Background: an optimization exercise with open tools, aiming at small area, a short achievable clock period and few clock cycles per item. Do not read the settings as production practice. RTL that was checked went through simulation tests only; none was proved equivalent to the original. The series may have gaps, and a smaller design here may also do less where the tests do not look. Function not checked in runs 1, 2 and 21: the RTL went through the layout flow alone.

## flow/design.v

```verilog
module mul_tree(input [31:0] a, input [15:0] one, input [15:0] two, input [15:0] neg, output [31:0] r0, r1, r2, r3, r4, r5);
wire p1;
wire p2;
wire p3;
wire p4;
wire p5;
wire p6;
wire p7;
wire p8;
wire p9;
wire p10;
wire p11;
wire p12;
wire p13;
wire p14;
wire p15;
wire p16;
wire p17;
wire p18;
wire p19;
wire p20;
wire p21;
wire p22;
wire p23;
wire p24;
wire p25;
wire p26;
wire p27;
wire p28;
wire p29;
wire p30;
wire p31;
wire p32;
wire p33;
wire p34;
wire p35;
wire p36;
wire p37;
wire p38;
wire p39;
wire p40;
wire p41;
wire p42;
wire p43;
wire p44;
wire p45;
wire p46;
wire p47;
wire p48;
wire p49;
wire p50;
wire p51;
wire p52;
wire p53;
wire p54;
wire p55;
wire p56;
wire p57;
wire p58;
wire p59;
wire p60;
wire p61;
wire p62;
wire p63;
wire p64;
wire p65;
wire p66;
wire p67;
wire p68;
wire p69;
wire p70;
wire p71;
wire p72;
wire p73;
wire p74;
wire p75;
wire p76;
wire p77;
wire p78;
wire p79;
wire p80;
wire p81;
wire p82;
wire p83;
wire p84;
wire p85;
wire p86;
wire p87;
wire p88;
wire p89;
wire p90;
wire p91;
wire p92;
wire p93;
wire p94;
wire p95;
wire p96;
wire p97;
wire p98;
wire p99;
wire p100;
wire p101;
wire p102;
wire p103;
wire p104;
wire p105;
wire p106;
wire p107;
wire p108;
wire p109;
wire p110;
wire p111;
wire p112;
wire p113;
wire p114;
wire p115;
wire p116;
wire p117;
wire p118;
wire p119;
wire p120;
wire p121;
wire p122;
wire p123;
wire p124;
wire p125;
wire p126;
wire p127;
wire p128;
wire p129;
wire p130;
wire p131;
wire p132;
wire p133;
wire p134;
wire p135;
wire p136;
wire p137;
wire p138;
wire p139;
wire p140;
wire p141;
wire p142;
wire p143;
wire p144;
wire p145;
wire p146;
wire p147;
wire p148;
wire p149;
wire p150;
wire p151;
wire p152;
wire p153;
wire p154;
wire p155;
wire p156;
wire p157;
wire p158;
wire p159;
wire p160;
wire p161;
wire p162;
wire p163;
wire p164;
wire p165;
wire p166;
wire p167;
wire p168;
wire p169;
wire p170;
wire p171;
wire p172;
wire p173;
wire p174;
wire p175;
wire p176;
wire p177;
wire p178;
wire p179;
wire p180;
wire p181;
wire p182;
wire p183;
wire p184;
wire p185;
wire p186;
wire p187;
wire p188;
wire p189;
wire p190;
wire p191;
wire p192;
wire p193;
wire p194;
wire p195;
wire p196;
wire p197;
wire p198;
wire p199;
wire p200;
wire p201;
wire p202;
wire p203;
wire p204;
wire p205;
wire p206;
wire p207;
wire p208;
wire p209;
wire p210;
wire p211;
wire p212;
wire p213;
wire p214;
wire p215;
wire p216;
wire p217;
wire p218;
wire p219;
wire p220;
wire p221;
wire p222;
wire p223;
wire p224;
wire p225;
wire p226;
wire p227;
wire p228;
wire p229;
wire p230;
wire p231;
wire p232;
wire p233;
wire p234;
wire p235;
wire p236;
wire p237;
wire p238;
wire p239;
wire p240;
wire p241;
wire p242;
wire p243;
wire p244;
wire p245;
wire p246;
wire p247;
wire p248;
wire p249;
wire p250;
wire p251;
wire p252;
wire p253;
wire p254;
wire p255;
wire p256;
wire p257;
wire p258;
wire p259;
wire p260;
wire p261;
wire p262;
wire p263;
wire p264;
wire p265;
wire p266;
wire p267;
wire p268;
wire p269;
wire p270;
wire p271;
wire p272;
wire s273;
wire c274;
wire s275;
wire c276;
wire s277;
wire c278;
wire s279;
wire c280;
wire s281;
wire c282;
wire s283;
wire c284;
wire s285;
wire c286;
wire s287;
wire c288;
wire s289;
wire c290;
wire s291;
wire c292;
wire s293;
wire c294;
wire s295;
wire c296;
wire s297;
wire c298;
wire s299;
wire c300;
wire s301;
wire c302;
wire s303;
wire c304;
wire s305;
wire c306;
wire s307;
wire c308;
wire s309;
wire c310;
wire s311;
wire c312;
wire s313;
wire c314;
wire s315;
wire c316;
wire s317;
wire c318;
wire s319;
wire c320;
wire s321;
wire c322;
wire s323;
wire c324;
wire s325;
wire c326;
wire s327;
wire c328;
wire s329;
wire c330;
wire s331;
wire c332;
wire s333;
wire c334;
wire s335;
wire c336;
wire s337;
wire c338;
wire s339;
wire c340;
wire s341;
wire c342;
wire s343;
wire c344;
wire s345;
wire c346;
wire s347;
wire c348;
wire s349;
wire c350;
wire s351;
wire c352;
wire s353;
wire c354;
wire s355;
wire c356;
wire s357;
wire c358;
wire s359;
wire c360;
wire s361;
wire c362;
wire s363;
wire c364;
wire s365;
wire c366;
wire s367;
wire c368;
wire s369;
wire c370;
wire s371;
wire c372;
wire s373;
wire c374;
wire s375;
wire c376;
wire s377;
wire c378;
wire s379;
wire c380;
wire s381;
wire c382;
wire s383;
wire c384;
wire s385;
wire c386;
wire s387;
wire c388;
wire s389;
wire c390;
wire s391;
wire c392;
wire s393;
wire c394;
wire s395;
wire c396;
wire s397;
wire c398;
wire s399;
wire c400;
wire s401;
wire c402;
wire s403;
wire c404;
wire s405;
wire c406;
wire s407;
wire c408;
wire s409;
wire c410;
wire s411;
wire c412;
wire s413;
wire c414;
wire s415;
wire c416;
wire s417;
wire c418;
wire s419;
wire c420;
wire s421;
wire c422;
wire s423;
wire c424;
wire s425;
wire c426;
wire s427;
wire c428;
wire s429;
wire c430;
wire s431;
wire c432;
wire s433;
wire c434;
wire s435;
wire c436;
wire s437;
wire c438;
wire s439;
wire c440;
wire s441;
wire c442;
wire s443;
wire c444;
wire s445;
wire c446;
wire s447;
wire c448;
wire s449;
wire c450;
wire s451;
wire c452;
wire s453;
wire c454;
wire s455;
wire c456;
wire s457;
wire c458;
wire s459;
wire c460;
wire s461;
wire c462;
wire s463;
wire c464;
wire s465;
wire c466;
wire s467;
wire c468;
wire s469;
wire c470;
wire s471;
wire c472;
wire s473;
wire c474;
wire s475;
wire c476;
wire s477;
wire c478;
wire s479;
wire c480;
wire s481;
wire c482;
wire s483;
wire c484;
wire s485;
wire c486;
wire s487;
wire c488;
wire s489;
wire c490;
wire s491;
wire c492;
wire s493;
wire c494;
wire s495;
wire c496;
wire s497;
wire c498;
wire s499;
wire c500;
wire s501;
wire c502;
wire s503;
wire c504;
wire s505;
wire c506;
wire s507;
wire c508;
wire s509;
wire c510;
wire s511;
wire c512;
wire s513;
wire c514;
wire s515;
wire c516;
wire s517;
wire c518;
wire s519;
wire c520;
wire s521;
wire c522;
wire s523;
wire c524;
wire s525;
wire c526;
wire s527;
wire c528;
wire s529;
wire c530;
wire s531;
wire c532;
wire s533;
wire c534;
wire s535;
wire c536;
wire s537;
wire c538;
wire s539;
wire c540;
wire s541;
wire c542;
wire s543;
wire c544;
wire s545;
wire c546;
wire s547;
wire c548;
wire s549;
wire c550;
wire s551;
wire c552;
wire s553;
wire c554;
wire s555;
wire c556;
wire s557;
wire c558;
wire s559;
wire c560;
wire s561;
wire c562;
wire s563;
wire c564;
wire s565;
wire c566;
wire s567;
wire c568;
wire s569;
wire c570;
wire s571;
wire c572;
wire s573;
wire c574;
wire s575;
wire c576;
wire s577;
wire c578;
wire s579;
wire c580;
wire s581;
wire c582;
wire s583;
wire c584;
wire s585;
wire c586;
wire s587;
wire c588;
wire s589;
wire c590;
wire s591;
wire c592;
wire s593;
wire c594;
wire s595;
wire c596;
wire s597;
wire c598;
wire s599;
wire c600;
wire s601;
wire c602;
wire s603;
wire c604;
wire s605;
wire c606;
wire s607;
wire c608;
wire s609;
wire c610;
wire s611;
wire c612;
wire s613;
wire c614;
wire s615;
wire c616;
wire s617;
wire c618;
wire s619;
wire c620;
wire s621;
wire c622;
wire s623;
wire c624;
wire s625;
wire c626;
wire s627;
wire c628;
wire s629;
wire c630;
wire s631;
wire c632;
wire s633;
wire c634;
wire s635;
wire c636;
wire s637;
wire c638;
wire s639;
wire c640;
wire s641;
wire c642;
wire s643;
wire c644;
wire s645;
wire c646;
wire s647;
wire c648;
wire s649;
wire c650;
wire s651;
wire c652;
wire s653;
wire c654;
wire s655;
wire c656;
wire s657;
wire c658;
wire s659;
wire c660;
wire s661;
wire c662;
wire s663;
wire c664;
wire x665;
wire x666;
wire x667;
wire x668;
wire x669;
wire x670;
wire x671;
wire x672;
wire x673;
wire x674;
wire x675;
wire x676;
wire one0 = one[0];
wire two0 = two[0];
wire neg0 = neg[0];
bpp u_p1(.a1(a[0]), .a0(1'b0), .one(one0), .two(two0), .neg(neg0), .p(p1));
bpp u_p2(.a1(a[1]), .a0(a[0]), .one(one0), .two(two0), .neg(neg0), .p(p2));
bpp u_p3(.a1(a[2]), .a0(a[1]), .one(one0), .two(two0), .neg(neg0), .p(p3));
bpp u_p4(.a1(a[3]), .a0(a[2]), .one(one0), .two(two0), .neg(neg0), .p(p4));
bpp u_p5(.a1(a[4]), .a0(a[3]), .one(one0), .two(two0), .neg(neg0), .p(p5));
bpp u_p6(.a1(a[5]), .a0(a[4]), .one(one0), .two(two0), .neg(neg0), .p(p6));
bpp u_p7(.a1(a[6]), .a0(a[5]), .one(one0), .two(two0), .neg(neg0), .p(p7));
bpp u_p8(.a1(a[7]), .a0(a[6]), .one(one0), .two(two0), .neg(neg0), .p(p8));
bpp u_p9(.a1(a[8]), .a0(a[7]), .one(one0), .two(two0), .neg(neg0), .p(p9));
bpp u_p10(.a1(a[9]), .a0(a[8]), .one(one0), .two(two0), .neg(neg0), .p(p10));
bpp u_p11(.a1(a[10]), .a0(a[9]), .one(one0), .two(two0), .neg(neg0), .p(p11));
bpp u_p12(.a1(a[11]), .a0(a[10]), .one(one0), .two(two0), .neg(neg0), .p(p12));
bpp u_p13(.a1(a[12]), .a0(a[11]), .one(one0), .two(two0), .neg(neg0), .p(p13));
bpp u_p14(.a1(a[13]), .a0(a[12]), .one(one0), .two(two0), .neg(neg0), .p(p14));
bpp u_p15(.a1(a[14]), .a0(a[13]), .one(one0), .two(two0), .neg(neg0), .p(p15));
bpp u_p16(.a1(a[15]), .a0(a[14]), .one(one0), .two(two0), .neg(neg0), .p(p16));
bpp u_p17(.a1(a[16]), .a0(a[15]), .one(one0), .two(two0), .neg(neg0), .p(p17));
bpp u_p18(.a1(a[17]), .a0(a[16]), .one(one0), .two(two0), .neg(neg0), .p(p18));
bpp u_p19(.a1(a[18]), .a0(a[17]), .one(one0), .two(two0), .neg(neg0), .p(p19));
bpp u_p20(.a1(a[19]), .a0(a[18]), .one(one0), .two(two0), .neg(neg0), .p(p20));
bpp u_p21(.a1(a[20]), .a0(a[19]), .one(one0), .two(two0), .neg(neg0), .p(p21));
bpp u_p22(.a1(a[21]), .a0(a[20]), .one(one0), .two(two0), .neg(neg0), .p(p22));
bpp u_p23(.a1(a[22]), .a0(a[21]), .one(one0), .two(two0), .neg(neg0), .p(p23));
bpp u_p24(.a1(a[23]), .a0(a[22]), .one(one0), .two(two0), .neg(neg0), .p(p24));
bpp u_p25(.a1(a[24]), .a0(a[23]), .one(one0), .two(two0), .neg(neg0), .p(p25));
bpp u_p26(.a1(a[25]), .a0(a[24]), .one(one0), .two(two0), .neg(neg0), .p(p26));
bpp u_p27(.a1(a[26]), .a0(a[25]), .one(one0), .two(two0), .neg(neg0), .p(p27));
bpp u_p28(.a1(a[27]), .a0(a[26]), .one(one0), .two(two0), .neg(neg0), .p(p28));
bpp u_p29(.a1(a[28]), .a0(a[27]), .one(one0), .two(two0), .neg(neg0), .p(p29));
bpp u_p30(.a1(a[29]), .a0(a[28]), .one(one0), .two(two0), .neg(neg0), .p(p30));
bpp u_p31(.a1(a[30]), .a0(a[29]), .one(one0), .two(two0), .neg(neg0), .p(p31));
bpp u_p32(.a1(a[31]), .a0(a[30]), .one(one0), .two(two0), .neg(neg0), .p(p32));
wire one1 = one[1];
wire two1 = two[1];
wire neg1 = neg[1];
bpp u_p33(.a1(a[0]), .a0(1'b0), .one(one1), .two(two1), .neg(neg1), .p(p33));
bpp u_p34(.a1(a[1]), .a0(a[0]), .one(one1), .two(two1), .neg(neg1), .p(p34));
bpp u_p35(.a1(a[2]), .a0(a[1]), .one(one1), .two(two1), .neg(neg1), .p(p35));
bpp u_p36(.a1(a[3]), .a0(a[2]), .one(one1), .two(two1), .neg(neg1), .p(p36));
bpp u_p37(.a1(a[4]), .a0(a[3]), .one(one1), .two(two1), .neg(neg1), .p(p37));
bpp u_p38(.a1(a[5]), .a0(a[4]), .one(one1), .two(two1), .neg(neg1), .p(p38));
bpp u_p39(.a1(a[6]), .a0(a[5]), .one(one1), .two(two1), .neg(neg1), .p(p39));
bpp u_p40(.a1(a[7]), .a0(a[6]), .one(one1), .two(two1), .neg(neg1), .p(p40));
bpp u_p41(.a1(a[8]), .a0(a[7]), .one(one1), .two(two1), .neg(neg1), .p(p41));
bpp u_p42(.a1(a[9]), .a0(a[8]), .one(one1), .two(two1), .neg(neg1), .p(p42));
bpp u_p43(.a1(a[10]), .a0(a[9]), .one(one1), .two(two1), .neg(neg1), .p(p43));
bpp u_p44(.a1(a[11]), .a0(a[10]), .one(one1), .two(two1), .neg(neg1), .p(p44));
bpp u_p45(.a1(a[12]), .a0(a[11]), .one(one1), .two(two1), .neg(neg1), .p(p45));
bpp u_p46(.a1(a[13]), .a0(a[12]), .one(one1), .two(two1), .neg(neg1), .p(p46));
bpp u_p47(.a1(a[14]), .a0(a[13]), .one(one1), .two(two1), .neg(neg1), .p(p47));
bpp u_p48(.a1(a[15]), .a0(a[14]), .one(one1), .two(two1), .neg(neg1), .p(p48));
bpp u_p49(.a1(a[16]), .a0(a[15]), .one(one1), .two(two1), .neg(neg1), .p(p49));
bpp u_p50(.a1(a[17]), .a0(a[16]), .one(one1), .two(two1), .neg(neg1), .p(p50));
bpp u_p51(.a1(a[18]), .a0(a[17]), .one(one1), .two(two1), .neg(neg1), .p(p51));
bpp u_p52(.a1(a[19]), .a0(a[18]), .one(one1), .two(two1), .neg(neg1), .p(p52));
bpp u_p53(.a1(a[20]), .a0(a[19]), .one(one1), .two(two1), .neg(neg1), .p(p53));
bpp u_p54(.a1(a[21]), .a0(a[20]), .one(one1), .two(two1), .neg(neg1), .p(p54));
bpp u_p55(.a1(a[22]), .a0(a[21]), .one(one1), .two(two1), .neg(neg1), .p(p55));
bpp u_p56(.a1(a[23]), .a0(a[22]), .one(one1), .two(two1), .neg(neg1), .p(p56));
bpp u_p57(.a1(a[24]), .a0(a[23]), .one(one1), .two(two1), .neg(neg1), .p(p57));
bpp u_p58(.a1(a[25]), .a0(a[24]), .one(one1), .two(two1), .neg(neg1), .p(p58));
bpp u_p59(.a1(a[26]), .a0(a[25]), .one(one1), .two(two1), .neg(neg1), .p(p59));
bpp u_p60(.a1(a[27]), .a0(a[26]), .one(one1), .two(two1), .neg(neg1), .p(p60));
bpp u_p61(.a1(a[28]), .a0(a[27]), .one(one1), .two(two1), .neg(neg1), .p(p61));
bpp u_p62(.a1(a[29]), .a0(a[28]), .one(one1), .two(two1), .neg(neg1), .p(p62));
wire one2 = one[2];
wire two2 = two[2];
wire neg2 = neg[2];
bpp u_p63(.a1(a[0]), .a0(1'b0), .one(one2), .two(two2), .neg(neg2), .p(p63));
bpp u_p64(.a1(a[1]), .a0(a[0]), .one(one2), .two(two2), .neg(neg2), .p(p64));
bpp u_p65(.a1(a[2]), .a0(a[1]), .one(one2), .two(two2), .neg(neg2), .p(p65));
bpp u_p66(.a1(a[3]), .a0(a[2]), .one(one2), .two(two2), .neg(neg2), .p(p66));
bpp u_p67(.a1(a[4]), .a0(a[3]), .one(one2), .two(two2), .neg(neg2), .p(p67));
bpp u_p68(.a1(a[5]), .a0(a[4]), .one(one2), .two(two2), .neg(neg2), .p(p68));
bpp u_p69(.a1(a[6]), .a0(a[5]), .one(one2), .two(two2), .neg(neg2), .p(p69));
bpp u_p70(.a1(a[7]), .a0(a[6]), .one(one2), .two(two2), .neg(neg2), .p(p70));
bpp u_p71(.a1(a[8]), .a0(a[7]), .one(one2), .two(two2), .neg(neg2), .p(p71));
bpp u_p72(.a1(a[9]), .a0(a[8]), .one(one2), .two(two2), .neg(neg2), .p(p72));
bpp u_p73(.a1(a[10]), .a0(a[9]), .one(one2), .two(two2), .neg(neg2), .p(p73));
bpp u_p74(.a1(a[11]), .a0(a[10]), .one(one2), .two(two2), .neg(neg2), .p(p74));
bpp u_p75(.a1(a[12]), .a0(a[11]), .one(one2), .two(two2), .neg(neg2), .p(p75));
bpp u_p76(.a1(a[13]), .a0(a[12]), .one(one2), .two(two2), .neg(neg2), .p(p76));
bpp u_p77(.a1(a[14]), .a0(a[13]), .one(one2), .two(two2), .neg(neg2), .p(p77));
bpp u_p78(.a1(a[15]), .a0(a[14]), .one(one2), .two(two2), .neg(neg2), .p(p78));
bpp u_p79(.a1(a[16]), .a0(a[15]), .one(one2), .two(two2), .neg(neg2), .p(p79));
bpp u_p80(.a1(a[17]), .a0(a[16]), .one(one2), .two(two2), .neg(neg2), .p(p80));
bpp u_p81(.a1(a[18]), .a0(a[17]), .one(one2), .two(two2), .neg(neg2), .p(p81));
bpp u_p82(.a1(a[19]), .a0(a[18]), .one(one2), .two(two2), .neg(neg2), .p(p82));
bpp u_p83(.a1(a[20]), .a0(a[19]), .one(one2), .two(two2), .neg(neg2), .p(p83));
bpp u_p84(.a1(a[21]), .a0(a[20]), .one(one2), .two(two2), .neg(neg2), .p(p84));
bpp u_p85(.a1(a[22]), .a0(a[21]), .one(one2), .two(two2), .neg(neg2), .p(p85));
bpp u_p86(.a1(a[23]), .a0(a[22]), .one(one2), .two(two2), .neg(neg2), .p(p86));
bpp u_p87(.a1(a[24]), .a0(a[23]), .one(one2), .two(two2), .neg(neg2), .p(p87));
bpp u_p88(.a1(a[25]), .a0(a[24]), .one(one2), .two(two2), .neg(neg2), .p(p88));
bpp u_p89(.a1(a[26]), .a0(a[25]), .one(one2), .two(two2), .neg(neg2), .p(p89));
bpp u_p90(.a1(a[27]), .a0(a[26]), .one(one2), .two(two2), .neg(neg2), .p(p90));
wire one3 = one[3];
wire two3 = two[3];
wire neg3 = neg[3];
bpp u_p91(.a1(a[0]), .a0(1'b0), .one(one3), .two(two3), .neg(neg3), .p(p91));
bpp u_p92(.a1(a[1]), .a0(a[0]), .one(one3), .two(two3), .neg(neg3), .p(p92));
bpp u_p93(.a1(a[2]), .a0(a[1]), .one(one3), .two(two3), .neg(neg3), .p(p93));
bpp u_p94(.a1(a[3]), .a0(a[2]), .one(one3), .two(two3), .neg(neg3), .p(p94));
bpp u_p95(.a1(a[4]), .a0(a[3]), .one(one3), .two(two3), .neg(neg3), .p(p95));
bpp u_p96(.a1(a[5]), .a0(a[4]), .one(one3), .two(two3), .neg(neg3), .p(p96));
bpp u_p97(.a1(a[6]), .a0(a[5]), .one(one3), .two(two3), .neg(neg3), .p(p97));
bpp u_p98(.a1(a[7]), .a0(a[6]), .one(one3), .two(two3), .neg(neg3), .p(p98));
bpp u_p99(.a1(a[8]), .a0(a[7]), .one(one3), .two(two3), .neg(neg3), .p(p99));
bpp u_p100(.a1(a[9]), .a0(a[8]), .one(one3), .two(two3), .neg(neg3), .p(p100));
bpp u_p101(.a1(a[10]), .a0(a[9]), .one(one3), .two(two3), .neg(neg3), .p(p101));
bpp u_p102(.a1(a[11]), .a0(a[10]), .one(one3), .two(two3), .neg(neg3), .p(p102));
bpp u_p103(.a1(a[12]), .a0(a[11]), .one(one3), .two(two3), .neg(neg3), .p(p103));
bpp u_p104(.a1(a[13]), .a0(a[12]), .one(one3), .two(two3), .neg(neg3), .p(p104));
bpp u_p105(.a1(a[14]), .a0(a[13]), .one(one3), .two(two3), .neg(neg3), .p(p105));
bpp u_p106(.a1(a[15]), .a0(a[14]), .one(one3), .two(two3), .neg(neg3), .p(p106));
bpp u_p107(.a1(a[16]), .a0(a[15]), .one(one3), .two(two3), .neg(neg3), .p(p107));
bpp u_p108(.a1(a[17]), .a0(a[16]), .one(one3), .two(two3), .neg(neg3), .p(p108));
bpp u_p109(.a1(a[18]), .a0(a[17]), .one(one3), .two(two3), .neg(neg3), .p(p109));
bpp u_p110(.a1(a[19]), .a0(a[18]), .one(one3), .two(two3), .neg(neg3), .p(p110));
bpp u_p111(.a1(a[20]), .a0(a[19]), .one(one3), .two(two3), .neg(neg3), .p(p111));
bpp u_p112(.a1(a[21]), .a0(a[20]), .one(one3), .two(two3), .neg(neg3), .p(p112));
bpp u_p113(.a1(a[22]), .a0(a[21]), .one(one3), .two(two3), .neg(neg3), .p(p113));
bpp u_p114(.a1(a[23]), .a0(a[22]), .one(one3), .two(two3), .neg(neg3), .p(p114));
bpp u_p115(.a1(a[24]), .a0(a[23]), .one(one3), .two(two3), .neg(neg3), .p(p115));
bpp u_p116(.a1(a[25]), .a0(a[24]), .one(one3), .two(two3), .neg(neg3), .p(p116));
wire one4 = one[4];
wire two4 = two[4];
wire neg4 = neg[4];
bpp u_p117(.a1(a[0]), .a0(1'b0), .one(one4), .two(two4), .neg(neg4), .p(p117));
bpp u_p118(.a1(a[1]), .a0(a[0]), .one(one4), .two(two4), .neg(neg4), .p(p118));
bpp u_p119(.a1(a[2]), .a0(a[1]), .one(one4), .two(two4), .neg(neg4), .p(p119));
bpp u_p120(.a1(a[3]), .a0(a[2]), .one(one4), .two(two4), .neg(neg4), .p(p120));
bpp u_p121(.a1(a[4]), .a0(a[3]), .one(one4), .two(two4), .neg(neg4), .p(p121));
bpp u_p122(.a1(a[5]), .a0(a[4]), .one(one4), .two(two4), .neg(neg4), .p(p122));
bpp u_p123(.a1(a[6]), .a0(a[5]), .one(one4), .two(two4), .neg(neg4), .p(p123));
bpp u_p124(.a1(a[7]), .a0(a[6]), .one(one4), .two(two4), .neg(neg4), .p(p124));
bpp u_p125(.a1(a[8]), .a0(a[7]), .one(one4), .two(two4), .neg(neg4), .p(p125));
bpp u_p126(.a1(a[9]), .a0(a[8]), .one(one4), .two(two4), .neg(neg4), .p(p126));
bpp u_p127(.a1(a[10]), .a0(a[9]), .one(one4), .two(two4), .neg(neg4), .p(p127));
bpp u_p128(.a1(a[11]), .a0(a[10]), .one(one4), .two(two4), .neg(neg4), .p(p128));
bpp u_p129(.a1(a[12]), .a0(a[11]), .one(one4), .two(two4), .neg(neg4), .p(p129));
bpp u_p130(.a1(a[13]), .a0(a[12]), .one(one4), .two(two4), .neg(neg4), .p(p130));
bpp u_p131(.a1(a[14]), .a0(a[13]), .one(one4), .two(two4), .neg(neg4), .p(p131));
bpp u_p132(.a1(a[15]), .a0(a[14]), .one(one4), .two(two4), .neg(neg4), .p(p132));
bpp u_p133(.a1(a[16]), .a0(a[15]), .one(one4), .two(two4), .neg(neg4), .p(p133));
bpp u_p134(.a1(a[17]), .a0(a[16]), .one(one4), .two(two4), .neg(neg4), .p(p134));
bpp u_p135(.a1(a[18]), .a0(a[17]), .one(one4), .two(two4), .neg(neg4), .p(p135));
bpp u_p136(.a1(a[19]), .a0(a[18]), .one(one4), .two(two4), .neg(neg4), .p(p136));
bpp u_p137(.a1(a[20]), .a0(a[19]), .one(one4), .two(two4), .neg(neg4), .p(p137));
bpp u_p138(.a1(a[21]), .a0(a[20]), .one(one4), .two(two4), .neg(neg4), .p(p138));
bpp u_p139(.a1(a[22]), .a0(a[21]), .one(one4), .two(two4), .neg(neg4), .p(p139));
bpp u_p140(.a1(a[23]), .a0(a[22]), .one(one4), .two(two4), .neg(neg4), .p(p140));
wire one5 = one[5];
wire two5 = two[5];
wire neg5 = neg[5];
bpp u_p141(.a1(a[0]), .a0(1'b0), .one(one5), .two(two5), .neg(neg5), .p(p141));
bpp u_p142(.a1(a[1]), .a0(a[0]), .one(one5), .two(two5), .neg(neg5), .p(p142));
bpp u_p143(.a1(a[2]), .a0(a[1]), .one(one5), .two(two5), .neg(neg5), .p(p143));
bpp u_p144(.a1(a[3]), .a0(a[2]), .one(one5), .two(two5), .neg(neg5), .p(p144));
bpp u_p145(.a1(a[4]), .a0(a[3]), .one(one5), .two(two5), .neg(neg5), .p(p145));
bpp u_p146(.a1(a[5]), .a0(a[4]), .one(one5), .two(two5), .neg(neg5), .p(p146));
bpp u_p147(.a1(a[6]), .a0(a[5]), .one(one5), .two(two5), .neg(neg5), .p(p147));
bpp u_p148(.a1(a[7]), .a0(a[6]), .one(one5), .two(two5), .neg(neg5), .p(p148));
bpp u_p149(.a1(a[8]), .a0(a[7]), .one(one5), .two(two5), .neg(neg5), .p(p149));
bpp u_p150(.a1(a[9]), .a0(a[8]), .one(one5), .two(two5), .neg(neg5), .p(p150));
bpp u_p151(.a1(a[10]), .a0(a[9]), .one(one5), .two(two5), .neg(neg5), .p(p151));
bpp u_p152(.a1(a[11]), .a0(a[10]), .one(one5), .two(two5), .neg(neg5), .p(p152));
bpp u_p153(.a1(a[12]), .a0(a[11]), .one(one5), .two(two5), .neg(neg5), .p(p153));
bpp u_p154(.a1(a[13]), .a0(a[12]), .one(one5), .two(two5), .neg(neg5), .p(p154));
bpp u_p155(.a1(a[14]), .a0(a[13]), .one(one5), .two(two5), .neg(neg5), .p(p155));
bpp u_p156(.a1(a[15]), .a0(a[14]), .one(one5), .two(two5), .neg(neg5), .p(p156));
bpp u_p157(.a1(a[16]), .a0(a[15]), .one(one5), .two(two5), .neg(neg5), .p(p157));
bpp u_p158(.a1(a[17]), .a0(a[16]), .one(one5), .two(two5), .neg(neg5), .p(p158));
bpp u_p159(.a1(a[18]), .a0(a[17]), .one(one5), .two(two5), .neg(neg5), .p(p159));
bpp u_p160(.a1(a[19]), .a0(a[18]), .one(one5), .two(two5), .neg(neg5), .p(p160));
bpp u_p161(.a1(a[20]), .a0(a[19]), .one(one5), .two(two5), .neg(neg5), .p(p161));
bpp u_p162(.a1(a[21]), .a0(a[20]), .one(one5), .two(two5), .neg(neg5), .p(p162));
wire one6 = one[6];
wire two6 = two[6];
wire neg6 = neg[6];
bpp u_p163(.a1(a[0]), .a0(1'b0), .one(one6), .two(two6), .neg(neg6), .p(p163));
bpp u_p164(.a1(a[1]), .a0(a[0]), .one(one6), .two(two6), .neg(neg6), .p(p164));
bpp u_p165(.a1(a[2]), .a0(a[1]), .one(one6), .two(two6), .neg(neg6), .p(p165));
bpp u_p166(.a1(a[3]), .a0(a[2]), .one(one6), .two(two6), .neg(neg6), .p(p166));
bpp u_p167(.a1(a[4]), .a0(a[3]), .one(one6), .two(two6), .neg(neg6), .p(p167));
bpp u_p168(.a1(a[5]), .a0(a[4]), .one(one6), .two(two6), .neg(neg6), .p(p168));
bpp u_p169(.a1(a[6]), .a0(a[5]), .one(one6), .two(two6), .neg(neg6), .p(p169));
bpp u_p170(.a1(a[7]), .a0(a[6]), .one(one6), .two(two6), .neg(neg6), .p(p170));
bpp u_p171(.a1(a[8]), .a0(a[7]), .one(one6), .two(two6), .neg(neg6), .p(p171));
bpp u_p172(.a1(a[9]), .a0(a[8]), .one(one6), .two(two6), .neg(neg6), .p(p172));
bpp u_p173(.a1(a[10]), .a0(a[9]), .one(one6), .two(two6), .neg(neg6), .p(p173));
bpp u_p174(.a1(a[11]), .a0(a[10]), .one(one6), .two(two6), .neg(neg6), .p(p174));
bpp u_p175(.a1(a[12]), .a0(a[11]), .one(one6), .two(two6), .neg(neg6), .p(p175));
bpp u_p176(.a1(a[13]), .a0(a[12]), .one(one6), .two(two6), .neg(neg6), .p(p176));
bpp u_p177(.a1(a[14]), .a0(a[13]), .one(one6), .two(two6), .neg(neg6), .p(p177));
bpp u_p178(.a1(a[15]), .a0(a[14]), .one(one6), .two(two6), .neg(neg6), .p(p178));
bpp u_p179(.a1(a[16]), .a0(a[15]), .one(one6), .two(two6), .neg(neg6), .p(p179));
bpp u_p180(.a1(a[17]), .a0(a[16]), .one(one6), .two(two6), .neg(neg6), .p(p180));
bpp u_p181(.a1(a[18]), .a0(a[17]), .one(one6), .two(two6), .neg(neg6), .p(p181));
bpp u_p182(.a1(a[19]), .a0(a[18]), .one(one6), .two(two6), .neg(neg6), .p(p182));
wire one7 = one[7];
wire two7 = two[7];
wire neg7 = neg[7];
bpp u_p183(.a1(a[0]), .a0(1'b0), .one(one7), .two(two7), .neg(neg7), .p(p183));
bpp u_p184(.a1(a[1]), .a0(a[0]), .one(one7), .two(two7), .neg(neg7), .p(p184));
bpp u_p185(.a1(a[2]), .a0(a[1]), .one(one7), .two(two7), .neg(neg7), .p(p185));
bpp u_p186(.a1(a[3]), .a0(a[2]), .one(one7), .two(two7), .neg(neg7), .p(p186));
bpp u_p187(.a1(a[4]), .a0(a[3]), .one(one7), .two(two7), .neg(neg7), .p(p187));
bpp u_p188(.a1(a[5]), .a0(a[4]), .one(one7), .two(two7), .neg(neg7), .p(p188));
bpp u_p189(.a1(a[6]), .a0(a[5]), .one(one7), .two(two7), .neg(neg7), .p(p189));
bpp u_p190(.a1(a[7]), .a0(a[6]), .one(one7), .two(two7), .neg(neg7), .p(p190));
bpp u_p191(.a1(a[8]), .a0(a[7]), .one(one7), .two(two7), .neg(neg7), .p(p191));
bpp u_p192(.a1(a[9]), .a0(a[8]), .one(one7), .two(two7), .neg(neg7), .p(p192));
bpp u_p193(.a1(a[10]), .a0(a[9]), .one(one7), .two(two7), .neg(neg7), .p(p193));
bpp u_p194(.a1(a[11]), .a0(a[10]), .one(one7), .two(two7), .neg(neg7), .p(p194));
bpp u_p195(.a1(a[12]), .a0(a[11]), .one(one7), .two(two7), .neg(neg7), .p(p195));
bpp u_p196(.a1(a[13]), .a0(a[12]), .one(one7), .two(two7), .neg(neg7), .p(p196));
bpp u_p197(.a1(a[14]), .a0(a[13]), .one(one7), .two(two7), .neg(neg7), .p(p197));
bpp u_p198(.a1(a[15]), .a0(a[14]), .one(one7), .two(two7), .neg(neg7), .p(p198));
bpp u_p199(.a1(a[16]), .a0(a[15]), .one(one7), .two(two7), .neg(neg7), .p(p199));
bpp u_p200(.a1(a[17]), .a0(a[16]), .one(one7), .two(two7), .neg(neg7), .p(p200));
wire one8 = one[8];
wire two8 = two[8];
wire neg8 = neg[8];
bpp u_p201(.a1(a[0]), .a0(1'b0), .one(one8), .two(two8), .neg(neg8), .p(p201));
bpp u_p202(.a1(a[1]), .a0(a[0]), .one(one8), .two(two8), .neg(neg8), .p(p202));
bpp u_p203(.a1(a[2]), .a0(a[1]), .one(one8), .two(two8), .neg(neg8), .p(p203));
bpp u_p204(.a1(a[3]), .a0(a[2]), .one(one8), .two(two8), .neg(neg8), .p(p204));
bpp u_p205(.a1(a[4]), .a0(a[3]), .one(one8), .two(two8), .neg(neg8), .p(p205));
bpp u_p206(.a1(a[5]), .a0(a[4]), .one(one8), .two(two8), .neg(neg8), .p(p206));
bpp u_p207(.a1(a[6]), .a0(a[5]), .one(one8), .two(two8), .neg(neg8), .p(p207));
bpp u_p208(.a1(a[7]), .a0(a[6]), .one(one8), .two(two8), .neg(neg8), .p(p208));
bpp u_p209(.a1(a[8]), .a0(a[7]), .one(one8), .two(two8), .neg(neg8), .p(p209));
bpp u_p210(.a1(a[9]), .a0(a[8]), .one(one8), .two(two8), .neg(neg8), .p(p210));
bpp u_p211(.a1(a[10]), .a0(a[9]), .one(one8), .two(two8), .neg(neg8), .p(p211));
bpp u_p212(.a1(a[11]), .a0(a[10]), .one(one8), .two(two8), .neg(neg8), .p(p212));
bpp u_p213(.a1(a[12]), .a0(a[11]), .one(one8), .two(two8), .neg(neg8), .p(p213));
bpp u_p214(.a1(a[13]), .a0(a[12]), .one(one8), .two(two8), .neg(neg8), .p(p214));
bpp u_p215(.a1(a[14]), .a0(a[13]), .one(one8), .two(two8), .neg(neg8), .p(p215));
bpp u_p216(.a1(a[15]), .a0(a[14]), .one(one8), .two(two8), .neg(neg8), .p(p216));
wire one9 = one[9];
wire two9 = two[9];
wire neg9 = neg[9];
bpp u_p217(.a1(a[0]), .a0(1'b0), .one(one9), .two(two9), .neg(neg9), .p(p217));
bpp u_p218(.a1(a[1]), .a0(a[0]), .one(one9), .two(two9), .neg(neg9), .p(p218));
bpp u_p219(.a1(a[2]), .a0(a[1]), .one(one9), .two(two9), .neg(neg9), .p(p219));
bpp u_p220(.a1(a[3]), .a0(a[2]), .one(one9), .two(two9), .neg(neg9), .p(p220));
bpp u_p221(.a1(a[4]), .a0(a[3]), .one(one9), .two(two9), .neg(neg9), .p(p221));
bpp u_p222(.a1(a[5]), .a0(a[4]), .one(one9), .two(two9), .neg(neg9), .p(p222));
bpp u_p223(.a1(a[6]), .a0(a[5]), .one(one9), .two(two9), .neg(neg9), .p(p223));
bpp u_p224(.a1(a[7]), .a0(a[6]), .one(one9), .two(two9), .neg(neg9), .p(p224));
bpp u_p225(.a1(a[8]), .a0(a[7]), .one(one9), .two(two9), .neg(neg9), .p(p225));
bpp u_p226(.a1(a[9]), .a0(a[8]), .one(one9), .two(two9), .neg(neg9), .p(p226));
bpp u_p227(.a1(a[10]), .a0(a[9]), .one(one9), .two(two9), .neg(neg9), .p(p227));
bpp u_p228(.a1(a[11]), .a0(a[10]), .one(one9), .two(two9), .neg(neg9), .p(p228));
bpp u_p229(.a1(a[12]), .a0(a[11]), .one(one9), .two(two9), .neg(neg9), .p(p229));
bpp u_p230(.a1(a[13]), .a0(a[12]), .one(one9), .two(two9), .neg(neg9), .p(p230));
wire one10 = one[10];
wire two10 = two[10];
wire neg10 = neg[10];
bpp u_p231(.a1(a[0]), .a0(1'b0), .one(one10), .two(two10), .neg(neg10), .p(p231));
bpp u_p232(.a1(a[1]), .a0(a[0]), .one(one10), .two(two10), .neg(neg10), .p(p232));
bpp u_p233(.a1(a[2]), .a0(a[1]), .one(one10), .two(two10), .neg(neg10), .p(p233));
bpp u_p234(.a1(a[3]), .a0(a[2]), .one(one10), .two(two10), .neg(neg10), .p(p234));
bpp u_p235(.a1(a[4]), .a0(a[3]), .one(one10), .two(two10), .neg(neg10), .p(p235));
bpp u_p236(.a1(a[5]), .a0(a[4]), .one(one10), .two(two10), .neg(neg10), .p(p236));
bpp u_p237(.a1(a[6]), .a0(a[5]), .one(one10), .two(two10), .neg(neg10), .p(p237));
bpp u_p238(.a1(a[7]), .a0(a[6]), .one(one10), .two(two10), .neg(neg10), .p(p238));
bpp u_p239(.a1(a[8]), .a0(a[7]), .one(one10), .two(two10), .neg(neg10), .p(p239));
bpp u_p240(.a1(a[9]), .a0(a[8]), .one(one10), .two(two10), .neg(neg10), .p(p240));
bpp u_p241(.a1(a[10]), .a0(a[9]), .one(one10), .two(two10), .neg(neg10), .p(p241));
bpp u_p242(.a1(a[11]), .a0(a[10]), .one(one10), .two(two10), .neg(neg10), .p(p242));
wire one11 = one[11];
wire two11 = two[11];
wire neg11 = neg[11];
bpp u_p243(.a1(a[0]), .a0(1'b0), .one(one11), .two(two11), .neg(neg11), .p(p243));
bpp u_p244(.a1(a[1]), .a0(a[0]), .one(one11), .two(two11), .neg(neg11), .p(p244));
bpp u_p245(.a1(a[2]), .a0(a[1]), .one(one11), .two(two11), .neg(neg11), .p(p245));
bpp u_p246(.a1(a[3]), .a0(a[2]), .one(one11), .two(two11), .neg(neg11), .p(p246));
bpp u_p247(.a1(a[4]), .a0(a[3]), .one(one11), .two(two11), .neg(neg11), .p(p247));
bpp u_p248(.a1(a[5]), .a0(a[4]), .one(one11), .two(two11), .neg(neg11), .p(p248));
bpp u_p249(.a1(a[6]), .a0(a[5]), .one(one11), .two(two11), .neg(neg11), .p(p249));
bpp u_p250(.a1(a[7]), .a0(a[6]), .one(one11), .two(two11), .neg(neg11), .p(p250));
bpp u_p251(.a1(a[8]), .a0(a[7]), .one(one11), .two(two11), .neg(neg11), .p(p251));
bpp u_p252(.a1(a[9]), .a0(a[8]), .one(one11), .two(two11), .neg(neg11), .p(p252));
wire one12 = one[12];
wire two12 = two[12];
wire neg12 = neg[12];
bpp u_p253(.a1(a[0]), .a0(1'b0), .one(one12), .two(two12), .neg(neg12), .p(p253));
bpp u_p254(.a1(a[1]), .a0(a[0]), .one(one12), .two(two12), .neg(neg12), .p(p254));
bpp u_p255(.a1(a[2]), .a0(a[1]), .one(one12), .two(two12), .neg(neg12), .p(p255));
bpp u_p256(.a1(a[3]), .a0(a[2]), .one(one12), .two(two12), .neg(neg12), .p(p256));
bpp u_p257(.a1(a[4]), .a0(a[3]), .one(one12), .two(two12), .neg(neg12), .p(p257));
bpp u_p258(.a1(a[5]), .a0(a[4]), .one(one12), .two(two12), .neg(neg12), .p(p258));
bpp u_p259(.a1(a[6]), .a0(a[5]), .one(one12), .two(two12), .neg(neg12), .p(p259));
bpp u_p260(.a1(a[7]), .a0(a[6]), .one(one12), .two(two12), .neg(neg12), .p(p260));
wire one13 = one[13];
wire two13 = two[13];
wire neg13 = neg[13];
bpp u_p261(.a1(a[0]), .a0(1'b0), .one(one13), .two(two13), .neg(neg13), .p(p261));
bpp u_p262(.a1(a[1]), .a0(a[0]), .one(one13), .two(two13), .neg(neg13), .p(p262));
bpp u_p263(.a1(a[2]), .a0(a[1]), .one(one13), .two(two13), .neg(neg13), .p(p263));
bpp u_p264(.a1(a[3]), .a0(a[2]), .one(one13), .two(two13), .neg(neg13), .p(p264));
bpp u_p265(.a1(a[4]), .a0(a[3]), .one(one13), .two(two13), .neg(neg13), .p(p265));
bpp u_p266(.a1(a[5]), .a0(a[4]), .one(one13), .two(two13), .neg(neg13), .p(p266));
wire one14 = one[14];
wire two14 = two[14];
wire neg14 = neg[14];
bpp u_p267(.a1(a[0]), .a0(1'b0), .one(one14), .two(two14), .neg(neg14), .p(p267));
bpp u_p268(.a1(a[1]), .a0(a[0]), .one(one14), .two(two14), .neg(neg14), .p(p268));
bpp u_p269(.a1(a[2]), .a0(a[1]), .one(one14), .two(two14), .neg(neg14), .p(p269));
bpp u_p270(.a1(a[3]), .a0(a[2]), .one(one14), .two(two14), .neg(neg14), .p(p270));
wire one15 = one[15];
wire two15 = two[15];
wire neg15 = neg[15];
bpp u_p271(.a1(a[0]), .a0(1'b0), .one(one15), .two(two15), .neg(neg15), .p(p271));
bpp u_p272(.a1(a[1]), .a0(a[0]), .one(one15), .two(two15), .neg(neg15), .p(p272));
ha u_s273(.a(neg2), .b(p35), .s(s273), .co(c274));
ha u_s275(.a(p36), .b(p6), .s(s275), .co(c276));
fa u_s277(.a(neg3), .b(p37), .c(p65), .s(s277), .co(c278));
ha u_s279(.a(p7), .b(p91), .s(s279), .co(c280));
fa u_s281(.a(p38), .b(p66), .c(p8), .s(s281), .co(c282));
ha u_s283(.a(p92), .b(c280), .s(s283), .co(c284));
fa u_s285(.a(neg4), .b(p117), .c(p39), .s(s285), .co(c286));
fa u_s287(.a(p67), .b(p9), .c(p93), .s(s287), .co(c288));
ha u_s289(.a(c282), .b(c284), .s(s289), .co(c290));
fa u_s291(.a(p10), .b(p118), .c(p40), .s(s291), .co(c292));
fa u_s293(.a(p68), .b(p94), .c(c286), .s(s293), .co(c294));
ha u_s295(.a(c288), .b(s291), .s(s295), .co(c296));
fa u_s297(.a(neg5), .b(p11), .c(p119), .s(s297), .co(c298));
fa u_s299(.a(p141), .b(p41), .c(p69), .s(s299), .co(c300));
fa u_s301(.a(p95), .b(c292), .c(s297), .s(s301), .co(c302));
ha u_s303(.a(s299), .b(c296), .s(s303), .co(c304));
fa u_s305(.a(p12), .b(p120), .c(p142), .s(s305), .co(c306));
fa u_s307(.a(p42), .b(p70), .c(p96), .s(s307), .co(c308));
fa u_s309(.a(c298), .b(c300), .c(s305), .s(s309), .co(c310));
ha u_s311(.a(s307), .b(c302), .s(s311), .co(c312));
fa u_s313(.a(neg6), .b(p121), .c(p13), .s(s313), .co(c314));
fa u_s315(.a(p143), .b(p163), .c(p43), .s(s315), .co(c316));
fa u_s317(.a(p71), .b(p97), .c(c306), .s(s317), .co(c318));
fa u_s319(.a(c308), .b(s313), .c(s315), .s(s319), .co(c320));
ha u_s321(.a(c310), .b(s317), .s(s321), .co(c322));
fa u_s323(.a(p122), .b(p14), .c(p144), .s(s323), .co(c324));
fa u_s325(.a(p164), .b(p44), .c(p72), .s(s325), .co(c326));
fa u_s327(.a(p98), .b(c314), .c(c316), .s(s327), .co(c328));
fa u_s329(.a(s323), .b(s325), .c(c318), .s(s329), .co(c330));
ha u_s331(.a(c320), .b(s327), .s(s331), .co(c332));
fa u_s333(.a(neg7), .b(p123), .c(p145), .s(s333), .co(c334));
fa u_s335(.a(p15), .b(p165), .c(p183), .s(s335), .co(c336));
fa u_s337(.a(p45), .b(p73), .c(p99), .s(s337), .co(c338));
fa u_s339(.a(c324), .b(c326), .c(s333), .s(s339), .co(c340));
fa u_s341(.a(s335), .b(s337), .c(c328), .s(s341), .co(c342));
ha u_s343(.a(s339), .b(c332), .s(s343), .co(c344));
fa u_s345(.a(p100), .b(p124), .c(p146), .s(s345), .co(c346));
fa u_s347(.a(p16), .b(p166), .c(p184), .s(s347), .co(c348));
fa u_s349(.a(p46), .b(p74), .c(c334), .s(s349), .co(c350));
fa u_s351(.a(c336), .b(c338), .c(s345), .s(s351), .co(c352));
fa u_s353(.a(s347), .b(c340), .c(s349), .s(s353), .co(c354));
ha u_s355(.a(s351), .b(c342), .s(s355), .co(c356));
fa u_s357(.a(neg8), .b(p101), .c(p125), .s(s357), .co(c358));
fa u_s359(.a(p147), .b(p167), .c(p17), .s(s359), .co(c360));
fa u_s361(.a(p185), .b(p201), .c(p47), .s(s361), .co(c362));
fa u_s363(.a(p75), .b(c346), .c(c348), .s(s363), .co(c364));
fa u_s365(.a(s357), .b(s359), .c(s361), .s(s365), .co(c366));
fa u_s367(.a(c350), .b(c352), .c(s363), .s(s367), .co(c368));
ha u_s369(.a(s365), .b(c354), .s(s369), .co(c370));
fa u_s371(.a(p102), .b(p126), .c(p148), .s(s371), .co(c372));
fa u_s373(.a(p168), .b(p18), .c(p186), .s(s373), .co(c374));
fa u_s375(.a(p202), .b(p48), .c(p76), .s(s375), .co(c376));
fa u_s377(.a(c358), .b(c360), .c(c362), .s(s377), .co(c378));
fa u_s379(.a(s371), .b(s373), .c(s375), .s(s379), .co(c380));
fa u_s381(.a(c364), .b(c366), .c(s377), .s(s381), .co(c382));
ha u_s383(.a(s379), .b(c368), .s(s383), .co(c384));
fa u_s385(.a(neg9), .b(p103), .c(p127), .s(s385), .co(c386));
fa u_s387(.a(p149), .b(p169), .c(p187), .s(s387), .co(c388));
fa u_s389(.a(p19), .b(p203), .c(p217), .s(s389), .co(c390));
fa u_s391(.a(p49), .b(p77), .c(c372), .s(s391), .co(c392));
fa u_s393(.a(c374), .b(c376), .c(s385), .s(s393), .co(c394));
fa u_s395(.a(s387), .b(s389), .c(c378), .s(s395), .co(c396));
fa u_s397(.a(c380), .b(s391), .c(s393), .s(s397), .co(c398));
ha u_s399(.a(c382), .b(s395), .s(s399), .co(c400));
fa u_s401(.a(p104), .b(p128), .c(p150), .s(s401), .co(c402));
fa u_s403(.a(p170), .b(p188), .c(p20), .s(s403), .co(c404));
fa u_s405(.a(p204), .b(p218), .c(p50), .s(s405), .co(c406));
fa u_s407(.a(p78), .b(c386), .c(c388), .s(s407), .co(c408));
fa u_s409(.a(c390), .b(s401), .c(s403), .s(s409), .co(c410));
fa u_s411(.a(s405), .b(c392), .c(c394), .s(s411), .co(c412));
fa u_s413(.a(s407), .b(s409), .c(c396), .s(s413), .co(c414));
ha u_s415(.a(s411), .b(c398), .s(s415), .co(c416));
fa u_s417(.a(neg10), .b(p105), .c(p129), .s(s417), .co(c418));
fa u_s419(.a(p151), .b(p171), .c(p189), .s(s419), .co(c420));
fa u_s421(.a(p205), .b(p21), .c(p219), .s(s421), .co(c422));
fa u_s423(.a(p231), .b(p51), .c(p79), .s(s423), .co(c424));
fa u_s425(.a(c402), .b(c404), .c(c406), .s(s425), .co(c426));
fa u_s427(.a(s417), .b(s419), .c(s421), .s(s427), .co(c428));
fa u_s429(.a(s423), .b(c408), .c(c410), .s(s429), .co(c430));
fa u_s431(.a(s425), .b(s427), .c(c412), .s(s431), .co(c432));
ha u_s433(.a(s429), .b(c416), .s(s433), .co(c434));
fa u_s435(.a(p106), .b(p130), .c(p152), .s(s435), .co(c436));
fa u_s437(.a(p172), .b(p190), .c(p206), .s(s437), .co(c438));
fa u_s439(.a(p22), .b(p220), .c(p232), .s(s439), .co(c440));
fa u_s441(.a(p52), .b(p80), .c(c418), .s(s441), .co(c442));
fa u_s443(.a(c420), .b(c422), .c(c424), .s(s443), .co(c444));
fa u_s445(.a(s435), .b(s437), .c(s439), .s(s445), .co(c446));
fa u_s447(.a(c426), .b(c428), .c(s441), .s(s447), .co(c448));
fa u_s449(.a(s443), .b(s445), .c(c430), .s(s449), .co(c450));
ha u_s451(.a(s447), .b(c432), .s(s451), .co(c452));
fa u_s453(.a(neg11), .b(p107), .c(p131), .s(s453), .co(c454));
fa u_s455(.a(p153), .b(p173), .c(p191), .s(s455), .co(c456));
fa u_s457(.a(p207), .b(p221), .c(p23), .s(s457), .co(c458));
fa u_s459(.a(p233), .b(p243), .c(p53), .s(s459), .co(c460));
fa u_s461(.a(p81), .b(c436), .c(c438), .s(s461), .co(c462));
fa u_s463(.a(c440), .b(s453), .c(s455), .s(s463), .co(c464));
fa u_s465(.a(s457), .b(s459), .c(c442), .s(s465), .co(c466));
fa u_s467(.a(c444), .b(c446), .c(s461), .s(s467), .co(c468));
fa u_s469(.a(s463), .b(c448), .c(s465), .s(s469), .co(c470));
ha u_s471(.a(s467), .b(c450), .s(s471), .co(c472));
fa u_s473(.a(p108), .b(p132), .c(p154), .s(s473), .co(c474));
fa u_s475(.a(p174), .b(p192), .c(p208), .s(s475), .co(c476));
fa u_s477(.a(p222), .b(p234), .c(p24), .s(s477), .co(c478));
fa u_s479(.a(p244), .b(p54), .c(p82), .s(s479), .co(c480));
fa u_s481(.a(c454), .b(c456), .c(c458), .s(s481), .co(c482));
fa u_s483(.a(c460), .b(s473), .c(s475), .s(s483), .co(c484));
fa u_s485(.a(s477), .b(s479), .c(c462), .s(s485), .co(c486));
fa u_s487(.a(c464), .b(s481), .c(s483), .s(s487), .co(c488));
fa u_s489(.a(c466), .b(c468), .c(s485), .s(s489), .co(c490));
ha u_s491(.a(s487), .b(c470), .s(s491), .co(c492));
fa u_s493(.a(neg12), .b(p109), .c(p133), .s(s493), .co(c494));
fa u_s495(.a(p155), .b(p175), .c(p193), .s(s495), .co(c496));
fa u_s497(.a(p209), .b(p223), .c(p235), .s(s497), .co(c498));
fa u_s499(.a(p245), .b(p25), .c(p253), .s(s499), .co(c500));
fa u_s501(.a(p55), .b(p83), .c(c474), .s(s501), .co(c502));
fa u_s503(.a(c476), .b(c478), .c(c480), .s(s503), .co(c504));
fa u_s505(.a(s493), .b(s495), .c(s497), .s(s505), .co(c506));
fa u_s507(.a(s499), .b(c482), .c(c484), .s(s507), .co(c508));
fa u_s509(.a(s501), .b(s503), .c(s505), .s(s509), .co(c510));
fa u_s511(.a(c486), .b(s507), .c(c488), .s(s511), .co(c512));
ha u_s513(.a(s509), .b(c490), .s(s513), .co(c514));
fa u_s515(.a(p110), .b(p134), .c(p156), .s(s515), .co(c516));
fa u_s517(.a(p176), .b(p194), .c(p210), .s(s517), .co(c518));
fa u_s519(.a(p224), .b(p236), .c(p246), .s(s519), .co(c520));
fa u_s521(.a(p254), .b(p26), .c(p56), .s(s521), .co(c522));
fa u_s523(.a(p84), .b(c494), .c(c496), .s(s523), .co(c524));
fa u_s525(.a(c498), .b(c500), .c(s515), .s(s525), .co(c526));
fa u_s527(.a(s517), .b(s519), .c(s521), .s(s527), .co(c528));
fa u_s529(.a(c502), .b(c504), .c(c506), .s(s529), .co(c530));
fa u_s531(.a(s523), .b(s525), .c(s527), .s(s531), .co(c532));
fa u_s533(.a(c508), .b(s529), .c(c510), .s(s533), .co(c534));
ha u_s535(.a(s531), .b(c512), .s(s535), .co(c536));
fa u_s537(.a(neg13), .b(p111), .c(p135), .s(s537), .co(c538));
fa u_s539(.a(p157), .b(p177), .c(p195), .s(s539), .co(c540));
fa u_s541(.a(p211), .b(p225), .c(p237), .s(s541), .co(c542));
fa u_s543(.a(p247), .b(p255), .c(p261), .s(s543), .co(c544));
fa u_s545(.a(p27), .b(p57), .c(p85), .s(s545), .co(c546));
fa u_s547(.a(c516), .b(c518), .c(c520), .s(s547), .co(c548));
fa u_s549(.a(c522), .b(s537), .c(s539), .s(s549), .co(c550));
fa u_s551(.a(s541), .b(s543), .c(s545), .s(s551), .co(c552));
fa u_s553(.a(c524), .b(c526), .c(c528), .s(s553), .co(c554));
fa u_s555(.a(s547), .b(s549), .c(s551), .s(s555), .co(c556));
fa u_s557(.a(c530), .b(s553), .c(c532), .s(s557), .co(c558));
ha u_s559(.a(s555), .b(c534), .s(s559), .co(c560));
fa u_s561(.a(p112), .b(p136), .c(p158), .s(s561), .co(c562));
fa u_s563(.a(p178), .b(p196), .c(p212), .s(s563), .co(c564));
fa u_s565(.a(p226), .b(p238), .c(p248), .s(s565), .co(c566));
fa u_s567(.a(p256), .b(p262), .c(p28), .s(s567), .co(c568));
fa u_s569(.a(p58), .b(p86), .c(c538), .s(s569), .co(c570));
fa u_s571(.a(c540), .b(c542), .c(c544), .s(s571), .co(c572));
fa u_s573(.a(c546), .b(s561), .c(s563), .s(s573), .co(c574));
fa u_s575(.a(s565), .b(s567), .c(c548), .s(s575), .co(c576));
fa u_s577(.a(c550), .b(c552), .c(s569), .s(s577), .co(c578));
fa u_s579(.a(s571), .b(s573), .c(c554), .s(s579), .co(c580));
fa u_s581(.a(s575), .b(s577), .c(c556), .s(s581), .co(c582));
ha u_s583(.a(s579), .b(c558), .s(s583), .co(c584));
fa u_s585(.a(neg14), .b(p113), .c(p137), .s(s585), .co(c586));
fa u_s587(.a(p159), .b(p179), .c(p197), .s(s587), .co(c588));
fa u_s589(.a(p213), .b(p227), .c(p239), .s(s589), .co(c590));
fa u_s591(.a(p249), .b(p257), .c(p263), .s(s591), .co(c592));
fa u_s593(.a(p267), .b(p29), .c(p59), .s(s593), .co(c594));
fa u_s595(.a(p87), .b(c562), .c(c564), .s(s595), .co(c596));
fa u_s597(.a(c566), .b(c568), .c(s585), .s(s597), .co(c598));
fa u_s599(.a(s587), .b(s589), .c(s591), .s(s599), .co(c600));
fa u_s601(.a(s593), .b(c570), .c(c572), .s(s601), .co(c602));
fa u_s603(.a(c574), .b(s595), .c(s597), .s(s603), .co(c604));
fa u_s605(.a(s599), .b(c576), .c(c578), .s(s605), .co(c606));
fa u_s607(.a(s601), .b(s603), .c(c580), .s(s607), .co(c608));
ha u_s609(.a(s605), .b(c582), .s(s609), .co(c610));
fa u_s611(.a(p114), .b(p138), .c(p160), .s(s611), .co(c612));
fa u_s613(.a(p180), .b(p198), .c(p214), .s(s613), .co(c614));
fa u_s615(.a(p228), .b(p240), .c(p250), .s(s615), .co(c616));
fa u_s617(.a(p258), .b(p264), .c(p268), .s(s617), .co(c618));
fa u_s619(.a(p30), .b(p60), .c(p88), .s(s619), .co(c620));
fa u_s621(.a(c586), .b(c588), .c(c590), .s(s621), .co(c622));
fa u_s623(.a(c592), .b(c594), .c(s611), .s(s623), .co(c624));
fa u_s625(.a(s613), .b(s615), .c(s617), .s(s625), .co(c626));
fa u_s627(.a(s619), .b(c596), .c(c598), .s(s627), .co(c628));
fa u_s629(.a(c600), .b(s621), .c(s623), .s(s629), .co(c630));
fa u_s631(.a(s625), .b(c602), .c(s627), .s(s631), .co(c632));
fa u_s633(.a(c604), .b(s629), .c(c606), .s(s633), .co(c634));
ha u_s635(.a(s631), .b(c610), .s(s635), .co(c636));
fa u_s637(.a(neg15), .b(p115), .c(p139), .s(s637), .co(c638));
fa u_s639(.a(p161), .b(p181), .c(p199), .s(s639), .co(c640));
fa u_s641(.a(p215), .b(p229), .c(p241), .s(s641), .co(c642));
fa u_s643(.a(p251), .b(p259), .c(p265), .s(s643), .co(c644));
fa u_s645(.a(p269), .b(p271), .c(p31), .s(s645), .co(c646));
fa u_s647(.a(p61), .b(p89), .c(c612), .s(s647), .co(c648));
fa u_s649(.a(c614), .b(c616), .c(c618), .s(s649), .co(c650));
fa u_s651(.a(c620), .b(s637), .c(s639), .s(s651), .co(c652));
fa u_s653(.a(s641), .b(s643), .c(s645), .s(s653), .co(c654));
fa u_s655(.a(c622), .b(c624), .c(c626), .s(s655), .co(c656));
fa u_s657(.a(s647), .b(s649), .c(s651), .s(s657), .co(c658));
fa u_s659(.a(s653), .b(c628), .c(s655), .s(s659), .co(c660));
fa u_s661(.a(c630), .b(s657), .c(c632), .s(s661), .co(c662));
ha u_s663(.a(s659), .b(c634), .s(s663), .co(c664));
assign x665 = p116 ^ p140 ^ p162;
assign x666 = p182 ^ p200 ^ p216;
assign x667 = p230 ^ p242 ^ p252;
assign x668 = p260 ^ p266 ^ p270;
assign x669 = p272 ^ p32 ^ p62;
assign x670 = p90 ^ c638 ^ c640;
assign x671 = c642 ^ c644 ^ c646;
assign x672 = x665 ^ x666 ^ x667;
assign x673 = x668 ^ x669 ^ c648;
assign x674 = c650 ^ x670 ^ x671;
assign x675 = x672 ^ c652 ^ c654;
assign x676 = x673 ^ x674 ^ c656;
assign r0 = {x675, c636, c608, c584, s581, s557, s533, s511, s489, s469, s449, c414, c400, s397, s381, s367, c344, c330, c322, s319, c304, c294, c290, s285, c278, c276, p64, p5, p34, neg1, p2, neg0};
assign r1 = {c658, s661, s633, s609, c560, c536, c514, c492, c472, c452, c434, s431, s415, c384, c370, c356, s353, s341, s331, c312, s309, s301, s295, s287, s281, s279, c274, p63, p4, p3, 1'b0, p1};
assign r2 = {x676, s663, s635, s607, s583, s559, s535, s513, s491, s471, s451, s433, s413, s399, s383, s369, s355, s343, s329, s321, s311, s303, s293, s289, s283, s277, s275, s273, 1'b0, p33, 1'b0, 1'b0};
assign r3 = {c660, 1'b0, 1'b0, 1'b0, 1'b0, 1'b0, 1'b0, 1'b0, 1'b0, 1'b0, 1'b0, 1'b0, 1'b0, 1'b0, 1'b0, 1'b0, 1'b0, 1'b0, 1'b0, 1'b0, 1'b0, 1'b0, 1'b0, 1'b0, 1'b0, 1'b0, 1'b0, 1'b0, 1'b0, 1'b0, 1'b0, 1'b0};
assign r4 = {c662, 1'b0, 1'b0, 1'b0, 1'b0, 1'b0, 1'b0, 1'b0, 1'b0, 1'b0, 1'b0, 1'b0, 1'b0, 1'b0, 1'b0, 1'b0, 1'b0, 1'b0, 1'b0, 1'b0, 1'b0, 1'b0, 1'b0, 1'b0, 1'b0, 1'b0, 1'b0, 1'b0, 1'b0, 1'b0, 1'b0, 1'b0};
assign r5 = {c664, 1'b0, 1'b0, 1'b0, 1'b0, 1'b0, 1'b0, 1'b0, 1'b0, 1'b0, 1'b0, 1'b0, 1'b0, 1'b0, 1'b0, 1'b0, 1'b0, 1'b0, 1'b0, 1'b0, 1'b0, 1'b0, 1'b0, 1'b0, 1'b0, 1'b0, 1'b0, 1'b0, 1'b0, 1'b0, 1'b0, 1'b0};
endmodule
module fa(input a, input b, input c, output s, output co);
  assign s = a ^ b ^ c;
  assign co = (a & b) | (a & c) | (b & c);
endmodule
module ha(input a, input b, output s, output co);
  assign s = a ^ b;
  assign co = a & b;
endmodule
module bpp(input a1, input a0, input one, input two, input neg, output p);
  wire s;
  ao22 u_s(.a(one), .b(a1), .c(two), .d(a0), .y(s));
  assign p = s ^ neg;
endmodule
module ao22(input a, input b, input c, input d, output y);
  assign y = (a & b) | (c & d);
endmodule
module proc(
    i_clk    ,
    i_rstn   ,
    i_en     ,
    i_grant_rd  ,
    i_grant_wr  ,
    i_valid  ,
    i_instr ,
    i_data ,
    o_addr  ,
    o_finish ,
    o_req_rd,
    o_req_wr,
    o_ack    ,
    o_data   ,
    o_wr_size ,
    o_busy
);
    input  [25:0] i_instr;
    input i_clk  ;
    input i_rstn ;
    input i_en   ;
    input i_grant_rd ;
    input i_grant_wr ;
    input i_valid ;
    output o_finish;
    output o_req_rd;
    output o_req_wr;
    output o_busy;
    output o_ack ;
    output [23:0] o_addr ;
    output [2:0] o_wr_size;
    input  [127:0] i_data  ;
    output [127:0] o_data;
    localparam INSTR_LD    = 2'd0;
    localparam INSTR_INFO  = 2'd1;
    localparam INSTR_STORE = 2'd2;
    wire [1:0]  opc     = i_instr[25:24];
    wire [23:0] payload = i_instr[23:0];
    reg busy_r, fin_r, ack_r;
    reg s_ld1, s_ld2, s_info, s_store;    
    reg run;                              
    reg rq_rd, rq_wr;                     
    reg rb;                               
    reg rdperm;                           
    reg rd_done;                          
    reg [1:0] inflight;                   
    reg rfull;                            
    reg seq_act;                          
    reg [1:0] seq_lane;                   
    reg s0_v, s1_v;                       
    reg [1:0] s0_lane, s1_lane;
    reg [23:0] addr_a, addr_b, addr_w;
    reg [23:0] oaddr;                     
    reg [2:0]  wsz;                       
    reg [19:0] rcnt;                      
    reg        rfrac;                     
    reg [2:0]  wsz_last;                  
    reg [1:0]  op;
    reg [127:0] areg, rreg;               
    reg [127:32] breg;                    
    reg [31:0]  s0_a;                     
    reg [15:0]  s0_one, s0_two, s0_neg;   
    reg [31:0]  s1_r0, s1_r1, s1_r2;      
    reg [2:0]   s1_r3;                    
    wire is_mul = (op == 2'd2);
    wire is_sub = op[0];
    wire acc_ld1   = s_ld1   & i_valid & (opc == INSTR_LD);
    wire acc_ld2   = s_ld2   & i_valid & (opc == INSTR_LD);
    wire acc_info  = s_info  & i_valid & (opc == INSTR_INFO);
    wire acc_store = s_store & i_valid & (opc == INSTR_STORE);
    wire rd_g = rq_rd & i_grant_rd;
    wire wr_g = rq_wr & i_grant_wr;
    wire commit  = s1_v & ~(s1_lane == 2'd0 & rfull & ~wr_g);
    wire replay  = s1_v & ~commit;
    wire commit0 = commit & (s1_lane == 2'd0);
    wire commit3 = commit & (s1_lane == 2'd3);
    wire confirm    = is_mul ? commit0 : rb;           
    wire complete   = (rb & ~is_mul) | commit3;        
    wire rfull_nx   = (rfull & ~wr_g) | complete;
    wire rdperm_nx  = (rdperm & ~rd_g) | (is_mul ? (commit0 | replay) : wr_g);
    wire rz = (rcnt == 20'd0);
    wire r1 = (rcnt == 20'd1);
    wire rlast = rfrac ? rz : (rz | r1);               
    wire rd_done_nx = rd_done | (confirm & rlast);
    wire [1:0] inflight_nx = inflight + {1'b0, confirm} - {1'b0, wr_g};
    wire wlast = rd_done & (inflight == 2'd1);         
    wire fin_now = wr_g & wlast;
    wire wr_nx = ~fin_now & rfull_nx & ~rd_g;
    wire rd_nx = ~fin_now & ~wr_nx & ~rd_done_nx & rdperm_nx & ~rd_g;
    wire shift_a = (rb & is_mul) | (seq_act & (seq_lane != 2'd3));
    always @(posedge i_clk or negedge i_rstn) begin
        if (!i_rstn) begin
            busy_r <= 1'b0; fin_r <= 1'b0; ack_r <= 1'b0;
            s_ld1 <= 1'b0; s_ld2 <= 1'b0; s_info <= 1'b0; s_store <= 1'b0;
            run <= 1'b0; rq_rd <= 1'b0; rq_wr <= 1'b0; rb <= 1'b0;
            rdperm <= 1'b0; rd_done <= 1'b0; inflight <= 2'd0; rfull <= 1'b0;
            seq_act <= 1'b0; seq_lane <= 2'd0;
            s0_v <= 1'b0; s0_lane <= 2'd0; s1_v <= 1'b0; s1_lane <= 2'd0;
        end else begin
            ack_r <= acc_ld1 | acc_ld2 | acc_info | acc_store;
            if (!busy_r && i_en) begin
                busy_r <= 1'b1;
                s_ld1  <= 1'b1;
            end
            if (acc_ld1)  begin s_ld1  <= 1'b0; s_ld2   <= 1'b1; end
            if (acc_ld2)  begin s_ld2  <= 1'b0; s_info  <= 1'b1; end
            if (acc_info) begin s_info <= 1'b0; s_store <= 1'b1; end
            if (acc_store) begin
                s_store  <= 1'b0;
                run      <= 1'b1;
                rq_rd    <= 1'b1;
                rdperm   <= 1'b1;
                rd_done  <= 1'b0;
                inflight <= 2'd0;
                rfull    <= 1'b0;
            end
            if (run) begin
                rq_rd    <= rd_nx;
                rq_wr    <= wr_nx;
                rb       <= rd_g;
                rdperm   <= rdperm_nx;
                rd_done  <= rd_done_nx;
                rfull    <= rfull_nx;
                inflight <= inflight_nx;
                if (fin_now) begin
                    run   <= 1'b0;
                    fin_r <= 1'b1;
                end
            end
            if (fin_r & i_valid) begin
                fin_r  <= 1'b0;
                busy_r <= 1'b0;
            end
            s1_v    <= s0_v & ~replay;
            s1_lane <= s0_lane;
            if (replay) begin
                s0_v <= 1'b0;
                seq_act <= 1'b0;
            end else if (rb & is_mul) begin
                s0_v <= 1'b1; s0_lane <= 2'd0;
                seq_act <= 1'b1; seq_lane <= 2'd1;
            end else if (seq_act) begin
                s0_v <= 1'b1; s0_lane <= seq_lane;
                seq_lane <= seq_lane + 2'd1;
                if (seq_lane == 2'd3) seq_act <= 1'b0;
            end else begin
                s0_v <= 1'b0;
            end
        end
    end
    wire [31:0] ld_a = areg[31:0];
    wire [31:0] ld_b = rb ? i_data[31:0] : breg[63:32];
    wire [32:0] bx = {ld_b, 1'b0};
    reg [15:0] enc_one, enc_two, enc_neg;
    integer ej;
    always @(*) begin
        for (ej = 0; ej < 16; ej = ej + 1) begin
            enc_one[ej] = bx[2*ej+1] ^ bx[2*ej];
            enc_two[ej] = (bx[2*ej+2] & ~bx[2*ej+1] & ~bx[2*ej]) | (~bx[2*ej+2] & bx[2*ej+1] & bx[2*ej]);
            enc_neg[ej] = bx[2*ej+2];
        end
    end
    wire [31:0] t_r0, t_r1, t_r2, t_r3, t_r4, t_r5;
    mul_tree u_mul (.a(s0_a), .one(s0_one), .two(s0_two), .neg(s0_neg), .r0(t_r0), .r1(t_r1), .r2(t_r2),
                    .r3(t_r3), .r4(t_r4), .r5(t_r5));
    wire [31:0] prod = s1_r0 + s1_r1 + s1_r2 + {^s1_r3, 31'd0};
    wire [127:0] addsub;
    genvar gi;
    generate
        for (gi = 0; gi < 4; gi = gi + 1) begin : g_as
            addsub32 u_as (.a(areg[32*gi +: 32]), .b(i_data[32*gi +: 32]), .sub(is_sub),
                           .y(addsub[32*gi +: 32]));
        end
    endgenerate
    wire [23:0] addr_a_nx = confirm ? addr_a + 24'd128 : addr_a;
    wire [23:0] addr_w_nx = wr_g ? addr_w + 24'd128 : addr_w;
    wire [23:0] oaddr_nx  = rd_g ? addr_b : (wr_nx ? addr_w_nx : addr_a_nx);
    wire [2:0]  wsz_nx    = (rd_done_nx & inflight_nx == 2'd1) ? wsz_last : 3'd4;
    always @(posedge i_clk) begin
        if (s_ld1) begin
            addr_a <= payload;
            oaddr  <= payload;
        end
        if (s_ld2)   addr_b <= payload;
        if (s_info) begin
            rcnt     <= payload[23:4];
            rfrac    <= |payload[3:2];
            wsz_last <= (payload[3:2] != 2'd0) ? {1'b0, payload[3:2]}
                                               : ((payload[23:4] == 20'd0) ? 3'd0 : 3'd4);
            op       <= payload[1:0];
        end
        if (s_store) addr_w <= payload;
        if (run) begin
            addr_a <= addr_a_nx;
            addr_w <= addr_w_nx;
            oaddr  <= oaddr_nx;
            wsz    <= wsz_nx;
            if (confirm) begin
                addr_b <= addr_b + 24'd128;
                rcnt   <= rcnt - 20'd1;
            end
        end
        areg[127:96] <= i_data[127:96];
        areg[95:0]   <= shift_a ? areg[127:32] : i_data[95:0];
        breg[127:96] <= i_data[127:96];
        breg[95:32]  <= rb ? i_data[95:32] : breg[127:64];
        s0_a   <= ld_a;
        s0_one <= enc_one;
        s0_two <= enc_two;
        s0_neg <= enc_neg;
        s1_r0 <= t_r0;
        s1_r1 <= t_r1;
        s1_r2 <= t_r2;
        s1_r3 <= {t_r5[31], t_r4[31], t_r3[31]};
        if (rb & ~is_mul) rreg <= addsub;
        else if (commit) begin
            case (s1_lane)
                2'd0: rreg[31:0]   <= prod;
                2'd1: rreg[63:32]  <= prod;
                2'd2: rreg[95:64]  <= prod;
                default: rreg[127:96] <= prod;
            endcase
        end
    end
    assign o_busy    = busy_r;
    assign o_finish  = fin_r;
    assign o_ack     = ack_r;
    assign o_req_rd  = rq_rd;
    assign o_req_wr  = rq_wr;
    assign o_data    = rreg;
    assign o_addr    = oaddr;
    assign o_wr_size = wsz;
endmodule
module addsub32(input [31:0] a, input [31:0] b, input sub, output [31:0] y);
    wire [31:0] ap = a ^ {32{sub}};
    wire [31:0] p0 = ap ^ b;
    wire [31:0] q0 = p0 ^ {32{sub}};       
    wire [31:0] g [0:5];
    wire [31:0] p [0:5];
    assign g[0] = ap & b;
    assign p[0] = p0;
    genvar l, q;
    generate
        for (l = 0; l < 5; l = l + 1) begin : g_lvl
            for (q = 0; q < 32; q = q + 1) begin : g_pos
                if ((q >> l) & 1) begin : g_join
                    localparam integer J = ((q >> l) << l) - 1;
                    assign g[l+1][q] = g[l][q] | (p[l][q] & g[l][J]);
                    assign p[l+1][q] = p[l][q] & p[l][J];
                end else begin : g_pass
                    assign g[l+1][q] = g[l][q];
                    assign p[l+1][q] = p[l][q];
                end
            end
        end
    endgenerate
    assign y = q0 ^ {g[5][30:0], 1'b0};
endmodule
```

## flow/flow/run.sh

```bash
#!/bin/bash
# Own flow: the standard ORFS flow (standard.sh, unchanged synthesis), with
#  - the port buffers made as sky130_fd_sc_hd__buf_1 instead of the default delay buffer,
#  - timing repair (floorplan, CTS, global route) aiming at extra setup slack.
# The make output goes to make.log; ORFS writes each step's log under orfs/logs/.
set -euo pipefail
export BUFFER_PORTS_ARGS="-buffer_cell sky130_fd_sc_hd__buf_1"
export SETUP_SLACK_MARGIN=7.3
bash standard.sh > make.log 2>&1
```

## flow/standard.sh

```bash
#!/bin/bash
# synth_recipe.tcl (not shown) runs the flow's synth.tcl, then flattens the netlist and writes it again
# the make line also repeats each setting of config.mk as NAME=value (left out here)
make -C /OpenROAD-flow-scripts/flow DESIGN_CONFIG=/design/flow/config.mk WORK_HOME=/design/flow/orfs CLKGATE_MAP_FILE= SYNTH_SCRIPT=/design/flow/synth_recipe.tcl "${@:-finish}"
```

## flow/constraint.sdc

```tcl
create_clock -name core_clock -period 11.0 [get_ports {i_clk}]
set_input_delay 2.2000 -clock core_clock [delete_from_list [all_inputs] [get_ports {i_clk}]]
set_output_delay 2.2000 -clock core_clock [all_outputs]
set_load 0.01 [all_outputs]
```

## flow/config.mk

```make
export PLATFORM = sky130hd
export DESIGN_NAME = proc
export DESIGN_NICKNAME = proc
export VERILOG_FILES = /design/flow/design.v
export SDC_FILE = /design/flow/constraint.sdc
export NUM_CORES = 4
export LEC_CHECK = 0
export CAP_MARGIN = 20
export CORE_MARGIN = 2
export CORE_UTILIZATION = 55
export CTS_BUF_LIST = sky130_fd_sc_hd__clkbuf_4 sky130_fd_sc_hd__clkbuf_8
export SLEW_MARGIN = 20
export SYNTH_HIERARCHICAL = 1
```

==> run_1/met1.png <==
Scale bar: 100 um. Supply wires on this layer in grey.
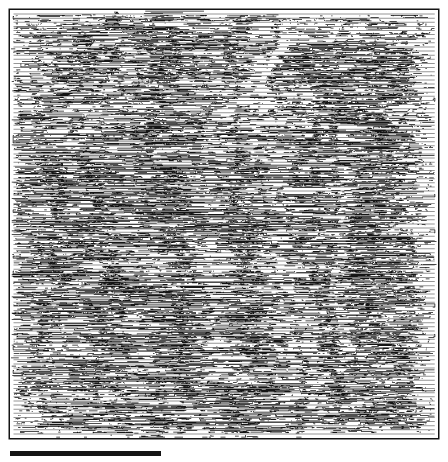
wire length on this layer	62.0 mm
share of all routed wire	44%
main direction	horizontal
nets with wire on the layer	4715
longest straight run	137 um
via count: 32700
Total Wirelength: 140000 um
met1 GRT Util: 48.7%

==> run_1/met2.png <==
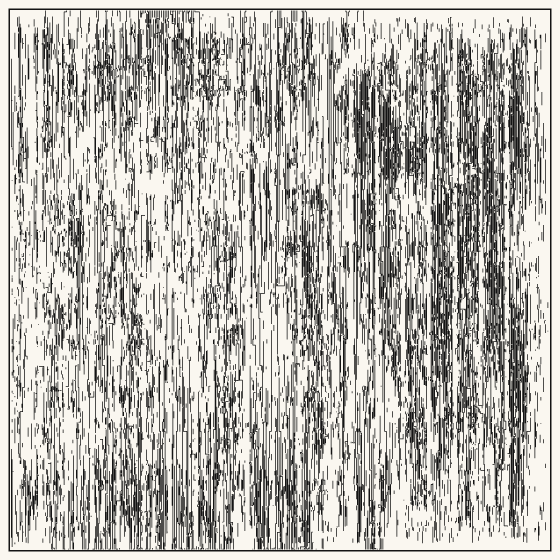
nets with wire on the layer	4049
main direction	vertical
longest straight run	111 um
wire length on this layer	58.6 mm

==> run_1/met3.png <==
Scale bar: 100 um.
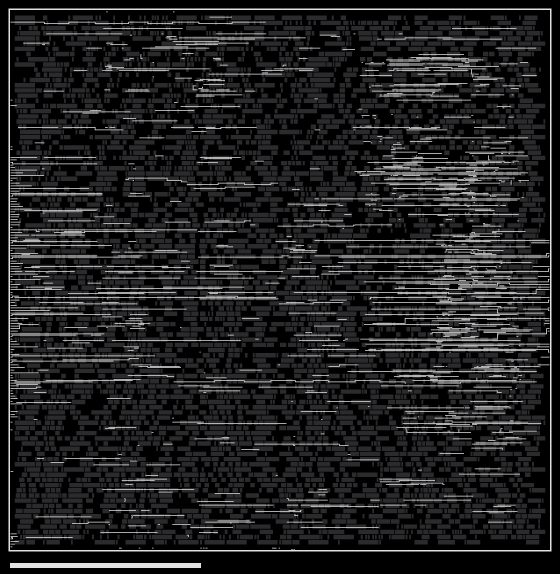
longest straight run	123 um
share of all routed wire	9.5%
main direction	horizontal
wire length on this layer	13200 um
met3 GRT Util: 9.67%

==> run_1/met4.png <==
Supply wires on this layer in grey.
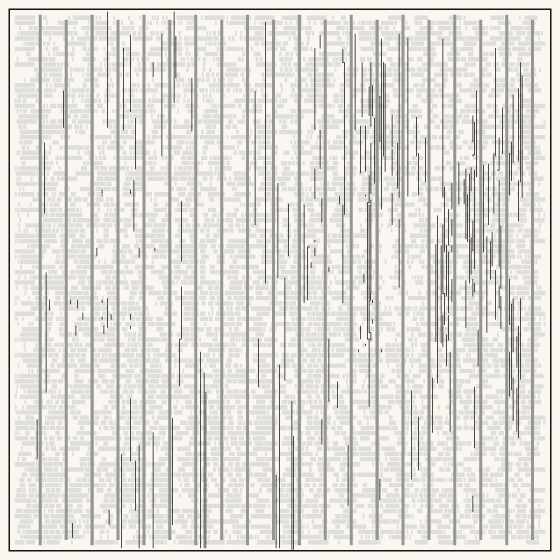
nets with wire on the layer	96
share of all routed wire	3.9%
longest straight run	137 um
wire length on this layer	5420 um

==> flow_metrics.tcl, run 1 <==
set metrics [dict create \
    cts_tree "yes" \
    largestClassByArea "multi-input combinational cells" \
    rows 102 \
    hold_depth 0 \
    setup_violations 0 \
    holdWs_ps 348 \
    grtUsageMet2_pct 49.2 \
    die_h_um 283 \
    drv_cap 0 \
    place_congestion 0.928 \
    crit_buf_inv 4 \
    final_nets 5005 \
    dpl.cell_count 5253 \
    post-place-ws_ps 6110 \
    drive_above_1_share_pct 19.5 \
    cts_buffer_depth 3 \
    rsz0062_at_grt "true" \
    crit_path_start_kind "primary input" \
    min_to "s0_a[6]" \
    outcome "complete, no violations" \
    final_common_cell "xor2_1" \
    finClkSkew_ps 56.9 \
    final_cell_mix "498 x xor2_1, 387 x dfxtp_1, 283 x buf_1" \
    cp_max_fo 3 \
    regMostFlops "rreg" \
    seq_area_mm2 0.0153 \
    crit_chain "buf_8 -> ha_4 -> a21oi_4 -> o21ai_4 -> a31o_4 -> a2111oi_4 -> buf_4 -> buf_6 -> buf_6 -> o21ai_4 -> a31oi_1 -> xnor2_1 -> o21a_1" \
    synthToLayoutAreaGrowth_pct 18.2 \
]
==> inputs of run 2 (changes only) <==
--- a/flow/design.v
+++ b/flow/design.v
@@ -1463,9 +1463,8 @@
 module addsub32(input [31:0] a, input [31:0] b, input sub, output [31:0] y);
-    wire [31:0] ap = a ^ {32{sub}};
-    wire [31:0] p0 = ap ^ b;
-    wire [31:0] q0 = p0 ^ {32{sub}};       
+    wire [31:0] bx = b ^ {32{sub}};
+    wire [31:0] p0 = a ^ bx;
     wire [31:0] g [0:5];
     wire [31:0] p [0:5];
-    assign g[0] = ap & b;
-    assign p[0] = p0;
+    assign g[0] = {a[30:0] & bx[30:0], sub};
+    assign p[0] = {p0[30:0], 1'b0};
     genvar l, q;
@@ -1485,3 +1484,3 @@
     endgenerate
-    assign y = q0 ^ {g[5][30:0], 1'b0};
+    assign y = p0 ^ g[5];
 endmodule
==> run_2/met4.png <==
Supply wires on this layer in grey.
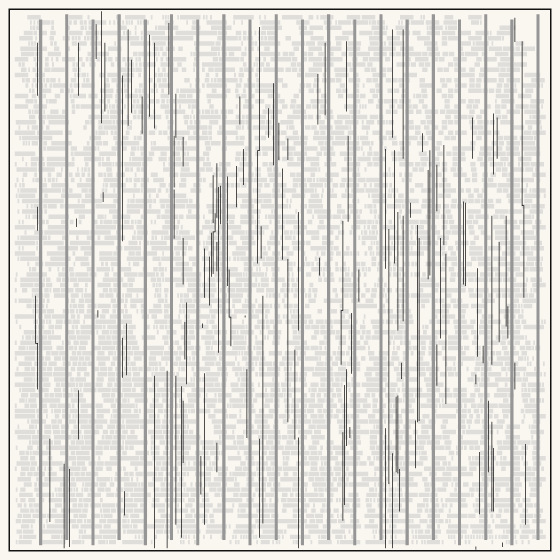
main direction	vertical
longest straight run	132 um
Total Wirelength: 137000 um
via count: 32400

==> run_2/met1.png <==
Scale bar: 100 um. Supply wires on this layer in grey.
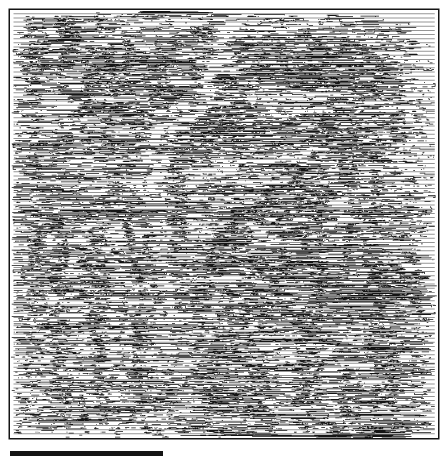
longest straight run	77.7 um
share of all routed wire	42%

==> run_2/final_clocks.png <==
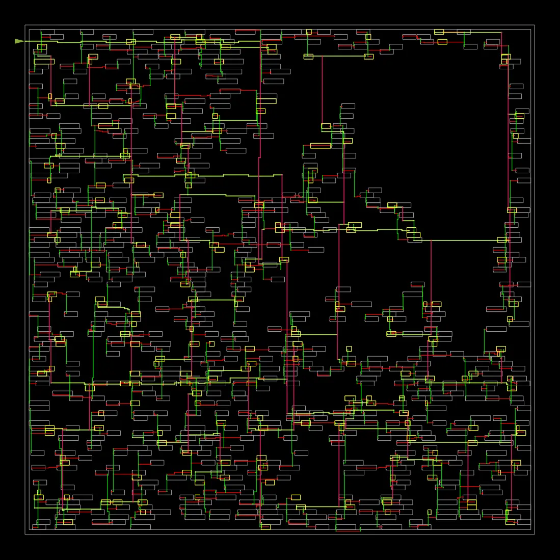
clk latency of the worst-skew pair: 770 ps
CTS buffer count: 112
seq_cells: 649

==> flow_metrics.tcl, run 2 <==
set metrics [dict create \
    holdWs_ps 343 \
    die_h_um 280 \
    buffers 520 \
    cp_max_fo 4 \
    grtUsageMet2_pct 55.5 \
    finClkSkew_ps 49.1 \
    fillers 6209 \
    seq_area_mm2 0.0153 \
    place_congestion 0.938 \
    hold_depth 0 \
    min_to "s0_a[14]" \
    grt_max_degree 82 \
    regMostFlops "rreg" \
    outcome "complete, no violations" \
    crit_buf_inv 5 \
    nClkBuffers 180 \
    gr-usage-met1_pct 45.4 \
    relSlewSlack_pct 27.4 \
    crit_path_start_kind "primary input" \
    rsz0062_at_grt "true" \
    critPathSlowestCell "ha_1" \
    grt_util_met3_pct 7.28 \
    initial_core_util_pct 55.3 \
    setup_tns_ps 0 \
    fin_cells 5430 \
    final_cell_mix "431 x xor2_1, 379 x dfxtp_1, 280 x buf_1" \
    largestClassByArea "multi-input combinational cells" \
    cp.arrival_ps 4670 \
    grt_usage_pct 34.3 \
    setup_violations 0 \
    crit_chain "buf_8 -> xor2_1 -> ha_1 -> a21o_1 -> a32o_2 -> a21oi_4 -> o21a_4 -> buf_12 -> clkinv_8 -> buf_6 -> a41oi_4 -> inv_2 -> a21o_1 -> xor2_1 -> nand2_1 -> nand3_1" \
    post-place-ws_ps 5870 \
    synthToLayoutAreaGrowth_pct 17.8 \
    final_common_cell "xor2_1" \
    cts_buffer_depth 3 \
    drive_above_1_share_pct 20.5 \
    final_nets 4939 \
    dpl.cell_count 5071 \
    die_width_um 280 \
    met3_length_um 10000 \
    final_area_mm2 0.0493 \
    rows 101 \
    cts_tree "yes" \
    ctsResizeCount 194 \
    drv_cap 0 \
]
==> inputs of run 3 (changes only) <==
--- a/flow/design.v
+++ b/flow/design.v
@@ -1287,3 +1287,4 @@
     reg [1:0]  op;
-    reg [127:0] areg, rreg;               
+    reg [127:0] areg;                     
+    reg [127:0] rreg;                     
     reg [127:32] breg;                    
@@ -1403,2 +1404,13 @@
     endgenerate
+    wire       ld_add = rb & ~is_mul;
+    wire [3:0] ld_mul = {4{commit}} & {s1_lane == 2'd3, s1_lane == 2'd2, s1_lane == 2'd1, s1_lane == 2'd0};
+    wire [3:0] keep   = ~(ld_mul | {4{ld_add}});
+    wire [127:0] rreg_nx;
+    generate
+        for (gi = 0; gi < 4; gi = gi + 1) begin : g_r
+            assign rreg_nx[32*gi +: 32] = ({32{keep[gi]}} & rreg[32*gi +: 32])
+                                        | ({32{ld_add}} & addsub[32*gi +: 32])
+                                        | ({32{ld_mul[gi]}} & prod);
+        end
+    endgenerate
     wire [23:0] addr_a_nx = confirm ? addr_a + 24'd128 : addr_a;
@@ -1407,10 +1419,17 @@
     wire [2:0]  wsz_nx    = (rd_done_nx & inflight_nx == 2'd1) ? wsz_last : 3'd4;
+    wire        hold_a = ~s_ld1 & ~confirm;
+    wire        hold_b = ~s_ld2 & ~confirm;
+    wire        hold_w = ~s_store & ~wr_g;
+    wire        hold_c = ~s_info & ~confirm;
+    wire [23:0] addr_a_d = ({24{s_ld1}} & payload) | ({24{confirm}} & (addr_a + 24'd128)) | ({24{hold_a}} & addr_a);
+    wire [23:0] addr_b_d = ({24{s_ld2}} & payload) | ({24{confirm}} & (addr_b + 24'd128)) | ({24{hold_b}} & addr_b);
+    wire [23:0] addr_w_d = ({24{s_store}} & payload) | ({24{wr_g}} & (addr_w + 24'd128)) | ({24{hold_w}} & addr_w);
+    wire [19:0] rcnt_d   = ({20{s_info}} & payload[23:4]) | ({20{confirm}} & (rcnt - 20'd1)) | ({20{hold_c}} & rcnt);
     always @(posedge i_clk) begin
-        if (s_ld1) begin
-            addr_a <= payload;
-            oaddr  <= payload;
-        end
-        if (s_ld2)   addr_b <= payload;
+        addr_a <= addr_a_d;
+        addr_b <= addr_b_d;
+        addr_w <= addr_w_d;
+        rcnt   <= rcnt_d;
+        oaddr  <= run ? oaddr_nx : addr_a;
         if (s_info) begin
-            rcnt     <= payload[23:4];
             rfrac    <= |payload[3:2];
@@ -1420,13 +1439,3 @@
         end
-        if (s_store) addr_w <= payload;
-        if (run) begin
-            addr_a <= addr_a_nx;
-            addr_w <= addr_w_nx;
-            oaddr  <= oaddr_nx;
-            wsz    <= wsz_nx;
-            if (confirm) begin
-                addr_b <= addr_b + 24'd128;
-                rcnt   <= rcnt - 20'd1;
-            end
-        end
+        if (run) wsz <= wsz_nx;
         areg[127:96] <= i_data[127:96];
@@ -1443,11 +1452,3 @@
         s1_r3 <= {t_r5[31], t_r4[31], t_r3[31]};
-        if (rb & ~is_mul) rreg <= addsub;
-        else if (commit) begin
-            case (s1_lane)
-                2'd0: rreg[31:0]   <= prod;
-                2'd1: rreg[63:32]  <= prod;
-                2'd2: rreg[95:64]  <= prod;
-                default: rreg[127:96] <= prod;
-            endcase
-        end
+        rreg <= rreg_nx;
     end
@@ -1463,8 +1464,9 @@
 module addsub32(input [31:0] a, input [31:0] b, input sub, output [31:0] y);
-    wire [31:0] bx = b ^ {32{sub}};
-    wire [31:0] p0 = a ^ bx;
+    wire [31:0] ap = a ^ {32{sub}};
+    wire [31:0] p0 = ap ^ b;
+    wire [31:0] q0 = p0 ^ {32{sub}};       
     wire [31:0] g [0:5];
     wire [31:0] p [0:5];
-    assign g[0] = {a[30:0] & bx[30:0], sub};
-    assign p[0] = {p0[30:0], 1'b0};
+    assign g[0] = ap & b;
+    assign p[0] = p0;
     genvar l, q;
@@ -1484,3 +1486,3 @@
     endgenerate
-    assign y = p0 ^ g[5];
+    assign y = q0 ^ {g[5][30:0], 1'b0};
 endmodule
--- a/flow/config.mk
+++ b/flow/config.mk
@@ -9,3 +9,3 @@
 export CORE_MARGIN = 2
-export CORE_UTILIZATION = 55
+export CORE_UTILIZATION = 65
 export CTS_BUF_LIST = sky130_fd_sc_hd__clkbuf_4 sky130_fd_sc_hd__clkbuf_8
==> run_3/met1.png <==
Scale bar: 100 um. Supply wires on this layer in grey.
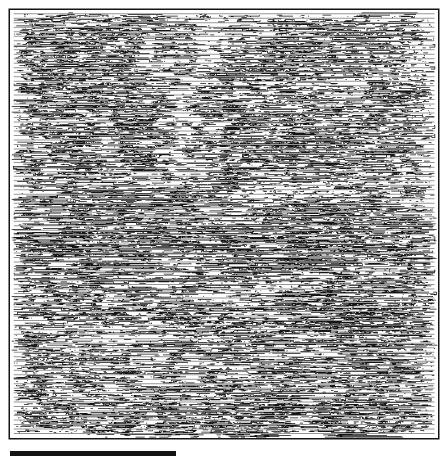
nets with wire on the layer	4835
wire length on this layer	54.7 mm
main direction	horizontal
Total Wirelength: 140000 um
met1 GRT Util: 52.1%
via count: 35000

==> run_3/met3.png <==
Scale bar: 100 um.
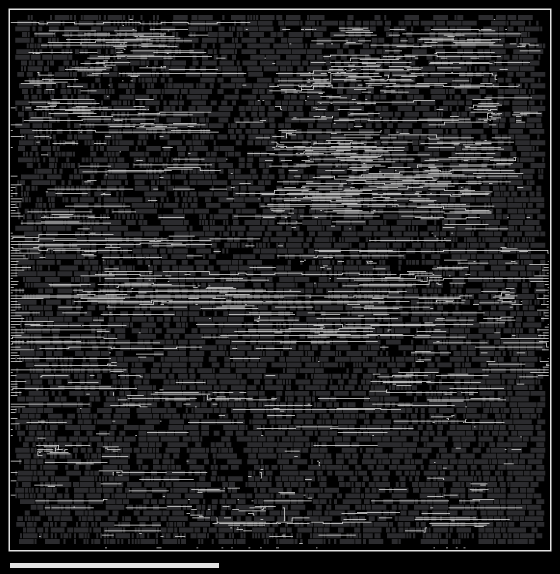
nets with wire on the layer	624
share of all routed wire	10%
main direction	horizontal
wire length on this layer	14400 um

==> run_3/met2.png <==
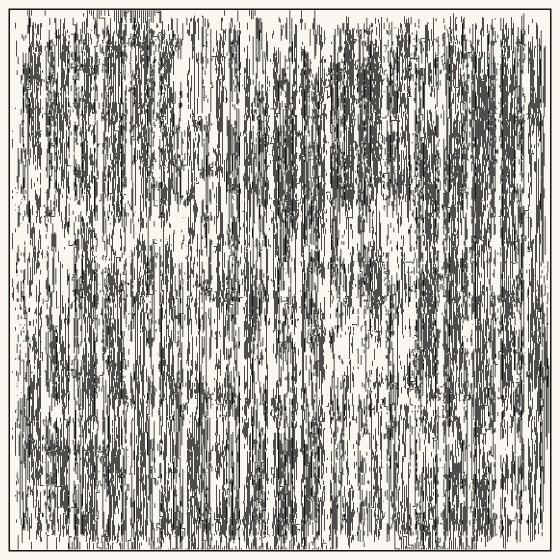
nets with wire on the layer	4385
share of all routed wire	46%
main direction	vertical
M2 GR Usage: 63.3%

==> flow_metrics.tcl, run 3 <==
set metrics [dict create \
    outcome "complete, no violations" \
    setup_violations 0 \
    grt_max_degree 71 \
    regMostFlops "rreg" \
    grt_usage_pct 39.8 \
    holdWs_ps 344 \
    met3_length_um 14400 \
    dpl.cell_count 5223 \
    final_common_cell "dfxtp_1" \
    ctsResizeCount 119 \
    fin_cells 5501 \
    seq_area_mm2 0.0133 \
    nClkBuffers 159 \
    synthToLayoutAreaGrowth_pct 17.2 \
    crit_chain "buf_4 -> ha_4 -> nand4_1 -> nor2_4 -> nand4_1 -> nand3_4 -> a221oi_4 -> buf_6 -> or3_1 -> and4_1 -> a22oi_1 -> o21ai_1" \
    fillers 4548 \
    place_congestion 0.971 \
    critPathSlowestCell "or3_1" \
    post-place-ws_ps 5960 \
    antenna_found_initial 18 \
    min_to "s0_a[16]" \
    die_width_um 258 \
    netlist_area_mm2 0.0419 \
    die_h_um 258 \
    rsz0062_at_grt "true" \
    initial_core_util_pct 65.3 \
    hold_depth 0 \
    cts_tree "yes" \
    seq_cells 649 \
    buffers 452 \
    largestClassByArea "multi-input combinational cells" \
    cp_max_fo 7 \
    drv_cap 0 \
    final_cell_mix "579 x dfxtp_1, 481 x xor2_1, 294 x a22o_1" \
    clock_latency_ps 750 \
    cts_buffers 109 \
    crit_buf_inv 2 \
    yosysWarnings 8 \
    setup_tns_ps 0 \
    grt_util_met3_pct 9.07 \
    finClkSkew_ps 46.6 \
    drive_above_1_share_pct 18.6 \
    crit_path_start_kind "primary input" \
]
Testbench counts for the RTL of run 3, summed over its fixed seeds: cycles 21,430, items 15,905.
==> inputs of run 4 (changes only) <==
--- a/flow/config.mk
+++ b/flow/config.mk
@@ -9,3 +9,3 @@
 export CORE_MARGIN = 2
-export CORE_UTILIZATION = 65
+export CORE_UTILIZATION = 55
 export CTS_BUF_LIST = sky130_fd_sc_hd__clkbuf_4 sky130_fd_sc_hd__clkbuf_8
==> run_4/met2.png <==
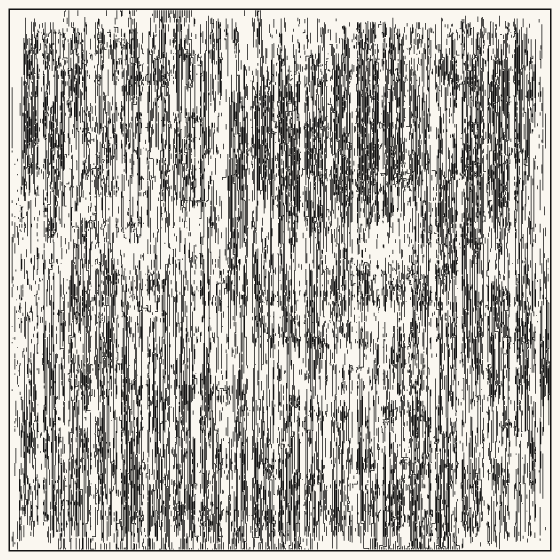
wire length on this layer	66.5 mm
nets with wire on the layer	4333
main direction	vertical

==> run_4/met1.png <==
Scale bar: 100 um. Supply wires on this layer in grey.
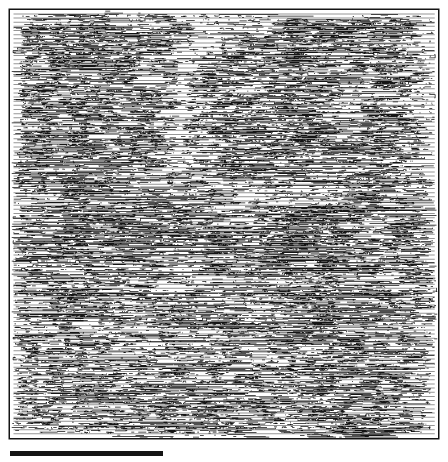
longest straight run	110 um
share of all routed wire	42%
Total Wirelength: 144000 um
met1 GRT Util: 46.5%
via count: 34400

==> run_4/met3.png <==
Scale bar: 100 um.
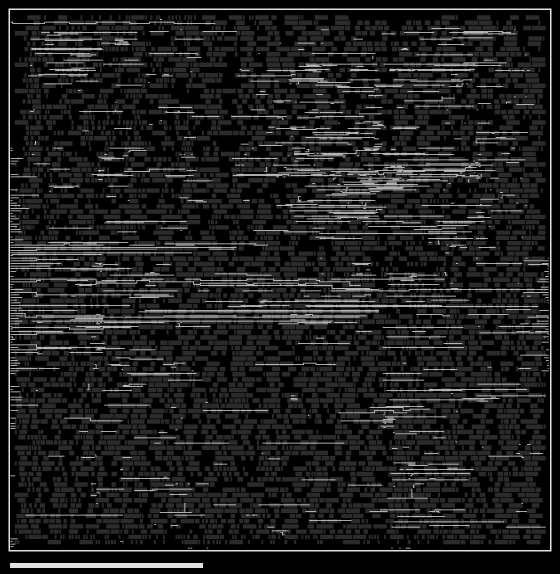
longest straight run	135 um
wire length on this layer	10700 um
nets with wire on the layer	463
main direction	horizontal
met3 GRT Util: 7.49%

==> flow_metrics.tcl, run 4 <==
set metrics [dict create \
    critPathSlowestCell "a221oi_4" \
    nonClkBufAreaFrac_pct 5.77 \
    initial_core_util_pct 55.3 \
    seq_cells 649 \
    netlist_area_mm2 0.0419 \
    crit_buf_inv 1 \
    grt_usage_pct 35.4 \
    setup_tns_ps 0 \
    die_width_um 280 \
    hold_depth 0 \
    clkTransAtPathRegs_ps 60 \
    grt_max_degree 73 \
    outcome "complete, no violations" \
    fin_cells 5625 \
    cts_buffers 113 \
    antenna_found_initial 14 \
    drive_above_1_share_pct 19.3 \
    place_congestion 0.928 \
    ctsResizeCount 127 \
    rsz0062_at_grt "true" \
    drv_cap 0 \
    post-place-ws_ps 6010 \
    dpl.cell_count 5346 \
    crit_path_start_kind "primary input" \
    grt_pass1_wl_um 211000 \
    met3_length_um 10700 \
    final_common_cell "dfxtp_1" \
    antenna_cells 4 \
    min_from "areg[6]" \
    multi_input_area_mm2 0.0289 \
    grtUsageMet2_pct 56.8 \
    nClkBuffers 172 \
    regMostFlops "rreg" \
    crit_chain "buf_2 -> ha_4 -> a21oi_4 -> o21ai_4 -> a22oi_2 -> nand3_4 -> a221oi_4 -> and2_4 -> xnor2_2 -> a221oi_2 -> o21ai_1" \
    clock_latency_ps 760 \
    seq_area_mm2 0.0133 \
    buffers 449 \
    cp_max_fo 7 \
    yosysWarnings 8 \
    synthToLayoutAreaGrowth_pct 18.2 \
    setup_violations 0 \
    layout_setup_ws_ps 7190 \
    fillers 6259 \
    die_h_um 280 \
]
==> inputs of run 5 (changes only) <==
--- a/flow/flow/run.sh
+++ b/flow/flow/run.sh
@@ -3,3 +3,4 @@
 #  - the port buffers made as sky130_fd_sc_hd__buf_1 instead of the default delay buffer,
-#  - timing repair (floorplan, CTS, global route) aiming at extra setup slack.
+#  - timing repair (floorplan, CTS, global route) aiming at extra setup slack,
+#  - clock tree synthesis without dummy loads.
 # The make output goes to make.log; ORFS writes each step's log under orfs/logs/.
@@ -8,2 +9,3 @@
 export SETUP_SLACK_MARGIN=7.3
+export CTS_ARGS="-sink_clustering_enable -repair_clock_nets -sink_clustering_size 12 -sink_clustering_max_diameter 60 -buf_list {sky130_fd_sc_hd__clkbuf_8 sky130_fd_sc_hd__clkbuf_16} -dont_use_dummy_load"
 bash standard.sh > make.log 2>&1
--- a/flow/config.mk
+++ b/flow/config.mk
@@ -10,3 +10,2 @@
 export CORE_UTILIZATION = 55
-export CTS_BUF_LIST = sky130_fd_sc_hd__clkbuf_4 sky130_fd_sc_hd__clkbuf_8
 export SLEW_MARGIN = 20
==> run_5/met4.png <==
Supply wires on this layer in grey.
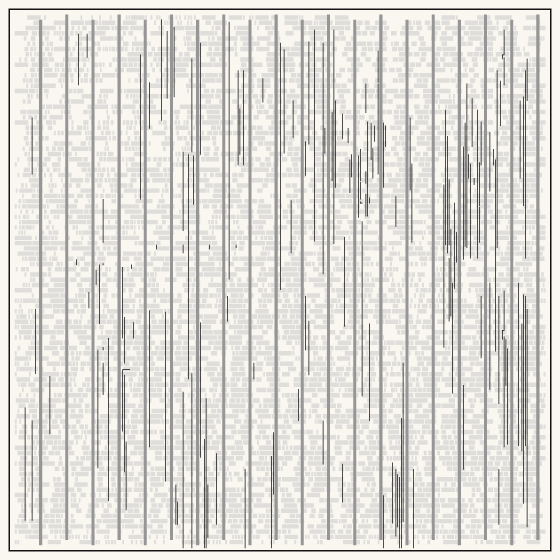
share of all routed wire	4.3%
wire length on this layer	6240 um
longest straight run	133 um
nets with wire on the layer	118

==> run_5/met2.png <==
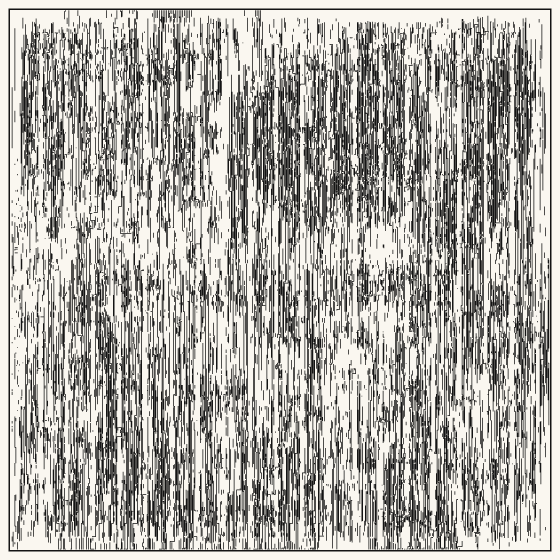
share of all routed wire	46%
longest straight run	119 um
via count: 34400
M2 GR Usage: 56.9%

==> run_5/met1.png <==
Scale bar: 100 um. Supply wires on this layer in grey.
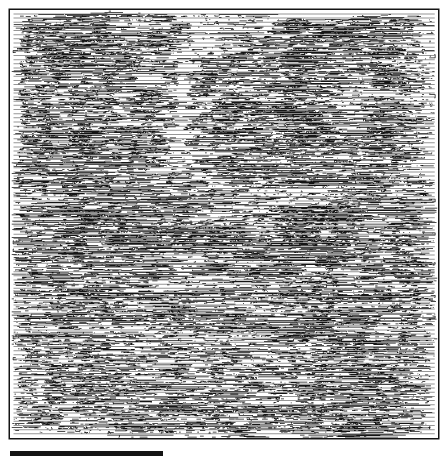
main direction	horizontal
longest straight run	116 um
share of all routed wire	42%

==> flow_metrics.tcl, run 5 <==
set metrics [dict create \
    grt_pass1_wl_um 210000 \
    yosysWarnings 8 \
    ctsResizeCount 207 \
    met3_length_um 11000 \
    grt_max_degree 73 \
    dpl.cell_count 5346 \
    seq_area_mm2 0.0133 \
    nClkBuffers 72 \
    initial_core_util_pct 55.3 \
    final_common_cell "dfxtp_1" \
    die_h_um 280 \
    multi_input_area_mm2 0.0290 \
    crit_chain "buf_8 -> ha_4 -> buf_4 -> and3_1 -> a31oi_4 -> nand3_4 -> buf_6 -> buf_6 -> a21o_1 -> a2111oi_2 -> nor3_1 -> a22oi_1 -> o21ai_1" \
    clock_latency_ps 630 \
    layout_setup_ws_ps 7080 \
    synthToLayoutAreaGrowth_pct 18.9 \
    hold_depth 0 \
    netlist_area_mm2 0.0419 \
    setup_tns_ps 0 \
    antenna_found_initial 13 \
    outcome "complete, no violations" \
    rsz0062_at_grt "true" \
    cp_max_fo 3 \
    nonClkBufAreaFrac_pct 7.41 \
    fillers 6221 \
    antenna_cells 7 \
    gr-usage-met1_pct 46.2 \
    fin_cells 5578 \
    regMostFlops "rreg" \
    setup_violations 0 \
    place_congestion 0.928 \
    top_layer "met5" \
    buffers 533 \
    drv_cap 0 \
    clkTransAtPathRegs_ps 60 \
    wirelength_um 145000 \
    crit_buf_inv 4 \
    io_buffers 319 \
    grt_util_met3_pct 7.42 \
    post-place-ws_ps 6010 \
    min_from "areg[17]" \
    clockRootBuffer "clkbuf_16" \
]
==> inputs of run 6 (changes only) <==
--- a/flow/flow/run.sh
+++ b/flow/flow/run.sh
@@ -9,3 +9,3 @@
 export SETUP_SLACK_MARGIN=7.3
-export CTS_ARGS="-sink_clustering_enable -repair_clock_nets -sink_clustering_size 12 -sink_clustering_max_diameter 60 -buf_list {sky130_fd_sc_hd__clkbuf_8 sky130_fd_sc_hd__clkbuf_16} -dont_use_dummy_load"
+export CTS_ARGS="-sink_clustering_enable -repair_clock_nets -sink_clustering_size 10 -sink_clustering_max_diameter 50 -buf_list {sky130_fd_sc_hd__clkbuf_4} -dont_use_dummy_load"
 bash standard.sh > make.log 2>&1
==> run_6/final_clocks.png <==
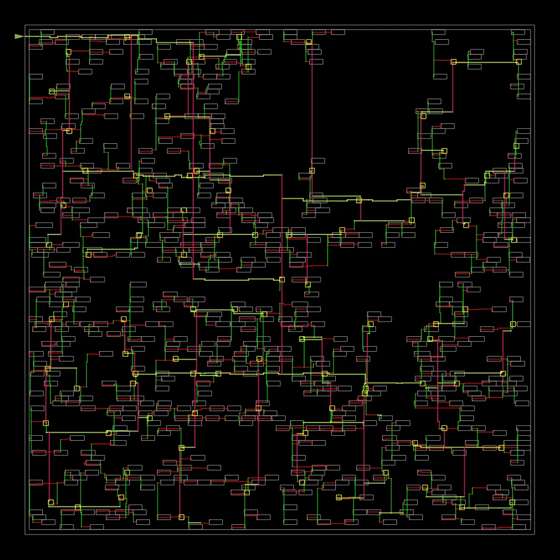
clk latency of the worst-skew pair: 950 ps
Clock Skews: 161 ps

==> run_6/met4.png <==
Supply wires on this layer in grey.
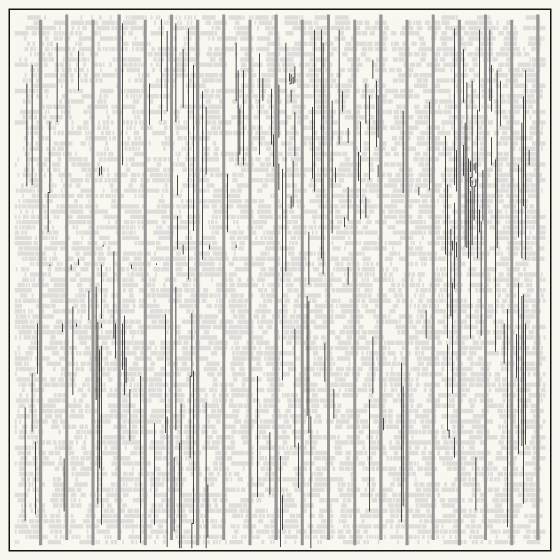
nets with wire on the layer	127
wire length on this layer	6860 um
share of all routed wire	4.8%

==> run_6/met2.png <==
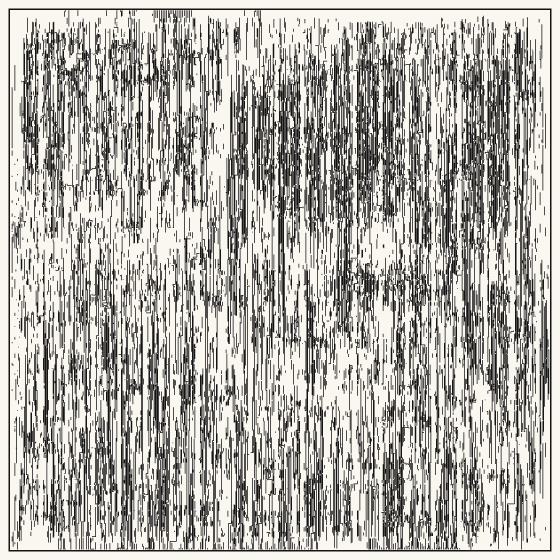
share of all routed wire	45%
nets with wire on the layer	4284

==> flow_metrics.tcl, run 6 <==
set metrics [dict create \
    regMostFlops "rreg" \
    place_congestion 0.928 \
    final_common_cell "dfxtp_1" \
    critPathTopFamily "flip-flops" \
    grt_pass1_wl_um 208000 \
    crit_chain "clkbuf_2" \
    antenna_cells 10 \
    initial_core_util_pct 55.3 \
    grt_max_degree 73 \
    synthToLayoutAreaGrowth_pct 13.2 \
    clockRootBuffer "clkbuf_4" \
    nClkBuffers 93 \
    buffers 436 \
    fillers 6528 \
    gr-usage-met1_pct 46.0 \
    antenna_found_initial 19 \
    hold_depth 0 \
    met3_length_um 12000 \
    clkTransAtPathRegs_ps 120 \
    post-place-ws_ps 6010 \
    vias 33900 \
    hp-class "register to register" \
    fin_cells 5504 \
    nonClkBufAreaFrac_pct 6.46 \
    grt_util_met3_pct 8.73 \
    yosysWarnings 8 \
    netlist_area_mm2 0.0419 \
    die_h_um 280 \
    crit_buf_inv 1 \
    drv_cap 0 \
    dpl.cell_count 5346 \
    outcome "complete, no violations" \
    setup_violations 0 \
    setup_tns_ps 0 \
    rsz0062_at_grt "true" \
    multi_input_area_mm2 0.0283 \
    ctsResizeCount 213 \
    wirelength_um 143000 \
    cp_max_fo 1 \
]
==> inputs of run 7 (changes only) <==
--- a/flow/flow/run.sh
+++ b/flow/flow/run.sh
@@ -9,3 +9,3 @@
 export SETUP_SLACK_MARGIN=7.3
-export CTS_ARGS="-sink_clustering_enable -repair_clock_nets -sink_clustering_size 10 -sink_clustering_max_diameter 50 -buf_list {sky130_fd_sc_hd__clkbuf_4} -dont_use_dummy_load"
+export CTS_ARGS="-sink_clustering_enable -repair_clock_nets -sink_clustering_size 8 -sink_clustering_max_diameter 40 -buf_list {sky130_fd_sc_hd__clkbuf_4} -dont_use_dummy_load"
 bash standard.sh > make.log 2>&1
--- a/flow/config.mk
+++ b/flow/config.mk
@@ -9,3 +9,3 @@
 export CORE_MARGIN = 2
-export CORE_UTILIZATION = 55
+export CORE_UTILIZATION = 75
 export SLEW_MARGIN = 20
==> run_7/met2.png <==
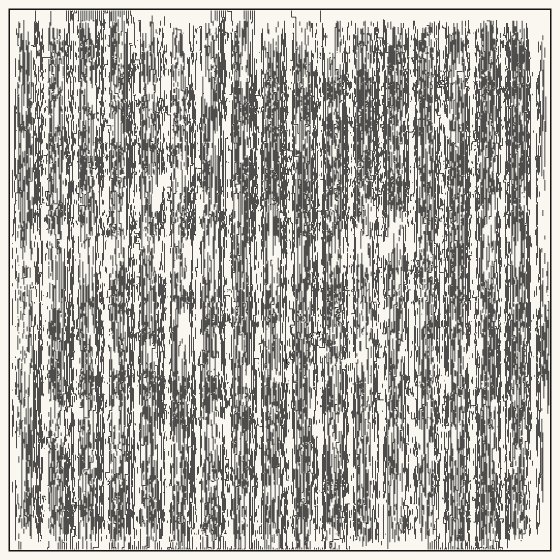
main direction	vertical
longest straight run	80.0 um
wire length on this layer	61.5 mm
Total Wirelength: 139000 um
via count: 36300
M2 GR Usage: 70.9%

==> run_7/met4.png <==
Supply wires on this layer in grey.
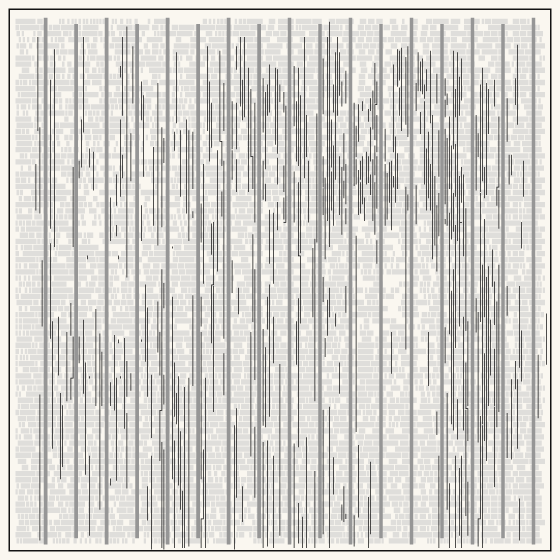
nets with wire on the layer	257
share of all routed wire	7.7%
main direction	vertical
longest straight run	112 um

==> run_7/met1.png <==
Scale bar: 50 um. Supply wires on this layer in grey.
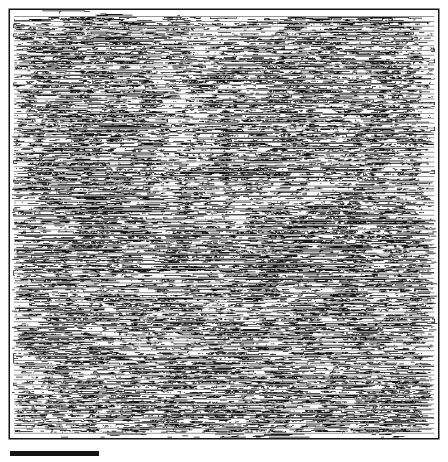
share of all routed wire	36%
main direction	horizontal
nets with wire on the layer	4803

==> flow_metrics.tcl, run 7 <==
set metrics [dict create \
    outcome "complete, no violations" \
    grt_max_degree 70 \
    cp_max_fo 1 \
    fin_cells 5277 \
    max_freq_mhz 263 \
    grt_util_met3_pct 12.6 \
    final_common_cell "dfxtp_1" \
    drv_cap 0 \
    ctsResizeCount 175 \
    nClkBuffers 102 \
    nonClkBufAreaFrac_pct 5.60 \
    setup_tns_ps 0 \
    die_h_um 240 \
    layout_setup_ws_ps 7200 \
    cts_buffers 102 \
    grt-busiest-layer "met2" \
    post-place-ws_ps 6030 \
    crit_buf_inv 1 \
    crit_type "register to primary output" \
    clkTransAtPathRegs_ps 90 \
    fillers 3232 \
    initial_core_util_pct 75.9 \
    hold_depth 0 \
    netlist_area_mm2 0.0419 \
    holdWs_ps 314 \
    grt_overflow 0 \
    clock_latency_ps 950 \
    critPathTopFamily "flip-flops" \
    dpl.cell_count 5114 \
    crit_chain "clkbuf_2" \
    rsz0062_at_grt "true" \
    min_from "areg[15]" \
    grt_pass1_wl_um 203000 \
    synthToLayoutAreaGrowth_pct 11.4 \
    clockRootBuffer "clkbuf_4" \
    met3_length_um 16500 \
    place_congestion 0.987 \
    gr-usage-met1_pct 57.2 \
    finClkSkew_ps 128 \
    regMostFlops "rreg" \
    antenna_found_initial 15 \
    final_area_mm2 0.0467 \
    multi_input_area_mm2 0.0282 \
    setup_violations 0 \
    relSlewSlack_pct 28.5 \
    hp-class "register to register" \
    yosysWarnings 8 \
    buffers 426 \
    critPathSlowestCell "edfxtp_1" \
    antenna_cells 13 \
]
==> inputs of run 8 (changes only) <==
--- a/flow/config.mk
+++ b/flow/config.mk
@@ -9,3 +9,3 @@
 export CORE_MARGIN = 2
-export CORE_UTILIZATION = 75
+export CORE_UTILIZATION = 55
 export SLEW_MARGIN = 20
==> run_8/met3.png <==
Scale bar: 100 um.
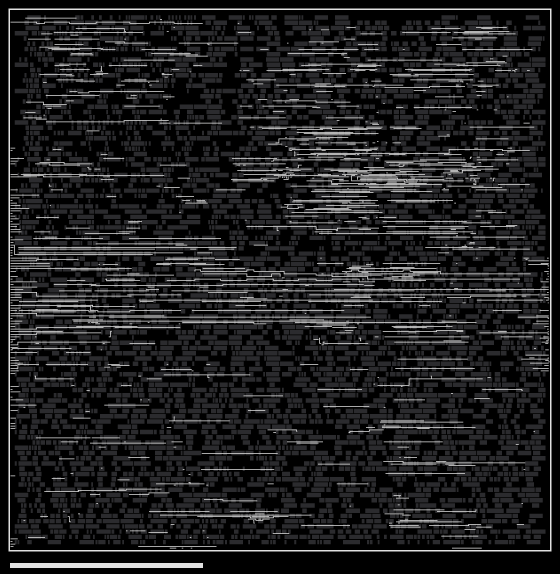
main direction	horizontal
wire length on this layer	12000 um
nets with wire on the layer	488
share of all routed wire	8.4%

==> run_8/met1.png <==
Scale bar: 100 um. Supply wires on this layer in grey.
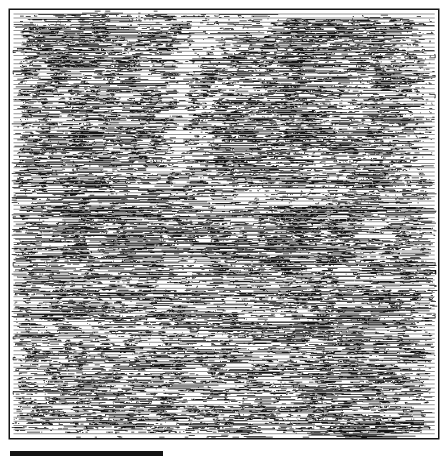
wire length on this layer	59.2 mm
share of all routed wire	42%
longest straight run	116 um
via count: 34000
Total Wirelength: 142000 um
met1 GRT Util: 45.8%

==> run_8/met2.png <==
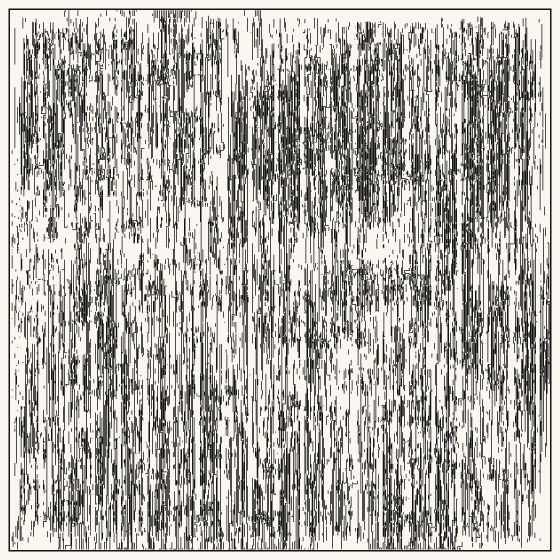
longest straight run	106 um
main direction	vertical

==> flow_metrics.tcl, run 8 <==
set metrics [dict create \
    outcome "complete, no violations" \
    cp_max_fo 5 \
    ctsResizeCount 333 \
    grt_util_met3_pct 7.73 \
    synthToLayoutAreaGrowth_pct 13.3 \
    clockRootBuffer "clkbuf_4" \
    die_h_um 280 \
    fillers 6533 \
    setup_violations 0 \
    grt_max_degree 73 \
    grt_pass1_wl_um 209000 \
    rsz0062_at_grt "true" \
    critPathSlowestCell "fa_1" \
    min_from "areg[17]" \
    fin_cells 5509 \
    crit_chain "inv_2 -> fa_1 -> inv_1 -> ha_1 -> ha_2 -> inv_2 -> fa_2 -> nor2b_2 -> o2111ai_2 -> a21o_1 -> nand3_4 -> nand2_4 -> o41ai_4 -> xnor2_4 -> o211ai_1" \
    nClkBuffers 113 \
    place_congestion 0.928 \
    hold_depth 0 \
    final_common_cell "dfxtp_1" \
    clock_latency_ps 960 \
    regMostFlops "rreg" \
    antenna_cells 8 \
    multi_input_area_mm2 0.0282 \
    nonClkBufAreaFrac_pct 6.47 \
    crit_type "register to register" \
    netlist_area_mm2 0.0419 \
    relSlewSlack_pct 21.5 \
    clkTransAtPathRegs_ps 90 \
    layout_setup_ws_ps 7300 \
    grt-busiest-layer "met2" \
    hp-class "register to register" \
    drv_slew 0 \
    buffers 423 \
    holdWs_ps 335 \
    initial_core_util_pct 55.3 \
    grtUsageMet2_pct 56.9 \
    setup_tns_ps 0 \
    finClkSkew_ps 130 \
    cp.arrival_ps 4440 \
    yosysWarnings 8 \
    cts_buffers 113 \
    max_freq_mhz 270 \
    antenna_found_initial 19 \
    critPathTopFamily "adder cells" \
    die_width_um 280 \
    final_area_mm2 0.0475 \
    dpl.cell_count 5346 \
]
==> inputs of run 9 (changes only) <==
--- a/flow/flow/run.sh
+++ b/flow/flow/run.sh
@@ -8,3 +8,3 @@
 export BUFFER_PORTS_ARGS="-buffer_cell sky130_fd_sc_hd__buf_1"
-export SETUP_SLACK_MARGIN=7.3
+export SETUP_SLACK_MARGIN=7.6
 export CTS_ARGS="-sink_clustering_enable -repair_clock_nets -sink_clustering_size 8 -sink_clustering_max_diameter 40 -buf_list {sky130_fd_sc_hd__clkbuf_4} -dont_use_dummy_load"
--- a/flow/config.mk
+++ b/flow/config.mk
@@ -9,3 +9,3 @@
 export CORE_MARGIN = 2
-export CORE_UTILIZATION = 55
+export CORE_UTILIZATION = 65
 export SLEW_MARGIN = 20
==> run_9/met1.png <==
Scale bar: 100 um. Supply wires on this layer in grey.
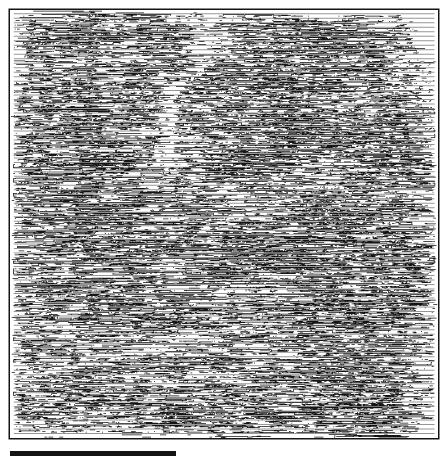
nets with wire on the layer	5043
wire length on this layer	56.1 mm
main direction	horizontal
share of all routed wire	36%
longest straight run	118 um

==> run_9/met4.png <==
Supply wires on this layer in grey.
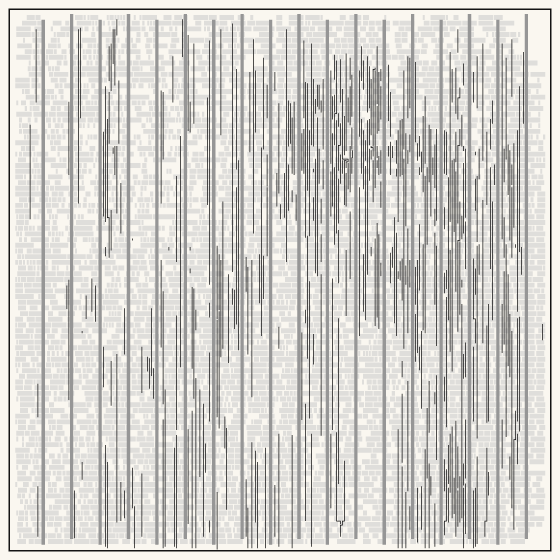
share of all routed wire	8.1%
main direction	vertical
via count: 37500
Total Wirelength: 155000 um

==> run_9/final_clocks.png <==
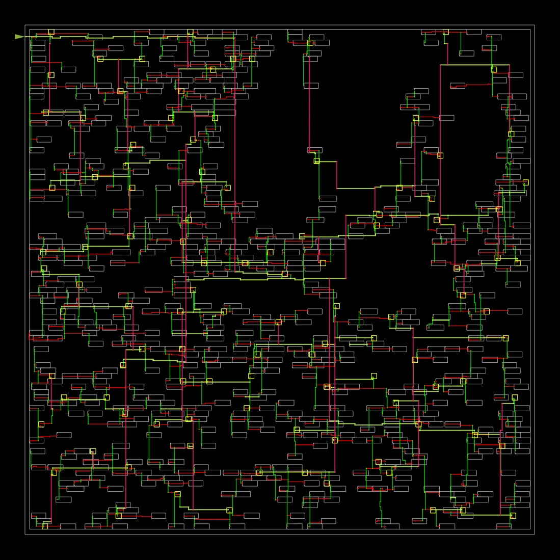
clk latency of the worst-skew pair: 990 ps
CTS buffer count: 109
clock buf count: 109

==> flow_metrics.tcl, run 9 <==
set metrics [dict create \
    placed_area_mm2 0.0445 \
    nonClkBufAreaFrac_pct 11.4 \
    final_area_mm2 0.0518 \
    clockRootBuffer "clkbuf_4" \
    buffers 661 \
    antenna_found_initial 21 \
    grt_pass1_wl_um 220000 \
    postSynthCellCount 4217 \
    clockNetworkAreaShare_pct 1.58 \
    yosysWarnings 8 \
    ff2ff_setup_slack_ps 7350 \
    gr-usage-met1_pct 53.4 \
    antenna_cells 13 \
    hp-class "register to register" \
    largestClassByArea "multi-input combinational cells" \
    dpl.cell_count 5185 \
    synthToLayoutAreaGrowth_pct 23.6 \
    holdWs_ps 267 \
    place_congestion 0.965 \
    final_nets 5343 \
    rsz0062_at_grt "true" \
    drv_slew 0 \
    io_buffers 319 \
    critPathTopFamily "flip-flops" \
    setup_violations 0 \
    grt_util_met3_pct 12.0 \
    die_width_um 258 \
    setup_tns_ps 0 \
    grtUsageMet2_pct 67.6 \
    min_from "areg[4]" \
    grt-busiest-layer "met2" \
    fin_cells 5627 \
    final_common_cell "xor2_1" \
    crit_start "rq_rd" \
    fillers 4044 \
    outcome "complete, no violations" \
    multi_input_area_mm2 0.0295 \
    crit_type "register to primary output" \
    clkTransAtPathRegs_ps 90 \
    crit_chain "buf_2" \
    max_freq_mhz 268 \
    finClkSkew_ps 138 \
    hold_depth 0 \
    cp_max_fo 3 \
    netlist_area_mm2 0.0419 \
]
==> inputs of run 10 (changes only) <==
--- a/flow/flow/run.sh
+++ b/flow/flow/run.sh
@@ -8,3 +8,3 @@
 export BUFFER_PORTS_ARGS="-buffer_cell sky130_fd_sc_hd__buf_1"
-export SETUP_SLACK_MARGIN=7.6
+export SETUP_SLACK_MARGIN=7.0
 export CTS_ARGS="-sink_clustering_enable -repair_clock_nets -sink_clustering_size 8 -sink_clustering_max_diameter 40 -buf_list {sky130_fd_sc_hd__clkbuf_4} -dont_use_dummy_load"
==> run_10/met2.png <==
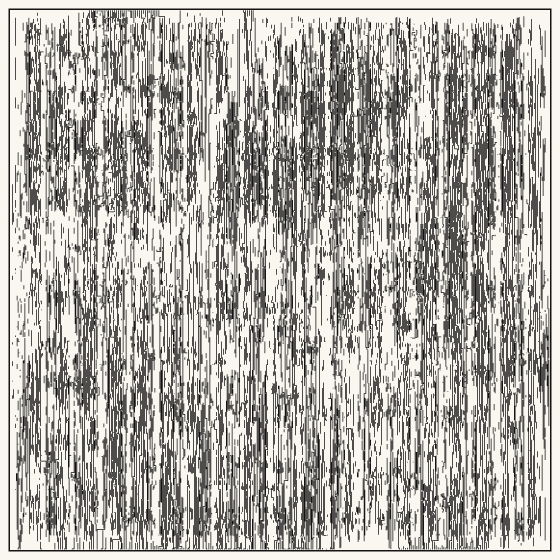
main direction	vertical
nets with wire on the layer	4272
share of all routed wire	46%
longest straight run	92.1 um

==> run_10/met3.png <==
Scale bar: 100 um.
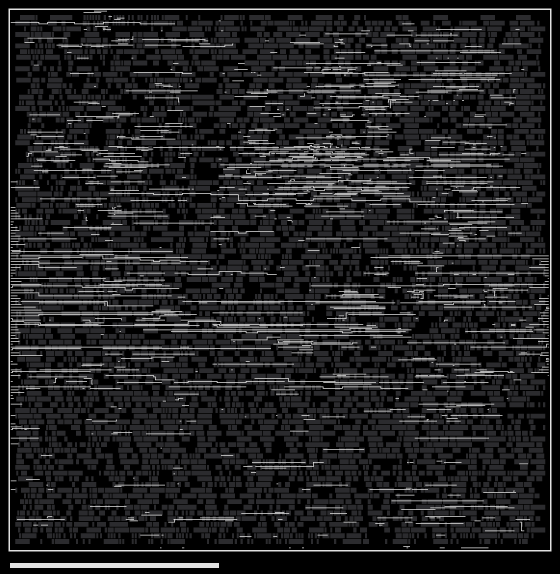
nets with wire on the layer	504
wire length on this layer	11000 um
longest straight run	98.9 um
met3 GRT Util: 7.99%
via count: 33800
Total Wirelength: 131000 um

==> run_10/met4.png <==
Supply wires on this layer in grey.
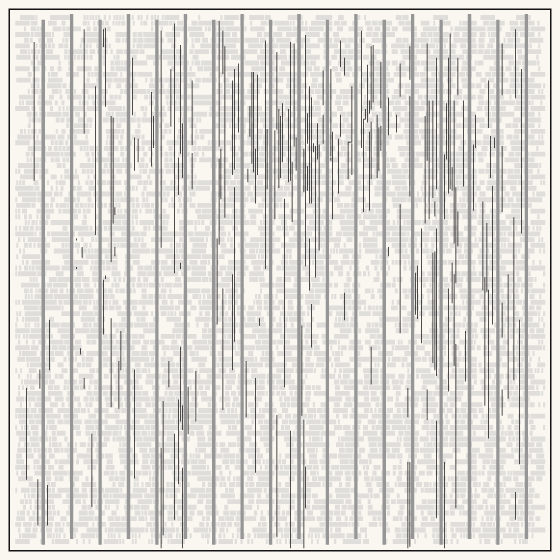
main direction	vertical
share of all routed wire	5.0%

==> flow_metrics.tcl, run 10 <==
set metrics [dict create \
    outcome "complete, no violations" \
    clockNetworkAreaShare_pct 1.84 \
    hp-class "register to register" \
    grtUsageMet2_pct 61.8 \
    crit_chain "a22o_1 -> xor2_1 -> fa_1 -> fa_1 -> fa_1 -> fa_1 -> fa_1 -> ha_1" \
    crit_type "register to register" \
    crit_start "s0_one[7]" \
    yosysWarnings 8 \
    antenna_cells 11 \
    clkTransAtPathRegs_ps 90 \
    netlist_area_mm2 0.0419 \
    fin_cells 5357 \
    rsz0062_at_grt "false" \
    final_area_mm2 0.0452 \
    setup_violations 0 \
    cp_max_fo 18 \
    max_freq_mhz 250 \
    critPathTopFamily "adder cells" \
    ff2ff_setup_slack_ps 7000 \
    final_common_cell "dfxtp_1" \
    clockRootBuffer "clkbuf_4" \
    dpl.cell_count 5223 \
    hold_depth 0 \
    largestClassByArea "multi-input combinational cells" \
    die_width_um 258 \
    io_buffers 319 \
    nClkBuffers 111 \
    placed_area_mm2 0.0440 \
    final_nets 5075 \
    gr-usage-met1_pct 50.0 \
]
==> inputs of run 11 (changes only) <==
--- a/flow/flow/run.sh
+++ b/flow/flow/run.sh
@@ -8,3 +8,3 @@
 export BUFFER_PORTS_ARGS="-buffer_cell sky130_fd_sc_hd__buf_1"
-export SETUP_SLACK_MARGIN=7.0
+export SETUP_SLACK_MARGIN=6.7
 export CTS_ARGS="-sink_clustering_enable -repair_clock_nets -sink_clustering_size 8 -sink_clustering_max_diameter 40 -buf_list {sky130_fd_sc_hd__clkbuf_4} -dont_use_dummy_load"
==> run_11/met2.png <==
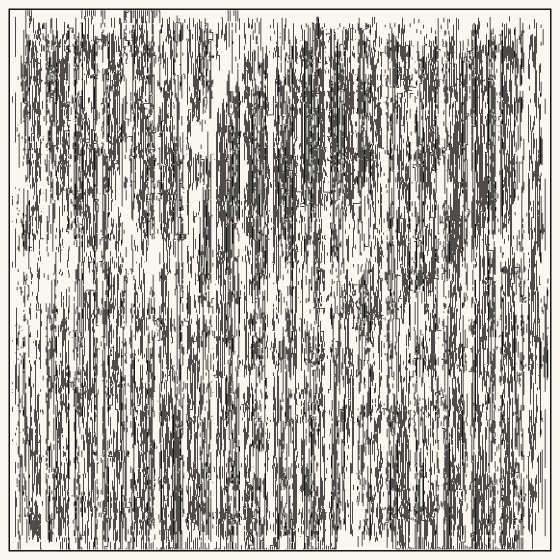
wire length on this layer	61.3 mm
nets with wire on the layer	4310
share of all routed wire	47%
longest straight run	78.9 um
Total Wirelength: 130000 um
M2 GR Usage: 62.4%
via count: 34000

==> run_11/met4.png <==
Supply wires on this layer in grey.
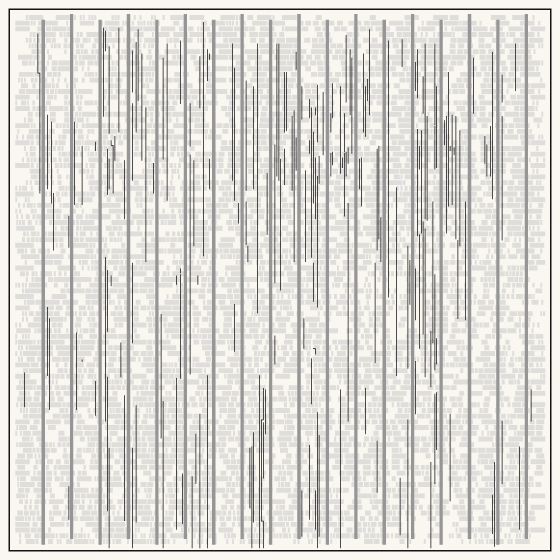
longest straight run	129 um
wire length on this layer	7100 um

==> run_11/met1.png <==
Scale bar: 100 um. Supply wires on this layer in grey.
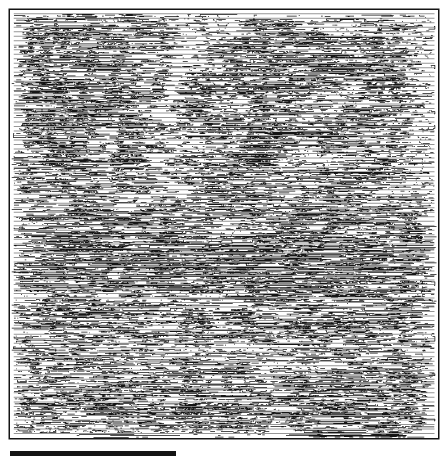
main direction	horizontal
wire length on this layer	51.3 mm
nets with wire on the layer	4757

==> flow_metrics.tcl, run 11 <==
set metrics [dict create \
    clockRootBuffer "clkbuf_4" \
    hold_depth 0 \
    crit_type "register to register" \
    netlist_area_mm2 0.0419 \
    crit_path_start_kind "register" \
    antenna_cells 6 \
    cts_setup_buffers 0 \
    grt_util_met3_pct 6.57 \
    ff2ff_setup_slack_ps 6830 \
    final_nets 5069 \
    critPathTopFamily "compound AO/OA/AOI/OAI gates" \
    setup_violations 0 \
    final_common_cell "dfxtp_1" \
    io_buffers 319 \
    clkTransAtPathRegs_ps 90 \
    die_width_um 258 \
    cp_max_fo 5 \
    cts_buffer_depth 3 \
    yosysWarnings 8 \
    min_from "areg[5]" \
    io_pins 320 \
    crit_chain "inv_1 -> fa_1 -> inv_1 -> ha_1 -> ha_1 -> a2111oi_0 -> o21ai_0 -> o21a_1 -> o2111ai_1 -> nand3b_1 -> a31oi_1 -> xor2_1 -> o21ai_0" \
    hp-class "register to register" \
    htreeDepth 3 \
    clockNetworkAreaShare_pct 1.89 \
    fin_cells 5346 \
    max_freq_mhz 240 \
    placed_area_mm2 0.0434 \
    outcome "complete, no violations" \
    crit_start "s1_r0[10]" \
    nClkBuffers 112 \
    largestClassByArea "multi-input combinational cells" \
]
==> inputs of run 12 (changes only) <==
--- a/flow/flow/run.sh
+++ b/flow/flow/run.sh
@@ -8,3 +8,3 @@
 export BUFFER_PORTS_ARGS="-buffer_cell sky130_fd_sc_hd__buf_1"
-export SETUP_SLACK_MARGIN=6.7
+export SETUP_SLACK_MARGIN=7.3
 export CTS_ARGS="-sink_clustering_enable -repair_clock_nets -sink_clustering_size 8 -sink_clustering_max_diameter 40 -buf_list {sky130_fd_sc_hd__clkbuf_4} -dont_use_dummy_load"
--- a/flow/config.mk
+++ b/flow/config.mk
@@ -12 +12,2 @@
 export SYNTH_HIERARCHICAL = 1
+export TNS_END_PERCENT = 10
==> run_12/met1.png <==
Scale bar: 100 um. Supply wires on this layer in grey.
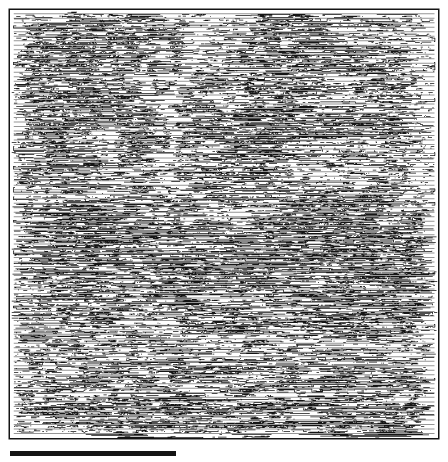
share of all routed wire	39%
wire length on this layer	52.3 mm
longest straight run	90.6 um
nets with wire on the layer	4798
main direction	horizontal

==> run_12/met4.png <==
Supply wires on this layer in grey.
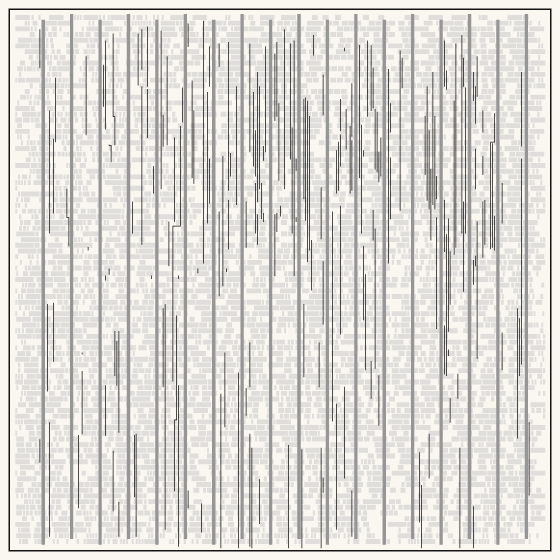
longest straight run	116 um
wire length on this layer	6890 um
main direction	vertical
share of all routed wire	5.2%
nets with wire on the layer	135

==> run_12/met2.png <==
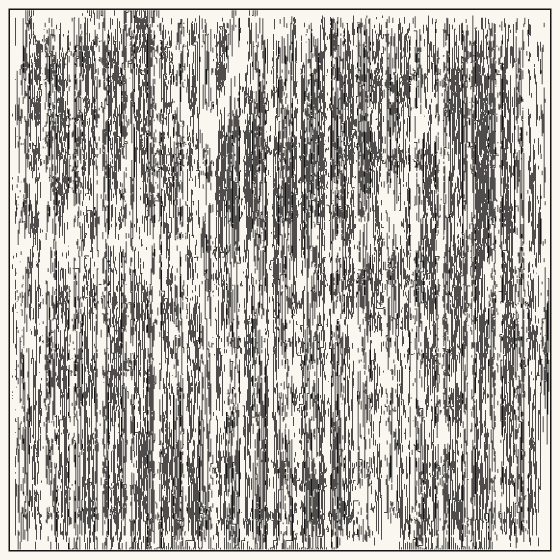
main direction	vertical
longest straight run	87.1 um
nets with wire on the layer	4309

==> flow_metrics.tcl, run 12 <==
set metrics [dict create \
    max_freq_mhz 262 \
    die_width_um 258 \
    wirelength_um 133000 \
    crit_path_start_kind "primary input" \
    cts_buffer_depth 3 \
    cp_max_fo 8 \
    final_common_cell "dfxtp_1" \
    grtUsageMet2_pct 61.8 \
    hold_depth 0 \
    min_from "areg[2]" \
    crit_start "i_data[106]" \
    outcome "complete, no violations" \
    hp-class "register to register" \
    final_nets 5085 \
    io_buffers 319 \
    vias 34200 \
    ff2ff_setup_slack_ps 7250 \
    grt_util_met3_pct 7.92 \
    crit_type "primary input to register" \
    clockRootBuffer "clkbuf_4" \
    nClkBuffers 110 \
    clockNetworkAreaShare_pct 1.81 \
    crit_chain "buf_1 -> ha_1 -> nand2_1 -> o21ai_0 -> a31oi_1 -> nand3_2 -> a221oi_4 -> buf_4 -> or3_1 -> and4_1 -> a22oi_1 -> o21ai_0" \
    largestClassByArea "multi-input combinational cells" \
    io_pins 320 \
    antenna_cells 10 \
    fin_cells 5366 \
    cts_setup_buffers 10 \
    clkTransAtPathRegs_ps 90 \
    htreeDepth 3 \
    yosysWarnings 8 \
    critPathTopFamily "compound AO/OA/AOI/OAI gates" \
    placed_area_mm2 0.0439 \
]
==> inputs of run 13 (changes only) <==
--- a/flow/config.mk
+++ b/flow/config.mk
@@ -12,2 +12,2 @@
 export SYNTH_HIERARCHICAL = 1
-export TNS_END_PERCENT = 10
+export TNS_END_PERCENT = 30
==> run_13/met4.png <==
Supply wires on this layer in grey.
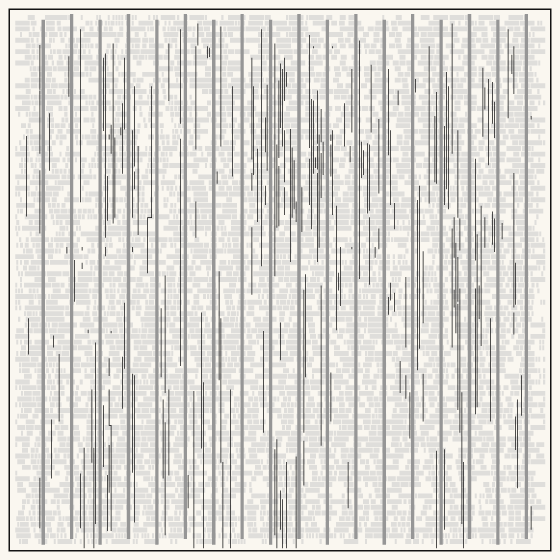
share of all routed wire	5.2%
nets with wire on the layer	156
longest straight run	114 um
main direction	vertical
Total Wirelength: 134000 um
via count: 34500

==> run_13/met2.png <==
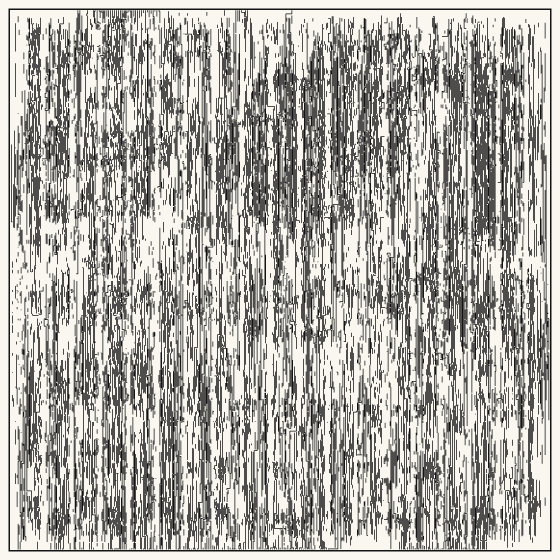
wire length on this layer	61.5 mm
nets with wire on the layer	4349
main direction	vertical
M2 GR Usage: 62.1%

==> run_13/met1.png <==
Scale bar: 100 um. Supply wires on this layer in grey.
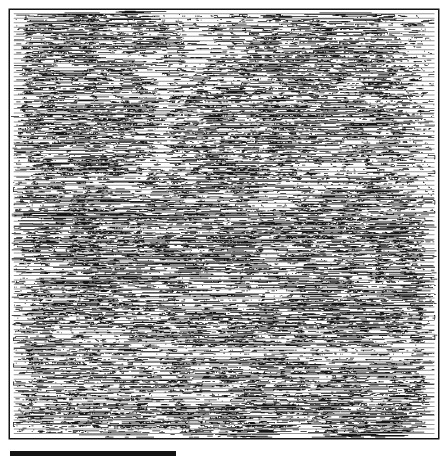
share of all routed wire	40%
longest straight run	104 um
nets with wire on the layer	4834

==> flow_metrics.tcl, run 13 <==
set metrics [dict create \
    outcome "complete, no violations" \
    io_buffers 319 \
    crit_type "primary input to register" \
    multi_input_area_share_pct 60.2 \
    grt-busiest-layer "met2" \
    dpl.cell_count 5224 \
    final_common_cell "dfxtp_1" \
    die_width_um 258 \
    largestClassByArea "multi-input combinational cells" \
    hp-class "register to register" \
    antenna_cells 7 \
    drt-initial-drc-count 3095 \
    grt_usage_pct 38.7 \
    io_pins 320 \
    critPathTopFamily "simple AND/OR/NAND/NOR gates" \
    relSlewSlack_pct 39.3 \
    cts_buffers 107 \
    ff2ff_setup_slack_ps 7350 \
    hold_depth 0 \
    final_nets 5110 \
    crit_chain "buf_1 -> ha_1 -> nand4_1 -> nor2_2 -> nand4_1 -> nand3_4 -> a221oi_4 -> buf_4 -> buf_4 -> or3_1 -> and4_1 -> nand2_1 -> o211ai_1" \
    cp_max_fo 5 \
    cts_tree "yes" \
    r2r_start "s1_r0[6]" \
    cts_setup_buffers 14 \
    die_h_um 258 \
    crit_start "i_data[15]" \
    clockRootBuffer "clkbuf_4" \
    cts_buffer_depth 3 \
    htreeDepth 3 \
    grt_util_met3_pct 7.96 \
    clock_latency_ps 970 \
    rr_endpoint "rreg[89]" \
    largest_reg_flops 128 \
    vias_per_cell 6.41 \
    clkTransAtPathRegs_ps 90 \
    min_from "areg[3]" \
    max_freq_mhz 261 \
    nClkBuffers 107 \
    crit_path_start_kind "primary input" \
    clockNetworkAreaShare_pct 1.73 \
    yosysWarnings 8 \
    fin_cells 5388 \
    setup_tns_ps 0 \
    placed_area_mm2 0.0442 \
]
==> inputs of run 14 (changes only) <==
--- a/flow/config.mk
+++ b/flow/config.mk
@@ -7,7 +7,6 @@
 export LEC_CHECK = 0
-export CAP_MARGIN = 20
+export CAP_MARGIN = 10
 export CORE_MARGIN = 2
 export CORE_UTILIZATION = 65
-export SLEW_MARGIN = 20
+export SLEW_MARGIN = 10
 export SYNTH_HIERARCHICAL = 1
-export TNS_END_PERCENT = 30
==> run_14/met3.png <==
Scale bar: 100 um.
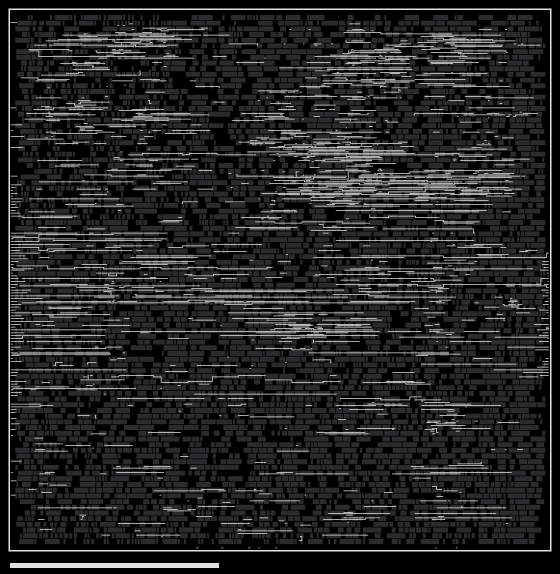
share of all routed wire	9.8%
nets with wire on the layer	572
wire length on this layer	13400 um
via count: 34600
Total Wirelength: 136000 um
met3 GRT Util: 9.15%

==> run_14/met2.png <==
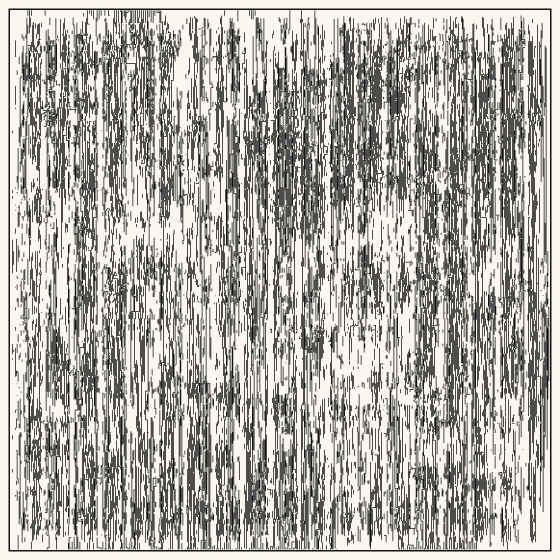
main direction	vertical
nets with wire on the layer	4358
longest straight run	106 um
M2 GR Usage: 62.3%

==> run_14/final_clocks.png <==
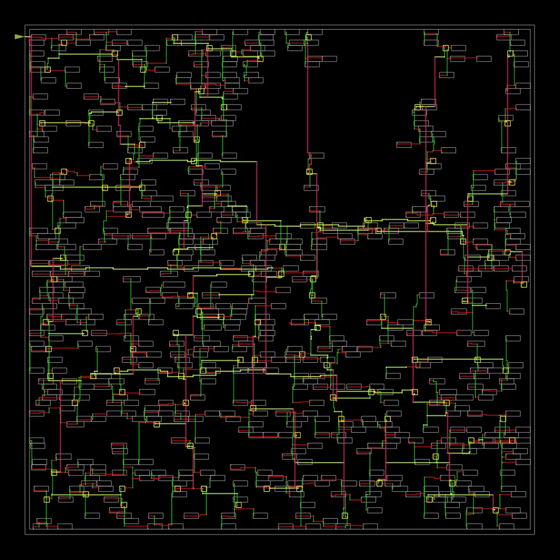
clock buf count: 112
Clock Skews: 152 ps
# clock sinks: 649

==> flow_metrics.tcl, run 14 <==
set metrics [dict create \
    cts_tree "yes" \
    die_h_um 258 \
    cts_buffer_depth 3 \
    ff2ff_setup_slack_ps 7370 \
    die_width_um 258 \
    min_from "areg[13]" \
    cts_setup_buffers 17 \
    rr_endpoint "rreg[29]" \
    outcome "complete, no violations" \
    clock_latency_ps 950 \
    hold_depth 0 \
    yosysWarnings 8 \
    critPathTopFamily "flip-flops" \
    clkTransAtPathRegs_ps 90 \
    io_pins 320 \
    crit_start "wsz[0]" \
    multi_input_area_share_pct 59.9 \
    clockRootBuffer "clkbuf_4" \
    setup_tns_ps 0 \
    vias_per_cell 6.41 \
    io_buffers 319 \
    dpl.cell_count 5223 \
    crit_chain "clkbuf_2" \
    crit_path_start_kind "register" \
    fin_cells 5401 \
    grt-busiest-layer "met2" \
    antenna_cells 13 \
    relSlewSlack_pct 16.4 \
    final_nets 5117 \
    htreeDepth 3 \
    r2r_start "s1_r1[10]" \
    clockNetworkAreaShare_pct 1.78 \
    crit_type "register to primary output" \
    final_common_cell "dfxtp_1" \
    grt_usage_pct 39.3 \
    cts_buffers 112 \
    placed_area_mm2 0.0445 \
    largest_reg_flops 128 \
    drt-initial-drc-count 3407 \
]
==> inputs of run 15 (changes only) <==
--- a/flow/flow/run.sh
+++ b/flow/flow/run.sh
@@ -8,3 +8,3 @@
 export BUFFER_PORTS_ARGS="-buffer_cell sky130_fd_sc_hd__buf_1"
-export SETUP_SLACK_MARGIN=7.3
+export SETUP_SLACK_MARGIN=7.4
 export CTS_ARGS="-sink_clustering_enable -repair_clock_nets -sink_clustering_size 8 -sink_clustering_max_diameter 40 -buf_list {sky130_fd_sc_hd__clkbuf_4} -dont_use_dummy_load"
--- a/flow/config.mk
+++ b/flow/config.mk
@@ -7,6 +7,7 @@
 export LEC_CHECK = 0
-export CAP_MARGIN = 10
+export CAP_MARGIN = 20
 export CORE_MARGIN = 2
 export CORE_UTILIZATION = 65
-export SLEW_MARGIN = 10
+export SLEW_MARGIN = 20
 export SYNTH_HIERARCHICAL = 1
+export TNS_END_PERCENT = 10
==> run_15/met2.png <==
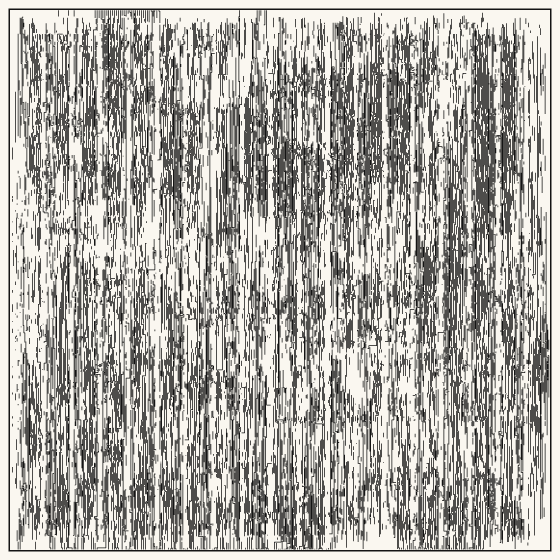
share of all routed wire	45%
nets with wire on the layer	4367
main direction	vertical
Total Wirelength: 138000 um
M2 GR Usage: 61.7%
via count: 34900

==> run_15/met4.png <==
Supply wires on this layer in grey.
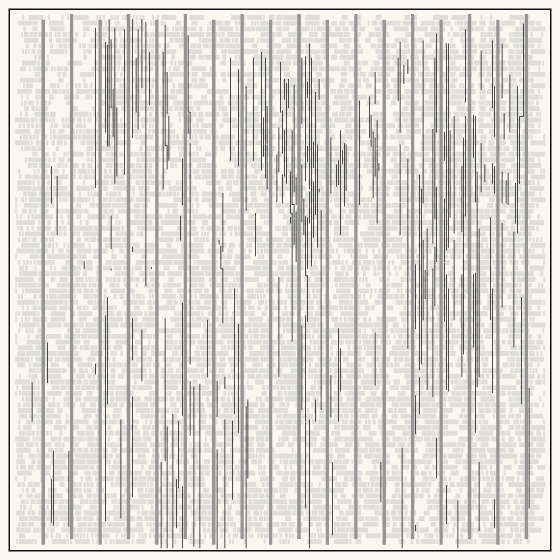
share of all routed wire	5.7%
longest straight run	126 um
main direction	vertical
wire length on this layer	7850 um
nets with wire on the layer	155

==> run_15/final_clocks.png <==
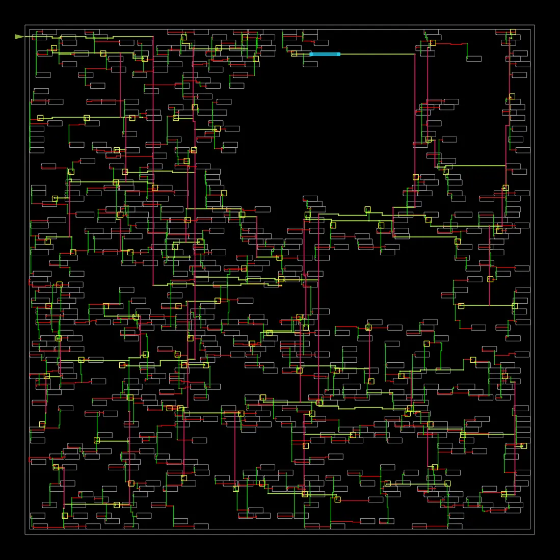
Clock Skews: 126 ps

==> flow_metrics.tcl, run 15 <==
set metrics [dict create \
    outcome "complete, no violations" \
    cts_buffer_depth 3 \
    die_h_um 258 \
    drt-initial-drc-count 3633 \
    crit_path_start_kind "register" \
    dpl.cell_count 5221 \
    grt-busiest-layer "met2" \
    antenna_cells 13 \
    relSlewSlack_pct 29.6 \
    nClkBuffers 107 \
    clockRootBuffer "clkbuf_4" \
    grt_usage_pct 39.3 \
    htreeDepth 3 \
    critPathTopFamily "flip-flops" \
    r2r_start "s1_r0[20]" \
    clockNetworkAreaShare_pct 1.72 \
    die_width_um 258 \
    vias_per_cell 6.47 \
    cts_setup_buffers 19 \
    crit_start "rreg[20]" \
    ff2ff_setup_slack_ps 7330 \
    yosysWarnings 8 \
    final_nets 5111 \
    crit_chain "buf_1" \
    cts_sinks 649 \
    fin_cells 5395 \
    rr_endpoint "rreg[31]" \
    crit_type "register to primary output" \
    min_from "areg[23]" \
    cts_tree "yes" \
]
==> inputs of run 16 (changes only) <==
--- a/flow/flow/run.sh
+++ b/flow/flow/run.sh
@@ -8,3 +8,3 @@
 export BUFFER_PORTS_ARGS="-buffer_cell sky130_fd_sc_hd__buf_1"
-export SETUP_SLACK_MARGIN=7.4
+export SETUP_SLACK_MARGIN=7.6
 export CTS_ARGS="-sink_clustering_enable -repair_clock_nets -sink_clustering_size 8 -sink_clustering_max_diameter 40 -buf_list {sky130_fd_sc_hd__clkbuf_4} -dont_use_dummy_load"
==> run_16/met3.png <==
Scale bar: 100 um.
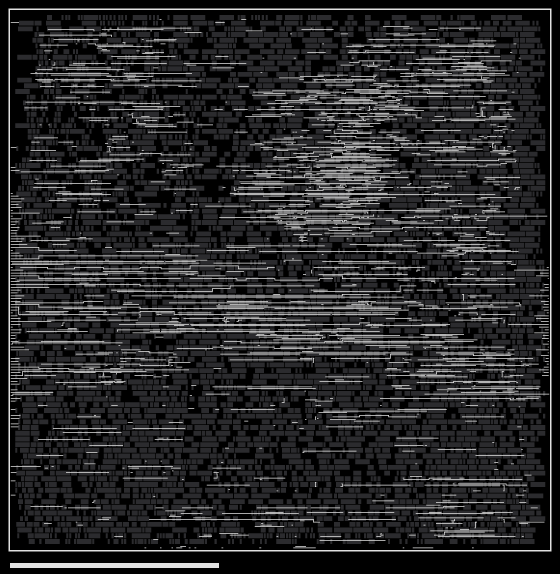
wire length on this layer	15600 um
share of all routed wire	11%
longest straight run	110 um
main direction	horizontal
nets with wire on the layer	686
via count: 35700
met3 GRT Util: 9.35%
Total Wirelength: 143000 um

==> run_16/final_clocks.png <==
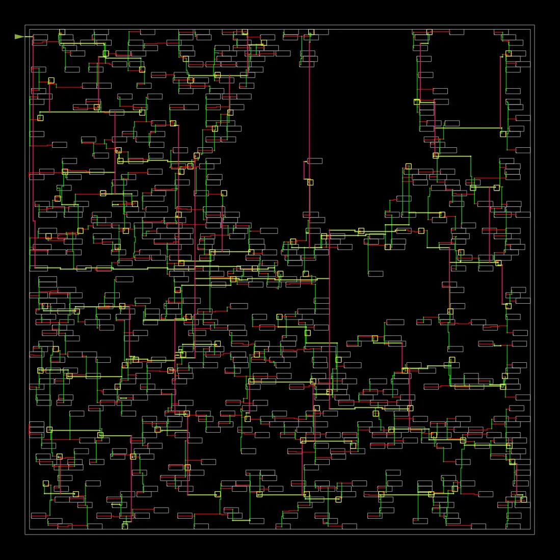
clk latency of the worst-skew pair: 940 ps
Clock Skews: 128 ps
CTS buffer count: 112

==> run_16/met1.png <==
Scale bar: 100 um. Supply wires on this layer in grey.
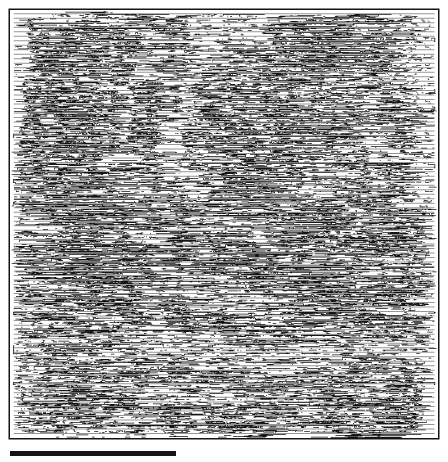
nets with wire on the layer	4878
main direction	horizontal
wire length on this layer	54.5 mm
share of all routed wire	38%
longest straight run	130 um

==> flow_metrics.tcl, run 16 <==
set metrics [dict create \
    min_from "areg[7]" \
    crit_path_start_kind "register" \
    htreeDepth 3 \
    grtUsageMet2_pct 63.4 \
    ff2ff_setup_slack_ps 7380 \
    cts_sinks 649 \
    final_util_pct 75.5 \
    die_width_um 258 \
    final_nets 5186 \
    cts_setup_buffers 68 \
    relSlewSlack_pct 15.0 \
    outcome "complete, no violations" \
    crit_start "wsz[0]" \
    vias_per_cell 6.52 \
    crit_type "register to primary output" \
    clockNetworkAreaShare_pct 1.74 \
    drt-initial-drc-count 3529 \
    largest_registers "rreg (128), areg (97), breg (95)" \
    yosysWarnings 8 \
    rr_endpoint "rreg[75]" \
    dpl.cell_count 5221 \
    r2r_start "op[0]" \
    die_h_um 258 \
    cts_buffer_depth 3 \
    crit_chain "buf_1" \
    drc 0 \
    nClkBuffers 112 \
]
==> inputs of run 17 (changes only) <==
--- a/flow/flow/run.sh
+++ b/flow/flow/run.sh
@@ -8,3 +8,3 @@
 export BUFFER_PORTS_ARGS="-buffer_cell sky130_fd_sc_hd__buf_1"
-export SETUP_SLACK_MARGIN=7.6
+export SETUP_SLACK_MARGIN=7.3
 export CTS_ARGS="-sink_clustering_enable -repair_clock_nets -sink_clustering_size 8 -sink_clustering_max_diameter 40 -buf_list {sky130_fd_sc_hd__clkbuf_4} -dont_use_dummy_load"
--- a/flow/config.mk
+++ b/flow/config.mk
@@ -10,4 +10,4 @@
 export CORE_UTILIZATION = 65
+export PLACE_DENSITY = 0.85
 export SLEW_MARGIN = 20
 export SYNTH_HIERARCHICAL = 1
-export TNS_END_PERCENT = 10
==> run_17/met2.png <==
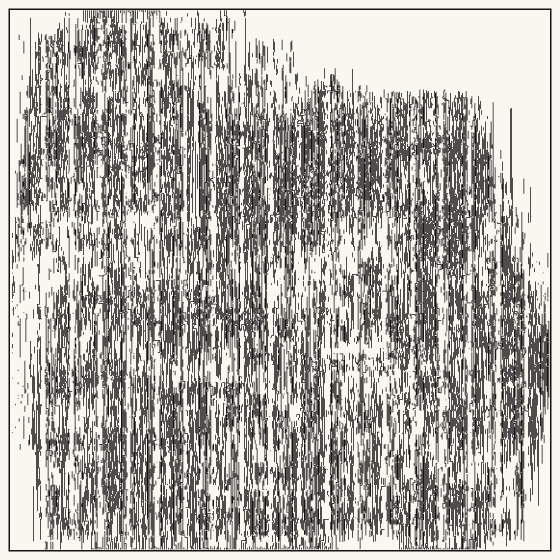
nets with wire on the layer	4531
share of all routed wire	44%
Total Wirelength: 137000 um
via count: 36200
M2 GR Usage: 60.1%

==> run_17/final_clocks.png <==
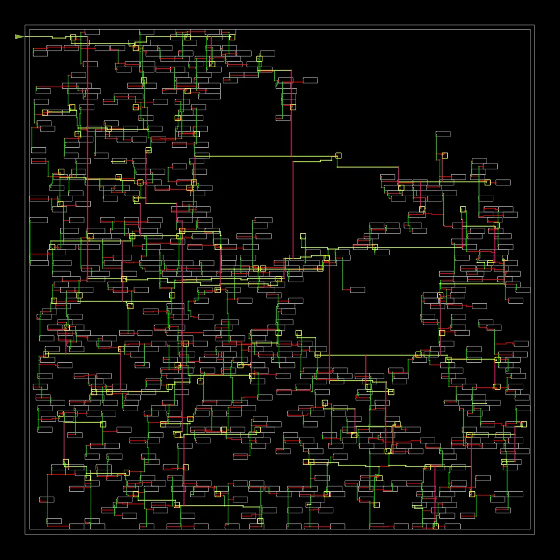
CTS buffer count: 104

==> run_17/met4.png <==
Supply wires on this layer in grey.
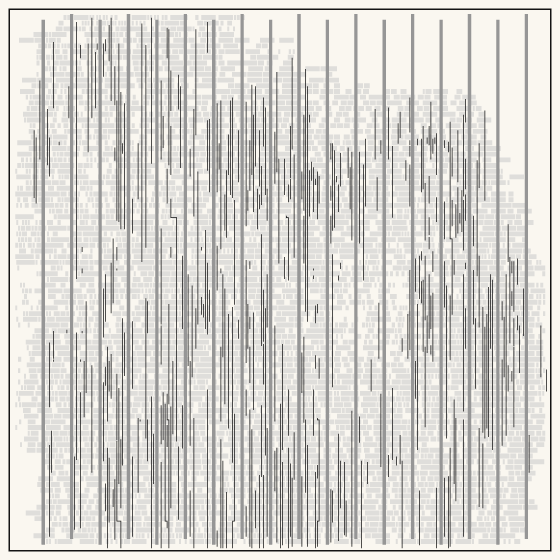
wire length on this layer	10900 um
nets with wire on the layer	277
share of all routed wire	8.0%
longest straight run	122 um

==> flow_metrics.tcl, run 17 <==
set metrics [dict create \
    outcome "complete, no violations" \
    relSlewSlack_pct 25.9 \
    post-place-ws_ps 5830 \
    crit_type "primary input to register" \
    ff2ff_setup_slack_ps 7310 \
    final_common_cell "dfxtp_1" \
    final_util_pct 73.3 \
    yosysWarnings 8 \
    setup_violations 0 \
    hold_violations 0 \
    crit_top_cell "nand4_1" \
    dpl.cell_count 5221 \
    drc 0 \
    cts_buffer_depth 3 \
    final_area_mm2 0.0470 \
    grt_util_met3_pct 11.2 \
    largest_registers "rreg (128), areg (97), breg (95)" \
    vias_per_cell 6.71 \
    tapCellCount 855 \
    drt-initial-drc-count 4250 \
    rr_endpoint "s1_r2[30]" \
    cts_sinks 649 \
    min_from "areg[12]" \
    seq_area_share_pct 28.4 \
    nonClkBufAreaFrac_pct 5.99 \
    met1_length_um 49600 \
    clock_latency_ps 940 \
    htreeDepth 3 \
    nClkBuffers 104 \
    crit_chain "buf_1 -> ha_1 -> nand4_1 -> nor2_1 -> nand4_1 -> nand3_4 -> a221oi_4 -> buf_4 -> or3_1 -> and4_1 -> nand2_1 -> o211ai_1" \
    final_nets 5113 \
    crit_start "i_data[15]" \
    holdWs_ps 341 \
    die_width_um 258 \
    finClkSkew_ps 76.6 \
]
==> inputs of run 18 (changes only) <==
--- a/flow/config.mk
+++ b/flow/config.mk
@@ -10,3 +10,2 @@
 export CORE_UTILIZATION = 65
-export PLACE_DENSITY = 0.85
 export SLEW_MARGIN = 20
==> run_18/final_clocks.png <==
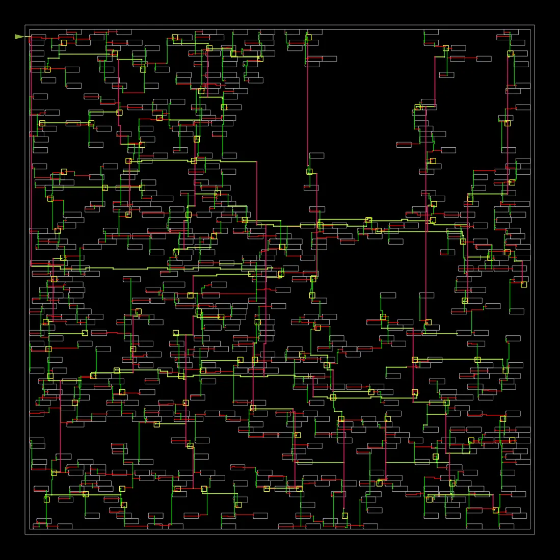
Clock Skews: 152 ps
CTS buffer count: 112
clk latency of the worst-skew pair: 960 ps

==> run_18/met2.png <==
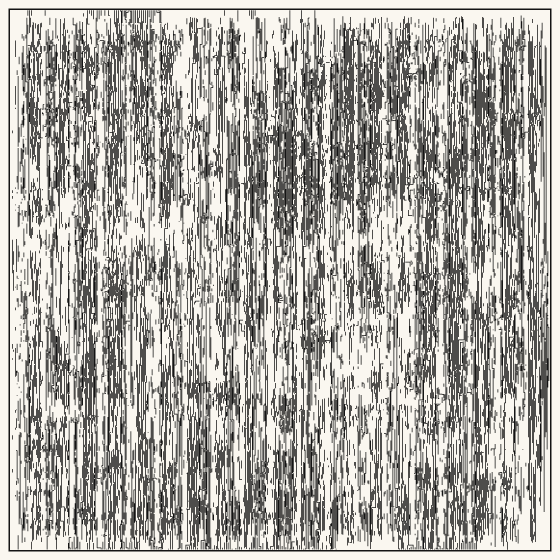
share of all routed wire	46%
main direction	vertical
wire length on this layer	62.0 mm
nets with wire on the layer	4341
longest straight run	103 um

==> run_18/met3.png <==
Scale bar: 100 um.
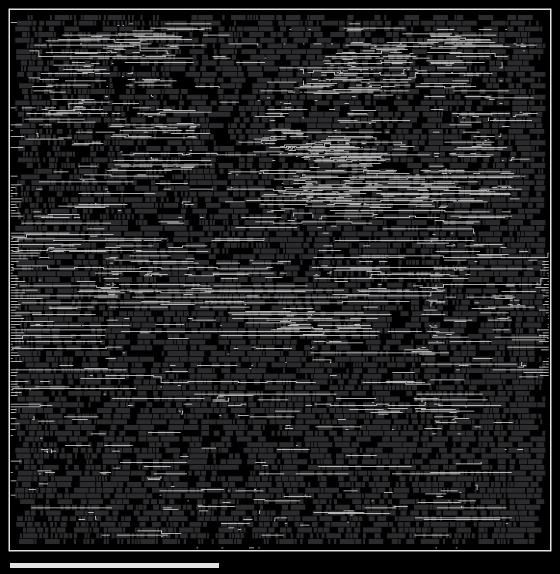
wire length on this layer	13500 um
main direction	horizontal
longest straight run	126 um
share of all routed wire	9.9%
nets with wire on the layer	585
met3 GRT Util: 9.15%
via count: 34500
Total Wirelength: 136000 um

==> flow_metrics.tcl, run 18 <==
set metrics [dict create \
    holdWs_ps 328 \
    final_area_mm2 0.0472 \
    crit_chain "clkbuf_2" \
    crit_type "register to primary output" \
    drc 0 \
    hold_violations 0 \
    met1_length_um 53900 \
    seq_area_share_pct 28.4 \
    setup_violations 0 \
    cts_buffer_depth 3 \
    nonClkBufAreaFrac_pct 6.02 \
    crit_start "wsz[0]" \
    vias_per_cell 6.40 \
    final_common_cell "dfxtp_1" \
    post-place-ws_ps 5960 \
    cts_sinks 649 \
    grtUsageMet2_pct 62.3 \
    outcome "complete, no violations" \
    ff2ff_setup_slack_ps 7360 \
    largest_registers "rreg (128), areg (97), breg (95)" \
    nClkBuffers 112 \
    die_width_um 258 \
]
==> inputs of run 19 (changes only) <==
--- a/flow/flow/run.sh
+++ b/flow/flow/run.sh
@@ -9,3 +9,3 @@
 export SETUP_SLACK_MARGIN=7.3
-export CTS_ARGS="-sink_clustering_enable -repair_clock_nets -sink_clustering_size 8 -sink_clustering_max_diameter 40 -buf_list {sky130_fd_sc_hd__clkbuf_4} -dont_use_dummy_load"
+export CTS_ARGS="-sink_clustering_enable -repair_clock_nets -sink_clustering_size 8 -sink_clustering_max_diameter 40 -buf_list {sky130_fd_sc_hd__clkbuf_4 sky130_fd_sc_hd__clkbuf_8} -sink_clustering_buffer sky130_fd_sc_hd__clkbuf_4 -dont_use_dummy_load"
 bash standard.sh > make.log 2>&1
==> run_19/met4.png <==
Supply wires on this layer in grey.
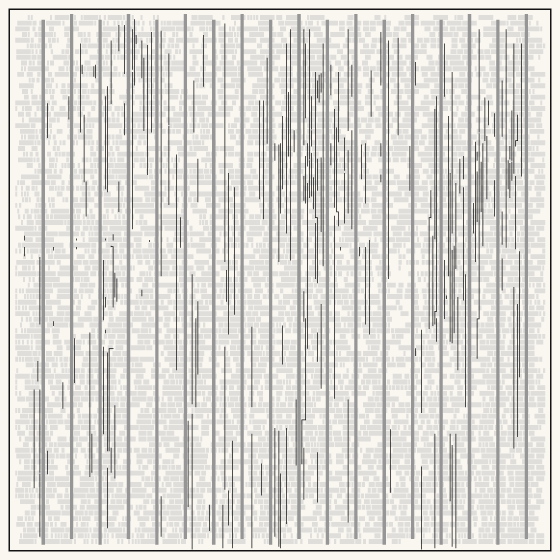
main direction	vertical
share of all routed wire	5.1%

==> run_19/met1.png <==
Scale bar: 100 um. Supply wires on this layer in grey.
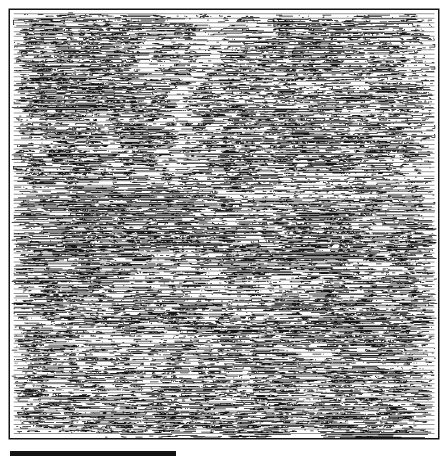
main direction	horizontal
share of all routed wire	39%
longest straight run	74.1 um
via count: 35000
Total Wirelength: 138000 um
met1 GRT Util: 52.1%

==> run_19/met2.png <==
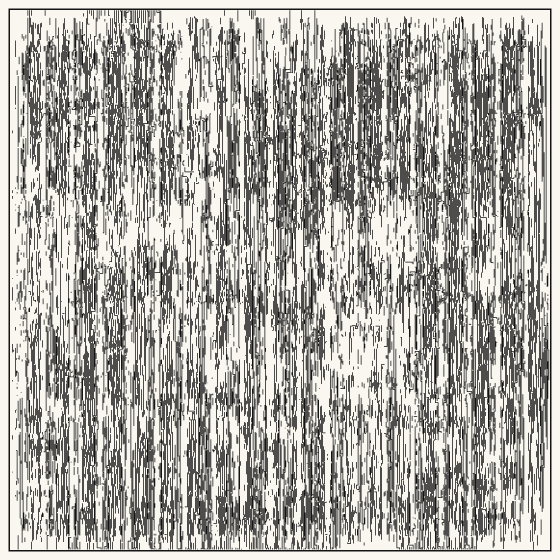
nets with wire on the layer	4421
share of all routed wire	45%
wire length on this layer	62.8 mm
M2 GR Usage: 63.0%

==> flow_metrics.tcl, run 19 <==
set metrics [dict create \
    drc 0 \
    die_width_um 258 \
    clockNetworkAreaShare_pct 1.87 \
    cts_tree "yes" \
    yosysWarnings 8 \
    vias_per_cell 6.43 \
    largest_registers "rreg (128), areg (97), breg (95)" \
    ff2ff_setup_slack_ps 7310 \
    critPathTopFamily "compound AO/OA/AOI/OAI gates" \
    crit_start "i_data[77]" \
    nonClkBufAreaFrac_pct 6.63 \
    fillers 4678 \
    cts_buffer_depth 3 \
    multi_input_cells 3137 \
    drv_slew 0 \
    crit_type "primary input to register" \
    outcome "complete, no violations" \
    initial_core_util_pct 65.3 \
    clockRootBuffer "clkbuf_8" \
    wl_met2_um 62800 \
    fin_cells 5444 \
    nClkBuffers 112 \
    drv_cap 0 \
    drt-initial-drc-count 3676 \
    crit_chain "buf_8 -> ha_4 -> a21o_1 -> a21o_1 -> a22oi_2 -> nand3_4 -> buf_4 -> a21o_4 -> a2111oi_4 -> nor3_1 -> a22oi_1 -> o21ai_1" \
    clkTransAtPathRegs_ps 80 \
    cts_buffers 112 \
    cts_setup_buffers 51 \
    post-place-ws_ps 5960 \
    holdWs_ps 322 \
    clock_latency_ps 710 \
    grt_max_degree 69 \
    met1_length_um 54500 \
    final_area_mm2 0.0480 \
    grt_util_met3_pct 8.93 \
    finClkSkew_ps 89.8 \
    setup_violations 0 \
    seq_area_share_pct 27.6 \
    cts_sinks 649 \
    final_common_cell "dfxtp_1" \
    crit_buf_inv 2 \
    inverters 200 \
    dp_hpwl_um 94600 \
    antenna_cells 9 \
    hold_violations 0 \
    hp-class "register to register" \
    worst_slew_pin_slew_ps 975 \
]
==> inputs of run 20 (changes only) <==
--- a/flow/flow/run.sh
+++ b/flow/flow/run.sh
@@ -9,3 +9,3 @@
 export SETUP_SLACK_MARGIN=7.3
-export CTS_ARGS="-sink_clustering_enable -repair_clock_nets -sink_clustering_size 8 -sink_clustering_max_diameter 40 -buf_list {sky130_fd_sc_hd__clkbuf_4 sky130_fd_sc_hd__clkbuf_8} -sink_clustering_buffer sky130_fd_sc_hd__clkbuf_4 -dont_use_dummy_load"
+export CTS_ARGS="-sink_clustering_enable -repair_clock_nets -sink_clustering_size 8 -sink_clustering_max_diameter 40 -buf_list {sky130_fd_sc_hd__clkbuf_4} -dont_use_dummy_load -root_buf sky130_fd_sc_hd__clkbuf_16"
 bash standard.sh > make.log 2>&1
==> run_20/met1.png <==
Scale bar: 100 um. Supply wires on this layer in grey.
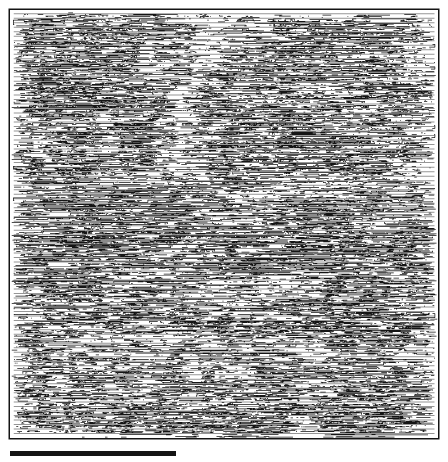
nets with wire on the layer	4872
wire length on this layer	54.7 mm
longest straight run	123 um
main direction	horizontal
met1 GRT Util: 52.3%
Total Wirelength: 138000 um

==> run_20/final_clocks.png <==
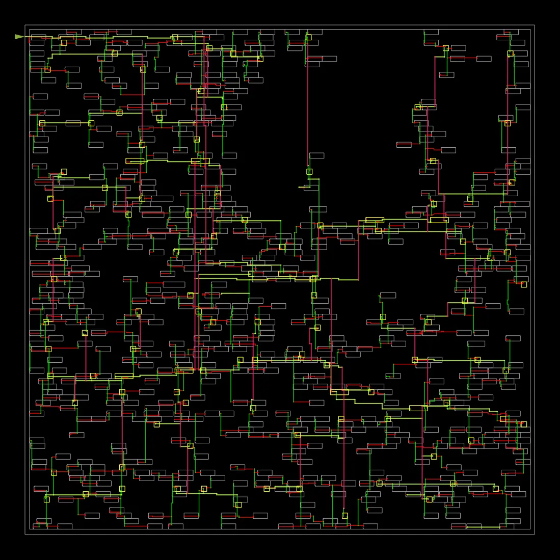
clk latency of the worst-skew pair: 620 ps
Clock Skews: 76.6 ps

==> run_20/met2.png <==
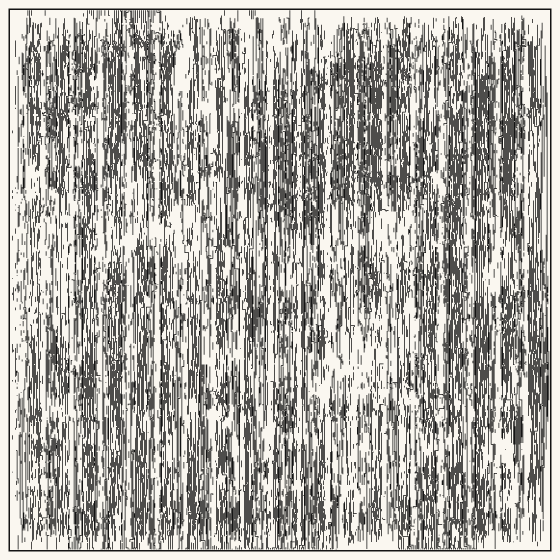
longest straight run	89.8 um
wire length on this layer	63.4 mm
main direction	vertical

==> flow_metrics.tcl, run 20 <==
set metrics [dict create \
    drv_cap 0 \
    final_area_mm2 0.0482 \
    fin_cells 5454 \
    drv_slew 0 \
    ff2ff_setup_slack_ps 7240 \
    clkTransAtPathRegs_ps 90 \
    holdWs_ps 332 \
    cts_tree "yes" \
    initial_core_util_pct 65.3 \
    met1_length_um 54700 \
    setup_violations 0 \
    final_common_cell "dfxtp_1" \
    inverters 200 \
    clockRootBuffer "clkbuf_16" \
    dp_hpwl_um 94600 \
    drc 0 \
    largest_registers "rreg (128), areg (97), breg (95)" \
    cts_buffer_depth 3 \
    multi_input_cells 3137 \
    post-place-ws_ps 5960 \
    grt_max_degree 69 \
    nClkBuffers 112 \
    cts_sinks 649 \
    hp-class "register to register" \
    crit_type "primary input to register" \
    vias 35100 \
    hold_violations 0 \
    yosysWarnings 8 \
    worst_slew_pin_slew_ps 977 \
    antenna_cells 10 \
    clockNetworkAreaShare_pct 2.07 \
    die_width_um 258 \
    critPathTopFamily "compound AO/OA/AOI/OAI gates" \
    cts_buffers 112 \
    outcome "complete, no violations" \
    grt_util_met3_pct 8.75 \
    seq_area_share_pct 27.5 \
    nonClkBufAreaFrac_pct 6.83 \
    grtUsageMet2_pct 63.4 \
]
--- run 21: outline of the changes from run 20 ---
flow/design.v: 1488 -> 1407 lines; modules unchanged: 5
  mul_tree: edited, 1212 -> 1130 lines
  proc: edited, 235 -> 236 lines
==> module proc as of run 21 <==
module proc(
    i_clk    ,
    i_rstn   ,
    i_en     ,
    i_grant_rd  ,
    i_grant_wr  ,
    i_valid  ,
    i_instr ,
    i_data ,
    o_addr  ,
    o_finish ,
    o_req_rd,
    o_req_wr,
    o_ack    ,
    o_data   ,
    o_wr_size ,
    o_busy
);
    input  [25:0] i_instr;
    input i_clk  ;
    input i_rstn ;
    input i_en   ;
    input i_grant_rd ;
    input i_grant_wr ;
    input i_valid ;
    output o_finish;
    output o_req_rd;
    output o_req_wr;
    output o_busy;
    output o_ack ;
    output [23:0] o_addr ;
    output [2:0] o_wr_size;
    input  [127:0] i_data  ;
    output [127:0] o_data;
    localparam INSTR_LD    = 2'd0;
    localparam INSTR_INFO  = 2'd1;
    localparam INSTR_STORE = 2'd2;
    wire [1:0]  opc     = i_instr[25:24];
    wire [23:0] payload = i_instr[23:0];
    reg busy_r, fin_r, ack_r;
    reg s_ld1, s_ld2, s_info, s_store;    
    reg run;                              
    reg rq_rd, rq_wr;                     
    reg rb;                               
    reg rdperm;                           
    reg rd_done;                          
    reg [1:0] inflight;                   
    reg rfull;                            
    reg seq_act;                          
    reg [1:0] seq_lane;                   
    reg s0_v, s1_v;                       
    reg [1:0] s0_lane, s1_lane;
    reg [23:0] addr_a, addr_b, addr_w;
    reg [23:0] oaddr;                     
    reg [2:0]  wsz;                       
    reg [19:0] rcnt;                      
    reg        rfrac;                     
    reg [2:0]  wsz_last;                  
    reg [1:0]  op;
    reg [127:0] areg;                     
    reg [127:0] rreg;                     
    reg [127:32] breg;                    
    reg [31:0]  s0_a;                     
    reg [15:0]  s0_one, s0_two, s0_neg;   
    reg [31:0]  s1_r0, s1_r1, s1_r2, s1_r3;  
    reg [2:0]   s1_rx;                    
    wire is_mul = (op == 2'd2);
    wire is_sub = op[0];
    wire acc_ld1   = s_ld1   & i_valid & (opc == INSTR_LD);
    wire acc_ld2   = s_ld2   & i_valid & (opc == INSTR_LD);
    wire acc_info  = s_info  & i_valid & (opc == INSTR_INFO);
    wire acc_store = s_store & i_valid & (opc == INSTR_STORE);
    wire rd_g = rq_rd & i_grant_rd;
    wire wr_g = rq_wr & i_grant_wr;
    wire commit  = s1_v & ~(s1_lane == 2'd0 & rfull & ~wr_g);
    wire replay  = s1_v & ~commit;
    wire commit0 = commit & (s1_lane == 2'd0);
    wire commit3 = commit & (s1_lane == 2'd3);
    wire confirm    = is_mul ? commit0 : rb;           
    wire complete   = (rb & ~is_mul) | commit3;        
    wire rfull_nx   = (rfull & ~wr_g) | complete;
    wire rdperm_nx  = (rdperm & ~rd_g) | (is_mul ? (commit0 | replay) : wr_g);
    wire rz = (rcnt == 20'd0);
    wire r1 = (rcnt == 20'd1);
    wire rlast = rfrac ? rz : (rz | r1);               
    wire rd_done_nx = rd_done | (confirm & rlast);
    wire [1:0] inflight_nx = inflight + {1'b0, confirm} - {1'b0, wr_g};
    wire wlast = rd_done & (inflight == 2'd1);         
    wire fin_now = wr_g & wlast;
    wire wr_nx = ~fin_now & rfull_nx & ~rd_g;
    wire rd_nx = ~fin_now & ~wr_nx & ~rd_done_nx & rdperm_nx & ~rd_g;
    wire shift_a = (rb & is_mul) | (seq_act & (seq_lane != 2'd3));
    always @(posedge i_clk or negedge i_rstn) begin
        if (!i_rstn) begin
            busy_r <= 1'b0; fin_r <= 1'b0; ack_r <= 1'b0;
            s_ld1 <= 1'b0; s_ld2 <= 1'b0; s_info <= 1'b0; s_store <= 1'b0;
            run <= 1'b0; rq_rd <= 1'b0; rq_wr <= 1'b0; rb <= 1'b0;
            rdperm <= 1'b0; rd_done <= 1'b0; inflight <= 2'd0; rfull <= 1'b0;
            seq_act <= 1'b0; seq_lane <= 2'd0;
            s0_v <= 1'b0; s0_lane <= 2'd0; s1_v <= 1'b0; s1_lane <= 2'd0;
        end else begin
            ack_r <= acc_ld1 | acc_ld2 | acc_info | acc_store;
            if (!busy_r && i_en) begin
                busy_r <= 1'b1;
                s_ld1  <= 1'b1;
            end
            if (acc_ld1)  begin s_ld1  <= 1'b0; s_ld2   <= 1'b1; end
            if (acc_ld2)  begin s_ld2  <= 1'b0; s_info  <= 1'b1; end
            if (acc_info) begin s_info <= 1'b0; s_store <= 1'b1; end
            if (acc_store) begin
                s_store  <= 1'b0;
                run      <= 1'b1;
                rq_rd    <= 1'b1;
                rdperm   <= 1'b1;
                rd_done  <= 1'b0;
                inflight <= 2'd0;
                rfull    <= 1'b0;
            end
            if (run) begin
                rq_rd    <= rd_nx;
                rq_wr    <= wr_nx;
                rb       <= rd_g;
                rdperm   <= rdperm_nx;
                rd_done  <= rd_done_nx;
                rfull    <= rfull_nx;
                inflight <= inflight_nx;
                if (fin_now) begin
                    run   <= 1'b0;
                    fin_r <= 1'b1;
                end
            end
            if (fin_r & i_valid) begin
                fin_r  <= 1'b0;
                busy_r <= 1'b0;
            end
            s1_v    <= s0_v & ~replay;
            s1_lane <= s0_lane;
            if (replay) begin
                s0_v <= 1'b0;
                seq_act <= 1'b0;
            end else if (rb & is_mul) begin
                s0_v <= 1'b1; s0_lane <= 2'd0;
                seq_act <= 1'b1; seq_lane <= 2'd1;
            end else if (seq_act) begin
                s0_v <= 1'b1; s0_lane <= seq_lane;
                seq_lane <= seq_lane + 2'd1;
                if (seq_lane == 2'd3) seq_act <= 1'b0;
            end else begin
                s0_v <= 1'b0;
            end
        end
    end
    wire [31:0] ld_a = areg[31:0];
    wire [31:0] ld_b = rb ? i_data[31:0] : breg[63:32];
    wire [32:0] bx = {ld_b, 1'b0};
    reg [15:0] enc_one, enc_two, enc_neg;
    integer ej;
    always @(*) begin
        for (ej = 0; ej < 16; ej = ej + 1) begin
            enc_one[ej] = bx[2*ej+1] ^ bx[2*ej];
            enc_two[ej] = (bx[2*ej+2] & ~bx[2*ej+1] & ~bx[2*ej]) | (~bx[2*ej+2] & bx[2*ej+1] & bx[2*ej]);
            enc_neg[ej] = bx[2*ej+2];
        end
    end
    wire [31:0] t_r0, t_r1, t_r2, t_r3, t_r4, t_r5, t_r6;
    mul_tree u_mul (.a(s0_a), .one(s0_one), .two(s0_two), .neg(s0_neg), .r0(t_r0), .r1(t_r1), .r2(t_r2),
                    .r3(t_r3), .r4(t_r4), .r5(t_r5), .r6(t_r6));
    wire [31:0] prod = s1_r0 + s1_r1 + s1_r2 + s1_r3 + {^s1_rx, 31'd0};
    wire [127:0] addsub;
    genvar gi;
    generate
        for (gi = 0; gi < 4; gi = gi + 1) begin : g_as
            addsub32 u_as (.a(areg[32*gi +: 32]), .b(i_data[32*gi +: 32]), .sub(is_sub),
                           .y(addsub[32*gi +: 32]));
        end
    endgenerate
    wire       ld_add = rb & ~is_mul;
    wire [3:0] ld_mul = {4{commit}} & {s1_lane == 2'd3, s1_lane == 2'd2, s1_lane == 2'd1, s1_lane == 2'd0};
    wire [3:0] keep   = ~(ld_mul | {4{ld_add}});
    wire [127:0] rreg_nx;
    generate
        for (gi = 0; gi < 4; gi = gi + 1) begin : g_r
            assign rreg_nx[32*gi +: 32] = ({32{keep[gi]}} & rreg[32*gi +: 32])
                                        | ({32{ld_add}} & addsub[32*gi +: 32])
                                        | ({32{ld_mul[gi]}} & prod);
        end
    endgenerate
    wire [23:0] addr_a_nx = confirm ? addr_a + 24'd128 : addr_a;
    wire [23:0] addr_w_nx = wr_g ? addr_w + 24'd128 : addr_w;
    wire [23:0] oaddr_nx  = rd_g ? addr_b : (wr_nx ? addr_w_nx : addr_a_nx);
    wire [2:0]  wsz_nx    = (rd_done_nx & inflight_nx == 2'd1) ? wsz_last : 3'd4;
    wire        hold_a = ~s_ld1 & ~confirm;
    wire        hold_b = ~s_ld2 & ~confirm;
    wire        hold_w = ~s_store & ~wr_g;
    wire        hold_c = ~s_info & ~confirm;
    wire [23:0] addr_a_d = ({24{s_ld1}} & payload) | ({24{confirm}} & (addr_a + 24'd128)) | ({24{hold_a}} & addr_a);
    wire [23:0] addr_b_d = ({24{s_ld2}} & payload) | ({24{confirm}} & (addr_b + 24'd128)) | ({24{hold_b}} & addr_b);
    wire [23:0] addr_w_d = ({24{s_store}} & payload) | ({24{wr_g}} & (addr_w + 24'd128)) | ({24{hold_w}} & addr_w);
    wire [19:0] rcnt_d   = ({20{s_info}} & payload[23:4]) | ({20{confirm}} & (rcnt - 20'd1)) | ({20{hold_c}} & rcnt);
    always @(posedge i_clk) begin
        addr_a <= addr_a_d;
        addr_b <= addr_b_d;
        addr_w <= addr_w_d;
        rcnt   <= rcnt_d;
        oaddr  <= run ? oaddr_nx : addr_a;
        if (s_info) begin
            rfrac    <= |payload[3:2];
            wsz_last <= (payload[3:2] != 2'd0) ? {1'b0, payload[3:2]}
                                               : ((payload[23:4] == 20'd0) ? 3'd0 : 3'd4);
            op       <= payload[1:0];
        end
        if (run) wsz <= wsz_nx;
        areg[127:96] <= i_data[127:96];
        areg[95:0]   <= shift_a ? areg[127:32] : i_data[95:0];
        breg[127:96] <= i_data[127:96];
        breg[95:32]  <= rb ? i_data[95:32] : breg[127:64];
        s0_a   <= ld_a;
        s0_one <= enc_one;
        s0_two <= enc_two;
        s0_neg <= enc_neg;
        s1_r0 <= t_r0;
        s1_r1 <= t_r1;
        s1_r2 <= t_r2;
        s1_r3 <= t_r3;
        s1_rx <= {t_r6[31], t_r5[31], t_r4[31]};
        rreg <= rreg_nx;
    end
    assign o_busy    = busy_r;
    assign o_finish  = fin_r;
    assign o_ack     = ack_r;
    assign o_req_rd  = rq_rd;
    assign o_req_wr  = rq_wr;
    assign o_data    = rreg;
    assign o_addr    = oaddr;
    assign o_wr_size = wsz;
endmodule
--- a/flow/flow/run.sh
+++ b/flow/flow/run.sh
@@ -8,4 +8,4 @@
 export BUFFER_PORTS_ARGS="-buffer_cell sky130_fd_sc_hd__buf_1"
 export SETUP_SLACK_MARGIN=7.3
-export CTS_ARGS="-sink_clustering_enable -repair_clock_nets -sink_clustering_size 8 -sink_clustering_max_diameter 40 -buf_list {sky130_fd_sc_hd__clkbuf_4} -dont_use_dummy_load -root_buf sky130_fd_sc_hd__clkbuf_16"
+export CTS_ARGS="-sink_clustering_enable -repair_clock_nets -sink_clustering_size 8 -sink_clustering_max_diameter 40 -buf_list {sky130_fd_sc_hd__clkbuf_4} -dont_use_dummy_load"
 bash standard.sh > make.log 2>&1
==> run_21/met2.png <==
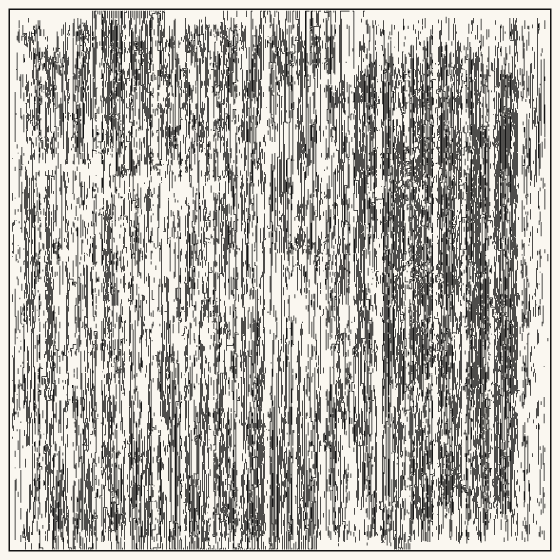
main direction	vertical
wire length on this layer	60.4 mm
nets with wire on the layer	4391
share of all routed wire	43%
via count: 35300
Total Wirelength: 141000 um
M2 GR Usage: 59.1%

==> run_21/met4.png <==
Supply wires on this layer in grey.
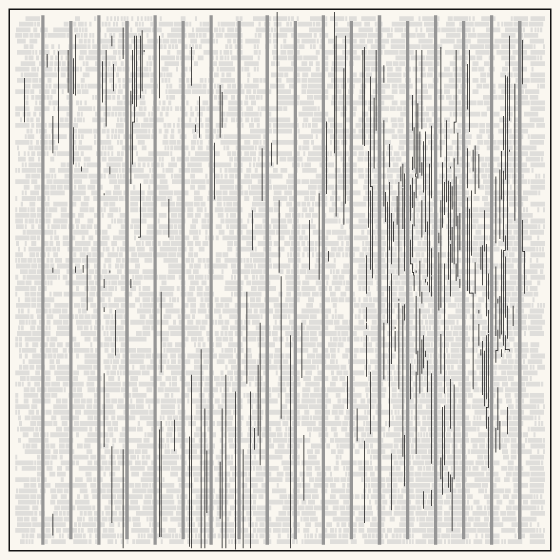
nets with wire on the layer	152
wire length on this layer	6810 um
main direction	vertical
longest straight run	103 um

==> run_21/met3.png <==
Scale bar: 100 um.
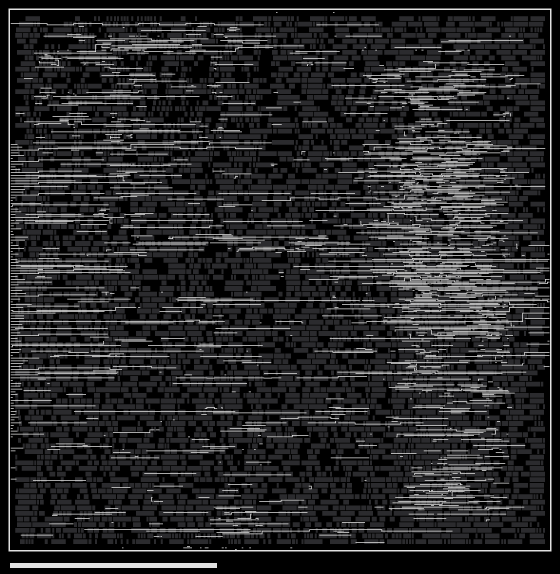
share of all routed wire	12%
wire length on this layer	16300 um
longest straight run	88.6 um
main direction	horizontal
nets with wire on the layer	608

==> flow_metrics.tcl, run 21 <==
set metrics [dict create \
    inverters 229 \
    drc 0 \
    worst_slew_pin_slew_ps 1130 \
    buffers 450 \
    grt_util_met3_pct 11.5 \
    clockNetworkAreaShare_pct 1.72 \
    initial_core_util_pct 65.5 \
    ff2ff_setup_slack_ps 6900 \
    vias_per_cell 6.43 \
    drv_cap 0 \
    critPathTopFamily "adder cells" \
    final_area_mm2 0.0490 \
    hold_violations 0 \
    seq_area_share_pct 28.6 \
    setup_violations 0 \
    yosysWarnings 8 \
    rsz0062_at_grt "true" \
    fin_cells 5491 \
    crit_type "register to register" \
    core-area_mm2 0.0656 \
    clock_latency_ps 950 \
    outcome "complete, no violations" \
    dp_hpwl_um 95500 \
    antenna_cells 24 \
    clockRootBuffer "clkbuf_4" \
    drv_slew 0 \
    cts_sinks 681 \
    hp-class "register to register" \
    grt_max_degree 72 \
    clkTransAtPathRegs_ps 90 \
    nonClkBufAreaFrac_pct 5.87 \
    met1_length_um 57400 \
    die_width_um 261 \
    nClkBuffers 112 \
]

==> notes/layouts.md <==
Pictures saved along the way, in no particular order.

Metal 2.
panel A
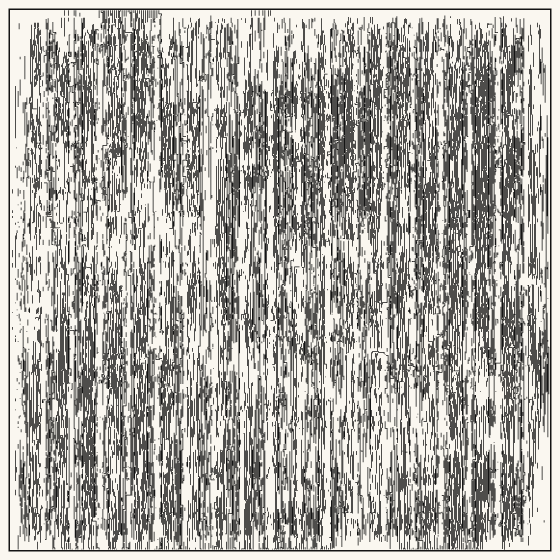
panel B
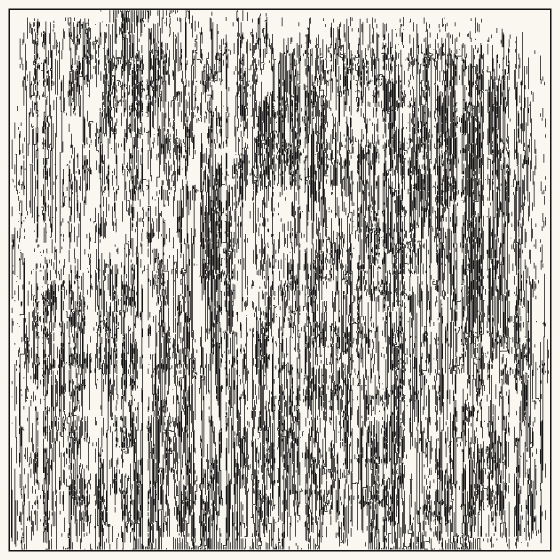
panel C
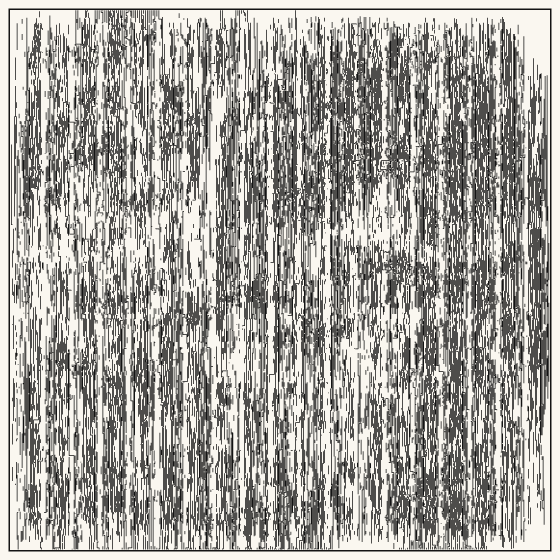
| from | picture |
|---|---|
| run 2 | panel B |
| run 9 | panel C |
| run 16 | panel A |

Key to panel B:
main direction	vertical
longest straight run	97.9 um
wire length on this layer	64.3 mm
nets with wire on the layer	4211


==> layout pictures side by side <==
Clock wiring as the flow saved it.
Plate I
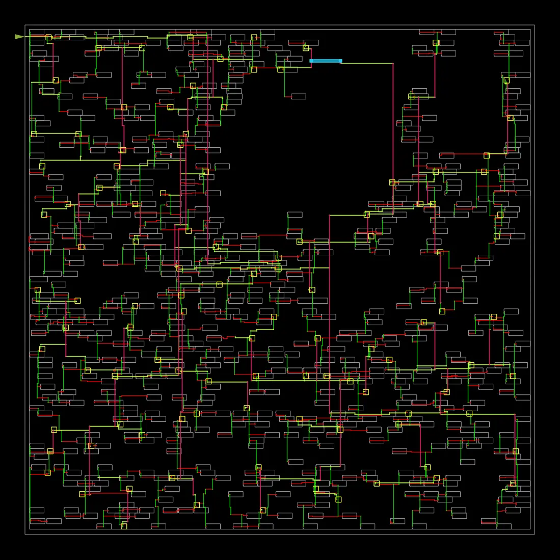
Plate II
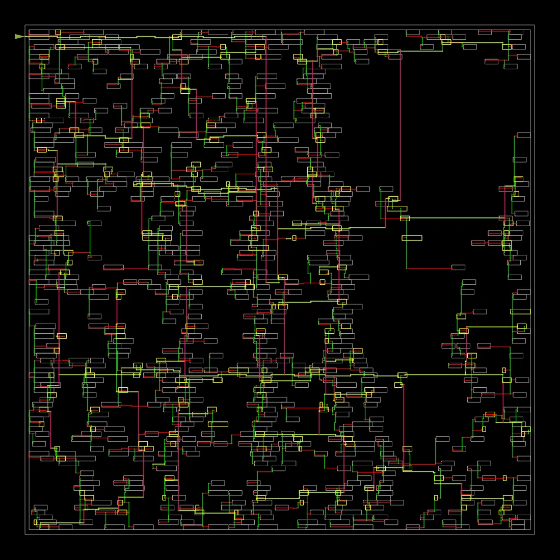
The one with the most clock buffers is Plate II.
Plate II is run 1.
Plate I is run 12.

==> separate check: timing with driven ports <==
The results above use ideal ports. As a check the final layouts listed here were re-extracted and re-timed, cells and wires unchanged. Step 1, drivers: a clkbuf_16 drives i_clk and a buf_2 each remaining input, both assumed. Step 2 times the ports against the registers' clock, not the clock port: input delays grow and output delays shrink by t, the midpoint of the rising clock arrivals with the driver on. Slacks: ideal / step 1 / step 2; pairs: ideal / step 1.
| run | t, ns | slack for setup (ns) | worst setup path at the end | latest minus earliest clock arrival (ns) | worst register clock-pin slew, ns |
|---|---|---|---|---|---|
| run 1 | 0.805 | 7.065 / 7.077 / 6.271 | input to register | 0.057 / 0.057 | 0.07 / 0.07 |
| run 2 | 0.814 | 6.803 / 6.829 / 6.015 | input to register | 0.049 / 0.049 | 0.07 / 0.07 |
| run 3 | 0.789 | 7.220 / 7.223 / 6.434 | input to register | 0.047 / 0.048 | 0.07 / 0.07 |
| run 4 | 0.801 | 7.190 / 7.203 / 6.402 | input to register | 0.060 / 0.060 | 0.07 / 0.07 |
| run 5 | 0.661 | 7.078 / 7.104 / 6.442 | input to register | 0.093 / 0.093 | 0.06 / 0.06 |
| run 6 | 0.938 | 7.268 / 7.199 / 6.392 | input to register | 0.161 / 0.161 | 0.12 / 0.12 |
| run 7 | 0.950 | 7.202 / 7.140 / 6.374 | input to register | 0.129 / 0.129 | 0.11 / 0.11 |
| run 8 | 0.959 | 7.303 / 7.254 / 6.356 | input to register | 0.142 / 0.142 | 0.10 / 0.10 |
| run 9 | 0.987 | 7.264 / 7.197 / 6.387 | input to register | 0.145 / 0.144 | 0.11 / 0.11 |
| run 10 | 0.965 | 7.002 / 7.002 / 6.125 | input to register | 0.131 / 0.131 | 0.10 / 0.10 |
| run 11 | 0.937 | 6.828 / 6.828 / 6.063 | input to register | 0.209 / 0.210 | 0.10 / 0.10 |
| run 12 | 0.942 | 7.185 / 7.152 / 6.283 | input to register | 0.141 / 0.141 | 0.10 / 0.10 |
| run 13 | 0.960 | 7.170 / 7.150 / 6.251 | input to register | 0.147 / 0.147 | 0.10 / 0.10 |
| run 14 | 0.945 | 7.262 / 7.195 / 6.385 | input to register | 0.152 / 0.152 | 0.10 / 0.10 |
| run 15 | 0.957 | 7.198 / 7.130 / 6.329 | input to register | 0.127 / 0.127 | 0.11 / 0.11 |
| run 16 | 0.947 | 7.260 / 7.192 / 6.347 | input to register | 0.138 / 0.138 | 0.10 / 0.10 |
| run 17 | 0.966 | 7.199 / 7.234 / 6.280 | input to register | 0.078 / 0.078 | 0.11 / 0.11 |
| run 18 | 0.952 | 7.266 / 7.198 / 6.388 | input to register | 0.152 / 0.152 | 0.11 / 0.11 |
| run 19 | 0.736 | 7.136 / 7.155 / 6.419 | input to register | 0.091 / 0.090 | 0.10 / 0.10 |
| run 20 | 0.649 | 7.107 / 7.144 / 6.495 | input to register | 0.078 / 0.078 | 0.10 / 0.10 |
| run 21 | 0.960 | 6.898 / 6.898 / 6.318 | input to register | 0.100 / 0.100 | 0.10 / 0.10 |
After both steps every run listed still meets setup and hold. For run 8, which loses most, drivers alone change the setup slack by -0.049 ns; drivers and shift together by -0.947 ns.
